Context: an optimization exercise on an open-source flow, tuned for small area, a short achievable clock period and few clock cycles. The choices shown serve that exercise and are no tape-out recipe.
Function was checked by simulation only, so behaviour that the tests miss may differ from the original.
Power and IR drop assume default switching activity.

--- flow/config.mk ---
export PLATFORM = sky130hd
export DESIGN_NAME = Mp3Decode
export DESIGN_NICKNAME = Mp3Decode
export VERILOG_FILES = /design/flow/design.v
export SDC_FILE = /design/flow/constraint.sdc
export NUM_CORES = 4
export LEC_CHECK = 0
export CAP_MARGIN = 20
export CORE_MARGIN = 2
export CORE_UTILIZATION = 40
export SLEW_MARGIN = 20
--- flow/constraint.sdc ---
create_clock -name core_clock -period 12.0 [get_ports {Clk}]
set_input_delay 2.4000 -clock core_clock [delete_from_list [all_inputs] [get_ports {Clk}]]
set_output_delay 2.4000 -clock core_clock [all_outputs]
set_load 0.01 [all_outputs]
--- flow/design.v ---
`timescale 1ns / 1ns
`timescale 1ns / 1ps
module synchronize(Clk,
                   Rst,
				   Enable,  
				   Done,
					fifo_empty, 
               fifo_datain,
               fifo_ren,
				   Granule,
				   Channel,
				   Ram_WEN,
					Invalid_format,
                   Ram_CEN,
                   Ram_A,
                   Ram_D,
						 Sfrq,
				   Mode,
					    Bitrate,
                   Mode_ext,
				   Blocksplit_flag,
                   Block_type,
                   Switch_point,
				   Global_gain,
                   Sub0_gain,
				   Sub1_gain,
				   Sub2_gain,
                   Preflag,
                   Scalefac_scale,
				   Main_data,        
                   Scfsi0,
				   Scfsi1,
				   Scfsi2,
				   Scfsi3,
                   Part2_3_length, 
                   Big_values,
                   Scalefac_compress,
                   count1table_select,
                   Table_select0,
				   Table_select1,
				   Table_select2,
                   Region1,
                   Region2);
input              Clk;
input              Rst;
input			   Enable;
input			   Granule;
input			   Channel;
input              fifo_empty; 
input [31 :0]      fifo_datain;
output             fifo_ren;
output		       Ram_WEN;
output             Ram_CEN;
output[12:0]       Ram_A;
output[19:0]       Ram_D;
output[1 :0]	   Mode;
output[1 :0]       Mode_ext;
output			   Blocksplit_flag;
output[1 :0]       Block_type;
output             Switch_point;
output[7 :0]	   Global_gain;
output[2 :0]       Sub0_gain;
output[2 :0]	   Sub1_gain;
output[2 :0]	   Sub2_gain;
output             Preflag;
output             Scalefac_scale;
output[10:0]	   Main_data;        
output             Scfsi0;
output		       Scfsi1;
output	           Scfsi2;	 
output             Scfsi3;
output[11:0]       Part2_3_length; 
output[8 :0]       Big_values;
output[3 :0]       Scalefac_compress;
output[4 :0]       Table_select0;
output[4 :0]	   Table_select1;
output[4 :0]	   Table_select2;
output[3 :0]       Region1;
output[2 :0]       Region2;   
output             Done;
output             count1table_select;
output[1 :0]       Sfrq;
output[3 :0]       Bitrate;
output             Invalid_format;
reg		        Ram_WEN;
reg             Ram_CEN;
reg[12:0]       Ram_A ;
reg[19:0]       Ram_D ;
reg[1 :0]	    Sfrq;
reg[1 :0]	    Mode;
reg[1 :0]       Mode_ext;
reg			    Blocksplit_flag;
reg[1 :0]       Block_type;
reg             Switch_point;
reg[7 :0]	    Global_gain;
reg[2 :0]       Sub0_gain;
reg[2 :0]	    Sub1_gain;
reg[2 :0]	    Sub2_gain;
reg             Preflag;
reg             Scalefac_scale;
reg[10:0]	    Main_data;        
reg             Scfsi0;
reg		        Scfsi1;
reg	            Scfsi2;	 
reg             Scfsi3;
reg[11:0]       Part2_3_length; 
reg[8 :0]       Big_values;
reg[3 :0]       Scalefac_compress;
reg[4 :0]       Table_select0;
reg[4 :0]	    Table_select1;
reg[4 :0]	    Table_select2;
reg[3 :0]       Region1;
reg[2 :0]       Region2;   
reg             Done;  
reg             count1table_select;
reg[3 :0]       Bitrate;
reg             Invalid_format;
parameter  SYNC_WORD=15'b111111111111101;
parameter   
           IDLE=3'b000,
		   COMP=3'b001,
           REQU=3'b010,
           DOUT=3'b011,
           DONE=3'b100;  
parameter  NULL=3'b000,
           SYNC=3'b001,
           HEAD=3'b010,  
           CRC =3'b011,
           SIDE=3'b100,
           MAIN=3'b101,
           READ=3'b110;
reg  [2  :0] CS,  NS;   
reg  [2  :0] CSS, NSS;
reg  [2  :0] Cnt0;
reg  [2  :0] Data_pointer;
reg  [31 :0] Data_save;
reg  [7  :0] Data_reg;
reg  [14 :0] Pdata;
reg  [16 :0] Head_bit;
reg  [255:0] Side_bit; 
reg  [8  :0] Cnt1;  
reg  [10 :0] Cnt2;
reg  [10 :0] Main_Len; 
reg          Main_use; 
reg  [10 :0] Main_Addr; 
reg  [10 :0] Addr_offset;
reg  [10 :0] L0;
reg  [10 :0] L1;
reg  [10 :0] L2;
reg  [10 :0] L3;  
reg          Ch;
reg          Si_req;   
reg          Si;
reg          Si_use;
reg			 Data_use;
reg          Data_req;
reg  [11:0]  Data_cnt;
integer      Side_Len;
always@(posedge Clk)
begin
 if(!Rst)
   CS<=IDLE;
 else
   CS<=NS;
end
always@(Data_use or Enable or CS or Cnt0 or Si_req or CSS or Data_pointer or Done)
begin
  NS=IDLE;
  case(CS)
   IDLE: if(Enable&&(CSS!=READ)&&(~Done))
          NS=COMP;
         else
          NS=IDLE;
	COMP: if(Data_pointer[2])
	       NS=REQU;
		  else
		   NS=DOUT;  
   REQU: if(Data_use)         
          NS=COMP;
         else       
          NS=REQU; 
   DOUT: if((Cnt0==7)&&(Si_req==1)||(CSS==MAIN))
          NS=DONE;
         else
          NS=DOUT;  
   DONE: NS=IDLE;
  endcase
end
always@(posedge Clk)
begin
 if(Data_use)
   Data_save<=fifo_datain;
end
always@(posedge Clk)
begin
  Data_use<=Data_req;
end
always@(CS or fifo_empty or Data_use)
begin
 if((CS==REQU)&&(!fifo_empty)&&(~Data_use))
   Data_req= 1'b1;
 else
   Data_req= 1'b0;
end
assign fifo_ren=Data_req;
always@(posedge Clk)
begin
 if(!Rst)
   Data_pointer<=3'b100;  
 else if(CS==REQU&&Enable)
   Data_pointer<=3'b000;
 else if(CS==DONE&&Enable)
   Data_pointer<=Data_pointer+1;
end
always@(Data_save or Data_pointer)
begin
  case(Data_pointer)
     3: Data_reg=Data_save[7 : 0];
	 2: Data_reg=Data_save[15: 8];
	 1: Data_reg=Data_save[23:16];
	 default: Data_reg=Data_save[31:24];
   endcase
end
always@(posedge Clk)
begin
 if(CS==REQU||CSS==NULL)
  Cnt0<=3'b0;
 else if((Si_req)&&(CS==DOUT)) 
  Cnt0<=Cnt0+1;
end
always@(Cnt0 or Data_reg)
begin
 Si=Data_reg[(~Cnt0)];
end 
always@(CS or Si_req)
begin
 if(CS==DOUT)
  Si_use<=Si_req;
 else
  Si_use<=1'b0;
end
always@(posedge Clk)
begin
  if(!Rst)
    CSS<=NULL;
  else
    CSS<=NSS;
end
always@(CSS or Pdata or Si or Cnt1 or Main_Len or Head_bit or Side_Len or Enable or Cnt2 or Done)  
begin
   case(CSS)
    NULL: if(Enable&(~Done))
           NSS=SYNC;
          else
           NSS=NULL; 
   SYNC: if(Pdata[14:0]==SYNC_WORD)
           NSS=HEAD;
         else       
           NSS=SYNC;
   HEAD: if(Cnt1==17)
           NSS=CRC;
         else
           NSS=HEAD;
   CRC:  if((Cnt1==16)||(Head_bit[16]))
           NSS=SIDE;
         else
           NSS=CRC; 
   SIDE: if(Cnt1==Side_Len)
           NSS=MAIN;
         else
           NSS=SIDE;
   MAIN: if(Cnt2==Main_Len)
           NSS=READ;
         else
           NSS=MAIN;
  READ:    NSS=NULL;
  default: NSS=NULL;
 endcase
end  
always@(CSS or Pdata or Si or Cnt1 or Head_bit or Side_Len or Main_Len or Cnt2)  
begin
   case(CSS) 
    SYNC: if(Pdata[14:0]==SYNC_WORD)
           Si_req=1'b0;
         else       
           Si_req=1'b1;
    HEAD: if(Cnt1==17)
           Si_req=1'b0;
         else
           Si_req=1'b1;
   CRC:  if((Cnt1==16)||(Head_bit[16]))
           Si_req=1'b0;
         else
           Si_req=1'b1; 
   SIDE: if(Cnt1==Side_Len)
           Si_req=1'b0;
         else
           Si_req=1'b1;
   MAIN: if(Cnt2==Main_Len)
           Si_req=1'b0;
         else
           Si_req=1'b1;  
  default: Si_req=1'b0;
 endcase
end  
always@(posedge Clk)
begin
 if(CSS==READ)
   Done<=1'b1;
 else
   Done<=1'b0;
end 
always@(posedge Clk)
begin
 if(!Si_req)
  Cnt1<=8'b0;
 else if(Si_use)
  Cnt1<=Cnt1+1;
end
always@(posedge Clk)
begin
 if(!Si_req)
  Cnt2<=11'b0;
 else if(!Main_use)
  Cnt2<=Cnt2+1;
end
always@(posedge Clk)
begin 
  if(CSS==NULL)
    Pdata<=15'b0;
  else if((CSS==SYNC)&&(Si_use))
    Pdata<={Pdata[13:0],Si};
end
always@(posedge Clk)
begin 
  if((CSS==HEAD)&&(Si_use))
    Head_bit<={Head_bit[15:0],Si};
end
always@(posedge Clk)
begin 
  if((CSS==SIDE)&&(Si_use))
    Side_bit<={Side_bit[254:0],Si};
end     
always@(Ch)
begin
  if(Ch)
    Side_Len=136;
  else
    Side_Len=256;
end
always@(Head_bit)
begin
  Ch=Head_bit[7]&Head_bit[6];
end
always@(posedge Clk)
begin
 if(!Rst)
   Data_cnt<=12'b0;
 else if(CSS==HEAD)
   Data_cnt<=12'b1111_1111_1111;
 else if(CSS==SYNC&&Data_use&&Data_cnt!=4095)
   Data_cnt<=Data_cnt+1;
end
always@(posedge Clk)
begin
 if(!Rst)
   Invalid_format<=1'b0;
 else if(Data_cnt==4094||(CSS==MAIN&&Mode_ext[0]&&Mode==1))
   Invalid_format<=1'b1;
end
always@(Head_bit)
begin
  case(Head_bit[15:12])
   1: begin L0=11'd105; L1=11'd65;  L2=11'd57;  end
   2: begin L0=11'd141; L1=11'd91;  L2=11'd81;  end
   3: begin L0=11'd177; L1=11'd117; L2=11'd105; end
   4: begin L0=11'd213; L1=11'd143; L2=11'd129; end
   5: begin L0=11'd249; L1=11'd169; L2=11'd153; end
   6: begin L0=11'd321; L1=11'd222; L2=11'd201; end
   7: begin L0=11'd393; L1=11'd274; L2=11'd249; end
   8: begin L0=11'd465; L1=11'd326; L2=11'd297; end
   9: begin L0=11'd537; L1=11'd378; L2=11'd345; end
   10:begin L0=11'd681; L1=11'd483; L2=11'd441; end
   11:begin L0=11'd825; L1=11'd587; L2=11'd537; end
   12:begin L0=11'd969; L1=11'd692; L2=11'd633; end
   13:begin L0=11'd1113;L1=11'd796; L2=11'd729; end
  default:begin L0=11'd1401;L1=11'd1005;L2=11'd921; end
  endcase
end 
always@(Head_bit or L0 or L1 or L2)
begin
 case(Head_bit[11:10]) 
  0: L3=L1;
  1: L3=L2;
  default:L3=L0;
 endcase
end
always@(Ch or Head_bit or L3)
begin
 Main_Len=L3+{Ch,Ch,Ch,Ch}+{Head_bit[16],~Head_bit[9]}+{Head_bit[9],1'b0};
end 
always@(CSS or Si_use)
begin
 if((Si_use)&&(CSS==MAIN))
   Main_use=1'b0; 
 else
   Main_use=1'b1;
end
always@(posedge Clk)
begin
 Ram_WEN<=Main_use;
end
always@(posedge Clk)
begin
 Ram_CEN<=Main_use;
end
always@(posedge Clk)
begin 
 if(!Main_use)
 Ram_D<={Data_reg,12'b0};
end 
always@(posedge Clk)
begin
 if(!Rst)
   Main_Addr<=11'b0;
 else if(!Main_use)
   Main_Addr<=Main_Addr+1;
end
always@(posedge Clk)
begin
 Ram_A<={2'b0,Main_Addr};
end
always@(posedge Clk)
begin
 if(CSS==HEAD)
   Addr_offset<=Main_Addr;
end
always@(Head_bit or Side_bit or Addr_offset or Ch)
begin
  if(Ch)
    Main_data=Addr_offset-Side_bit[135:127];
  else
    Main_data=Addr_offset-Side_bit[255:247];
end
always@(Head_bit)
begin
  Mode=Head_bit[7:6];
  Mode_ext=Head_bit[5:4];
  Sfrq=Head_bit[11:10];
  Bitrate=Head_bit[15:12];
end
always@(Ch or Channel or Granule or Side_bit)
begin
  case({Ch,Granule,Channel})
    3'b100 : begin Blocksplit_flag=Side_bit[84];
                   Block_type=Side_bit[83:82]&{Side_bit[84],Side_bit[84]};
                   Switch_point=Side_bit[81]; end 
    3'b000 :begin Blocksplit_flag=Side_bit[202];
                   Block_type=Side_bit[201:200]&{Side_bit[202],Side_bit[202]};
                   Switch_point=Side_bit[199]; end   
    3'b001 :begin Blocksplit_flag=Side_bit[143];
                   Block_type=Side_bit[142:141]&{Side_bit[143],Side_bit[143]};
                   Switch_point=Side_bit[140]; end    
    3'b010 :begin Blocksplit_flag=Side_bit[84];
                   Block_type=Side_bit[83:82]&{Side_bit[84],Side_bit[84]};
                   Switch_point=Side_bit[81]; end   
    default: begin Blocksplit_flag=Side_bit[25];
                   Block_type=Side_bit[24:23]&{Side_bit[25],Side_bit[25]};
                   Switch_point=Side_bit[22]; end    
   endcase
end
always@(Ch or Channel or Granule or Side_bit)
begin
  case({Ch,Granule,Channel})
    3'b100 : begin Global_gain=Side_bit[96:89];
                   Sub0_gain=Side_bit[70:68];
                   Sub1_gain=Side_bit[67:65];
                   Sub2_gain=Side_bit[64:62]; 
                   Preflag=Side_bit[61];
                   Scalefac_scale=Side_bit[60];  
                   Region1=Side_bit[68:65];
                   Region2=Side_bit[64:62];
                   end  
    3'b000 :begin  Global_gain=Side_bit[214:207];
                   Sub0_gain=Side_bit[188:186];
                   Sub1_gain=Side_bit[185:183];
                   Sub2_gain=Side_bit[182:180]; 
                   Preflag=Side_bit[179];
                   Scalefac_scale=Side_bit[178]; 
                   Region1=Side_bit[186:183];
                   Region2=Side_bit[182:180];
                   end   
    3'b001 :begin  Global_gain=Side_bit[155:148];
                   Sub0_gain=Side_bit[129:127];
                   Sub1_gain=Side_bit[126:124];
                   Sub2_gain=Side_bit[123:121]; 
                   Preflag=Side_bit[120];
                   Scalefac_scale=Side_bit[119]; 
                   Region1=Side_bit[127:124];
                   Region2=Side_bit[123:121];
                   end   
    3'b010 :begin  Global_gain=Side_bit[96:89];
                   Sub0_gain=Side_bit[70:68];
                   Sub1_gain=Side_bit[67:65];
                   Sub2_gain=Side_bit[64:62]; 
                   Preflag=Side_bit[61];
                   Scalefac_scale=Side_bit[60];
                   Region1=Side_bit[68:65];
                   Region2=Side_bit[64:62];end 
    default:begin  Global_gain=Side_bit[37:30];
                   Sub0_gain=Side_bit[11:9];
                   Sub1_gain=Side_bit[8:6];
                   Sub2_gain=Side_bit[5:3]; 
                   Preflag=Side_bit[2];
                   Scalefac_scale=Side_bit[1];
                   Region1=Side_bit[9:6];
                   Region2=Side_bit[5:3];end    
   endcase
end
always@(Ch or Channel or Granule or Side_bit)
begin
  case({Ch,Granule,Channel})
    3'b100 : begin Scfsi0=1'b0;
				   Scfsi1=1'b0;
				   Scfsi2=1'b0;
				   Scfsi3=1'b0;
                   Part2_3_length=Side_bit[117:106];
                   Big_values=Side_bit[105:97];
                   Scalefac_compress=Side_bit[88:85];
                   count1table_select=Side_bit[59];end  
   3'b110 : begin  Scfsi0=Side_bit[121];
				   Scfsi1=Side_bit[120];
				   Scfsi2=Side_bit[119];
				   Scfsi3=Side_bit[118];
                   Part2_3_length=Side_bit[58:47]; 
                   Big_values=Side_bit[46:38];
                   Scalefac_compress=Side_bit[29:26];
                   count1table_select=Side_bit[0];end  
    3'b000 :begin  Scfsi0=1'b0;
				   Scfsi1=1'b0;
				   Scfsi2=1'b0;
				   Scfsi3=1'b0;
                   Part2_3_length=Side_bit[235:224]; 
                   Big_values=Side_bit[223:215];
                   Scalefac_compress=Side_bit[206:203];
                   count1table_select=Side_bit[177]; end   
    3'b001 :begin  Scfsi0=1'b0;
				   Scfsi1=1'b0;
				   Scfsi2=1'b0;
				   Scfsi3=1'b0;
                   Part2_3_length=Side_bit[176:165];
                   Big_values=Side_bit[164:156];
                   Scalefac_compress=Side_bit[147:144];
                   count1table_select=Side_bit[118]; end    
    3'b010 :begin  Scfsi0=Side_bit[243];
				   Scfsi1=Side_bit[242];
				   Scfsi2=Side_bit[241];
				   Scfsi3=Side_bit[240];
                   Part2_3_length=Side_bit[117:106];
                   Big_values=Side_bit[105:97];
                   Scalefac_compress=Side_bit[88:85];
                   count1table_select=Side_bit[59];
                   end  
    default:begin  Scfsi0=Side_bit[239];
				   Scfsi1=Side_bit[238];
				   Scfsi2=Side_bit[237];
				   Scfsi3=Side_bit[236];
                   Part2_3_length=Side_bit[58:47]; 
                   Big_values=Side_bit[46:38];
                   Scalefac_compress=Side_bit[29:26];
                   count1table_select=Side_bit[0]; end    
   endcase
end
always@(Ch or Channel or Granule or Side_bit)
begin
   case({Ch,Granule,Channel})
     3'b100: begin 
               if(Side_bit[84]) begin 
                Table_select0=Side_bit[80:76];
                Table_select1=Side_bit[75:71];
                Table_select2=5'b0;  end 
              else  begin 
                Table_select0=Side_bit[83:79];
                Table_select1=Side_bit[78:74];
                Table_select2=Side_bit[73:69]; end
             end                                                   
     3'b000: begin 
               if(Side_bit[202]) begin 
                Table_select0=Side_bit[198:194];
                Table_select1=Side_bit[193:189];
                Table_select2=5'b0;  end 
              else  begin 
                Table_select0=Side_bit[201:197];
                Table_select1=Side_bit[196:192];
                Table_select2=Side_bit[191:187]; end
             end    
     3'b001:begin 
               if(Side_bit[143]) begin 
                Table_select0=Side_bit[139:135];
                Table_select1=Side_bit[134:130];
                Table_select2=5'b0;  end 
              else  begin 
                Table_select0=Side_bit[142:138];
                Table_select1=Side_bit[137:133];
                Table_select2=Side_bit[132:128]; end
             end    
     3'b010:begin 
               if(Side_bit[84]) begin 
                Table_select0=Side_bit[80:76];
                Table_select1=Side_bit[75:71];
                Table_select2=5'b0;  end 
              else  begin 
                Table_select0=Side_bit[83:79];
                Table_select1=Side_bit[78:74];
                Table_select2=Side_bit[73:69]; end
             end    
     default:begin 
               if(Side_bit[25]) begin 
                Table_select0=Side_bit[21:17];
                Table_select1=Side_bit[16:12];
                Table_select2=5'b0;  end 
              else  begin 
                Table_select0=Side_bit[24:20];
                Table_select1=Side_bit[19:15];
                Table_select2=Side_bit[14:10]; end
             end    
    endcase
end
endmodule
`timescale 1ns / 1ps
module huffmandecoder(Clk,
                      Enable,
                      Rst,   
                      Granule,
                                      Channel,
                                      Sfrq,
                                      Ram_WEN,
                      Ram_CEN,
                      Ram_A,
                      Ram_D,
                      Ram_Q,   
                      Rom_A,
                      Rom_Q,
                      Rom_CEN,
                      Main_data,        
                      Scfsi0,
                                      Scfsi1,
                                      Scfsi2,
                                      Scfsi3, 
                                      Blocksplit_flag,
                      Block_type,
                      Switch_point,
                      Part2_3_length, 
                      Big_values,
                      Scalefac_compress,
                      count1table_select,
                      Table_select0,
                                      Table_select1,
                                      Table_select2,
                      Region1,
                      Region2,
                      Done);       
input             Clk;
input             Rst;
input                     Enable;
input                     Granule;
input                     Channel; 
input[10:0]           Main_data;
input[19:0]       Rom_Q;
input[19:0]       Ram_Q;    
input[1 :0]       Sfrq;
input                     Blocksplit_flag;
input[1 :0]       Block_type;
input             Switch_point;        
input             Scfsi0;
input                 Scfsi1;
input             Scfsi2;        
input             Scfsi3;
input[11:0]       Part2_3_length; 
input[8 :0]       Big_values;
input[3 :0]       Scalefac_compress;
input[4 :0]       Table_select0;
input[4 :0]           Table_select1;
input[4 :0]           Table_select2;
input[3 :0]       Region1;
input[2 :0]       Region2;   
input             count1table_select; 
output            Done;
output                Ram_WEN;
output            Ram_CEN;
output[12:0]      Ram_A;
output[19:0]      Ram_D;
output[12:0]      Rom_A;
output            Rom_CEN;
reg               Done;
reg                       Ram_WEN;
reg               Ram_CEN;
reg[12:0]         Ram_A;
reg[19:0]         Ram_D; 
reg[12:0]         Rom_A;
reg               Rom_CEN;    
parameter  IDLE=2'b00,
           RUN =2'b01,
           READ=2'b10;
reg[1 :0] CS,NS;
reg[5 :0] Pointer;
reg[31:0] Data0;                   
reg[15:0] Dout;
reg[12:0] Addr0;
reg[10:0] Temp0;    
reg[5 :0] Temp1; 
reg[31:0] Temp2;
reg[3 :0] Bit_Cnt; 
reg       Bit_use; 
reg       Incr0;
reg       Bit_in;
reg[2 :0] Slen0,Slen1,Slen2;      
reg[4 :0] Sfb;
reg[3 :0] CSS, NSS;
reg[12:0] Bitleft;
reg[1 :0] Block;      
reg[1 :0] Win;
reg       Scale_WEN;
reg       Scale_CEN;
reg[3 :0] Scale_D;
reg[12:0] Scale_A; 
reg[2 :0] Scale_Cnt;   
reg       Scale_use;
reg[9 :0] R1start;                
reg[9 :0] R2start;
reg[3 :0] Reg1_addr;
reg[2 :0] Reg2_addr;
reg[12:0] Reg_addr; 
reg[1 :0] Cnt0;
reg[4 :0] Temp3;
reg[4 :0] Temp4;
reg[3 :0] Temp5; 
reg[3 :0] Linbit;
reg[4 :0] Table;  
reg[11:0] Huff_saddr;   
reg[12:0] Huff_addr;
reg[12:0] Rom_addr;
reg       Big_flag;
reg[2 :0] Vwxy;  
reg[12:0] Value;
reg[12:0] Value_reg;
reg       Value_flag; 
reg[7 :0] Count1;     
reg       Count1_flar; 
reg[13:0] Temp6; 
reg[19:0] Temp7;
reg[9 :0] Temp11;
reg[19:0] Data1;  
reg[9 :0] Line;
reg       Sign;   
reg[7 :0] Win_width; 
reg[9 :0] Sfbindex;
reg[2 :0] Cnt1;
reg[7 :0] Cnt2;
reg[3 :0] Cnt3; 
reg[12:0] Addr1;
reg[9 :0] A1,A2,A3;
reg       Reorder;
reg[12:0] Sfb_addr;
reg       Scale_flag; 
reg       Sign_flag;
reg       Zero_flag;
reg       Sfb_flag;
reg[3 :0] Temp8;     
reg       Discard;
parameter 
          NULL   =4'b0000,
          STYPE  =4'b0001,
          LTYPE  =4'b0010,
          CALRG  =4'b0011,
          SELRG  =4'b0100,  
          FIND0  =4'b0101,
          FIND1  =4'b0110, 
          COUNT1 =4'b0111, 
          BIGS   =4'b1000, 
          REORD  =4'b1001,
          ZERO   =4'b1010,
          SAVE   =4'b1011,
          DONE   =4'b1100,
                  BUSY   =4'b1101,
                  WAIT   =4'b1110,
          WRITE  =4'b1111; 
always@(posedge Clk)
begin
  if(!Rst)
    CS<=IDLE;
  else
    CS<=NS;
end
always@(CS or Incr0 or Enable)
begin
  case(CS)
    IDLE: if(Enable)
            NS=RUN;
          else
            NS=IDLE;
    RUN : if(!Enable)
            NS=IDLE;
          else if(Incr0)
            NS=READ;
          else
            NS=RUN;
   READ:    NS=RUN;
   default: NS=RUN;
 endcase
end
always@(posedge Clk)
begin
  if(!Rst)
    Addr0<=13'b0 ;
  else if((!Granule)&&(!Channel)&&(CS==IDLE)&&(Enable==1))
    Addr0<={2'b00, Main_data};
  else 
    Addr0<={2'b0,Temp0};
end
always@(Addr0 or Incr0)
begin
  if(Incr0)
    Temp0=Addr0+1;
  else
    Temp0=Addr0;
end  
always@(Temp1 or CS)
begin
 if(((Temp1==63)||(Temp1<24))&&(CS==RUN))
   Incr0=1'b1;
 else
   Incr0=1'b0;
end           
always@(posedge Clk)
begin
  if(CS==READ)
    Bit_in<=1'b1;
  else
    Bit_in<=1'b0;
end
always@(Bit_Cnt or Pointer or  Bit_in)
begin
  Temp1=Pointer+{Bit_in,3'b0}-Bit_Cnt;
end
always@(posedge Clk)
begin
  if((!Granule)&&(!Channel)&&(Enable)&&(CS==NULL))
    Pointer<=6'b111111;
  else
    Pointer<=Temp1;
end
always@(Ram_Q or Pointer or Data0)
begin
  case(Pointer)
    0: begin Temp2={23'b0,Data0[0   ],Ram_Q[19:12]}; Dout=Temp2[15:0];  end
    1: begin Temp2={22'b0,Data0[1 :0],Ram_Q[19:12]}; Dout=Temp2[15:0];  end
    2: begin Temp2={21'b0,Data0[2 :0],Ram_Q[19:12]}; Dout=Temp2[15:0];  end
    3: begin Temp2={20'b0,Data0[3 :0],Ram_Q[19:12]}; Dout=Temp2[15:0];  end
    4: begin Temp2={19'b0,Data0[4 :0],Ram_Q[19:12]}; Dout=Temp2[15:0];  end
    5: begin Temp2={18'b0,Data0[5 :0],Ram_Q[19:12]}; Dout=Temp2[15:0];  end
    6: begin Temp2={17'b0,Data0[6 :0],Ram_Q[19:12]}; Dout=Temp2[15:0];  end
    7: begin Temp2={16'b0,Data0[7 :0],Ram_Q[19:12]}; Dout=Temp2[15:0];  end
    8: begin Temp2={15'b0,Data0[8 :0],Ram_Q[19:12]}; Dout=Temp2[16:1];  end
    9: begin Temp2={14'b0,Data0[9 :0],Ram_Q[19:12]}; Dout=Temp2[17:2];  end
    10:begin Temp2={13'b0,Data0[10:0],Ram_Q[19:12]}; Dout=Temp2[18:3];  end
    11:begin Temp2={12'b0,Data0[11:0],Ram_Q[19:12]}; Dout=Temp2[19:4];  end
    12:begin Temp2={11'b0,Data0[12:0],Ram_Q[19:12]}; Dout=Temp2[20:5];  end
    13:begin Temp2={10'b0,Data0[13:0],Ram_Q[19:12]}; Dout=Temp2[21:6];  end
    14:begin Temp2={9 'b0,Data0[14:0],Ram_Q[19:12]}; Dout=Temp2[22:7];  end
    15:begin Temp2={8 'b0,Data0[15:0],Ram_Q[19:12]}; Dout=Temp2[23:8];  end
    16:begin Temp2={7 'b0,Data0[16:0],Ram_Q[19:12]}; Dout=Temp2[24:9];  end
    17:begin Temp2={6 'b0,Data0[17:0],Ram_Q[19:12]}; Dout=Temp2[25:10]; end
    18:begin Temp2={5 'b0,Data0[18:0],Ram_Q[19:12]}; Dout=Temp2[26:11]; end
    19:begin Temp2={4 'b0,Data0[19:0],Ram_Q[19:12]}; Dout=Temp2[27:12]; end
    20:begin Temp2={3 'b0,Data0[20:0],Ram_Q[19:12]}; Dout=Temp2[28:13]; end
    21:begin Temp2={2 'b0,Data0[21:0],Ram_Q[19:12]}; Dout=Temp2[29:14]; end
    22:begin Temp2={1 'b0,Data0[22:0],Ram_Q[19:12]}; Dout=Temp2[30:15]; end
    23:begin Temp2={Data0[23:0],Ram_Q[19:12]};       Dout=Temp2[31:16]; end
    24:begin Temp2=Data0;                            Dout=Temp2[24: 9]; end
    25:begin Temp2=Data0;                            Dout=Temp2[25:10]; end
    26:begin Temp2=Data0;                            Dout=Temp2[26:11]; end
    27:begin Temp2=Data0;                            Dout=Temp2[27:12]; end
    28:begin Temp2=Data0;                            Dout=Temp2[28:13]; end
    29:begin Temp2=Data0;                            Dout=Temp2[29:14]; end
    30:begin Temp2=Data0;                            Dout=Temp2[30:15]; end
    31:begin Temp2=Data0;                            Dout=Temp2[31:16]; end
    default: begin Temp2={24'b0,Ram_Q[19:12]};       Dout=Temp2[15: 0]; end
  endcase
end    
always@(posedge Clk)
begin
 if(Bit_in)
   Data0<=Temp2;
end
always@(Pointer or CS)
begin
 if((Pointer!=63)&&(Pointer>=15)&&(CS!=IDLE))
   Bit_use=1'b1;
 else
   Bit_use=1'b0;
end    
always@(Scale_Cnt or Rom_Q or Sign_flag or Linbit or Count1_flar or Value_flag or CSS or Discard)
begin 
 if((CSS==FIND1 &&(Rom_Q[15:8]!=0))||(Sign_flag))
   Bit_Cnt=4'b0001;
 else if(Value_flag)
   Bit_Cnt=Linbit;
 else if(Count1_flar)
   Bit_Cnt=4'b0100;
 else if(CSS==DONE)
   Bit_Cnt={3'b0,Discard};
 else
   Bit_Cnt=Scale_Cnt;
end    
always@(Scalefac_compress)        
 begin 
   case(Scalefac_compress)
    4:  Slen0=3'b011;
    5:  Slen0=3'b001;
    6:  Slen0=3'b001;
    7:  Slen0=3'b001;
    8:  Slen0=3'b010;
    9:  Slen0=3'b010;
    10: Slen0=3'b010;
    11: Slen0=3'b011;
    12: Slen0=3'b011; 
    13 :Slen0=3'b011;
    14: Slen0=3'b100; 
    15: Slen0=3'b100;
    default: Slen0=3'b000;
   endcase
end
always@(Scalefac_compress)       
 begin 
   case(Scalefac_compress)
    0:  Slen1=3'b000;
    1:  Slen1=3'b001;
    2:  Slen1=3'b010;
    4:  Slen1=3'b000;
    5:  Slen1=3'b001;
    6:  Slen1=3'b010;
    8:  Slen1=3'b001;
    9:  Slen1=3'b010;
    11: Slen1=3'b001;
         12: Slen1=3'b010; 
    13: Slen1=3'b011;
    14: Slen1=3'b010; 
    default: Slen1=3'b011;
   endcase
end
always@(Slen1 or Slen0 or Sfb or CSS or Block)
begin      
  case(CSS)
    STYPE  : begin if((Sfb==12)||(Sfb==13))
                     Slen2=3'b0;
                    else if(Sfb<=5)  
                     Slen2=Slen0; 
                    else 
                                         Slen2=Slen1; end
    default: begin if((Sfb==23)||(Sfb==22)||(Sfb==21)||((Sfb==8)&&(Block==3)))
                     Slen2=3'b0;
                    else if(Sfb>=11) 
                     Slen2=Slen1; 
                    else 
                                         Slen2=Slen0; end
  endcase
end
always@(Blocksplit_flag or Block_type or Switch_point)
begin
  if((Blocksplit_flag==1)&&(Block_type==2)) begin
      if (Switch_point==1) 
                Block=2'b11;                     
          else                                             
        Block=2'b10;  end                
  else 
            Block=2'b00;                     
end 
always@(posedge Clk)
begin
 if(!Rst)
   CSS<=NULL;
 else
   CSS<=NSS;
end
always@(CSS or Enable or Bit_use or Block or Cnt0 or Blocksplit_flag or Block_type or Sfb or Win or Incr0
        or Big_values or Line or Bitleft or count1table_select or Vwxy or Reorder or Rom_Q or Sfbindex or
            Cnt1 or Big_flag or Scale_flag or Zero_flag)
begin
  case(CSS)
   NULL: if(Enable&&Bit_use)begin
           if(Block==2)
             NSS=STYPE;
           else
             NSS=LTYPE; end
          else
             NSS=NULL;
   STYPE: if((Sfb==13)&&(Win==3))
            NSS=CALRG;
          else
            NSS=WAIT;
   LTYPE: if((Block==3)&&(Sfb==8))
            NSS=STYPE;
          else if((Sfb==23))
            NSS=CALRG;
          else
            NSS=WAIT;   
   WAIT  : NSS=WRITE;
   WRITE : if(Scale_flag)
             NSS=LTYPE;
            else
             NSS=STYPE;         
   CALRG : if(((Blocksplit_flag)&&(Block_type==2))||(Cnt0==3))
             NSS=SELRG;
           else
             NSS=CALRG;
   SELRG : if (Line<{Big_values,1'b0})
             NSS=FIND0;  
           else if((Line<576)&&(Bitleft[12:2]!=0)) 
             NSS=COUNT1;
           else if(Line<576)
             NSS=REORD;   
           else                 
             NSS=DONE;
   FIND0 : NSS=FIND1;
   FIND1 : if(Rom_Q[15:8]==0) begin
            if(Big_flag)
             NSS=BIGS;
            else
             NSS=REORD; end
           else
             NSS=FIND0;   
  BIGS  : NSS=REORD;           
  COUNT1: if(!count1table_select)
            NSS=FIND0;
          else 
            NSS=REORD;  
  REORD: if(Reorder==0)
           begin  
           if(Zero_flag)
            NSS=ZERO;
           else
            NSS=SAVE; end
          else if((Line!=Sfbindex)&&(Cnt1==0))
           begin
           if(Zero_flag)
            NSS=ZERO;
           else
            NSS=SAVE; end
          else if(Cnt1==3)
           begin
           if(Zero_flag)
            NSS=ZERO;
           else
            NSS=SAVE; end         
          else
            NSS=REORD;  
  SAVE : if((Big_flag)&&(Vwxy==2)&&(!Incr0))
           NSS=BIGS;
         else if((Vwxy==3)&&(!Incr0))
           NSS=SELRG;
         else if(!Incr0)
           NSS=REORD;
                        else
                          NSS=SAVE;           
  ZERO : if(Line==576)
                   NSS=DONE;
         else
           NSS=REORD;
  DONE :  if(Bitleft==0)
            NSS=BUSY;
          else
            NSS=DONE; 
  BUSY :  NSS=NULL;
  default :NSS=NULL;                                                      
 endcase 
end
always@(Line or Big_values) 
begin 
  if(Line<{Big_values,1'b0})
    Big_flag=1'b1; 
  else
    Big_flag=1'b0;
end
always@(posedge Clk)
begin
 if((CSS==DONE)&&(Bitleft==0))
   Done<=1'b1;
  else
   Done<=1'b0;
end
always@(posedge Clk)      
begin
  if(CSS==NULL)
    Sfb<=5'b0;
  else if((CSS==WRITE)&&((!Sfb_flag)||(Win==2)))
    Sfb<=Sfb+1;
  else if((CSS==LTYPE)&&(Sfb==8)&&(Block==3))
    Sfb<=5'b00011;
end
always@(posedge Clk)
begin
  if((CSS==NULL)||(Win==3))
    Win<=2'b0;
  else if((CSS==WRITE)&&(Sfb_flag))
    Win<=Win+1;
end
always@(posedge Clk)
begin 
 if(CSS==LTYPE)
   Scale_flag<=1'b1;
 else if (CSS==STYPE)
   Scale_flag<=1'b0;
end
always@(CSS or Scale_use)
begin
 if((CSS==WRITE)&&(Scale_use))begin
  Scale_WEN=1'b0; 
  Scale_CEN=1'b0; end
 else  begin
  Scale_WEN=1'b1; 
  Scale_CEN=1'b1; end
end
always@(Sfb or Win or Channel or Scale_flag)
begin
 if(Scale_flag)
  Scale_A={7'b0,Channel, Sfb}+2624;
 else   
  Scale_A={6'b0,1'b1,Sfb[3:0],Win}+2624;
end 
always@(posedge Clk)
begin 
 if((CSS==STYPE)||(CSS==LTYPE))begin 
 case(Slen2)
   1: Scale_D<={3'b0,Dout[15]};
   2: Scale_D<={2'b0,Dout[15:14]};
   3: Scale_D<={1'b0,Dout[15:13]};
   4: Scale_D<=Dout[15:12];
   default:Scale_D<=4'b0;
 endcase end
end 
always@(Scfsi0 or Scfsi1 or Scfsi2 or Scfsi3  or Sfb or Granule or Block)
begin 
 if((!Granule)||(Block==2)||(Block==3)||(Sfb==21)||(Sfb==22)||(Sfb==23))
  Scale_use=1'b1;
 else if((Scfsi0==0)&&(Sfb<6))
  Scale_use=1'b1;
 else if((Scfsi1==0)&&(Sfb>=6)&&(Sfb<11))
  Scale_use=1'b1;
 else if((Scfsi2==0)&&(Sfb>=11)&&(Sfb<16))
  Scale_use=1'b1;
 else if((Scfsi3==0)&&(Sfb>=16)&&(Sfb<21))
  Scale_use=1'b1;  
 else 
  Scale_use=1'b0;
end
always@(posedge Clk) 
begin
 if(((CSS==STYPE)||(CSS==LTYPE))&&(Scale_use))
   Scale_Cnt<=Slen2;
 else
   Scale_Cnt<=3'b0;
end
always@(Blocksplit_flag or Block_type or Region1 or Region2)      
begin
 if(Blocksplit_flag) begin 
     Reg2_addr=3'b000; 
   if(Block_type==2)
     Reg1_addr=4'b1000;
   else   
     Reg1_addr=4'b0111; end 
 else begin
   Reg1_addr=Region1;
   Reg2_addr=Region2; end
end   
always@(posedge Clk)
begin
  if(CSS==NULL)
    Cnt0<=2'b0;
  else if(CSS==CALRG)
    Cnt0<=Cnt0+1;
end
always@(posedge Clk)
begin
  if(CSS==NULL)
    R1start<=10'b0000100100;
  else if(Cnt0==2)
    R1start<=Rom_Q[9:0];
end
always@(posedge Clk)
begin
  if(CSS==NULL)
    R2start<=10'b1001000000;
  else if((Cnt0==3)&&(!Blocksplit_flag))
    R2start<=Rom_Q[9:0];
end
always@(Reg2_addr or Reg1_addr)
begin
  Temp3=Reg1_addr+1;
  Temp4=Reg1_addr+Reg2_addr+2;
end
always@(Temp3 or Temp4 or Cnt0 or Sfrq)
begin
  if(Cnt0==0)
    Reg_addr={6'b0,Sfrq,Temp3}+2816;
  else
    Reg_addr={6'b0,Sfrq,Temp4}+2816;
end  
always@(Table)       
begin
  case(Table)
    16:Linbit=4'b0001; 
    17:Linbit=4'b0010; 
    18:Linbit=4'b0011; 
    19:Linbit=4'b0100; 
    20:Linbit=4'b0110; 
    21:Linbit=4'b1000; 
    22:Linbit=4'b1010; 
    23:Linbit=4'b1101;
    24:Linbit=4'b0100; 
    25:Linbit=4'b0101; 
    26:Linbit=4'b0110; 
    27:Linbit=4'b0111; 
    28:Linbit=4'b1000; 
    29:Linbit=4'b1001; 
    30:Linbit=4'b1011; 
    31:Linbit=4'b1101;
    default:Linbit=4'b0000;
  endcase
end      
always@(Table)
begin
  case(Table)  
   0:Huff_saddr=12'b000000000000; 
   1:Huff_saddr=12'b000000000001; 
   2:Huff_saddr=12'b000000001000; 
   3:Huff_saddr=12'b000000011001;
   4:Huff_saddr=12'b000000000000;
   5:Huff_saddr=12'b000000101010; 
   6:Huff_saddr=12'b000001001001;
   7:Huff_saddr=12'b000001101000;
   8:Huff_saddr=12'b000010101111; 
   9:Huff_saddr=12'b000011110110; 
  10:Huff_saddr=12'b000100111101; 
  11:Huff_saddr=12'b000110111100;
  12:Huff_saddr=12'b001000111011; 
  13:Huff_saddr=12'b001010111010; 
  14:Huff_saddr=12'b000000000000; 
  15:Huff_saddr=12'b010010111001;
  16:Huff_saddr=12'b011010111000;
  17:Huff_saddr=12'b011010111000; 
  18:Huff_saddr=12'b011010111000; 
  19:Huff_saddr=12'b011010111000;
  20:Huff_saddr=12'b011010111000; 
  21:Huff_saddr=12'b011010111000; 
  22:Huff_saddr=12'b011010111000; 
  23:Huff_saddr=12'b011010111000; 
  default:Huff_saddr=12'b100010110111; 
 endcase
end  
always@(R1start or R2start or Line or Table_select0 or Table_select1 or Table_select2)
begin
 if(Line<R1start)
   Table=Table_select0;
 else if(Line>=R1start&&Line<R2start)
   Table=Table_select1;
 else
   Table=Table_select2;
end  
always@(CSS or Huff_saddr or Dout or Rom_addr or Rom_Q or Sfb_addr)       
begin
  if(CSS==SELRG)
   Huff_addr={1'b0,Huff_saddr};
  else if(CSS==COUNT1)
   Huff_addr=13'b0101010110110; 
  else if((CSS==FIND1)&&(Rom_Q[15:8]!=0))
   begin
   if (Dout[15])
     Huff_addr=Rom_addr+Rom_Q[7: 0];
   else
     Huff_addr=Rom_addr+Rom_Q[15:8];
        end 
  else if(CSS==REORD)
     Huff_addr=Sfb_addr; 
  else 
     Huff_addr=Rom_addr;
end  
always@(posedge Clk)
begin
 Rom_addr<=Huff_addr;
end
always@(Vwxy or Count1)
begin
 if(Vwxy==2)
   Temp5=Count1[7:4];
 else   
   Temp5=Count1[3:0];
end
always@(CSS or Temp5)
begin 
  if((CSS==BIGS)&&(Temp5==15))
    Value_flag=1'b1;
  else
    Value_flag=1'b0;
end
always@(posedge Clk)
begin
  if(CSS==BIGS) 
    begin
         if(Temp5==15)
         begin
    case(Linbit)
     1: Value<={12'b0,Dout[15]};
     2: Value<={11'b0,Dout[15:14]};
     3: Value<={10'b0,Dout[15:13]};
     4: Value<={9'b0, Dout[15:12]};
     5: Value<={8'b0 ,Dout[15:11]};
     6: Value<={7'b0 ,Dout[15:10]};
     7: Value<={6'b0 ,Dout[15:9]};
     8: Value<={5'b0 ,Dout[15:8]};
     9: Value<={4'b0 ,Dout[15:7]};
    10: Value<={3'b0 ,Dout[15:6]};
    11: Value<={2'b0 ,Dout[15:5]};
    12: Value<={1'b0 ,Dout[15:4]};
    13: Value<=Dout[15:3];
    default:Value<=13'b0;
    endcase 
         end         
   else
   Value<=13'b0;
   end
end
always@(posedge Clk)
begin
 if(CSS==REORD)
   Value_reg<=Value;
end
always@(CSS or  count1table_select or Bitleft)
begin
  if((CSS==COUNT1)&&(count1table_select)&&(Bitleft[12:2]!=0))
    Count1_flar=1;
  else
    Count1_flar=0;
end
always@(posedge Clk)
begin
 if((CSS==FIND1)&&(Rom_Q[15:8]==0))
   Count1<=Rom_Q[7:0];
 if(Count1_flar)
   Count1<={4'b0,~Dout[15:12]};
end     
always@(Big_flag or Vwxy or Value_reg or Count1)        
begin 
  case(Vwxy)
   0: Temp6={13'b0,Count1[3]}; 
   1: Temp6={13'b0,Count1[2]};   
   2: begin
       if(Big_flag)
         Temp6=Count1[7:4]+Value_reg;
       else 
         Temp6={13'b0,Count1[1]};
       end  
   default:
      begin
       if(Big_flag)
         Temp6=Count1[3:0]+Value_reg;
       else
         Temp6={13'b0,Count1[0]}; 
       end     
  endcase
end
always@(Temp6 or CSS)
begin
 if(CSS==ZERO)
  Temp7=20'b0;
 else
  Temp7={7'b0,Temp6[12:0]};
end
always@(Temp7 or Sign)
begin 
  if(Temp7!=0) begin
    if(Sign)
      Data1=~{Temp7}+1;
    else
      Data1=Temp7; end
  else   
    Data1=Temp7;
end
always@(Big_flag or Temp5 or    Temp7)
begin
 if(Big_flag)
   Temp8=Temp5;
 else
   Temp8=Temp7[3:0];
end
always@(posedge Clk)
begin
  if((CSS==REORD)&&(Temp8!=0)&&(Cnt1==0))
    Sign<=Dout[15];
end
always@(CSS or Temp8 or Bitleft or Cnt1)
if((CSS==REORD)&&(Temp8!=0)&&(Bitleft[12:0]!=0)&&(Cnt1==0))
    Sign_flag=1'b1;
else
    Sign_flag=1'b0;
always@(posedge Clk)
begin
  if(NSS==NULL)
    Zero_flag<=1'b0;
  else if((Bitleft[12:2]==0)&&((CSS==COUNT1)||(CSS==SELRG)))
    Zero_flag<=1'b1;
end    
always@(posedge Clk)
begin
  if(NSS==NULL)
    Sfb_flag<=1'b0;
  else if(CSS==STYPE)
    Sfb_flag<=1'b1;
end    
always@(posedge Clk)
begin
  if((CSS==FIND0)&&(Big_flag))
    Vwxy<=2'b10;
  else if(CSS==COUNT1)
    Vwxy<=2'b00;
  else if((CSS==SAVE)&&(!Incr0))
    Vwxy<=Vwxy+1;
end  
always@(posedge Clk)
begin
 if(CSS==NULL)
   Line<=10'b0;
 else if((CSS==SAVE||CSS==ZERO)&&(!Incr0))
   Line<=Line+1;
end
always@(Line or Block)
begin
 if((Block==0)||((Block==3)&&(Line<36)))
   Reorder=1'b0;
 else
   Reorder=1'b1;
end 
always@(posedge Clk)
begin
 if((CSS==NULL)&&(Block==2))
   Sfbindex<=10'b0000001100;
 else if((CSS==NULL)&&(Block==3))
   Sfbindex<=10'b0000110000;
 else if(Cnt1==2)
   Sfbindex<=Rom_Q[9:0];
end    
always@(posedge Clk)
begin
 if((CSS==REORD)&&(Line==Sfbindex))
   Cnt1<=Cnt1+1;    
  else
   Cnt1<=2'b0;
end 
always@(posedge Clk)
begin
  if(!Rst)
    Cnt3<=4'b0000; 
  else if((CSS==NULL)&&(Block==3))
    Cnt3<=4'b0011; 
  else if((CSS==NULL)&&(Block==2))
    Cnt3<=4'b0000; 
  else if(Cnt1==3)
    Cnt3<=Cnt3+1;
end
always@(Cnt3 or Sfrq or Cnt1)
begin
  if(Cnt1[0]==0)
    Sfb_addr=2914+{4'b0,Sfrq,Cnt3};
  else
    Sfb_addr=2961+{4'b0,Sfrq,Cnt3};
end   
always@(posedge Clk)
begin
 if(CSS==NULL)
   Win_width<=8'b00000100;
 else if(Cnt1==3)
   Win_width<=Rom_Q[7:0];
end
always@(Sfbindex or Win_width)
begin
  A3=Sfbindex-Win_width;
  A2=Sfbindex-{1'b0,Win_width,1'b0};
  A1=Sfbindex-{1'b0,Win_width,1'b0}-Win_width;
end 
always@(Line or A1 or A2 or A3 or Reorder or Channel or Win_width or Cnt2)
begin
  if(!Reorder)
   begin 
    Addr1={2'b01,Channel,Line};
    Temp11=10'b0; 
   end
  else if((A1<=Line)&&(Line<A2)) 
   begin
    Temp11=Line+{1'b0,Cnt2,1'b0};
    Addr1={2'b01,Channel,Temp11};
   end 
  else if((A2<=Line)&&(Line<A3))
   begin
    Temp11=(Line+{1'b0,Cnt2,1'b0})-(Win_width-1);
    Addr1={2'b01,Channel,Temp11};
   end 
  else
   begin
    Temp11=(Line+{1'b0,Cnt2,1'b0})-{(Win_width-1),1'b0};
    Addr1={2'b01,Channel,Temp11};
   end 
end                              
always@(posedge Clk)
begin 
 if((CSS==NULL)||(Cnt2==Win_width))
  Cnt2<=8'b0;
 else if((!Incr0)&&((CSS==SAVE)||(CSS==ZERO)))
  Cnt2<=Cnt2+1;  
end  
always@(CSS or Bitleft)
begin
 if((CSS==DONE)&&(Bitleft!=0))
  Discard=1'b1;
 else
  Discard=1'b0;
end
always@(posedge Clk)
begin
 if(CSS==NULL)
   Bitleft<=Part2_3_length;
 else 
   Bitleft<=Bitleft-Bit_Cnt; 
end
always@(posedge Clk)
begin
 if((CSS==CALRG)||(CSS==SELRG)||(CSS==FIND0)||(CSS==FIND1)||(CSS==REORD)||(CSS==COUNT1))
   Rom_CEN<=1'b0;
 else
   Rom_CEN<=1'b1;
end
always@(posedge Clk)
begin
 if(CSS==CALRG)
   Rom_A<=Reg_addr;
 else 
   Rom_A<=Huff_addr;
end
always@(posedge Clk)
begin
 if(Incr0)
  Ram_CEN<=1'b0;
 else if(CSS==WRITE)
  Ram_CEN<=Scale_CEN;
 else if((CSS==SAVE)||(CSS==ZERO))
  Ram_CEN<=1'b0;
 else
  Ram_CEN<=1'b1;
end
always@(posedge Clk)
begin
 if(Incr0)
  Ram_WEN<=1'b1;
 else if(CSS==WRITE)
  Ram_WEN<=Scale_WEN;
 else if((CSS==SAVE)||((CSS==ZERO)&&(Line!=576)))
  Ram_WEN<=1'b0;
 else
  Ram_WEN<=1'b1;
end
always@(posedge Clk)
begin
 if(Incr0)
  Ram_A<=Addr0;
 else if(CSS==WRITE)
  Ram_A<=Scale_A; 
 else 
  Ram_A<=Addr1;
end
always@(posedge Clk)
begin
 if(CSS==WRITE)
  Ram_D<=Scale_D; 
 else 
  Ram_D<=Data1;
end  
endmodule
 `timescale 1ns / 1ns
module Controll(Clk,
                Rst,  
                Enable,
                            Enable_syn,
                                Enable_huf, 
                                Enable_req,    
                                Enable_ste,
                                Enable_ala,
                                Enable_imd, 
                                Enable_fil,
                                Enable_i2s,
                    Done_req, 
                    Done_syn,
                                Done_huf,
                                Done_ste,
                                Done_ala,  
                                Done_imd,  
                                Done_fil,
                                Done_i2s,       
                                Mode,
                                Channel,
                Granule);
input      Clk;
input      Rst;
input      Enable;
input      Done_syn;
input      Done_huf;   
input      Done_req;  
input      Done_ste;
input      Done_ala;   
input      Done_imd;   
input      Done_fil;
input      Done_i2s;
input[1:0] Mode; 
output     Enable_syn;
output     Enable_huf;
output     Enable_req;
output     Enable_ste;
output     Enable_ala; 
output     Enable_imd;
output     Enable_fil;
output     Enable_i2s;
output     Channel;
output     Granule;  
reg        Enable_syn;
reg        Enable_huf;   
reg        Enable_req;   
reg        Enable_ste;
reg        Enable_ala; 
reg        Enable_imd;  
reg        Enable_fil;
reg        Enable_i2s;
reg        Channel;
reg        Granule;
reg        Gr;
reg        Ch;
reg [4 :0] CS, NS;
parameter  
          NULL =4'b0000,
          SYCN =4'b0001,
          HUFF =4'b0010,
          REQT =4'b0011,   
          STER =4'b0100,
          ALAI =4'b0101,  
          IMDT =4'b0110,
          FILT =4'b0111,
                         WRITE=4'b1000,
          DONE =4'b1001;
always@(posedge Clk)
begin
  if(!Rst)
    CS<=NULL;
  else
    CS<=NS;          
end
always@(Done_huf or Done_syn or Enable or CS or Gr or Done_req
        or Done_ste or Done_ala or Mode or Ch or Done_imd or Done_fil or Done_i2s)
begin
  case(CS)
   NULL:if(Enable)
         NS=SYCN;
       else
         NS=NULL; 
   SYCN:if(Done_syn)
         NS=HUFF;
        else
         NS=SYCN;
   HUFF:if(Done_huf)
         NS=REQT;
        else
         NS=HUFF;    
   REQT:if(Done_req)
         begin
         if(Mode==3)
          NS=ALAI;    
         else
         begin
         if(Ch==0)
          NS=HUFF;
         else
          NS=STER;   
         end
         end            
        else
         NS=REQT;    
   STER:if(Done_ste)
         NS=ALAI;
        else
         NS=STER;   
   ALAI:if(Done_ala)
         begin
         if(Mode==3)
          NS=IMDT;
         else
         begin
         if(Ch==0)
          NS=ALAI;
         else
          NS=IMDT;
         end
         end            
        else
         NS=ALAI;  
   IMDT:if(Done_imd)
         begin
         if(Mode==3)
          NS=FILT;
         else
         begin
         if(Ch==0)
          NS=IMDT;
         else
          NS=FILT;
         end
         end            
        else
         NS=IMDT;                
   FILT:if(Done_fil)
         begin
         if(Mode==3)
          NS=WRITE;
         else
         begin
         if(Ch==0)
          NS=FILT;
         else
          NS=WRITE;
         end
         end            
        else
         NS=FILT;    
        WRITE:if(Done_i2s)
                 NS=DONE;
         else
          NS=WRITE;
   DONE:if(Mode==3)
        begin
        if(Gr==1)
          NS=SYCN;
        else
          NS=HUFF;
       end
     else
      begin
        if((Gr==1)&&(Ch==1))
          NS=SYCN;
        else
          NS=HUFF;
       end    
        default: NS=NULL;
  endcase
end
always@(posedge Clk)
begin
 if((CS==SYCN)&&(!Done_syn))
   Enable_syn<=1'b1;
 else
   Enable_syn<=1'b0;
end   
always@(posedge Clk)
begin
 if((CS==HUFF)&&(!Done_huf))
   Enable_huf<=1'b1;
 else
   Enable_huf<=1'b0;
end  
always@(posedge Clk)
begin
 if(CS==REQT)
   Enable_req<=1'b1;
 else
   Enable_req<=1'b0;
end  
always@(posedge Clk)
begin
 if((CS==STER))
   Enable_ste<=1'b1;
 else
   Enable_ste<=1'b0; 
end  
always@(posedge Clk)
begin
 if((CS==ALAI)&&(!Done_ala))
   Enable_ala<=1'b1;
 else
   Enable_ala<=1'b0;
end  
always@(posedge Clk)
begin
 if((CS==IMDT)&&(!Done_imd))
   Enable_imd<=1'b1;
 else
   Enable_imd<=1'b0;
end  
always@(posedge Clk)
begin
 if((CS==FILT)&&(!Done_fil))
   Enable_fil<=1'b1;
 else
   Enable_fil<=1'b0;
end   
always@(posedge Clk)
begin
 if((CS==WRITE)&&(!Done_i2s))
   Enable_i2s<=1'b1;
 else
   Enable_i2s<=1'b0;
end  
always@(posedge Clk)
begin
  if(!Rst)
    Ch<=1'b0;
  else
  begin
   case(CS)
    REQT:if((Done_req)&&(Mode!=3)&&(Ch==0))
           Ch<=1'b1; 
    STER:if(Done_ste)
           Ch<=1'b0;
    ALAI:if((Done_ala)&&(Mode!=3)&&(Ch==0))
           Ch<=1'b1;  
             else if((Done_ala)&&(Ch==1))
                   Ch<=1'b0;  
    IMDT:if((Done_imd)&&(Mode!=3)&&(Ch==0))
           Ch<=1'b1; 
         else if((Done_imd)&&(Ch==1))
                   Ch<=1'b0;   
    FILT:if((Done_fil)&&(Mode!=3)&&(Ch==0))
           Ch<=1'b1;           
    DONE:if(Mode!=3)
           Ch<=~Ch;
    endcase
  end
end 
always@(posedge Clk)
begin
  if(!Rst)
    Gr<=1'b0;
  else if((CS==DONE)&&(Gr==0)&&(Ch==1)&&(Mode!=3))
    Gr<=1'b1;
  else if((CS==DONE)&&(Gr==0)&&(Ch==0)&&(Mode==3))
    Gr<=1'b1;
  else if((CS==DONE)&&(Gr==1)&&(Ch==1)&&(Mode!=3))
    Gr<=1'b0;
  else if((CS==DONE)&&(Gr==1)&&(Ch==0)&&(Mode==3))
    Gr<=1'b0;
end 
always@(Gr)
begin
  Granule=Gr;
end
always@(Ch)
begin
  Channel=Ch;
end
endmodule 
 `timescale 1ns / 1ns
module Memorysel(Clk,
                 Enable_syn,
                 Enable_huf, 
                 Enable_req,
                 Enable_ste,
                 Enable_ala, 
                 Enable_imd,   
                 Enable_fil,
				 Enable_i2s,
                 RamWEn_syn,
                 RamCen_syn,
                 RamA_syn,
                 RamD_Syn,
                 RamWEn_huf,
                 RamCen_huf,
                 RamA_huf,
                 RamD_huf,
			     RamWEn_req,
                 RamCen_req,
                 RamA_req,
                 RamD_req,
                 RamWEn_ste,
                 RamCen_ste,
                 RamA_ste,
                 RamD_ste,
                 RamWEn_ala,
                 RamCen_ala,
                 RamA_ala,
                 RamD_ala,
                 RamWEn_imd,
                 RamCen_imd,
                 RamA_imd,
                 RamD_imd, 
                 RamWEn_fil,
                 RamCen_fil,
                 RamA_fil,
                 RamD_fil,
					  RamWEn_i2s,
                 RamCen_i2s,
                 RamA_i2s,
                 Ram_Wen,
                 Ram_Cen,
                 Ram_A,
                 Ram_D,
                 Rom_A,
                 Rom_CEN,
                 RomA_huf,
                 RomCEN_huf,
                 RomA_req,
                 RomCEN_req,
				 RomCEN_imd,
				 RomA_imd, 
				 RomCEN_fil,
				 RomA_fil,
                 Mulin1,
                 Mulin2,
                 Mulin1_req,
                 Mulin2_req,
                 Mulin1_ste,
                 Mulin2_ste,
                 Mulin1_ala,
                 Mulin2_ala,
                 Mulin1_imd,
                 Mulin2_imd,
                 Mulin1_fil,
                 Mulin2_fil);
input       Clk;        
input       Enable_syn;
input       Enable_huf;
input       Enable_req;   
input       Enable_ste;
input       Enable_ala; 
input       Enable_imd; 
input       Enable_fil;
input       Enable_i2s;
input       RamCen_huf;
input       RamCen_syn;  
input       RamCen_req;  
input       RamCen_ste;
input       RamCen_ala;    
input       RamCen_imd;  
input       RamCen_fil;
input       RamCen_i2s;
input       RamWEn_huf;
input       RamWEn_syn;     
input       RamWEn_req;   
input       RamWEn_ste;
input       RamWEn_ala;
input       RamWEn_imd;    
input       RamWEn_fil;
input       RamWEn_i2s;
input       RomCEN_req;
input       RomCEN_huf;   
input       RomCEN_imd;  
input       RomCEN_fil;
input[12:0] RomA_huf;
input[12:0] RomA_req;    
input[12:0] RomA_imd;  
input[12:0] RomA_fil;
input[19:0] RamD_huf;
input[19:0] RamD_Syn;  
input[19:0] RamD_req;
input[19:0] RamD_ste;
input[19:0] RamD_ala;   
input[19:0] RamD_imd;   
input[19:0] RamD_fil;
input[12:0] RamA_huf;
input[12:0] RamA_syn;
input[12:0] RamA_req;   
input[12:0] RamA_ste;
input[12:0] RamA_ala;     
input[12:0] RamA_imd;    
input[12:0] RamA_fil;
input[12:0] RamA_i2s;
input[19:0] Mulin1_req;
input[19:0] Mulin2_req;
input[19:0] Mulin1_ste;
input[19:0] Mulin2_ste;
input[19:0] Mulin1_ala;
input[19:0] Mulin2_ala; 
input[19:0] Mulin1_imd;
input[19:0] Mulin2_imd;   
input[19:0] Mulin1_fil;
input[19:0] Mulin2_fil;
output      Ram_Wen;
output      Ram_Cen;
output      Rom_CEN;
output[19:0]Ram_D;
output[12:0]Ram_A;  
output[12:0]Rom_A;       
output[19:0]Mulin1;
output[19:0]Mulin2;
reg         Ram_Wen;
reg         Ram_Cen;
reg         Rom_CEN;
reg   [12:0]Rom_A;
reg   [19:0]Ram_D;
reg   [12:0]Ram_A;   
reg   signed[19:0]Mulin1;
reg   signed[19:0]Mulin2;  
always@(Enable_huf or Enable_syn or RamA_syn or RamA_huf
        or RamD_Syn or RamD_huf or RamWEn_syn or RamWEn_huf
        or RamCen_syn or RamCen_huf or Enable_req or RamA_req
        or RamD_req or RamCen_req or RamWEn_req or RomA_req or
        RomA_huf or RomCEN_huf or RomCEN_req or Enable_ste or 
        RamWEn_ste or RamCen_ste or RamA_ste or RamD_ste or
        Enable_ala or RamWEn_ala or RamCen_ala or RamA_ala or
        RamD_ala  or RamCen_imd or
        RamWEn_imd or RamA_imd or RamD_imd or Enable_imd or RomA_imd
        or RomCEN_imd or  RamCen_fil or
        RamWEn_fil or RamA_fil or RamD_fil or Enable_fil or RomA_fil
        or RomCEN_fil  or  RamWEn_i2s or RamA_i2s or RamCen_i2s or Enable_i2s)
begin
   case({Enable_i2s,Enable_fil,Enable_imd,Enable_ala,Enable_ste,Enable_req ,Enable_huf,Enable_syn})
     1: begin
          Ram_A=RamA_syn;
          Ram_D=RamD_Syn;
          Ram_Cen=RamCen_syn;
          Ram_Wen=RamWEn_syn;
		    Rom_CEN=1'b1;
          Rom_A=13'b0;   
        end
     2: begin
          Ram_A=RamA_huf;
          Ram_D=RamD_huf;
          Ram_Cen=RamCen_huf;
          Ram_Wen=RamWEn_huf;    
          Rom_A=RomA_huf;
          Rom_CEN=RomCEN_huf; 
        end  
     4: begin
          Ram_A=RamA_req;
          Ram_D=RamD_req;
          Ram_Cen=RamCen_req;
          Ram_Wen=RamWEn_req;
          Rom_A=RomA_req;
          Rom_CEN=RomCEN_req; 
        end
     8: begin
          Ram_A=RamA_ste;
          Ram_D=RamD_ste;
          Ram_Cen=RamCen_ste;
          Ram_Wen=RamWEn_ste;
		  Rom_CEN=1'b1;
          Rom_A=13'b0;   
        end  
     16: begin
          Ram_A=RamA_ala;
          Ram_D=RamD_ala;
          Ram_Cen=RamCen_ala;
          Ram_Wen=RamWEn_ala;
		  Rom_CEN=1'b1;
          Rom_A=13'b0; 
        end 
     32: begin
          Ram_A=RamA_imd;
          Ram_D=RamD_imd;
          Ram_Cen=RamCen_imd;
          Ram_Wen=RamWEn_imd;
          Rom_A=RomA_imd;
          Rom_CEN=RomCEN_imd;  
        end 
     64: begin
          Ram_A=RamA_fil;
          Ram_D=RamD_fil;
          Ram_Cen=RamCen_fil;
          Ram_Wen=RamWEn_fil;
          Rom_A=RomA_fil;
          Rom_CEN=RomCEN_fil;  
        end        
	 128 :begin
          Ram_A=RamA_i2s;
          Ram_Cen=RamCen_i2s;
          Ram_Wen=RamWEn_i2s;  
			 Ram_D=20'b0;
			 Rom_CEN=1'b1;
          Rom_A=13'b0; 
        end       
    default:    
        begin
          Ram_A=13'b0;
          Ram_D=20'b0;
          Ram_Cen=1'b1;
          Ram_Wen=1'b1;   
          Rom_CEN=1'b1;
          Rom_A=13'b0; 
        end      
   endcase
end
always@(posedge Clk )
begin
   case({Enable_fil,Enable_imd,Enable_ala,Enable_ste,Enable_req ,Enable_huf,Enable_syn})
     4: begin
          Mulin1<=Mulin1_req;
          Mulin2<=Mulin2_req;
        end
     8: begin  
          Mulin1<=Mulin1_ste;
          Mulin2<=Mulin2_ste;
        end  
     16: begin
          Mulin1<=Mulin1_ala;
          Mulin2<=Mulin2_ala;
        end 
     32: begin  
          Mulin1<=Mulin1_imd;
          Mulin2<=Mulin2_imd;
        end 
     64: begin  
          Mulin1<=Mulin1_fil;
          Mulin2<=Mulin2_fil;
        end        
    default:    
        begin
          Mulin1<=20'b0;
          Mulin2<=20'b0;
        end      
   endcase
end
endmodule
 `timescale 1ns / 1ns
module   Multiplier(Mulin1,
                    Mulin2,
                    Mulout);
input  signed[19:0]  Mulin1;
input  signed[19:0]  Mulin2;
output signed[39:0]  Mulout;
reg    signed[39:0]  Mulout;
always@(Mulin1 or Mulin2)
begin
  Mulout=Mulin1*Mulin2;
end
endmodule                   
 `timescale 1ns / 1ns
module requatize(Clk,
                 Rst,
                 Enable,   
                 Done,  
                 Mulin1,
                 Mulin2,
                 Mulout,
                 Channel,
                 Rom_CEN,
                 Rom_A,
                 Rom_Q,
                 Ram_WEN,
                 Ram_CEN,
                 Ram_A,
                 Ram_D,  
                 Ram_Q,
                                 Sfrq,
                                 Blocksplit_flag,
                 Block_type,
                 Switch_point,
                                 Global_gain,
                 Sub0_gain,
                                 Sub1_gain,
                                 Sub2_gain,
                 Preflag,
                 Scalefac_scale);
input         Clk;
input         Rst;
input         Enable;
input[19:0]   Rom_Q;
input         Channel;
input[19:0]   Ram_Q;
input         Blocksplit_flag;
input[1 :0]   Block_type;
input         Switch_point;
input[7 :0]       Global_gain;
input[2 :0]   Sub0_gain;
input[2 :0]       Sub1_gain;
input[2 :0]       Sub2_gain;
input         Preflag;
input         Scalefac_scale;   
input[39:0]   Mulout;
input[1 :0]   Sfrq;
output        Done;
output        Ram_CEN;
output        Ram_WEN;
output[12:0]  Ram_A;
output[19:0]  Ram_D;
output[12:0]  Rom_A;
output        Rom_CEN;
output[19:0]  Mulin1;
output[19:0]  Mulin2;
reg           Done;
reg           Ram_CEN;
reg           Ram_WEN;
reg[12:0]     Ram_A;
reg[19:0]     Ram_D;
reg[12:0]     Rom_A;
reg           Rom_CEN;
reg[19:0]     Mulin1;
reg[19:0]     Mulin2;
parameter
          IDLE   =4'b0000,
          SAMPLE =4'b0001,
          SFBSEL =4'b0010,
          SCALE  =4'b0011,
          MULTI  =4'b0100,
          MULTO  =4'b0101,
          WRITE  =4'b0110,
          READY  =4'b0111,
                         WAIT   =4'b1000;
reg [3 :0] CS,NS;
reg [19:0] Sample_reg; 
reg [15:0] Sample_reg_Temp0;
reg [9 :0] Sample_reg_Temp1;
reg [2 :0] Sample_Cnt;
reg [9 :0] Line_reg;
reg [3 :0] Scale_reg;   
reg [2 :0] Scale_Cnt;
reg [9 :0] Index_reg;   
reg [4 :0] Sfb_reg;       
reg [2 :0] Sfb_Cnt;          
reg [1 :0] Win_reg;
reg [20:0] Mulout_reg; 
reg [3 :0] Is_Exp ;   
reg        Sign_reg;
reg        Is_Big;
reg[1 :0]  Block;          
reg[12:0]  Ram_addr;
reg        Ram_we;
reg        Ram_ce;
reg[12:0]  Rom_addr;
reg        Rom_ce; 
reg        Long;
reg [2 :0] Sub_gain;
reg [1 :0] Pretab;
reg [4 :0] Temp2;
reg [19:0] Gain_Correct;   
reg [3 :0] Is_Exp_Temp;   
reg [7 :0] Temp3;
reg [19:0] Temp4;
reg [19:0] Temp5;
reg signed[8 :0] Temp0; 
reg signed[8 :0] Temp1;  
reg signed[19:0] Temp6;
reg signed[5 :0] Exp_A;
reg signed[6 :0] Ind_A;    
reg signed[2 :0] Ind_B;
reg signed[5 :0] Exp_B;
reg signed[5 :0] Inx;
reg signed[7 :0] Exp;     
always@(posedge Clk)
begin
 if(!Rst)
   CS<=IDLE;
 else
   CS<=NS;
end
always@(CS or Line_reg or Sample_Cnt or Index_reg or Sfb_Cnt or Scale_Cnt or Enable)
begin
  case(CS) 
   IDLE:   if(Enable)
             NS=SAMPLE;
           else 
             NS=IDLE; 
   SAMPLE: if(Sample_Cnt==5)
             NS=SFBSEL;
           else
             NS=SAMPLE;              
   SFBSEL: if((Line_reg!=Index_reg)||((Sfb_Cnt==2)&&(Line_reg==36)))
             NS=SCALE;
           else
             NS=SFBSEL;    
   SCALE:  if(Scale_Cnt==2)
             NS=MULTI;
           else
           NS=SCALE;  
   MULTI:  NS=MULTO;
   MULTO:  NS=WAIT ;
        WAIT :  NS=WRITE;  
   WRITE:  if(Line_reg==575)
                  NS=READY;
                          else 
                            NS=SAMPLE;
   READY:  NS=IDLE; 
   default:NS=IDLE;
  endcase            
end    
always@(posedge Clk)
begin
 if((CS==MULTO)&&(Line_reg==575))
   Done<=1'b1;
 else 
   Done<=1'b0;
end
always@(posedge Clk)
begin
 if(!Rst||Sample_Cnt==5)
   Sample_Cnt<=3'b0;
 else if(CS==SAMPLE)
   Sample_Cnt<=Sample_Cnt+1;
end
always@(posedge Clk)
begin
 if(Sample_Cnt==2)
   Sample_reg<=Ram_Q;
 else if(Sample_Cnt==5)
   Sample_reg<=Rom_Q; 
end 
always@(posedge Clk)
begin
 if(Sample_Cnt==2)
   Sign_reg<=Ram_Q[15];
end
always@(Sample_reg)
begin
 if(Sample_reg[15])
  Sample_reg_Temp0=~(Sample_reg[15:0])+1;
 else
  Sample_reg_Temp0=Sample_reg[15:0];
end
always@(Sample_reg_Temp0)
begin
 if(Sample_reg_Temp0[15:10]!=0)
   Sample_reg_Temp1=Sample_reg_Temp0[12:3];
 else
   Sample_reg_Temp1=Sample_reg_Temp0[9 :0];
end  
always@(posedge Clk)           
begin
  if(Sample_Cnt==0)
    Is_Big<=1'b0;
  else if((Sample_Cnt==3)&&(Sample_reg_Temp0[15:10]!=0))
    Is_Big<=1'b1;
end           
always@(Sample_reg_Temp1)
begin
 if(Sample_reg_Temp1==0||Sample_reg_Temp1==1)
   Is_Exp_Temp=4'b0;
 else if(Sample_reg_Temp1==2)
   Is_Exp_Temp=4'b0010;
 else if(Sample_reg_Temp1==3||Sample_reg_Temp1==4)
   Is_Exp_Temp=4'b0011;
 else if((Sample_reg_Temp1>4)&&(Sample_reg_Temp1<9))
   Is_Exp_Temp=4'b0100;
 else if((Sample_reg_Temp1>8)&&(Sample_reg_Temp1<14))
   Is_Exp_Temp=4'b0101;                 
 else if((Sample_reg_Temp1>13)&&(Sample_reg_Temp1<23))
   Is_Exp_Temp=4'b0110;          
 else if((Sample_reg_Temp1>22)&&(Sample_reg_Temp1<39))
   Is_Exp_Temp=4'b0111;          
 else if((Sample_reg_Temp1>38)&&(Sample_reg_Temp1<65))
   Is_Exp_Temp=4'b1000;          
 else if((Sample_reg_Temp1>64)&&(Sample_reg_Temp1<108))
   Is_Exp_Temp=4'b1001;
 else if((Sample_reg_Temp1>107)&&(Sample_reg_Temp1<182))
   Is_Exp_Temp=4'b1010;
 else if((Sample_reg_Temp1>181)&&(Sample_reg_Temp1<305))
   Is_Exp_Temp=4'b1011;
 else if((Sample_reg_Temp1>304)&&(Sample_reg_Temp1<513))
   Is_Exp_Temp=4'b1100;
 else if((Sample_reg_Temp1>512)&&(Sample_reg_Temp1<862))
   Is_Exp_Temp=4'b1101;
 else          
   Is_Exp_Temp=4'b1110;
end
always@(posedge Clk)
begin
  if(Sample_Cnt==3)
    Is_Exp <=Is_Exp_Temp;
end               
always@(Blocksplit_flag or Block_type or Switch_point)
begin
  if((Blocksplit_flag==1)&&(Block_type==2)) 
      begin
      if (Switch_point==1) 
                 Block=2'b11;                      
           else                                            
       Block=2'b10;                                          
                end              
  else 
            Block=2'b00;                      
end 
always@(Block or Line_reg)
begin
 if((Block==0)||((Block==3)&&(Line_reg<35)))
   Long=1;
 else
   Long=0;
end 
always@(posedge Clk)
begin
  if(CS==SFBSEL)
    Sfb_Cnt<=Sfb_Cnt+1;
  else
    Sfb_Cnt<=2'b0;
end
always@(posedge Clk)
begin      
 case(Block)
   0: begin 
      if(CS==IDLE)
        Index_reg<=10'b0000000100;
      else if(Sfb_Cnt==2)
        Index_reg<=Rom_Q[9:0];
      end
   2:begin 
      if(CS==IDLE)
        Index_reg<=10'b0000001100;
      else if(Sfb_Cnt==2)
        Index_reg<=Rom_Q[9:0];
      end  
  3:begin 
      if(CS==IDLE)
        Index_reg<=10'b0000000100;  
      else if(Line_reg==36)
        Index_reg<=10'b0000110000;
      else if(Sfb_Cnt==2)
        Index_reg<=Rom_Q[9:0];
      end  
  endcase
end 
always@(posedge Clk)
begin
  if(CS==IDLE)
    Sfb_reg<=5'b0;
  else if((Line_reg==36)&&(Block==3))
    Sfb_reg<=5'b00011;
  else if(Sfb_Cnt==2)
    Sfb_reg<=Sfb_reg+1;
end    
always@(posedge Clk)
begin
 if(CS==SCALE)
   Scale_Cnt<=Scale_Cnt+1;
 else 
   Scale_Cnt<=2'b0;
end
always@(posedge Clk)
begin
  if(Scale_Cnt==2)
    Scale_reg<=Ram_Q[3:0];
end
always@(Win_reg or Sub0_gain or Sub1_gain or Sub2_gain)
begin
  case(Win_reg)
    0: Sub_gain=Sub0_gain;
    1: Sub_gain=Sub1_gain;
    default:Sub_gain=Sub2_gain;
  endcase
end
always@(Sfb_reg)
begin 
  case(Sfb_reg)
        11: Pretab=2'b01;
        12: Pretab=2'b01;
        13: Pretab=2'b01;
        14: Pretab=2'b01;
        15: Pretab=2'b10;
        16: Pretab=2'b10;
        17: Pretab=2'b11;
        18: Pretab=2'b11;
        19: Pretab=2'b11;
        20: Pretab=2'b10;
   default:Pretab=2'b00;
  endcase
end   
always@(Inx)
begin 
  case(Inx[3:0])
    0:Gain_Correct=20'd110218;
    1:Gain_Correct=20'd131072;
    2:Gain_Correct=20'd155872;
    3:Gain_Correct=20'd185364;
    4:Gain_Correct=20'd220436;
    5:Gain_Correct=20'd262144;
    6:Gain_Correct=20'd311744;
    7:Gain_Correct=20'd370728;
    8:Gain_Correct=20'd440872;
    default:Gain_Correct=20'd0;
   endcase
end
always@(Global_gain)
begin
    Temp0=Global_gain-210;
end
always@(posedge Clk)
begin
  if(!Long)
    Temp1<=Temp0-{Sub_gain,3'b0};
  else
    Temp1<=Temp0;
end
always@(Temp1)
begin
  Ind_A={4'b0,Temp1[1:0]};
  Exp_A=Temp1[8:2];
end
always@(Pretab or Preflag or Scale_reg or Scalefac_scale or Long)
begin
  if(Long&&Preflag)
    Temp2={1'b0, Scale_reg}+Pretab;
  else
    Temp2={1'b0, Scale_reg};
  if(!Scalefac_scale)
    begin
         Exp_B={2'b0,Temp2[4:1]};
    if(Temp2[0])
     Ind_B=3'b010;
         else
          Ind_B=3'b000; 
    end
  else
    begin
    Ind_B=3'b000;
    Exp_B={1'b0,Temp2};
    end
end
always@(Ind_A or Ind_B)
begin
  Inx=Ind_A-Ind_B+5;
end  
always@(CS or Gain_Correct or Sample_reg)
begin
  if(CS==MULTI)
   begin
   Mulin1=Gain_Correct;
        Mulin2=Sample_reg;
        end
  else
   begin
   Mulin1=20'b0;
        Mulin2=20'b0;
        end   
end
always@(posedge Clk)
begin
 if(CS==MULTO)
  Mulout_reg<=Mulout[37:17];
end 
always@(Exp_A or Exp_B or Is_Exp or Is_Big)
begin
 Exp=({Exp_A[5],Exp_A[5],Exp_A}-{2'b0,Exp_B})+({4'b0,Is_Exp}+{5'b0,Is_Big,2'b0});
end
always@(Mulout_reg)
begin
 Temp6=Mulout_reg[20:1]+Mulout_reg[0];
end
always@(Exp)
begin
 if(Exp[7])
  Temp3=~(Exp)+1;
 else
  Temp3=Exp;
end   
always@(posedge Clk)
begin
 if(Exp[7])
   Temp4<=Temp6>>Temp3;
 else
   Temp4<=Temp6<<Temp3;
end
always@(Temp4 or Sign_reg or Temp6)
begin
 if(Temp6==0)
    Temp5=20'b0;
 else
  begin
  if(Sign_reg)
    Temp5=~(Temp4)+1;
  else
    Temp5=Temp4;
  end    
end
always@(posedge Clk)
begin
  if(CS==WRITE)
    Ram_D<=Temp5;
end
always@(posedge Clk)
begin
 if(CS==IDLE)
   Line_reg<=10'b0;
 else if(CS==WRITE)
   Line_reg<=Line_reg+1;
end
always@(posedge Clk)
begin
  if(CS==IDLE||Win_reg==3)
    Win_reg<=2'b0;
  else if(CS==WRITE)
    Win_reg<=Win_reg+1;
end 
always@(CS or Line_reg or  Sample_Cnt or Win_reg or Channel or Sfb_reg or Scale_Cnt or Long)
begin 
  if((CS==SAMPLE)&&(Sample_Cnt==0))
    begin
      Ram_we=1'b1;
      Ram_ce=1'b0;
      Ram_addr={2'b01,Channel,Line_reg};
    end
   else if((CS==SCALE)&&(Scale_Cnt==0))
    begin  
      Ram_we=1'b1;
      Ram_ce=1'b0;
      if(Long)
      Ram_addr=2624+{7'b0,Channel, Sfb_reg};
      else    
      Ram_addr=2624+{6'b0,1'b1,Sfb_reg[3:0],Win_reg};
    end   
  else if(CS==WRITE)
   begin 
    Ram_we=1'b0;
    Ram_ce=1'b0;
    Ram_addr={2'b01,Channel,Line_reg};
   end
  else
   begin 
    Ram_we=1'b1;
    Ram_ce=1'b1;
    Ram_addr=13'b0;
   end
end
always@(CS or Sample_reg_Temp1 or  Sample_Cnt or Sfrq or Sfb_reg or Long)
begin           
  case(CS) 
      SAMPLE:if(Sample_Cnt==3) 
               begin
               Rom_ce=1'b0;
               Rom_addr=Sample_reg_Temp1+3007; 
               end
             else               
               begin 
               Rom_ce=1'b1;
               Rom_addr=13'b0;  
               end
      SFBSEL:if(Sample_Cnt==0)  
               begin
               Rom_ce=1'b0;
               if(Long)
               Rom_addr=2818+{6'b0,Sfrq,Sfb_reg};
               else    
               Rom_addr=2914+{7'b0,Sfrq,Sfb_reg[3:0]}; 
               end  
             else                
               begin 
               Rom_ce=1'b1;
               Rom_addr=13'b0;   
               end
     default:begin
              Rom_ce=1'b1;
              Rom_addr=13'b0;
             end
  endcase          
end
always@(posedge Clk)
begin
  Ram_A<=Ram_addr;
  Ram_WEN<=Ram_we;
  Ram_CEN<=Ram_ce;
end
always@(posedge Clk)
begin
  Rom_A<=Rom_addr;
  Rom_CEN<=Rom_ce;
end
endmodule 
 `timescale 1ns / 1ns
module    Stereo(Clk,
                 Rst,
                 Enable,   
                 Done,  
                 Mulin1_ste,
                 Mulin2_ste,
                 Mulout,
                 Ram_WEN,
                 Ram_CEN,
                 Ram_A,
                 Ram_D,  
                 Ram_Q,
                                 Mode,
                                 Mode_ext);
input         Clk;
input         Rst;
input         Enable;
input[19:0]   Ram_Q;  
input signed[39:0] Mulout;
input[1 :0]   Mode;  
input[1 :0]   Mode_ext;
output        Done;
output        Ram_CEN;
output        Ram_WEN;
output[12:0]  Ram_A;
output[19:0]  Ram_D;
output signed[19:0]  Mulin1_ste;
output signed[19:0]  Mulin2_ste;
reg           Done;
reg           Ram_CEN;
reg           Ram_WEN;
reg[12:0]     Ram_A;
reg[19:0]     Ram_D;
reg signed[19:0] Mulin2_ste;
reg[1 :0]  CS,NS;
parameter
         IDLE=2'b00,
         MSTE=2'b01,
         DONE=2'b10;
reg[3 :0] Ms_Cnt;
reg[9 :0] Line_Cnt;
reg signed[20:0] Data0_reg;                
reg signed[20:0] Data1_reg;           
reg       Ramwen;
reg       Ramcen;
reg[12:0] Ramaddr;
always@(posedge Clk)
begin
  if(!Rst)
    CS<=IDLE;
   else
    CS<=NS;
end
always@(CS or Line_Cnt or Enable or Mode or Mode_ext)
begin
  case(CS)
    IDLE:if(Enable)
         begin
         if((Mode==1)&&(Mode_ext==2))
          NS=MSTE;
         else
          NS=DONE;
         end
       else
         NS=IDLE;
    MSTE:if(Line_Cnt==576)
          NS=DONE;
         else
          NS=MSTE;         
    DONE:NS=IDLE;   
    default:NS=IDLE;
  endcase
end
always@(posedge Clk)
begin
 if(NS==IDLE)
   Line_Cnt<=10'b0;
 else if(Ms_Cnt[3]==1)
   Line_Cnt<=Line_Cnt+1;
end
always@(posedge Clk)
begin
  if(NS==IDLE||Ms_Cnt[3]==1)
    Ms_Cnt<=4'b0;
  else if(CS==MSTE)
    Ms_Cnt<=Ms_Cnt+1;
end
always@(posedge Clk)
begin
  if(Ms_Cnt==2)
    Data0_reg<={1'b0,Ram_Q};
  else if(Ms_Cnt==5||Ms_Cnt==6)
    Data0_reg<=Mulout[38:18];
end 
always@(posedge Clk)
begin
  if(Ms_Cnt==3)
    Data1_reg<={1'b0,Ram_Q};
end    
always@(posedge Clk)
begin
  if((Line_Cnt==576)&&(CS==MSTE)||(CS==DONE))
    Done<=1'b1;
  else
    Done<=1'b0;
end 
assign   Mulin1_ste= 20'd370728;
always@(Data0_reg or Data1_reg or Ms_Cnt)
begin
  case(Ms_Cnt)
    4:Mulin2_ste= Data0_reg[19:0]+Data1_reg[19:0];
    5:Mulin2_ste= Data0_reg[19:0]-Data1_reg[19:0];
    default: Mulin2_ste= 20'b0;
  endcase
end
always@(Ms_Cnt or Line_Cnt)
begin
  case(Ms_Cnt)
    0:begin
      Ramwen=1'b1;
      Ramcen=1'b0;
      Ramaddr={3'b010,Line_Cnt};
      end
    1:begin
      Ramwen=1'b1;
      Ramcen=1'b0;
      Ramaddr={3'b011,Line_Cnt};
      end
    6:begin
      Ramwen=1'b0;
      Ramcen=1'b0;
      Ramaddr={3'b010,Line_Cnt};
      end
    7:begin
      Ramwen=1'b0;
      Ramcen=1'b0;
      Ramaddr={3'b011,Line_Cnt};
      end
   default: 
      begin
      Ramwen=1'b1;
      Ramcen=1'b1;
      Ramaddr=13'b0;
      end
  endcase
end 
always@(posedge Clk)
begin
  Ram_WEN<=Ramwen;
  Ram_CEN<=Ramcen;
  Ram_A  <=Ramaddr;
end     
always@(posedge Clk)
begin
  if(Ms_Cnt==6||Ms_Cnt==7)
    Ram_D<=Data0_reg[20:1]+Data0_reg[0];
  else 
    Ram_D<=20'b0;
end
endmodule  
module     Alais(Clk,
                 Rst,
                 Enable,   
                 Done,  
                 Mulin1_ala,
                 Mulin2_ala,
                 Mulout, 
                 Channel,
                 Ram_WEN,
                 Ram_CEN,
                 Ram_A,
                 Ram_D,  
                 Ram_Q,
                                 Blocksplit_flag,
                 Block_type,
                 Switch_point);
input         Clk;
input         Rst;
input         Enable;
input         Channel;
input[19:0]   Ram_Q;
input         Blocksplit_flag;
input[1 :0]   Block_type;
input         Switch_point;  
input[39:0]   Mulout;
output        Done;
output        Ram_CEN;
output        Ram_WEN;
output[12:0]  Ram_A;
output[19:0]  Ram_D;
output[19:0]  Mulin1_ala;
output[19:0]  Mulin2_ala;
reg           Done;
reg           Ram_CEN;
reg           Ram_WEN;
reg[12:0]     Ram_A;
reg[19:0]     Ram_D;
reg signed[19:0] Mulin1_ala;
reg signed[19:0] Mulin2_ala;    
reg[1 :0]     CS,NS;
parameter     
              IDLE=2'b00,
              CALU=2'b01, 
              WAIT=2'b10,
              DONE=2'b11;
reg[4 :0]    Sfb_Cnt;
reg[2 :0]    Bfly_Cnt;
reg[2 :0]    Calu_Cnt;
reg[9 :0]    Addr_inl;
reg[19:0]    Data0_reg;
reg[19:0]    Data1_reg;
reg signed[20:0]Data2_reg;
reg signed[20:0]Data3_reg;            
reg[1 :0]  Block;
reg[19:0]  Coff_cs;
reg[19:0]  Coff_ca;
reg signed[19:0]Temp;
reg       Ramwen;
reg       Ramcen;
reg[12:0] Ramaddr;
reg[9 :0] Temp1;
always@(posedge Clk)
begin
  if(!Rst)
    CS<=IDLE;
  else
    CS<=NS; 
end
always@(CS or Enable or Block or Bfly_Cnt or Calu_Cnt or Sfb_Cnt)
begin
  case(CS)
    0:if(Enable==1)
        begin
        if(Block==2)
        NS=WAIT;
        else
        NS=CALU;
        end
      else
        NS=IDLE;
    1: if((Calu_Cnt==7)&&(Bfly_Cnt==7)&&((Block==3)||((Block==0)&&(Sfb_Cnt==30))))
        NS=WAIT;
       else
        NS=CALU;
    2:NS=DONE;
    3:NS=IDLE;
  endcase
end
always@(posedge Clk)
begin 
 if(CS==WAIT)
   Done<=1'b1;
  else
   Done<=1'b0;
end              
always@(Blocksplit_flag or Block_type or Switch_point)
begin
  if((Blocksplit_flag==1)&&(Block_type==2)) 
      begin
      if (Switch_point==1) 
           Block=2'b11;                          
          else                                             
       Block=2'b10;                                          
      end              
  else 
         Block=2'b00;                            
end  
always @(Bfly_Cnt)
begin
  case(Bfly_Cnt)
   0:Coff_cs=20'd449573;
   1:Coff_cs=20'd462287;
   2:Coff_cs=20'd497879;
   3:Coff_cs=20'd515540;
   4:Coff_cs=20'd521938;
   5:Coff_cs=20'd523848;
   6:Coff_cs=20'd524235;
   default Coff_cs=20'd524283;
  endcase
end
always @(Bfly_Cnt)
begin
  case(Bfly_Cnt)
   0:Coff_ca=20'd778832;
   1:Coff_ca=20'd801253;
   2:Coff_ca=20'd884276;
   3:Coff_ca=20'd953201;
   4:Coff_ca=20'd998992;
   5:Coff_ca=20'd1027098;
   6:Coff_ca=20'd1041132;
   default Coff_ca=20'd1046636;
  endcase
end
always@(posedge Clk)
begin
  if(CS==IDLE)
    Calu_Cnt<=3'b0;
  else if(CS==CALU)
    Calu_Cnt<=Calu_Cnt+1;
end
always@(posedge Clk)
begin
  if(CS==IDLE)
    Bfly_Cnt<=3'b0;
  else if(Calu_Cnt==7)
    Bfly_Cnt<=Bfly_Cnt+1;
end
always@(posedge Clk)
begin
  if(CS==IDLE)
    Sfb_Cnt<=5'b0;
  else if((Calu_Cnt==7)&&(Bfly_Cnt==7))
    Sfb_Cnt<=Sfb_Cnt+1;
end 
always@(posedge Clk)
begin
  if(Calu_Cnt==2)
    Data0_reg<=Ram_Q;
end  
always@(posedge Clk)
begin
  if(Calu_Cnt==3)
    Data1_reg<=Ram_Q;
end
always@(Calu_Cnt or Ram_Q or Data0_reg or Data1_reg)
begin
 case(Calu_Cnt)
   2: Mulin1_ala= Ram_Q;
   3: Mulin1_ala= Ram_Q;
   4: Mulin1_ala= Data0_reg;
   5: Mulin1_ala= Data1_reg;
  default:Mulin1_ala= 20'b0;
 endcase    
end
always@(Calu_Cnt or Coff_cs or  Coff_ca)
begin
 case(Calu_Cnt)
   2: Mulin2_ala= Coff_cs;
   3: Mulin2_ala= Coff_ca;
   4: Mulin2_ala= Coff_ca;
   5: Mulin2_ala= Coff_cs;
  default:Mulin2_ala= 20'b0;
 endcase    
end 
always@(posedge Clk)
begin
  if(Calu_Cnt==3||Calu_Cnt==5)
    Data2_reg<=Mulout[38:18];
end  
always@(posedge Clk)
begin
  if(Calu_Cnt==4||Calu_Cnt==6)
    Data3_reg<=Mulout[38:18];
end  
always@(Calu_Cnt or Data2_reg or Data3_reg)
begin
  if(Calu_Cnt==5)
   Temp={Data2_reg[20:1]+Data2_reg[0]}-{Data3_reg[20:1]+Data3_reg[0]};   
  else if(Calu_Cnt==7)
   Temp={Data2_reg[20:1]+Data2_reg[0]}+{Data3_reg[20:1]+Data3_reg[0]}; 
  else
   Temp=20'b0;
end
always@(posedge Clk)
begin
  if(CS==IDLE)
    Addr_inl<=10'd17;
  else if((Bfly_Cnt==7)&&(Calu_Cnt==7))
    Addr_inl<=Addr_inl+18;
end
always@(Calu_Cnt)
begin
  case(Calu_Cnt)
   0: begin
      Ramwen=1'b1;
      Ramcen=1'b0;
      end
   1: begin
      Ramwen=1'b1;
      Ramcen=1'b0;
      end
   5: begin
      Ramwen=1'b0;
      Ramcen=1'b0;
      end
   7:begin
      Ramwen=1'b0;
      Ramcen=1'b0;
      end
  default:
      begin
      Ramwen=1'b1;
      Ramcen=1'b1;
      end
  endcase
end
always@(Addr_inl or Bfly_Cnt or Calu_Cnt or Channel)
begin
   Temp1=Addr_inl+Bfly_Cnt+1;
   case(Calu_Cnt)
   0: Ramaddr={2'b01,Channel,(Addr_inl-Bfly_Cnt)};
   1: Ramaddr={2'b01,Channel,Temp1};
   5: Ramaddr={2'b01,Channel,(Addr_inl-Bfly_Cnt)};
   7: Ramaddr={2'b01,Channel,Temp1};
  default:Ramaddr=13'b0;
  endcase
end     
always@(posedge Clk)
begin
  Ram_WEN<=Ramwen;
  Ram_CEN<=Ramcen;
  Ram_A  <=Ramaddr;
  Ram_D  <=Temp;
end
endmodule         
 `timescale 1ns / 1ns
module     Imdct(Clk,
                 Rst,
                 Enable,   
                 Done,  
                 Mulin1_imd,
                 Mulin2_imd,
                 Mulout, 
                 Channel,
                 Mode,
                 Ram_WEN,
                 Ram_CEN,
                 Ram_A,
                 Ram_D,  
                 Ram_Q, 
                 Rom_A,
                 Rom_Q,
                 Rom_CEN,
                                 Blocksplit_flag,
                 Block_type,
                 Switch_point);
input         Clk;
input         Rst;
input         Enable;
input         Channel;
input[19:0]   Ram_Q;
input         Blocksplit_flag;
input[1 :0]   Block_type;
input         Switch_point;  
input[39:0]   Mulout;
input[19:0]   Rom_Q;
input[1 :0]   Mode;
output        Done;
output        Ram_CEN;
output        Ram_WEN; 
output        Rom_CEN;
output[12:0]  Rom_A;
output[12:0]  Ram_A;
output[19:0]  Ram_D;
output[19:0]  Mulin1_imd;
output[19:0]  Mulin2_imd;
reg           Done;
reg           Ram_CEN;
reg           Ram_WEN;   
reg           Rom_CEN;
reg[12:0]     Rom_A;
reg[12:0]     Ram_A;
reg[19:0]     Ram_D;
reg signed[19:0] Mulin1_imd;
reg signed[19:0] Mulin2_imd;    
reg[2 :0]    CS,NS;  
reg signed[20:0] Mulout_reg; 
reg signed[19:0] Data_reg;
reg signed[19:0] Adder_reg;  
reg[4 :0]    Line_cnt;
reg[4 :0]    Imdct_cnt;
reg[5 :0]    Sfb_cnt;
reg[9 :0]    Ram_Point;
reg[8 :0]    Rom_Point;  
reg[4 :0]    Short_Cnt0;
reg[2 :0]    Short_Cnt1;
reg          Flag;
parameter   
            IDLE  =3'b000,
            SELTY =3'b001,
            IMDCT =3'b010,
            SHORT =3'b011,
            OUTPT =3'b100,
            UPDAT =3'b101,
            READY =3'b110;
reg[1 :0]   Block;
reg         RamCEN_i;
reg         RamWEn_i;
reg[12:0]   RamAddr_i;  
reg[19:0]   RamD_i;
reg         RomCEN_i;
reg[12:0]   RomAddr_i;  
reg[5 :0]   RamAddr_l0;
reg[5 :0]   RamAddr_l1;
reg[5 :0]   RamAddr_s0;
reg[5 :0]   RamAddr_s1;
reg         RamCEN_s;
reg         RamWEn_s;
reg[12:0]   RamAddr_s;    
reg         RamCEN_o;
reg         RamWEn_o;
reg[12:0]   RamAddr_o;  
reg[19:0]   RamD_o;
reg signed[19:0] Temp0;
reg signed[19:0] Temp1;
reg       [5 :0] Temp3;
reg       [9 :0] Temp2;
reg       [5 :0] Temp4;
always@(posedge Clk)
begin
  if(!Rst)
    CS<=3'b0;
  else
    CS<=NS;
end
always@(CS or Enable or Sfb_cnt or Block or Line_cnt or Short_Cnt1 or Short_Cnt0)
begin
  case(CS)
    IDLE :if(Enable)
           NS=IMDCT;
         else
           NS=IDLE;
    SELTY:if(Sfb_cnt==32)
           NS=READY;
          else      
           NS=IMDCT;
    IMDCT:if(Line_cnt==18)
           begin
           if(Block==2)
           NS=SHORT;
           else
           NS=OUTPT;
           end           
          else
           NS=IMDCT;
    SHORT:if(Short_Cnt1==5&&Short_Cnt0==11)
           NS=OUTPT;
          else
           NS=SHORT;                                
    OUTPT:if(Line_cnt==18)
            NS=SELTY;
          else
            NS=OUTPT;
    READY:NS=IDLE; 
    default:NS=IDLE;
   endcase
end
always@(Block_type or Blocksplit_flag or Sfb_cnt or Switch_point)
begin
 if((Blocksplit_flag)&&(Switch_point)&&(Sfb_cnt<2))
  Block=2'b00;
 else
  Block=Block_type;
end   
always@(posedge Clk)
begin
  if((Sfb_cnt==32)&&(CS==SELTY))
     Done<=1'b1;
  else 
     Done<=1'b0;
end
always@(posedge Clk)
begin
  if((CS==SELTY)||(CS==IDLE)||(Imdct_cnt==27)||((CS==OUTPT)&&(Imdct_cnt==6)))
    Imdct_cnt<=5'b0;
  else if(CS==IMDCT||CS==OUTPT)
    Imdct_cnt<=Imdct_cnt+1;
end
always@(posedge Clk)
begin
  if(CS==SELTY||Line_cnt==18||(CS==IDLE))
    Line_cnt<=5'b0;
  else if(Imdct_cnt==26||((CS==OUTPT)&&(Imdct_cnt==5)))
    Line_cnt<=Line_cnt+1;
end
always@(posedge Clk)
begin
  if(CS==IDLE)
    Sfb_cnt<=5'b0;
  else if((CS==OUTPT)&&(Line_cnt==18))
    Sfb_cnt<=Sfb_cnt+1;
end
always@(Imdct_cnt)
begin 
   case(Imdct_cnt)
     18,19,20,21,22,23,26:RamCEN_i=1'b1;
   default: RamCEN_i=1'b0;
   endcase
end
always@(Imdct_cnt)     
begin 
 if((Imdct_cnt==24)||(Imdct_cnt==25))
   RamWEn_i=1'b0;
 else
   RamWEn_i=1'b1;
end
always@(Line_cnt)
begin
  case(Line_cnt)
   1: begin RamAddr_l0=6'd1;RamAddr_l1=6'd16;
            RamAddr_s0=6'd1;RamAddr_s1=6'd4;end 
   2: begin RamAddr_l0=6'd2;RamAddr_l1=6'd15;
            RamAddr_s0=6'd2;RamAddr_s1=6'd3;end    
   3: begin RamAddr_l0=6'd3;RamAddr_l1=6'd14;
            RamAddr_s0=6'd6;RamAddr_s1=6'd11;end    
   4: begin RamAddr_l0=6'd4;RamAddr_l1=6'd13;
            RamAddr_s0=6'd7;RamAddr_s1=6'd10;end   
   5: begin RamAddr_l0=6'd5;RamAddr_l1=6'd12;
            RamAddr_s0=6'd8;RamAddr_s1=6'd9;end   
   6: begin RamAddr_l0=6'd6;RamAddr_l1=6'd11;
            RamAddr_s0=6'd24;RamAddr_s1=6'd29;end   
   7: begin RamAddr_l0=6'd7;RamAddr_l1=6'd10;
            RamAddr_s0=6'd25;RamAddr_s1=6'd28;end    
   8: begin RamAddr_l0=6'd8;RamAddr_l1=6'd9 ;
            RamAddr_s0=6'd26;RamAddr_s1=6'd27;end   
   9: begin RamAddr_l0=6'd18;RamAddr_l1=6'd35;
            RamAddr_s0=6'd30;RamAddr_s1=6'd35;end   
   10:begin RamAddr_l0=6'd19;RamAddr_l1=6'd34;
            RamAddr_s0=6'd31;RamAddr_s1=6'd34;end   
   11:begin RamAddr_l0=6'd20;RamAddr_l1=6'd33;
            RamAddr_s0=6'd32;RamAddr_s1=6'd33;end  
   12:begin RamAddr_l0=6'd21;RamAddr_l1=6'd32;
            RamAddr_s0=6'd12;RamAddr_s1=6'd17;end   
   13:begin RamAddr_l0=6'd22;RamAddr_l1=6'd31;
            RamAddr_s0=6'd13;RamAddr_s1=6'd16;end   
   14:begin RamAddr_l0=6'd23;RamAddr_l1=6'd30;
            RamAddr_s0=6'd14;RamAddr_s1=6'd15;end   
   15:begin RamAddr_l0=6'd24;RamAddr_l1=6'd29;
            RamAddr_s0=6'd18;RamAddr_s1=6'd23;end   
   16:begin RamAddr_l0=6'd25;RamAddr_l1=6'd28;
            RamAddr_s0=6'd19;RamAddr_s1=6'd22;end   
   17:begin RamAddr_l0=6'd26;RamAddr_l1=6'd27;
            RamAddr_s0=6'd20;RamAddr_s1=6'd21;end   
   default:begin 
            RamAddr_l0=6'd0;RamAddr_l1=6'd17;
            RamAddr_s0=6'd0;RamAddr_s1=6'd5;end
  endcase
end 
always@(Block or RamAddr_l0 or RamAddr_l1 or RamAddr_s0 or 
        RamAddr_s1 or Imdct_cnt or Line_cnt or Channel or Ram_Point)
begin
   case(Imdct_cnt)
    24:begin 
       if (Block==2)
        RamAddr_i={7'b1001001,RamAddr_s0};
       else
        RamAddr_i={7'b1001001,RamAddr_l0};   
       end
    25:begin
       if(Block==2) 
        RamAddr_i={7'b1001001,RamAddr_s1};
       else
        RamAddr_i={7'b1001001,RamAddr_l1};
       end
    default: RamAddr_i={2'b01,Channel,Imdct_cnt+Ram_Point};
   endcase
end 
always@(Imdct_cnt or Mulout_reg or Data_reg)
begin
  if(Imdct_cnt==24||Imdct_cnt==25)
    RamD_i=Mulout_reg[20:1]+Mulout_reg[0];
  else 
    RamD_i=Mulout_reg[19:0]+Data_reg;
end 
always@(posedge Clk)          
begin
 if(CS==IDLE)
   Ram_Point<=10'b0;
 else if(CS==SELTY)    
   Ram_Point<=Ram_Point+18;
end
always@(Imdct_cnt)
begin 
  case(Imdct_cnt)
    18,19,22,23,24,25,26,27:RomCEN_i=1'b1;
    default: RomCEN_i=1'b0;
  endcase
end
always@(posedge Clk)
begin
 if(CS==IDLE||CS==SELTY)
   Rom_Point<=9'b0;   
 else if(Imdct_cnt<18)
   Rom_Point<=Rom_Point+1;
end
always@(Rom_Point or Imdct_cnt or Block or RamAddr_l0 or RamAddr_l1 or RamAddr_s0 or RamAddr_s1)
begin
 case(Block)
   0:begin
     case(Imdct_cnt)
      20:RomAddr_i={7'b1000110,RamAddr_l0}; 
      21:RomAddr_i={7'b1000110,RamAddr_l1};
      default:RomAddr_i={4'b1000,Rom_Point}; 
     endcase
    end  
   1:begin
     case(Imdct_cnt)
      20:RomAddr_i={7'b1000111,RamAddr_l0};
      21:RomAddr_i={7'b1000111,RamAddr_l1};
      default:RomAddr_i={4'b1000,Rom_Point}; 
     endcase
    end      
   2:begin
     case(Imdct_cnt)
      20 :RomAddr_i={7'b1001111,RamAddr_s0};
      21 :RomAddr_i={7'b1001111,RamAddr_s1};
      default:RomAddr_i={4'b1001,Rom_Point};  
     endcase
    end  
   default:begin
     case(Imdct_cnt)
      20:RomAddr_i={7'b1001110,RamAddr_l0};
      21:RomAddr_i={7'b1001110,RamAddr_l1};
      default:RomAddr_i={4'b1000,Rom_Point};  
     endcase
    end
 endcase
end
always@(Rom_Q or CS)
begin
 if(CS==IMDCT)
   Mulin1_imd=Rom_Q;
 else
   Mulin1_imd=20'b0;
end
always@(Imdct_cnt or CS or Adder_reg or Ram_Q)
begin
 if(CS==IMDCT)
   begin
   if(Imdct_cnt==22||Imdct_cnt==23)
     Mulin2_imd=Adder_reg;
   else
     Mulin2_imd= Ram_Q;
   end
 else
   Mulin2_imd=20'b0; 
end
always@(posedge Clk)
begin
 if(CS==IMDCT)
   Mulout_reg<=Mulout[38:18];   
 else if(Short_Cnt1==2||((CS==OUTPT)&&(Imdct_cnt==3)))
   Mulout_reg<={1'b0,Ram_Q};   
end  
always@(posedge Clk)
begin
 case(Imdct_cnt)
  0: Adder_reg<=20'b0;
  4,5,6,7,8,9,10,11,12,13,14,15,
  16,17,18,19,20,21:Adder_reg<=Mulout_reg[20:1]+Mulout_reg[0]+Adder_reg;
 endcase
end     
always@(posedge Clk)
begin
 if(CS==IMDCT||Short_Cnt1==5)
   Short_Cnt1<=3'b0;
 else if(CS==SHORT)
   Short_Cnt1<=Short_Cnt1+1;
end
always@(posedge Clk)
begin
 if(CS==IMDCT)
   Short_Cnt0<=4'b0;
 else if(Short_Cnt1==5)
   Short_Cnt0<=Short_Cnt0+1;
end
always@(posedge Clk)
begin
 if(Short_Cnt1==3||((CS==OUTPT)&&((Imdct_cnt==2)||(Imdct_cnt==4))))
   Data_reg<=Ram_Q;
end    
always@(Short_Cnt1)
begin
 if((Short_Cnt1==0)||(Short_Cnt1==1)||(Short_Cnt1==4))
   RamCEN_s=1'b0;
 else
   RamCEN_s=1'b1;
end 
always@(Short_Cnt1 )
begin
 if(Short_Cnt1==4)
   RamWEn_s=1'b0;
 else
   RamWEn_s=1'b1;
end  
always@(Short_Cnt1 or Short_Cnt0)
begin
  if(Short_Cnt1==0)
    begin
         Temp4=Short_Cnt0+24;
    RamAddr_s={7'b1001001, Temp4};
         end
  else
    begin
         Temp4=Short_Cnt0+6;
    RamAddr_s={7'b1001001,Temp4};
         end
end   
always@(posedge Clk)
begin 
 if(!Rst)
  Flag<=1'b0;
 else if((CS==READY)&&((Mode==3)||(Channel)))
  Flag<=1'b1;
end
always@(Imdct_cnt)
begin
 if(Imdct_cnt==3||Imdct_cnt==6)
   RamCEN_o=1'b1;
 else
   RamCEN_o=1'b0;
end 
always@(Imdct_cnt)
begin
 if(Imdct_cnt==4||Imdct_cnt==5)
   RamWEn_o=1'b0;
 else
   RamWEn_o=1'b1;
end 
always@(Imdct_cnt or Line_cnt or Block or Ram_Point or Channel)
begin
  Temp3=5'b0;
  Temp2=Line_cnt+Ram_Point;
  case(Imdct_cnt)
    0: RamAddr_o={2'b10,Channel,Temp2};
    1: if(Block!=2)
             begin
                  Temp3=Line_cnt;
        RamAddr_o={7'b1001001,Temp3};
                  end
       else
                  begin
                  Temp3=Line_cnt-6;
        RamAddr_o={7'b1001001,Temp3}; 
                  end
    2:if(Block!=2)
             begin
                  Temp3=Line_cnt+18;
        RamAddr_o={7'b1001001,Temp3};
                  end
       else
                  begin
                  Temp3=Line_cnt+12;
        RamAddr_o={7'b1001001,Temp3};
                  end
    4:RamAddr_o={2'b01,Channel,Temp2};
    5:RamAddr_o={2'b10,Channel,Temp2};
    default:RamAddr_o=13'b0;
  endcase
end    
always@(Block or Data_reg or Imdct_cnt or Flag or Line_cnt)
begin
  if(Imdct_cnt==4)
    begin
    if(!Flag)
      Temp0=20'b0;
    else 
      Temp0=Data_reg;
    end   
  else if(Imdct_cnt==5)
    begin
    if((Block==2)&&((Line_cnt==12)||(Line_cnt==13)||(Line_cnt==14)||
      (Line_cnt==15)||(Line_cnt==16)||(Line_cnt==17)))
      Temp0=20'b0;
    else 
      Temp0=Data_reg; 
    end
  else
    Temp0=20'b0;
end
always@(Block or Mulout_reg or Imdct_cnt or Line_cnt)
begin
  if(Imdct_cnt==4)
    begin
    if((Block==2)&&((Line_cnt==0)||(Line_cnt==1)||(Line_cnt==2)||
      (Line_cnt==3)||(Line_cnt==4)||(Line_cnt==5)))
      Temp1=20'b0;
    else 
      Temp1=Mulout_reg[19:0]; 
    end
  else
     Temp1=20'b0;
end
always@(Imdct_cnt or Temp0 or Temp1 or Sfb_cnt or Line_cnt)
begin
 if(Imdct_cnt==4)
   begin
    if(Sfb_cnt[0]&&Line_cnt[0])
      RamD_o=~(Temp0+Temp1)+1;
    else
      RamD_o=Temp0+Temp1;
    end
 else
   RamD_o=Temp0;
end
always@(posedge Clk)
begin 
 case(CS)
   IMDCT: begin
          Ram_CEN<=RamCEN_i;
          Ram_WEN<=RamWEn_i;
          Ram_A  <=RamAddr_i;
          end
   SHORT: begin
          Ram_CEN<=RamCEN_s;
          Ram_WEN<=RamWEn_s;
          Ram_A  <=RamAddr_s;
          end
    OUTPT:begin
          Ram_CEN<=RamCEN_o;
          Ram_WEN<=RamWEn_o;
          Ram_A  <=RamAddr_o;
          end     
   default:begin
          Ram_CEN<=1'b1;
          Ram_WEN<=1'b1;
          Ram_A  <=20'b0;
          end  
  endcase   
end
always@(posedge Clk)
begin 
  if(CS==OUTPT)    
         Ram_D<=RamD_o;    
  else
    Ram_D<=RamD_i;
end
always@(posedge Clk)
begin 
  begin
    Rom_CEN<=RomCEN_i;      
    Rom_A  <=RomAddr_i;
  end
end
endmodule                               
 `timescale 1ns / 1ns
module Filterbank(Clk,
                  Rst,
                  Enable,   
                  Done,  
                  Mulin1_fil,
                  Mulin2_fil,
                  Mulout, 
                  Channel,
                  Ram_WEN,
                  Ram_CEN,
                  Ram_A,
                  Ram_D,  
                  Ram_Q, 
                  Rom_A,
                  Rom_Q,
                  Rom_CEN);
input         Clk;
input         Rst;
input         Enable;
input         Channel;
input[19:0]   Ram_Q;
input[39:0]   Mulout;
input[19:0]   Rom_Q;
output        Done;
output        Ram_CEN;
output        Ram_WEN; 
output        Rom_CEN;
output[12:0]  Rom_A;
output[12:0]  Ram_A;
output[19:0]  Ram_D;
output[19:0]  Mulin1_fil;
output[19:0]  Mulin2_fil;
reg           Done;
reg           Ram_CEN;
reg           Ram_WEN;   
reg           Rom_CEN;
reg[12:0]     Rom_A;
reg[12:0]     Ram_A;
reg[19:0]     Ram_D;
reg signed[19:0] Mulin1_fil;
reg signed[19:0] Mulin2_fil;   
reg[3 :0] Fifo_point0;
reg[3 :0] Fifo_point1;
reg[9 :0] Clear_Cnt0;
reg       Clear_Cnt1;  
reg       Clear_flag;        
reg[2 :0] CS,NS;
reg[4 :0] Sfb_cnt;
reg[4 :0] Line_cnt;
reg[5 :0] Mdct_cnt;          
reg       Mdct_en0;
reg       Mdct_en1;
reg signed[19:0] Data0_reg;
reg signed[19:0] Data1_reg;
reg signed[19:0] Accum_reg;
reg signed[39:0] Mulout_reg;  
reg signed[45:0] Adder_reg;
parameter 
          IDLE =3'b000,
          CLEAR=3'b001,
          MDCT =3'b010,
          ACCUM=3'b011, 
          SELST=3'b100,
          READY=3'b101;
reg        RamWen_c;
reg[12:0]  RamAddr_c;
reg        RamCen_m;
reg        RamWen_m;
reg[12:0]  RamAddr_m;
reg[19:0]  RamD_m; 
reg        RomCen_m;
reg[12:0]  RomAddr_m;  
reg        RamCen_a;
reg        RamWen_a;
reg[12:0]  RamAddr_a;
reg        RomCen_a;
reg[12:0]  RomAddr_a;
reg        Mdct_en;    
reg[5 :0]  Addr1;
reg[5 :0]  Addr2;  
reg[4 :0]  Addr3;
reg[5 :0]  Temp2;
reg[5 :0]  Temp3;
reg[5 :0]  Temp4;
reg[4 :0]  Temp5;  
reg[9 :0]  Temp6;   
reg[9 :0]  Temp7;
reg[3 :0]  Temp8; 
reg[9 :0]  Temp10; 
reg[15:0]  Temp12;
reg[9 :0]  Temp11;
reg signed[19:0]Temp0; 
wire       Poverflow;
wire       Noverflow;
always@(posedge Clk)
begin
  if(!Rst)
    CS<=IDLE;
  else
    CS<=NS;
end
always@(CS or Clear_Cnt0 or Enable or Clear_flag or Line_cnt or Mdct_cnt or Sfb_cnt or Clear_Cnt1)
begin
  case(CS)
    IDLE: if(Enable)
            begin
            if(Clear_flag)
             NS=MDCT;
            else
             NS=CLEAR;
            end
          else
            NS=IDLE;
   CLEAR:if(Clear_Cnt0==1023&&Clear_Cnt1==1)
          NS=MDCT;
         else
          NS=CLEAR;
   MDCT :if(Line_cnt==31&&Mdct_cnt==39)
           NS=ACCUM;
         else
           NS=MDCT;
   ACCUM:if(Line_cnt==31&&Mdct_cnt==21)
           NS=SELST;
         else
           NS=ACCUM;
   SELST:if(Sfb_cnt==17)
           NS=READY;
         else
           NS=MDCT;   
   READY:  NS=IDLE;
   default: NS=IDLE;
 endcase
end
always@(posedge Clk)
begin
  if(Sfb_cnt==17&&CS==SELST)
    Done<=1'b1;
  else
    Done<=1'b0;
end
always@(posedge Clk)
begin
  if(!Rst)
    Clear_flag<=1'b0;
  else if(Clear_Cnt0==1023)
    Clear_flag<=1'b1;
end
always@(posedge Clk)
begin
  if(CS==CLEAR)
    Clear_Cnt1<=~Clear_Cnt1;  
  else
    Clear_Cnt1<=1'b0;
end
always@(posedge Clk)
begin
  if(!Rst)
    Clear_Cnt0<=10'b0;
  else if(Clear_Cnt1)
    Clear_Cnt0<=Clear_Cnt0+1;
end
always@(Clear_Cnt0 or Clear_Cnt1 )
begin 
   RamWen_c=1'b0;
   RamAddr_c={2'b11,Clear_Cnt1,Clear_Cnt0};
end
always@(posedge Clk)
begin
  if(CS==IDLE||Mdct_cnt==39||((CS==ACCUM)&&(Mdct_cnt==21)))
    Mdct_cnt<=6'b0;
  else if(CS==MDCT||CS==ACCUM)
    Mdct_cnt<=Mdct_cnt+1;
end
always@(posedge Clk)
begin
 if(CS==IDLE)
   Line_cnt<=5'b0;
 else if(Mdct_cnt==39||((CS==ACCUM)&&(Mdct_cnt==21)))
   Line_cnt<=Line_cnt+1;
end    
always@(posedge Clk)
begin
  if(CS==IDLE)
    Sfb_cnt<=5'b0;
  else if(CS==SELST)
    Sfb_cnt<=Sfb_cnt+1;
end
always@(posedge Clk)
begin
  if(!Rst)
    begin
    Fifo_point0<=4'b0;
    Fifo_point1<=4'b0;
    end
  else if(CS==SELST)
    begin
    if(Channel)       
     Fifo_point1<=Fifo_point1-1;
    else
     Fifo_point0<=Fifo_point0-1;
    end
end
always@(posedge Clk)
begin  
 if(CS==MDCT)
   begin
     Data0_reg<=Ram_Q;
     Data1_reg<=Data0_reg;
   end
end
always@(Rom_Q)
begin
  Mulin1_fil=Rom_Q;
end
always@(Data0_reg or Data1_reg or Line_cnt)
begin
  if(!Line_cnt[0])
   Temp0=Data1_reg+Data0_reg;
  else
   Temp0=Data0_reg-Data1_reg;
end
always@(CS or Ram_Q or Temp0 or Mdct_en)
begin
   if(CS==ACCUM) 
     Mulin2_fil=Ram_Q;
   else if(Mdct_en)  
     Mulin2_fil=Temp0; 
        else
         Mulin2_fil=20'b0;   
end
always@(Mdct_cnt)
begin
  if(Mdct_cnt[5:1]!=0&&Mdct_cnt[5:1]!=1&&Mdct_cnt[5:1]!=18
    &&Mdct_cnt[5:1]!=19&&(!Mdct_cnt[0]))
    Mdct_en=1'b1;
  else
    Mdct_en=1'b0;
end
always@(posedge Clk)
begin
  Mdct_en1<=Mdct_en0;
  Mdct_en0<=Mdct_en;
end
always@(posedge Clk)
begin
  if(Mdct_en0&&(CS==MDCT))
   Mulout_reg[20:0]<=Mulout[38:18];
  else
   Mulout_reg<=Mulout;
end
always@(posedge Clk)
begin
  if(Mdct_cnt==0)
    Accum_reg<=20'b0;
  else if(Mdct_en1)
    Accum_reg<=Accum_reg+Mulout_reg[0]+Mulout_reg[20:1];
end
always@(Mdct_cnt)
begin
  if(Mdct_cnt==0||Mdct_cnt[0]||(Mdct_cnt[5]&&(Mdct_cnt[4:0]!=0)))
    RomCen_m=1'b1;
  else 
    RomCen_m=1'b0;
end
always@(Mdct_cnt or Line_cnt)
begin 
  Temp8=Mdct_cnt[4:1]-1;
  RomAddr_m={4'b1010,Line_cnt,Temp8};
end
always@(CS or Mdct_cnt)
begin
 if((CS==MDCT&&(!Mdct_cnt[5]))||(Mdct_cnt==37||Mdct_cnt==38))
   RamCen_m=1'b0;
 else
   RamCen_m=1'b1;
end
always@(Mdct_cnt)
begin
  if(Mdct_cnt==37||Mdct_cnt==38)
    RamWen_m=1'b0;
  else
    RamWen_m=1'b1;
end
always@(Line_cnt)
begin 
  Temp2=32-Line_cnt;
  Temp3=16+Line_cnt;
  Temp4=80-Line_cnt;
  if(Line_cnt==16)
    begin
    Addr1=6'b010000;  
    Addr2=6'b110000;
    end
  else if(!Line_cnt[4])  
    begin
    Addr1={1'b0,Line_cnt};  
    Addr2=Temp2;
    end
  else
    begin
    Addr1=Temp3;  
    Addr2=Temp4;
    end
end
always@(Channel or Addr1 or Addr2 or Mdct_cnt or Fifo_point0 or Fifo_point1 or Sfb_cnt )
begin 
  Temp5=~{1'b0,Mdct_cnt[5:1]};
  Temp6={2'b0,Mdct_cnt[5:1],4'b0000}+{Mdct_cnt[5:1],1'b0}+Sfb_cnt;  
  Temp7={Temp5,4'b0}+{Temp5,1'b0}+Sfb_cnt;
  case(Mdct_cnt)
    37:begin
       if(Channel)
        RamAddr_m={3'b111,Fifo_point1,Addr1};
       else
        RamAddr_m={3'b110,Fifo_point0,Addr1}; 
       end
    38:begin
       if(Channel)
        RamAddr_m={3'b111,Fifo_point1,Addr2};
       else
        RamAddr_m={3'b110,Fifo_point0,Addr2}; 
       end 
    default:   
       begin
        if(Mdct_cnt[0])
        RamAddr_m={2'b01,Channel,Temp6};
       else
        RamAddr_m={2'b01,Channel,Temp7}; 
       end
  endcase
end                              
always@( Line_cnt or Mdct_cnt or Accum_reg )
begin
  if(Mdct_cnt==37)
    begin
    if(Line_cnt==16)
      RamD_m=20'b0;
     else
      RamD_m=Accum_reg;
    end
  else
    begin 
    if(!Line_cnt[4])      
      RamD_m=~Accum_reg+1;
    else
      RamD_m=Accum_reg;
    end
end
always@(Mdct_cnt )
begin
  if(Mdct_cnt[4]==0)
    RomCen_a=1'b0;
  else
    RomCen_a=1'b1;
end
always@(Mdct_cnt or Line_cnt)
begin
 RomAddr_a={4'b1011,Mdct_cnt[3:0],Line_cnt};
end
always@( Mdct_cnt )
begin
  if(Mdct_cnt[4]==0||Mdct_cnt==20)
    RamCen_a=1'b0;
  else
    RamCen_a=1'b1;
end   
always@(Mdct_cnt )
begin
  if(Mdct_cnt==20)
    RamWen_a=1'b0;
  else
    RamWen_a=1'b1;
end
always@(Mdct_cnt)
begin
  case(Mdct_cnt)
   0 :Addr3=5'b00000;
   1 :Addr3=5'b00011;
   2 :Addr3=5'b00100;
   3 :Addr3=5'b00111;
   4 :Addr3=5'b01000;
   5 :Addr3=5'b01011;
   6 :Addr3=5'b01100;
   7 :Addr3=5'b01111;
   8 :Addr3=5'b10000;
   9 :Addr3=5'b10011;
   10:Addr3=5'b10100;
   11:Addr3=5'b10111;
   12:Addr3=5'b11000;
   13:Addr3=5'b11011;
   14:Addr3=5'b11100;
   default: Addr3=5'b11111;
  endcase
end
always@(Channel or Fifo_point0 or Fifo_point1 or Line_cnt or Mdct_cnt or Sfb_cnt or Addr3)
begin
  begin 
    Temp11={2'b0,Line_cnt[4:0],4'b0000}+{Line_cnt[4:0],1'b0}+Sfb_cnt;
  if(Channel)
    Temp10=Line_cnt+{Addr3,5'b0}+{Fifo_point1,6'b0};
  else
    Temp10=Line_cnt+{Addr3,5'b0}+{Fifo_point0,6'b0};
  end 
  if(Mdct_cnt==20)
    RamAddr_a={2'b01, Channel,Temp11};  
  else 
    RamAddr_a={2'b11, Channel,Temp10};
end  
always@(posedge Clk)
begin
  if(Mdct_cnt==0)
    Adder_reg<=46'b0;
  else if((CS==ACCUM)&&(Mdct_cnt!=0&&Mdct_cnt!=1&&Mdct_cnt!=2&&Mdct_cnt!=3&&Mdct_cnt!=20)) 
    Adder_reg<=Adder_reg+{Mulout_reg[39],Mulout_reg[39],Mulout_reg[39],Mulout_reg[39],Mulout_reg[39],Mulout_reg[39],Mulout_reg};
end  
assign  Poverflow=|Adder_reg[44:37];
assign  Noverflow=&Adder_reg[44:37];    
always@(Adder_reg or Poverflow or Noverflow )
 begin
 if(!Adder_reg[45]&&Poverflow)
   Temp12=16'b0111_1111_1111_1111;
 else if (Adder_reg[45]&&!Noverflow)
   Temp12=16'b1000_0000_0000_0000;
 else
   Temp12=Adder_reg[37:22];
end
always@(posedge Clk)
begin
 if(CS==MDCT)
  begin
  Rom_CEN<=RomCen_m;
  Rom_A<=RomAddr_m;
  end
 else
  begin
  Rom_CEN<=RomCen_a;
  Rom_A<=RomAddr_a;
  end
end
always@(posedge Clk)
begin
 if(CS==MDCT)
  begin
  Ram_CEN<=RamCen_m;
  Ram_A<=RamAddr_m;  
  Ram_D<=RamD_m;
  Ram_WEN<=RamWen_m;
  end
 else if(CS==CLEAR)
  begin
  Ram_CEN<=1'b0;
  Ram_A<=RamAddr_c;  
  Ram_D<=20'b0;
  Ram_WEN<=1'b0;
  end
 else
  begin
  Ram_CEN<=RamCen_a;
  Ram_A<=RamAddr_a;  
  Ram_D<=Temp12;
  Ram_WEN<=RamWen_a;
  end
end
endmodule  
module write_i2s_fifo(Clk,
                      Rst,
                      Mode,
                      Write_enable,
                      Write_done,
                      Ram_addr,
                      Ram_out,
                      Ram_wen,
                      Ram_cen,
                      Winc,
                      Wdata,
                      Wfull
                      );
input           Rst;
input           Clk;
input           Wfull;
output          Winc;
output[31:0]    Wdata;
input [1 :0]    Mode;
input           Write_enable;   
input [19:0]    Ram_out;
output          Write_done;
output          Ram_wen;
output          Ram_cen;
output[12:0]    Ram_addr;   
reg             Ram_cen;
reg   [12:0]    Ram_addr;
reg             Write_done;
reg             Winc;
reg [1 :0] current_state, next_state;
reg [4 :0] Sfb_cnt;
reg [4 :0] Line_cnt;  
reg [2 :0] Write_cnt;
reg [15:0] Data_reg;
wire[9 :0] Temp;
parameter 
          IDLE  =2'b00,
          FULL  =2'b01,
          WRITE =2'b10,
          READY =2'b11;
always@(posedge Clk)
begin
  if(!Rst)
    current_state<=IDLE;
  else
    current_state<=next_state;
end
always@(Sfb_cnt or current_state or Wfull or Write_cnt or Write_enable)
begin
  next_state=IDLE;
  case(current_state)
    IDLE: if(Write_enable)
            next_state=FULL;
    FULL:if(Sfb_cnt==18)
            next_state=READY;
          else if(Wfull)
            next_state=FULL;
          else
            next_state=WRITE;
    WRITE: if(Write_cnt==4)
             next_state=FULL;
           else
                            next_state=WRITE;
    READY:next_state=IDLE;
   endcase
end     
always@(posedge Clk)
begin 
  if(Write_cnt==1||Write_cnt==2)
  Data_reg<=Ram_out[15:0];
end
assign Wdata={16'b0,Data_reg};
always@(posedge Clk)
begin
  if(current_state==IDLE)
    Sfb_cnt<=5'b0;
  else if(Line_cnt==31&&Write_cnt==4)
    Sfb_cnt<=Sfb_cnt+1;
end
always@(posedge Clk)
begin
  if(current_state==IDLE)
    Line_cnt<=5'b0;
  else if(Write_cnt==4)
    Line_cnt<=Line_cnt+1;
end          
always@(posedge Clk)
begin
  if(Sfb_cnt==18)
    Write_done<=1'b1;
  else
    Write_done<=1'b0;
end
assign Ram_wen=1'b1;
always@(posedge Clk)
begin
  if((!Wfull)&&(Write_cnt==0||Write_cnt==5))
    Ram_cen<=1'b0;
  else 
    Ram_cen<=1'b1;
end
always@(posedge Clk)
begin
  if(Write_cnt==3)
    begin
    if(!Wfull)
     Write_cnt<=Write_cnt+1;
    end
  else if(current_state==WRITE)
    Write_cnt<=Write_cnt+1;
  else 
    Write_cnt<=3'b0;
end
assign Temp={2'b0,Line_cnt[4:0],4'b0000}+{Line_cnt[4:0],1'b0}+Sfb_cnt;
always@(posedge Clk)
begin 
  if(Mode==3||current_state==FULL)
    Ram_addr<={3'b010,Temp};
  else    
    Ram_addr<={3'b011,Temp};
end
always@(posedge Clk)
begin
  if(Write_cnt==1||(Write_cnt==3&&!Wfull))
    Winc<=1'b1;
  else
    Winc<=1'b0;
end
endmodule
 `timescale 1ns / 1ns
module Mp3Decode  (Clk,
                   Rst,
				   Enable,  
				   fifo_empty, 
                   fifo_datain,
                   fifo_ren,
				   Invalid_format,
                   Music_mode,
				   Bitrate,
				   Sample_freq,
                   Winc,
                   Wdata,
                   Wfull,
                   Ram_A,
                   Ram_D,
                   Ram_WEN,
                   Ram_CEN,
                   Ram_Q,
                   Rom_A,
                   Rom_CEN,
                   Rom_Q);
input              Clk;
input              Rst;
input			   Enable;
input			   fifo_empty;
input [31:0]	   fifo_datain;
output[1 :0]       Music_mode;
output[1 :0]       Sample_freq;
output[3 :0]       Bitrate; 
output             fifo_ren;    
output             Invalid_format;   
input              Wfull;
output             Winc;
output[31:0]       Wdata;
output[12:0]       Ram_A;
output[19:0]       Ram_D;
output             Ram_WEN;
output             Ram_CEN;
input [19:0]       Ram_Q;
output[12:0]       Rom_A;
output             Rom_CEN;
input [19:0]       Rom_Q;
wire[1 :0]         Mode_ext;
wire			   Granule;
wire			   Channel;
wire[1 :0]	       Mode;
wire			   Blocksplit_flag;
wire[1 :0]         Block_type;
wire               Switch_point;
wire               Scfsi0;
wire		       Scfsi1;
wire	           Scfsi2;	 
wire               Scfsi3;   
wire[7 :0]	       Global_gain;
wire[2 :0]         Sub0_gain;
wire[2 :0]	       Sub1_gain;
wire[2 :0]	       Sub2_gain;
wire               Preflag;
wire               Scalefac_scale;
wire[11:0]         Part2_3_length; 
wire[8 :0]         Big_values;
wire[3 :0]         Scalefac_compress;
wire[4 :0]         Table_select0;
wire[4 :0]	       Table_select1;
wire[4 :0]	       Table_select2;
wire[3 :0]         Region1;
wire[2 :0]         Region2;   
wire[10:0]	       Main_data;        
wire               count1table_select; 
wire[1 :0]         Sfrq;  
wire               Done_syn;
wire               Done_huf;  
wire               Done_req;  
wire               Done_ste;
wire               Done_ala;  
wire               Done_imd; 
wire               Done_fil;
wire               Done_i2s;
wire               Enable_syn;
wire               Enable_huf;   
wire               Enable_req; 
wire               Enable_ste;
wire               Enable_ala;
wire               Enable_imd;
wire               Enable_fil;
wire               Enable_i2s;
wire[19:0]         Rom_Q;
wire[12:0]         Rom_A;
wire               Rom_CEN;
wire[12:0]         RomA_huf;
wire               RomCEN_huf; 
wire[12:0]         RomA_req;
wire               RomCEN_req;
wire[12:0]         RomA_imd;
wire               RomCEN_imd; 
wire[12:0]         RomA_fil;
wire               RomCEN_fil;
wire[19:0]         Ram_Q;   
wire[19:0]         Ram_D;
wire[12:0]         Ram_A;
wire               Ram_CEN;
wire               Ram_WEN;
wire		       RamWEN_syn;
wire               RamCEN_syn;
wire[12:0]         RamA_syn;
wire[19:0]         RamD_syn;
wire		       RamWEN_huf;
wire               RamCEN_huf;
wire[12:0]         RamA_huf;
wire[19:0]         RamD_huf;    
wire		       RamWEN_req;
wire               RamCEN_req;
wire[12:0]         RamA_req;
wire[19:0]         RamD_req;                            
wire		       RamWEN_ste;
wire               RamCEN_ste;
wire[12:0]         RamA_ste;
wire[19:0]         RamD_ste;                                        
wire		       RamWEN_ala;
wire               RamCEN_ala;
wire[12:0]         RamA_ala;
wire[19:0]         RamD_ala;  
wire		       RamWEN_imd;
wire               RamCEN_imd;
wire[12:0]         RamA_imd;
wire[19:0]         RamD_imd;   
wire		       RamWEN_fil;
wire               RamCEN_fil;
wire[12:0]         RamA_fil;
wire[19:0]         RamD_fil; 
wire		       RamWEN_i2s;
wire               RamCEN_i2s;
wire[12:0]         RamA_i2s;                              
wire[19:0]         Mulin1_req;
wire[19:0]         Mulin2_req;    
wire[19:0]         Mulin1_ste;
wire[19:0]         Mulin2_ste;
wire[19:0]         Mulin1_ala;
wire[19:0]         Mulin2_ala;
wire[19:0]         Mulin1_imd;
wire[19:0]         Mulin2_imd;
wire[19:0]         Mulin1_fil;
wire[19:0]         Mulin2_fil;
wire[19:0]         Mulin1;
wire[19:0]         Mulin2;
wire[39:0]         Mulout;                                     
synchronize Syn_UT(.Clk(Clk),
                   .Rst(Rst),
				   .Enable(Enable_syn),  
				   .Done(Done_syn),
				   .fifo_empty(fifo_empty), 
                   .fifo_datain(fifo_datain),
                   .fifo_ren(fifo_ren),
				   .Granule(Granule),
				   .Channel(Channel),
				   .Ram_WEN(RamWEN_syn),
                   .Ram_CEN(RamCEN_syn),
                   .Ram_A(RamA_syn),
                   .Ram_D(RamD_syn),
				   .Mode(Mode),
				   .Sfrq(Sfrq),
				   .Bitrate(Bitrate),
                   .Mode_ext(Mode_ext),
				   .Invalid_format(Invalid_format),
				   .Blocksplit_flag(Blocksplit_flag),
                   .Block_type(Block_type),
                   .Switch_point(Switch_point),
				   .Global_gain(Global_gain),
                   .Sub0_gain(Sub0_gain),
				   .Sub1_gain(Sub1_gain),
				   .Sub2_gain(Sub2_gain),
                   .Preflag(Preflag),
                   .Scalefac_scale(Scalefac_scale),
				   .Main_data(Main_data),        
                   .Scfsi0(Scfsi0),
				   .Scfsi1(Scfsi1),
				   .Scfsi2(Scfsi2),
				   .Scfsi3(Scfsi3),
                   .Part2_3_length(Part2_3_length), 
                   .Big_values(Big_values),
                   .Scalefac_compress(Scalefac_compress),
                   .count1table_select(count1table_select),
                   .Table_select0(Table_select0),
				   .Table_select1(Table_select1),
				   .Table_select2(Table_select2),
                   .Region1(Region1),
                   .Region2(Region2));
assign  Music_mode=Mode;
assign  Sample_freq=Sfrq;                                             
huffmandecoder huf_UT(.Clk(Clk),
                      .Enable(Enable_huf),
                      .Rst(Rst),   
                      .Granule(Granule),
				      .Channel(Channel),
				      .Sfrq(Sfrq),
				      .Ram_WEN(RamWEN_huf),
                      .Ram_CEN(RamCEN_huf),
                      .Ram_A(RamA_huf),
                      .Ram_D(RamD_huf),
                      .Ram_Q(Ram_Q),
                      .Rom_Q(Rom_Q),   
                      .Rom_A(RomA_huf),
                      .Rom_CEN(RomCEN_huf),
                      .Main_data(Main_data),        
                      .Scfsi0(Scfsi0),
				      .Scfsi1(Scfsi1),
				      .Scfsi2(Scfsi2),
				      .Scfsi3(Scfsi3), 
				      .Blocksplit_flag(Blocksplit_flag),
                      .Block_type(Block_type),
                      .Switch_point(Switch_point),
                      .Part2_3_length(Part2_3_length), 
                      .Big_values(Big_values),
                      .Scalefac_compress(Scalefac_compress),
                      .count1table_select(count1table_select),
                      .Table_select0(Table_select0),
				      .Table_select1(Table_select1),
				      .Table_select2(Table_select2),
                      .Region1(Region1),
                      .Region2(Region2),
                      .Done(Done_huf));    
Controll       Con_UT(.Clk(Clk),
                      .Rst(Rst),  
                      .Enable(Enable),
				      .Done_syn(Done_syn),
				      .Done_huf(Done_huf),
				      .Enable_syn(Enable_syn),
				      .Enable_huf(Enable_huf),
					  .Enable_req(Enable_req), 
					  .Enable_ste(Enable_ste), 
					  .Enable_ala(Enable_ala),    
					  .Enable_fil(Enable_fil),     
					  .Enable_imd(Enable_imd),
					  .Enable_i2s(Enable_i2s),
					  .Done_i2s(Done_i2s),
					  .Done_fil(Done_fil),
					  .Done_ala(Done_ala),  
					  .Done_imd(Done_imd),
					  .Done_req(Done_req),
					  .Done_ste(Done_ste),
			      	  .Mode(Mode),
				      .Channel(Channel),
                      .Granule(Granule));  
Memorysel    Msel_UT(.Clk(Clk),
                     .Enable_syn(Enable_syn),
                     .Enable_huf(Enable_huf),
					 .Enable_req(Enable_req),
				     .Enable_ste(Enable_ste),
					 .Enable_ala(Enable_ala), 
					 .Enable_imd(Enable_imd), 
					 .Enable_fil(Enable_fil), 
					 .Enable_i2s(Enable_i2s),
                     .RamWEn_syn(RamWEN_syn),
                     .RamCen_syn(RamCEN_syn),
                     .RamA_syn(RamA_syn),
                     .RamD_Syn(RamD_syn),
                     .RamWEn_huf(RamWEN_huf),
                     .RamCen_huf(RamCEN_huf),
                     .RamA_huf(RamA_huf),
                     .RamD_huf(RamD_huf),
				     .RamWEn_req(RamWEN_req),
                     .RamCen_req(RamCEN_req),
                     .RamA_req(RamA_req),
                     .RamD_req(RamD_req),
                     .Ram_Wen(Ram_WEN),
                     .Ram_Cen(Ram_CEN),
                     .Ram_A(Ram_A),
                     .Ram_D(Ram_D),
                     .Rom_CEN(Rom_CEN),
                     .Rom_A(Rom_A),
                     .RomCEN_req(RomCEN_req),
                     .RomA_req(RomA_req), 
                     .RomCEN_imd(RomCEN_imd),
                     .RomA_imd(RomA_imd),  
                     .RomCEN_fil(RomCEN_fil),
                     .RomA_fil(RomA_fil),
                     .RomCEN_huf(RomCEN_huf),
                     .RomA_huf(RomA_huf),  
                     .RamWEn_ste(RamWEN_ste),
                     .RamCen_ste(RamCEN_ste),
                     .RamA_ste(RamA_ste),
                     .RamD_ste(RamD_ste),
                     .RamWEn_ala(RamWEN_ala),
                     .RamCen_ala(RamCEN_ala),
                     .RamA_ala(RamA_ala),
                     .RamD_ala(RamD_ala),
                     .RamWEn_imd(RamWEN_imd),
                     .RamCen_imd(RamCEN_imd),
                     .RamA_imd(RamA_imd),
                     .RamD_imd(RamD_imd),  
                     .RamWEn_fil(RamWEN_fil),
                     .RamCen_fil(RamCEN_fil),
                     .RamA_fil(RamA_fil),
                     .RamD_fil(RamD_fil),
					 .RamWEn_i2s(RamWEN_i2s),
                     .RamCen_i2s(RamCEN_i2s),
                     .RamA_i2s(RamA_i2s),
                     .Mulin1(Mulin1),
                     .Mulin2(Mulin2),
                     .Mulin1_req(Mulin1_req),
                     .Mulin2_req(Mulin2_req),
                     .Mulin1_ste(Mulin1_ste),
                     .Mulin2_ste(Mulin2_ste),
                     .Mulin1_ala(Mulin1_ala),
                     .Mulin2_ala(Mulin2_ala),
                     .Mulin1_imd(Mulin1_imd),
                     .Mulin2_imd(Mulin2_imd),
                     .Mulin1_fil(Mulin1_fil),
                     .Mulin2_fil(Mulin2_fil));  
Multiplier   Mult_UT(.Mulin1(Mulin1),
                     .Mulin2(Mulin2),
                     .Mulout(Mulout));
requatize    Req_UT(.Clk(Clk),
                    .Rst(Rst),
                    .Enable(Enable_req),   
                    .Done(Done_req),  
                    .Mulin1(Mulin1_req),
                    .Mulin2(Mulin2_req),
                    .Mulout(Mulout),
                    .Channel(Channel), 
                    .Rom_Q(Rom_Q),
                    .Rom_CEN(RomCEN_req),
                    .Rom_A(RomA_req),
                    .Ram_WEN(RamWEN_req),
                    .Ram_CEN(RamCEN_req),
                    .Ram_A(RamA_req),
                    .Ram_D(RamD_req),  
                    .Ram_Q(Ram_Q),
				    .Sfrq(Sfrq),
				    .Blocksplit_flag(Blocksplit_flag),
                    .Block_type(Block_type),
                    .Switch_point(Switch_point),
				    .Global_gain(Global_gain),
                    .Sub0_gain(Sub0_gain),
				    .Sub1_gain(Sub1_gain),
				    .Sub2_gain(Sub2_gain),
                    .Preflag(Preflag),
                    .Scalefac_scale(Scalefac_scale)); 
Stereo    Ste_UT(.Clk(Clk),
                 .Rst(Rst),
                 .Enable(Enable_ste),   
                 .Done(Done_ste),  
                 .Mulin1_ste(Mulin1_ste),
                 .Mulin2_ste(Mulin2_ste),
                 .Mulout(Mulout),
                 .Ram_WEN(RamWEN_ste),
                 .Ram_CEN(RamCEN_ste),
                 .Ram_A(RamA_ste),
                 .Ram_D(RamD_ste),  
                 .Ram_Q(Ram_Q),
				 .Mode(Mode),
				 .Mode_ext(Mode_ext));  
Alais    Ala_UT(.Clk(Clk),
                .Rst(Rst),
                .Enable(Enable_ala),   
                .Done(Done_ala),  
                .Mulin1_ala(Mulin1_ala),
                .Mulin2_ala(Mulin2_ala),
                .Mulout(Mulout), 
                .Channel(Channel),
                .Ram_WEN(RamWEN_ala),
                .Ram_CEN(RamCEN_ala),
                .Ram_A(RamA_ala),
                .Ram_D(RamD_ala),  
                .Ram_Q(Ram_Q),
				.Blocksplit_flag(Blocksplit_flag),
                .Block_type(Block_type),
                .Switch_point(Switch_point));     
Imdct    Imd_UT(.Clk(Clk),
                .Rst(Rst),
                .Enable(Enable_imd),   
                .Done(Done_imd),  
                .Mulin1_imd(Mulin1_imd),
                .Mulin2_imd(Mulin2_imd),
                .Mulout(Mulout), 
                .Channel(Channel),
                .Mode(Mode),
                .Ram_WEN(RamWEN_imd),
                .Ram_CEN(RamCEN_imd),
                .Ram_A(RamA_imd),
                .Ram_D(RamD_imd),  
                .Ram_Q(Ram_Q), 
                .Rom_A(RomA_imd),
                .Rom_Q(Rom_Q),
                .Rom_CEN(RomCEN_imd),
				    .Blocksplit_flag(Blocksplit_flag),
                .Block_type(Block_type),
                .Switch_point(Switch_point));                
Filterbank Fil_UT(.Clk(Clk),
                  .Rst(Rst),
                  .Enable(Enable_fil),   
                  .Done(Done_fil),  
                  .Mulin1_fil(Mulin1_fil),
                  .Mulin2_fil(Mulin2_fil),
                  .Mulout(Mulout), 
                  .Channel(Channel),
                  .Ram_WEN(RamWEN_fil),
                  .Ram_CEN(RamCEN_fil),
                  .Ram_A(RamA_fil),
                  .Ram_D(RamD_fil),  
                  .Ram_Q(Ram_Q), 
                  .Rom_A(RomA_fil),
                  .Rom_Q(Rom_Q),
				  .Rom_CEN(RomCEN_fil));                      
write_i2s_fifo i2s_UT(.Clk(Clk),
                      .Rst(Rst),
                      .Write_enable(Enable_i2s),   
                      .Write_done(Done_i2s), 
                      .Mode(Mode),
                      .Ram_addr(RamA_i2s),
                      .Ram_out(Ram_Q),
                      .Ram_wen(RamWEN_i2s),
                      .Ram_cen(RamCEN_i2s),
                      .Winc(Winc),
                      .Wdata(Wdata),
                      .Wfull(Wfull));		
endmodule 
--- flow/run.sh ---
#!/bin/bash
# synth_recipe.tcl (not shown) runs the flow's synth.tcl, then flattens the netlist and writes it again
# the make line also repeats each setting of config.mk as NAME=value (left out here)
make -C /OpenROAD-flow-scripts/flow DESIGN_CONFIG=/design/flow/config.mk WORK_HOME=/design/flow/orfs CLKGATE_MAP_FILE= SYNTH_SCRIPT=/design/flow/synth_recipe.tcl finish
==> images/m4.png <==
Supply wires on this layer in grey.
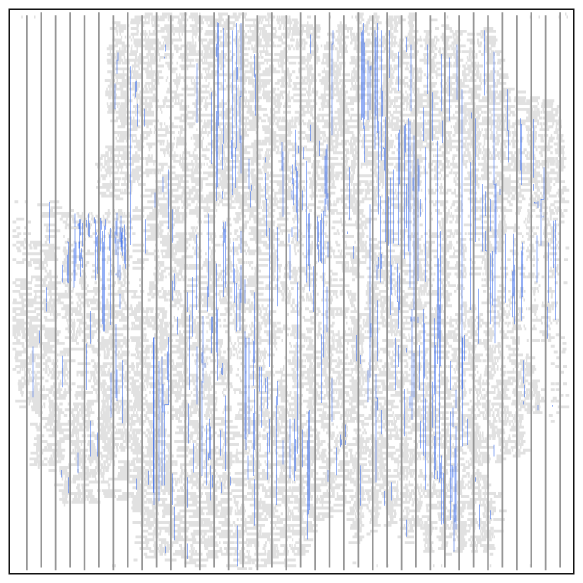
longest straight run = 282 um
wire length on this layer = 17,300 um
share of all routed wire = 4.3%
main direction = vertical
nets with wire on the layer = 261
via count: 94,700
Post-Route WL: 408,000 um

==> impl_metrics.json <==
{
  "synthTopCellsByArea": "edfxtp_1, dfxtp_1, fa_1",
  "holdPathEnd": "huf_UT.Value_reg[4]",
  "utilization_pct": 44.4,
  "dieArea_um2": 281000,
  "fmax_mhz": 94.8,
  "grt-ovfl-total": 0,
  "post-route-period-util_pct": 87.9,
  "yosysMostFrequentCell": "nand2_1",
  "cts_tree": "done",
  "r2r-start": "Syn_UT.Head_bit[6]",
  "skew_ps": 112,
  "n_fill_cell": 26400,
  "cp.arrival_ps": 11370,
  "area_growth_pct": 10.8,
  "synth_top_area_share_pct": 19.9,
  "nets": 13400,
  "drv_slew": 0,
  "dieWidth_um": 530,
  "cts_setup_buffers": 0,
  "cts_buffer_depth": 4,
  "ys_ff_latch": 1592,
  "rr_endpoint": "huf_UT.Sfb_flag",
  "min_path_cells": 0,
  "fin_crit_ps": 10550,
  "vias_per_cell": 5.94,
  "multi_input_area_um2": 66200,
  "reg2reg_depth": 33,
  "drc": 0,
  "cts_made_buffers": 188,
  "fin_setup_tns_ps": 0,
  "rows": 193,
  "io_pins": 169,
  "cp-end-kind": "flop",
  "die_h_um": 530,
  "regToRegSetupSlack_ps": 1450,
  "core_um2": 276000,
  "synth_cell_types": 104,
  "crit_top_cell": "a21oi_1",
  "portBuffers": 152,
  "synth-edff-count": 732,
  "ant_nets": 0,
  "tightest_slew_ps": 1290,
  "place_congestion": 0.991,
  "dpl.hpwl_um": 307000,
  "critPathMaxFanout": 37,
  "clock_latency_ps": 920,
  "synth_top_cell_by_area": "edfxtp_1",
  "status": "no timing/DRC/antenna violations",
  "cts-resized-gates": 0,
  "cp-start-kind": "flop",
  "slowest_stage": "o21ai_0",
  "cts_sinks": 1592,
  "synth_warnings": 11,
  "synth_ff_type": "dfxtp_1",
  "hold_violations": 0,
  "avgSynthCellArea_um2": 9.10,
  "setup_viol": 0,
  "crit_buf_inv": 2,
  "drtPass1Iterations": 10,
  "critPathTopFamily": "compound AO/OA/AOI/OAI gates",
  "hold_path_startpoint": "huf_UT.Value[4]",
  "netlist_area_um2": 111000,
  "async_flop_share_pct": 0,
  "crit_type": "flop to flop",
  "worst_ep_required_time_ps": 12820,
  "maxCapViolCount": 0,
  "final_layout_size_suffix_gt1_share_pct": 5.90,
  "wl_per_cell_um": 25.5,
  "initial_core_util_pct": 40.1,
  "hold_buffers": 0,
  "cp_slowest_stage_delay_ps": 790,
  "first_global_vias": 91400,
  "vdd_drop_max_mv": 0.177,
  "p_leak_uw": 0.0492,
  "rsz0062_at_grt": "false",
  "ys_seq_area_share_pct": 35.4,
  "powerDensity_nw_per_um2": 116,
  "postSynthCellCount": 12200,
  "min_path_type": "flop to flop"
}
Testbench counts, summed over its fixed seeds: cycles 4,721,665.
==> images/sizing.png <==
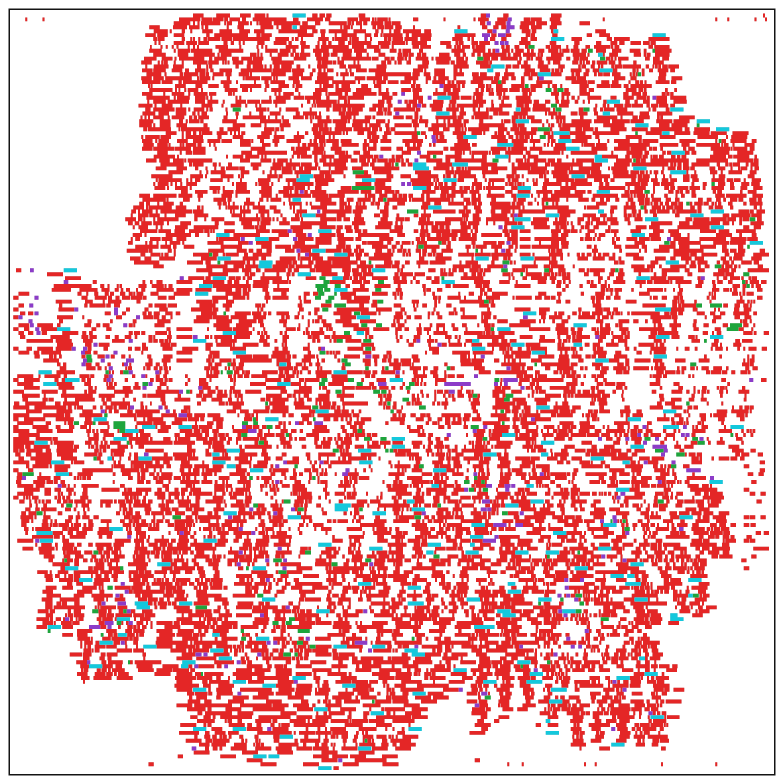
green -> x2  # cells 228, share 1.9%, most used mux2_2
red -> x1 and smaller  # cells 11,515, share 94%, most used nand2_1
purple -> x3 and x4  # cells 247, share 2.0%, most used buf_4
cyan -> x6 and larger  # cells 247, share 2.0%, most used clkbuf_16

==> cell usage in the layout, fill, tap and decap left out, types with 126 or more instances in the layout <==
cell type	count
ha_1	717
nor3_1	233
clkdlybuf4s50_1	152
xnor2_1	445
edfxtp_1	732
nor2_1	982
mux2i_1	221
buf_4	201
clkbuf_16	196
fa_1	483
a22oi_1	205
dfxtp_1	853
and3_1	143
a21oi_1	658
and2_1	270
nand2_1	1288
a21o_1	151
o21ai_0	648
inv_1	855
nand2b_1	134
nand3_1	349
xor2_1	314
a211oi_1	126
==> power by group <==
part | total [uW] | switching [uW] | internal (uW)
logic | 2410 | 1570 | 845
registers | 5950 | 170 | 5780
clock network | 5870 | 2510 | 3370
==> how the worst max path moves through the flow <==
stage                       startpoint            endpoint  slack, ps  depth (start not counted)
floorplan           Syn_UT.Head_bit[6]  Syn_UT.Side_bit[0]         10                         25
global placement    Syn_UT.Head_bit[6]     huf_UT.Sfb_flag       1900                         33
detailed placement  Syn_UT.Head_bit[6]     huf_UT.Sfb_flag       1760                         33
CTS                 Syn_UT.Head_bit[6]     huf_UT.Sfb_flag       1770                         33
global route        Syn_UT.Head_bit[6]     huf_UT.Sfb_flag        900                         33
finish              Syn_UT.Head_bit[6]     huf_UT.Sfb_flag       1450                         33
==> per-layer routing <==
metal,vias up,wire [um],part of all wire [%],track usage (%)
met2,4516,180000,44,44.0
met1,46500,174000,43,38.8
met3,837,35700,8.8,4.98
met4,16,17300,4.3,10.7
met5,-,104,0.026,0
li1,42900,-,-,-
==> final cells by class <==
type / instances / share of cell area (%)
multi-input combinational: 9077 / 53.9
sequential: 1592 / 32.0
clock buffer: 242 / 4.30
tap: 3705 / 3.78
inverter: 866 / 2.65
timing repair buffer: 355 / 2.51
clock inverter: 105 / 0.834
antenna: 12 / 0.0245
==> kinds of logic (layout without fill, tap and decap cells) <==
logic type	Yosys count	in the layout	synth area share [%]
XOR/XNOR	762	762	6.03
flip-flops	1592	1592	35.4
other	2	38	0.00678
AO/OA/AOI/OAI	2851	2851	17.0
multiplexers	298	298	2.84
AND/OR/NAND/NOR	3936	3936	16.6
adder cells (fa/ha/maj)	1204	1204	16.9
buffers and inverters	1520	1568	5.27
==> metrics by stage <==
step | std cells | instance area [um^2]
6_report | 16000 | 123000
5_1_grt | 15900 | 123000
4_1_cts | 15900 | 123000
3_5_place_dp | 15600 | 116000
3_3_place_gp | 15600 | 116000
2_1_floorplan | 12200 | 111000

## separate check: timing with driven ports
How much do the figures lean on ideal ports? The routed layout below was timed once more, with nothing changed but the port constraints.
Step 1 (the two cells are an assumption about what drives the block):
set clk [get_ports {Clk}]
set_driving_cell -lib_cell sky130_fd_sc_hd__clkbuf_16 $clk
set_driving_cell -lib_cell sky130_fd_sc_hd__buf_2 [delete_from_list [all_inputs] $clk]
Step 2 times the ports against the registers' clock, not the clock port: input delays grow and output delays shrink by t, the midpoint of the rising clock arrivals with the driver on.
Three values: no drivers, after step 1, after step 2; two values: the first two.
shift t [ns]: 0.967
setup WS [ns]: 1.452 / 1.452 / 1.452
hold WS [ns]: 0.361 / 0.361 / 0.361
After both steps this run still meets setup and hold. The setup slack of this run moves by 0.000 ns with the drivers and by 0.000 ns with both steps.
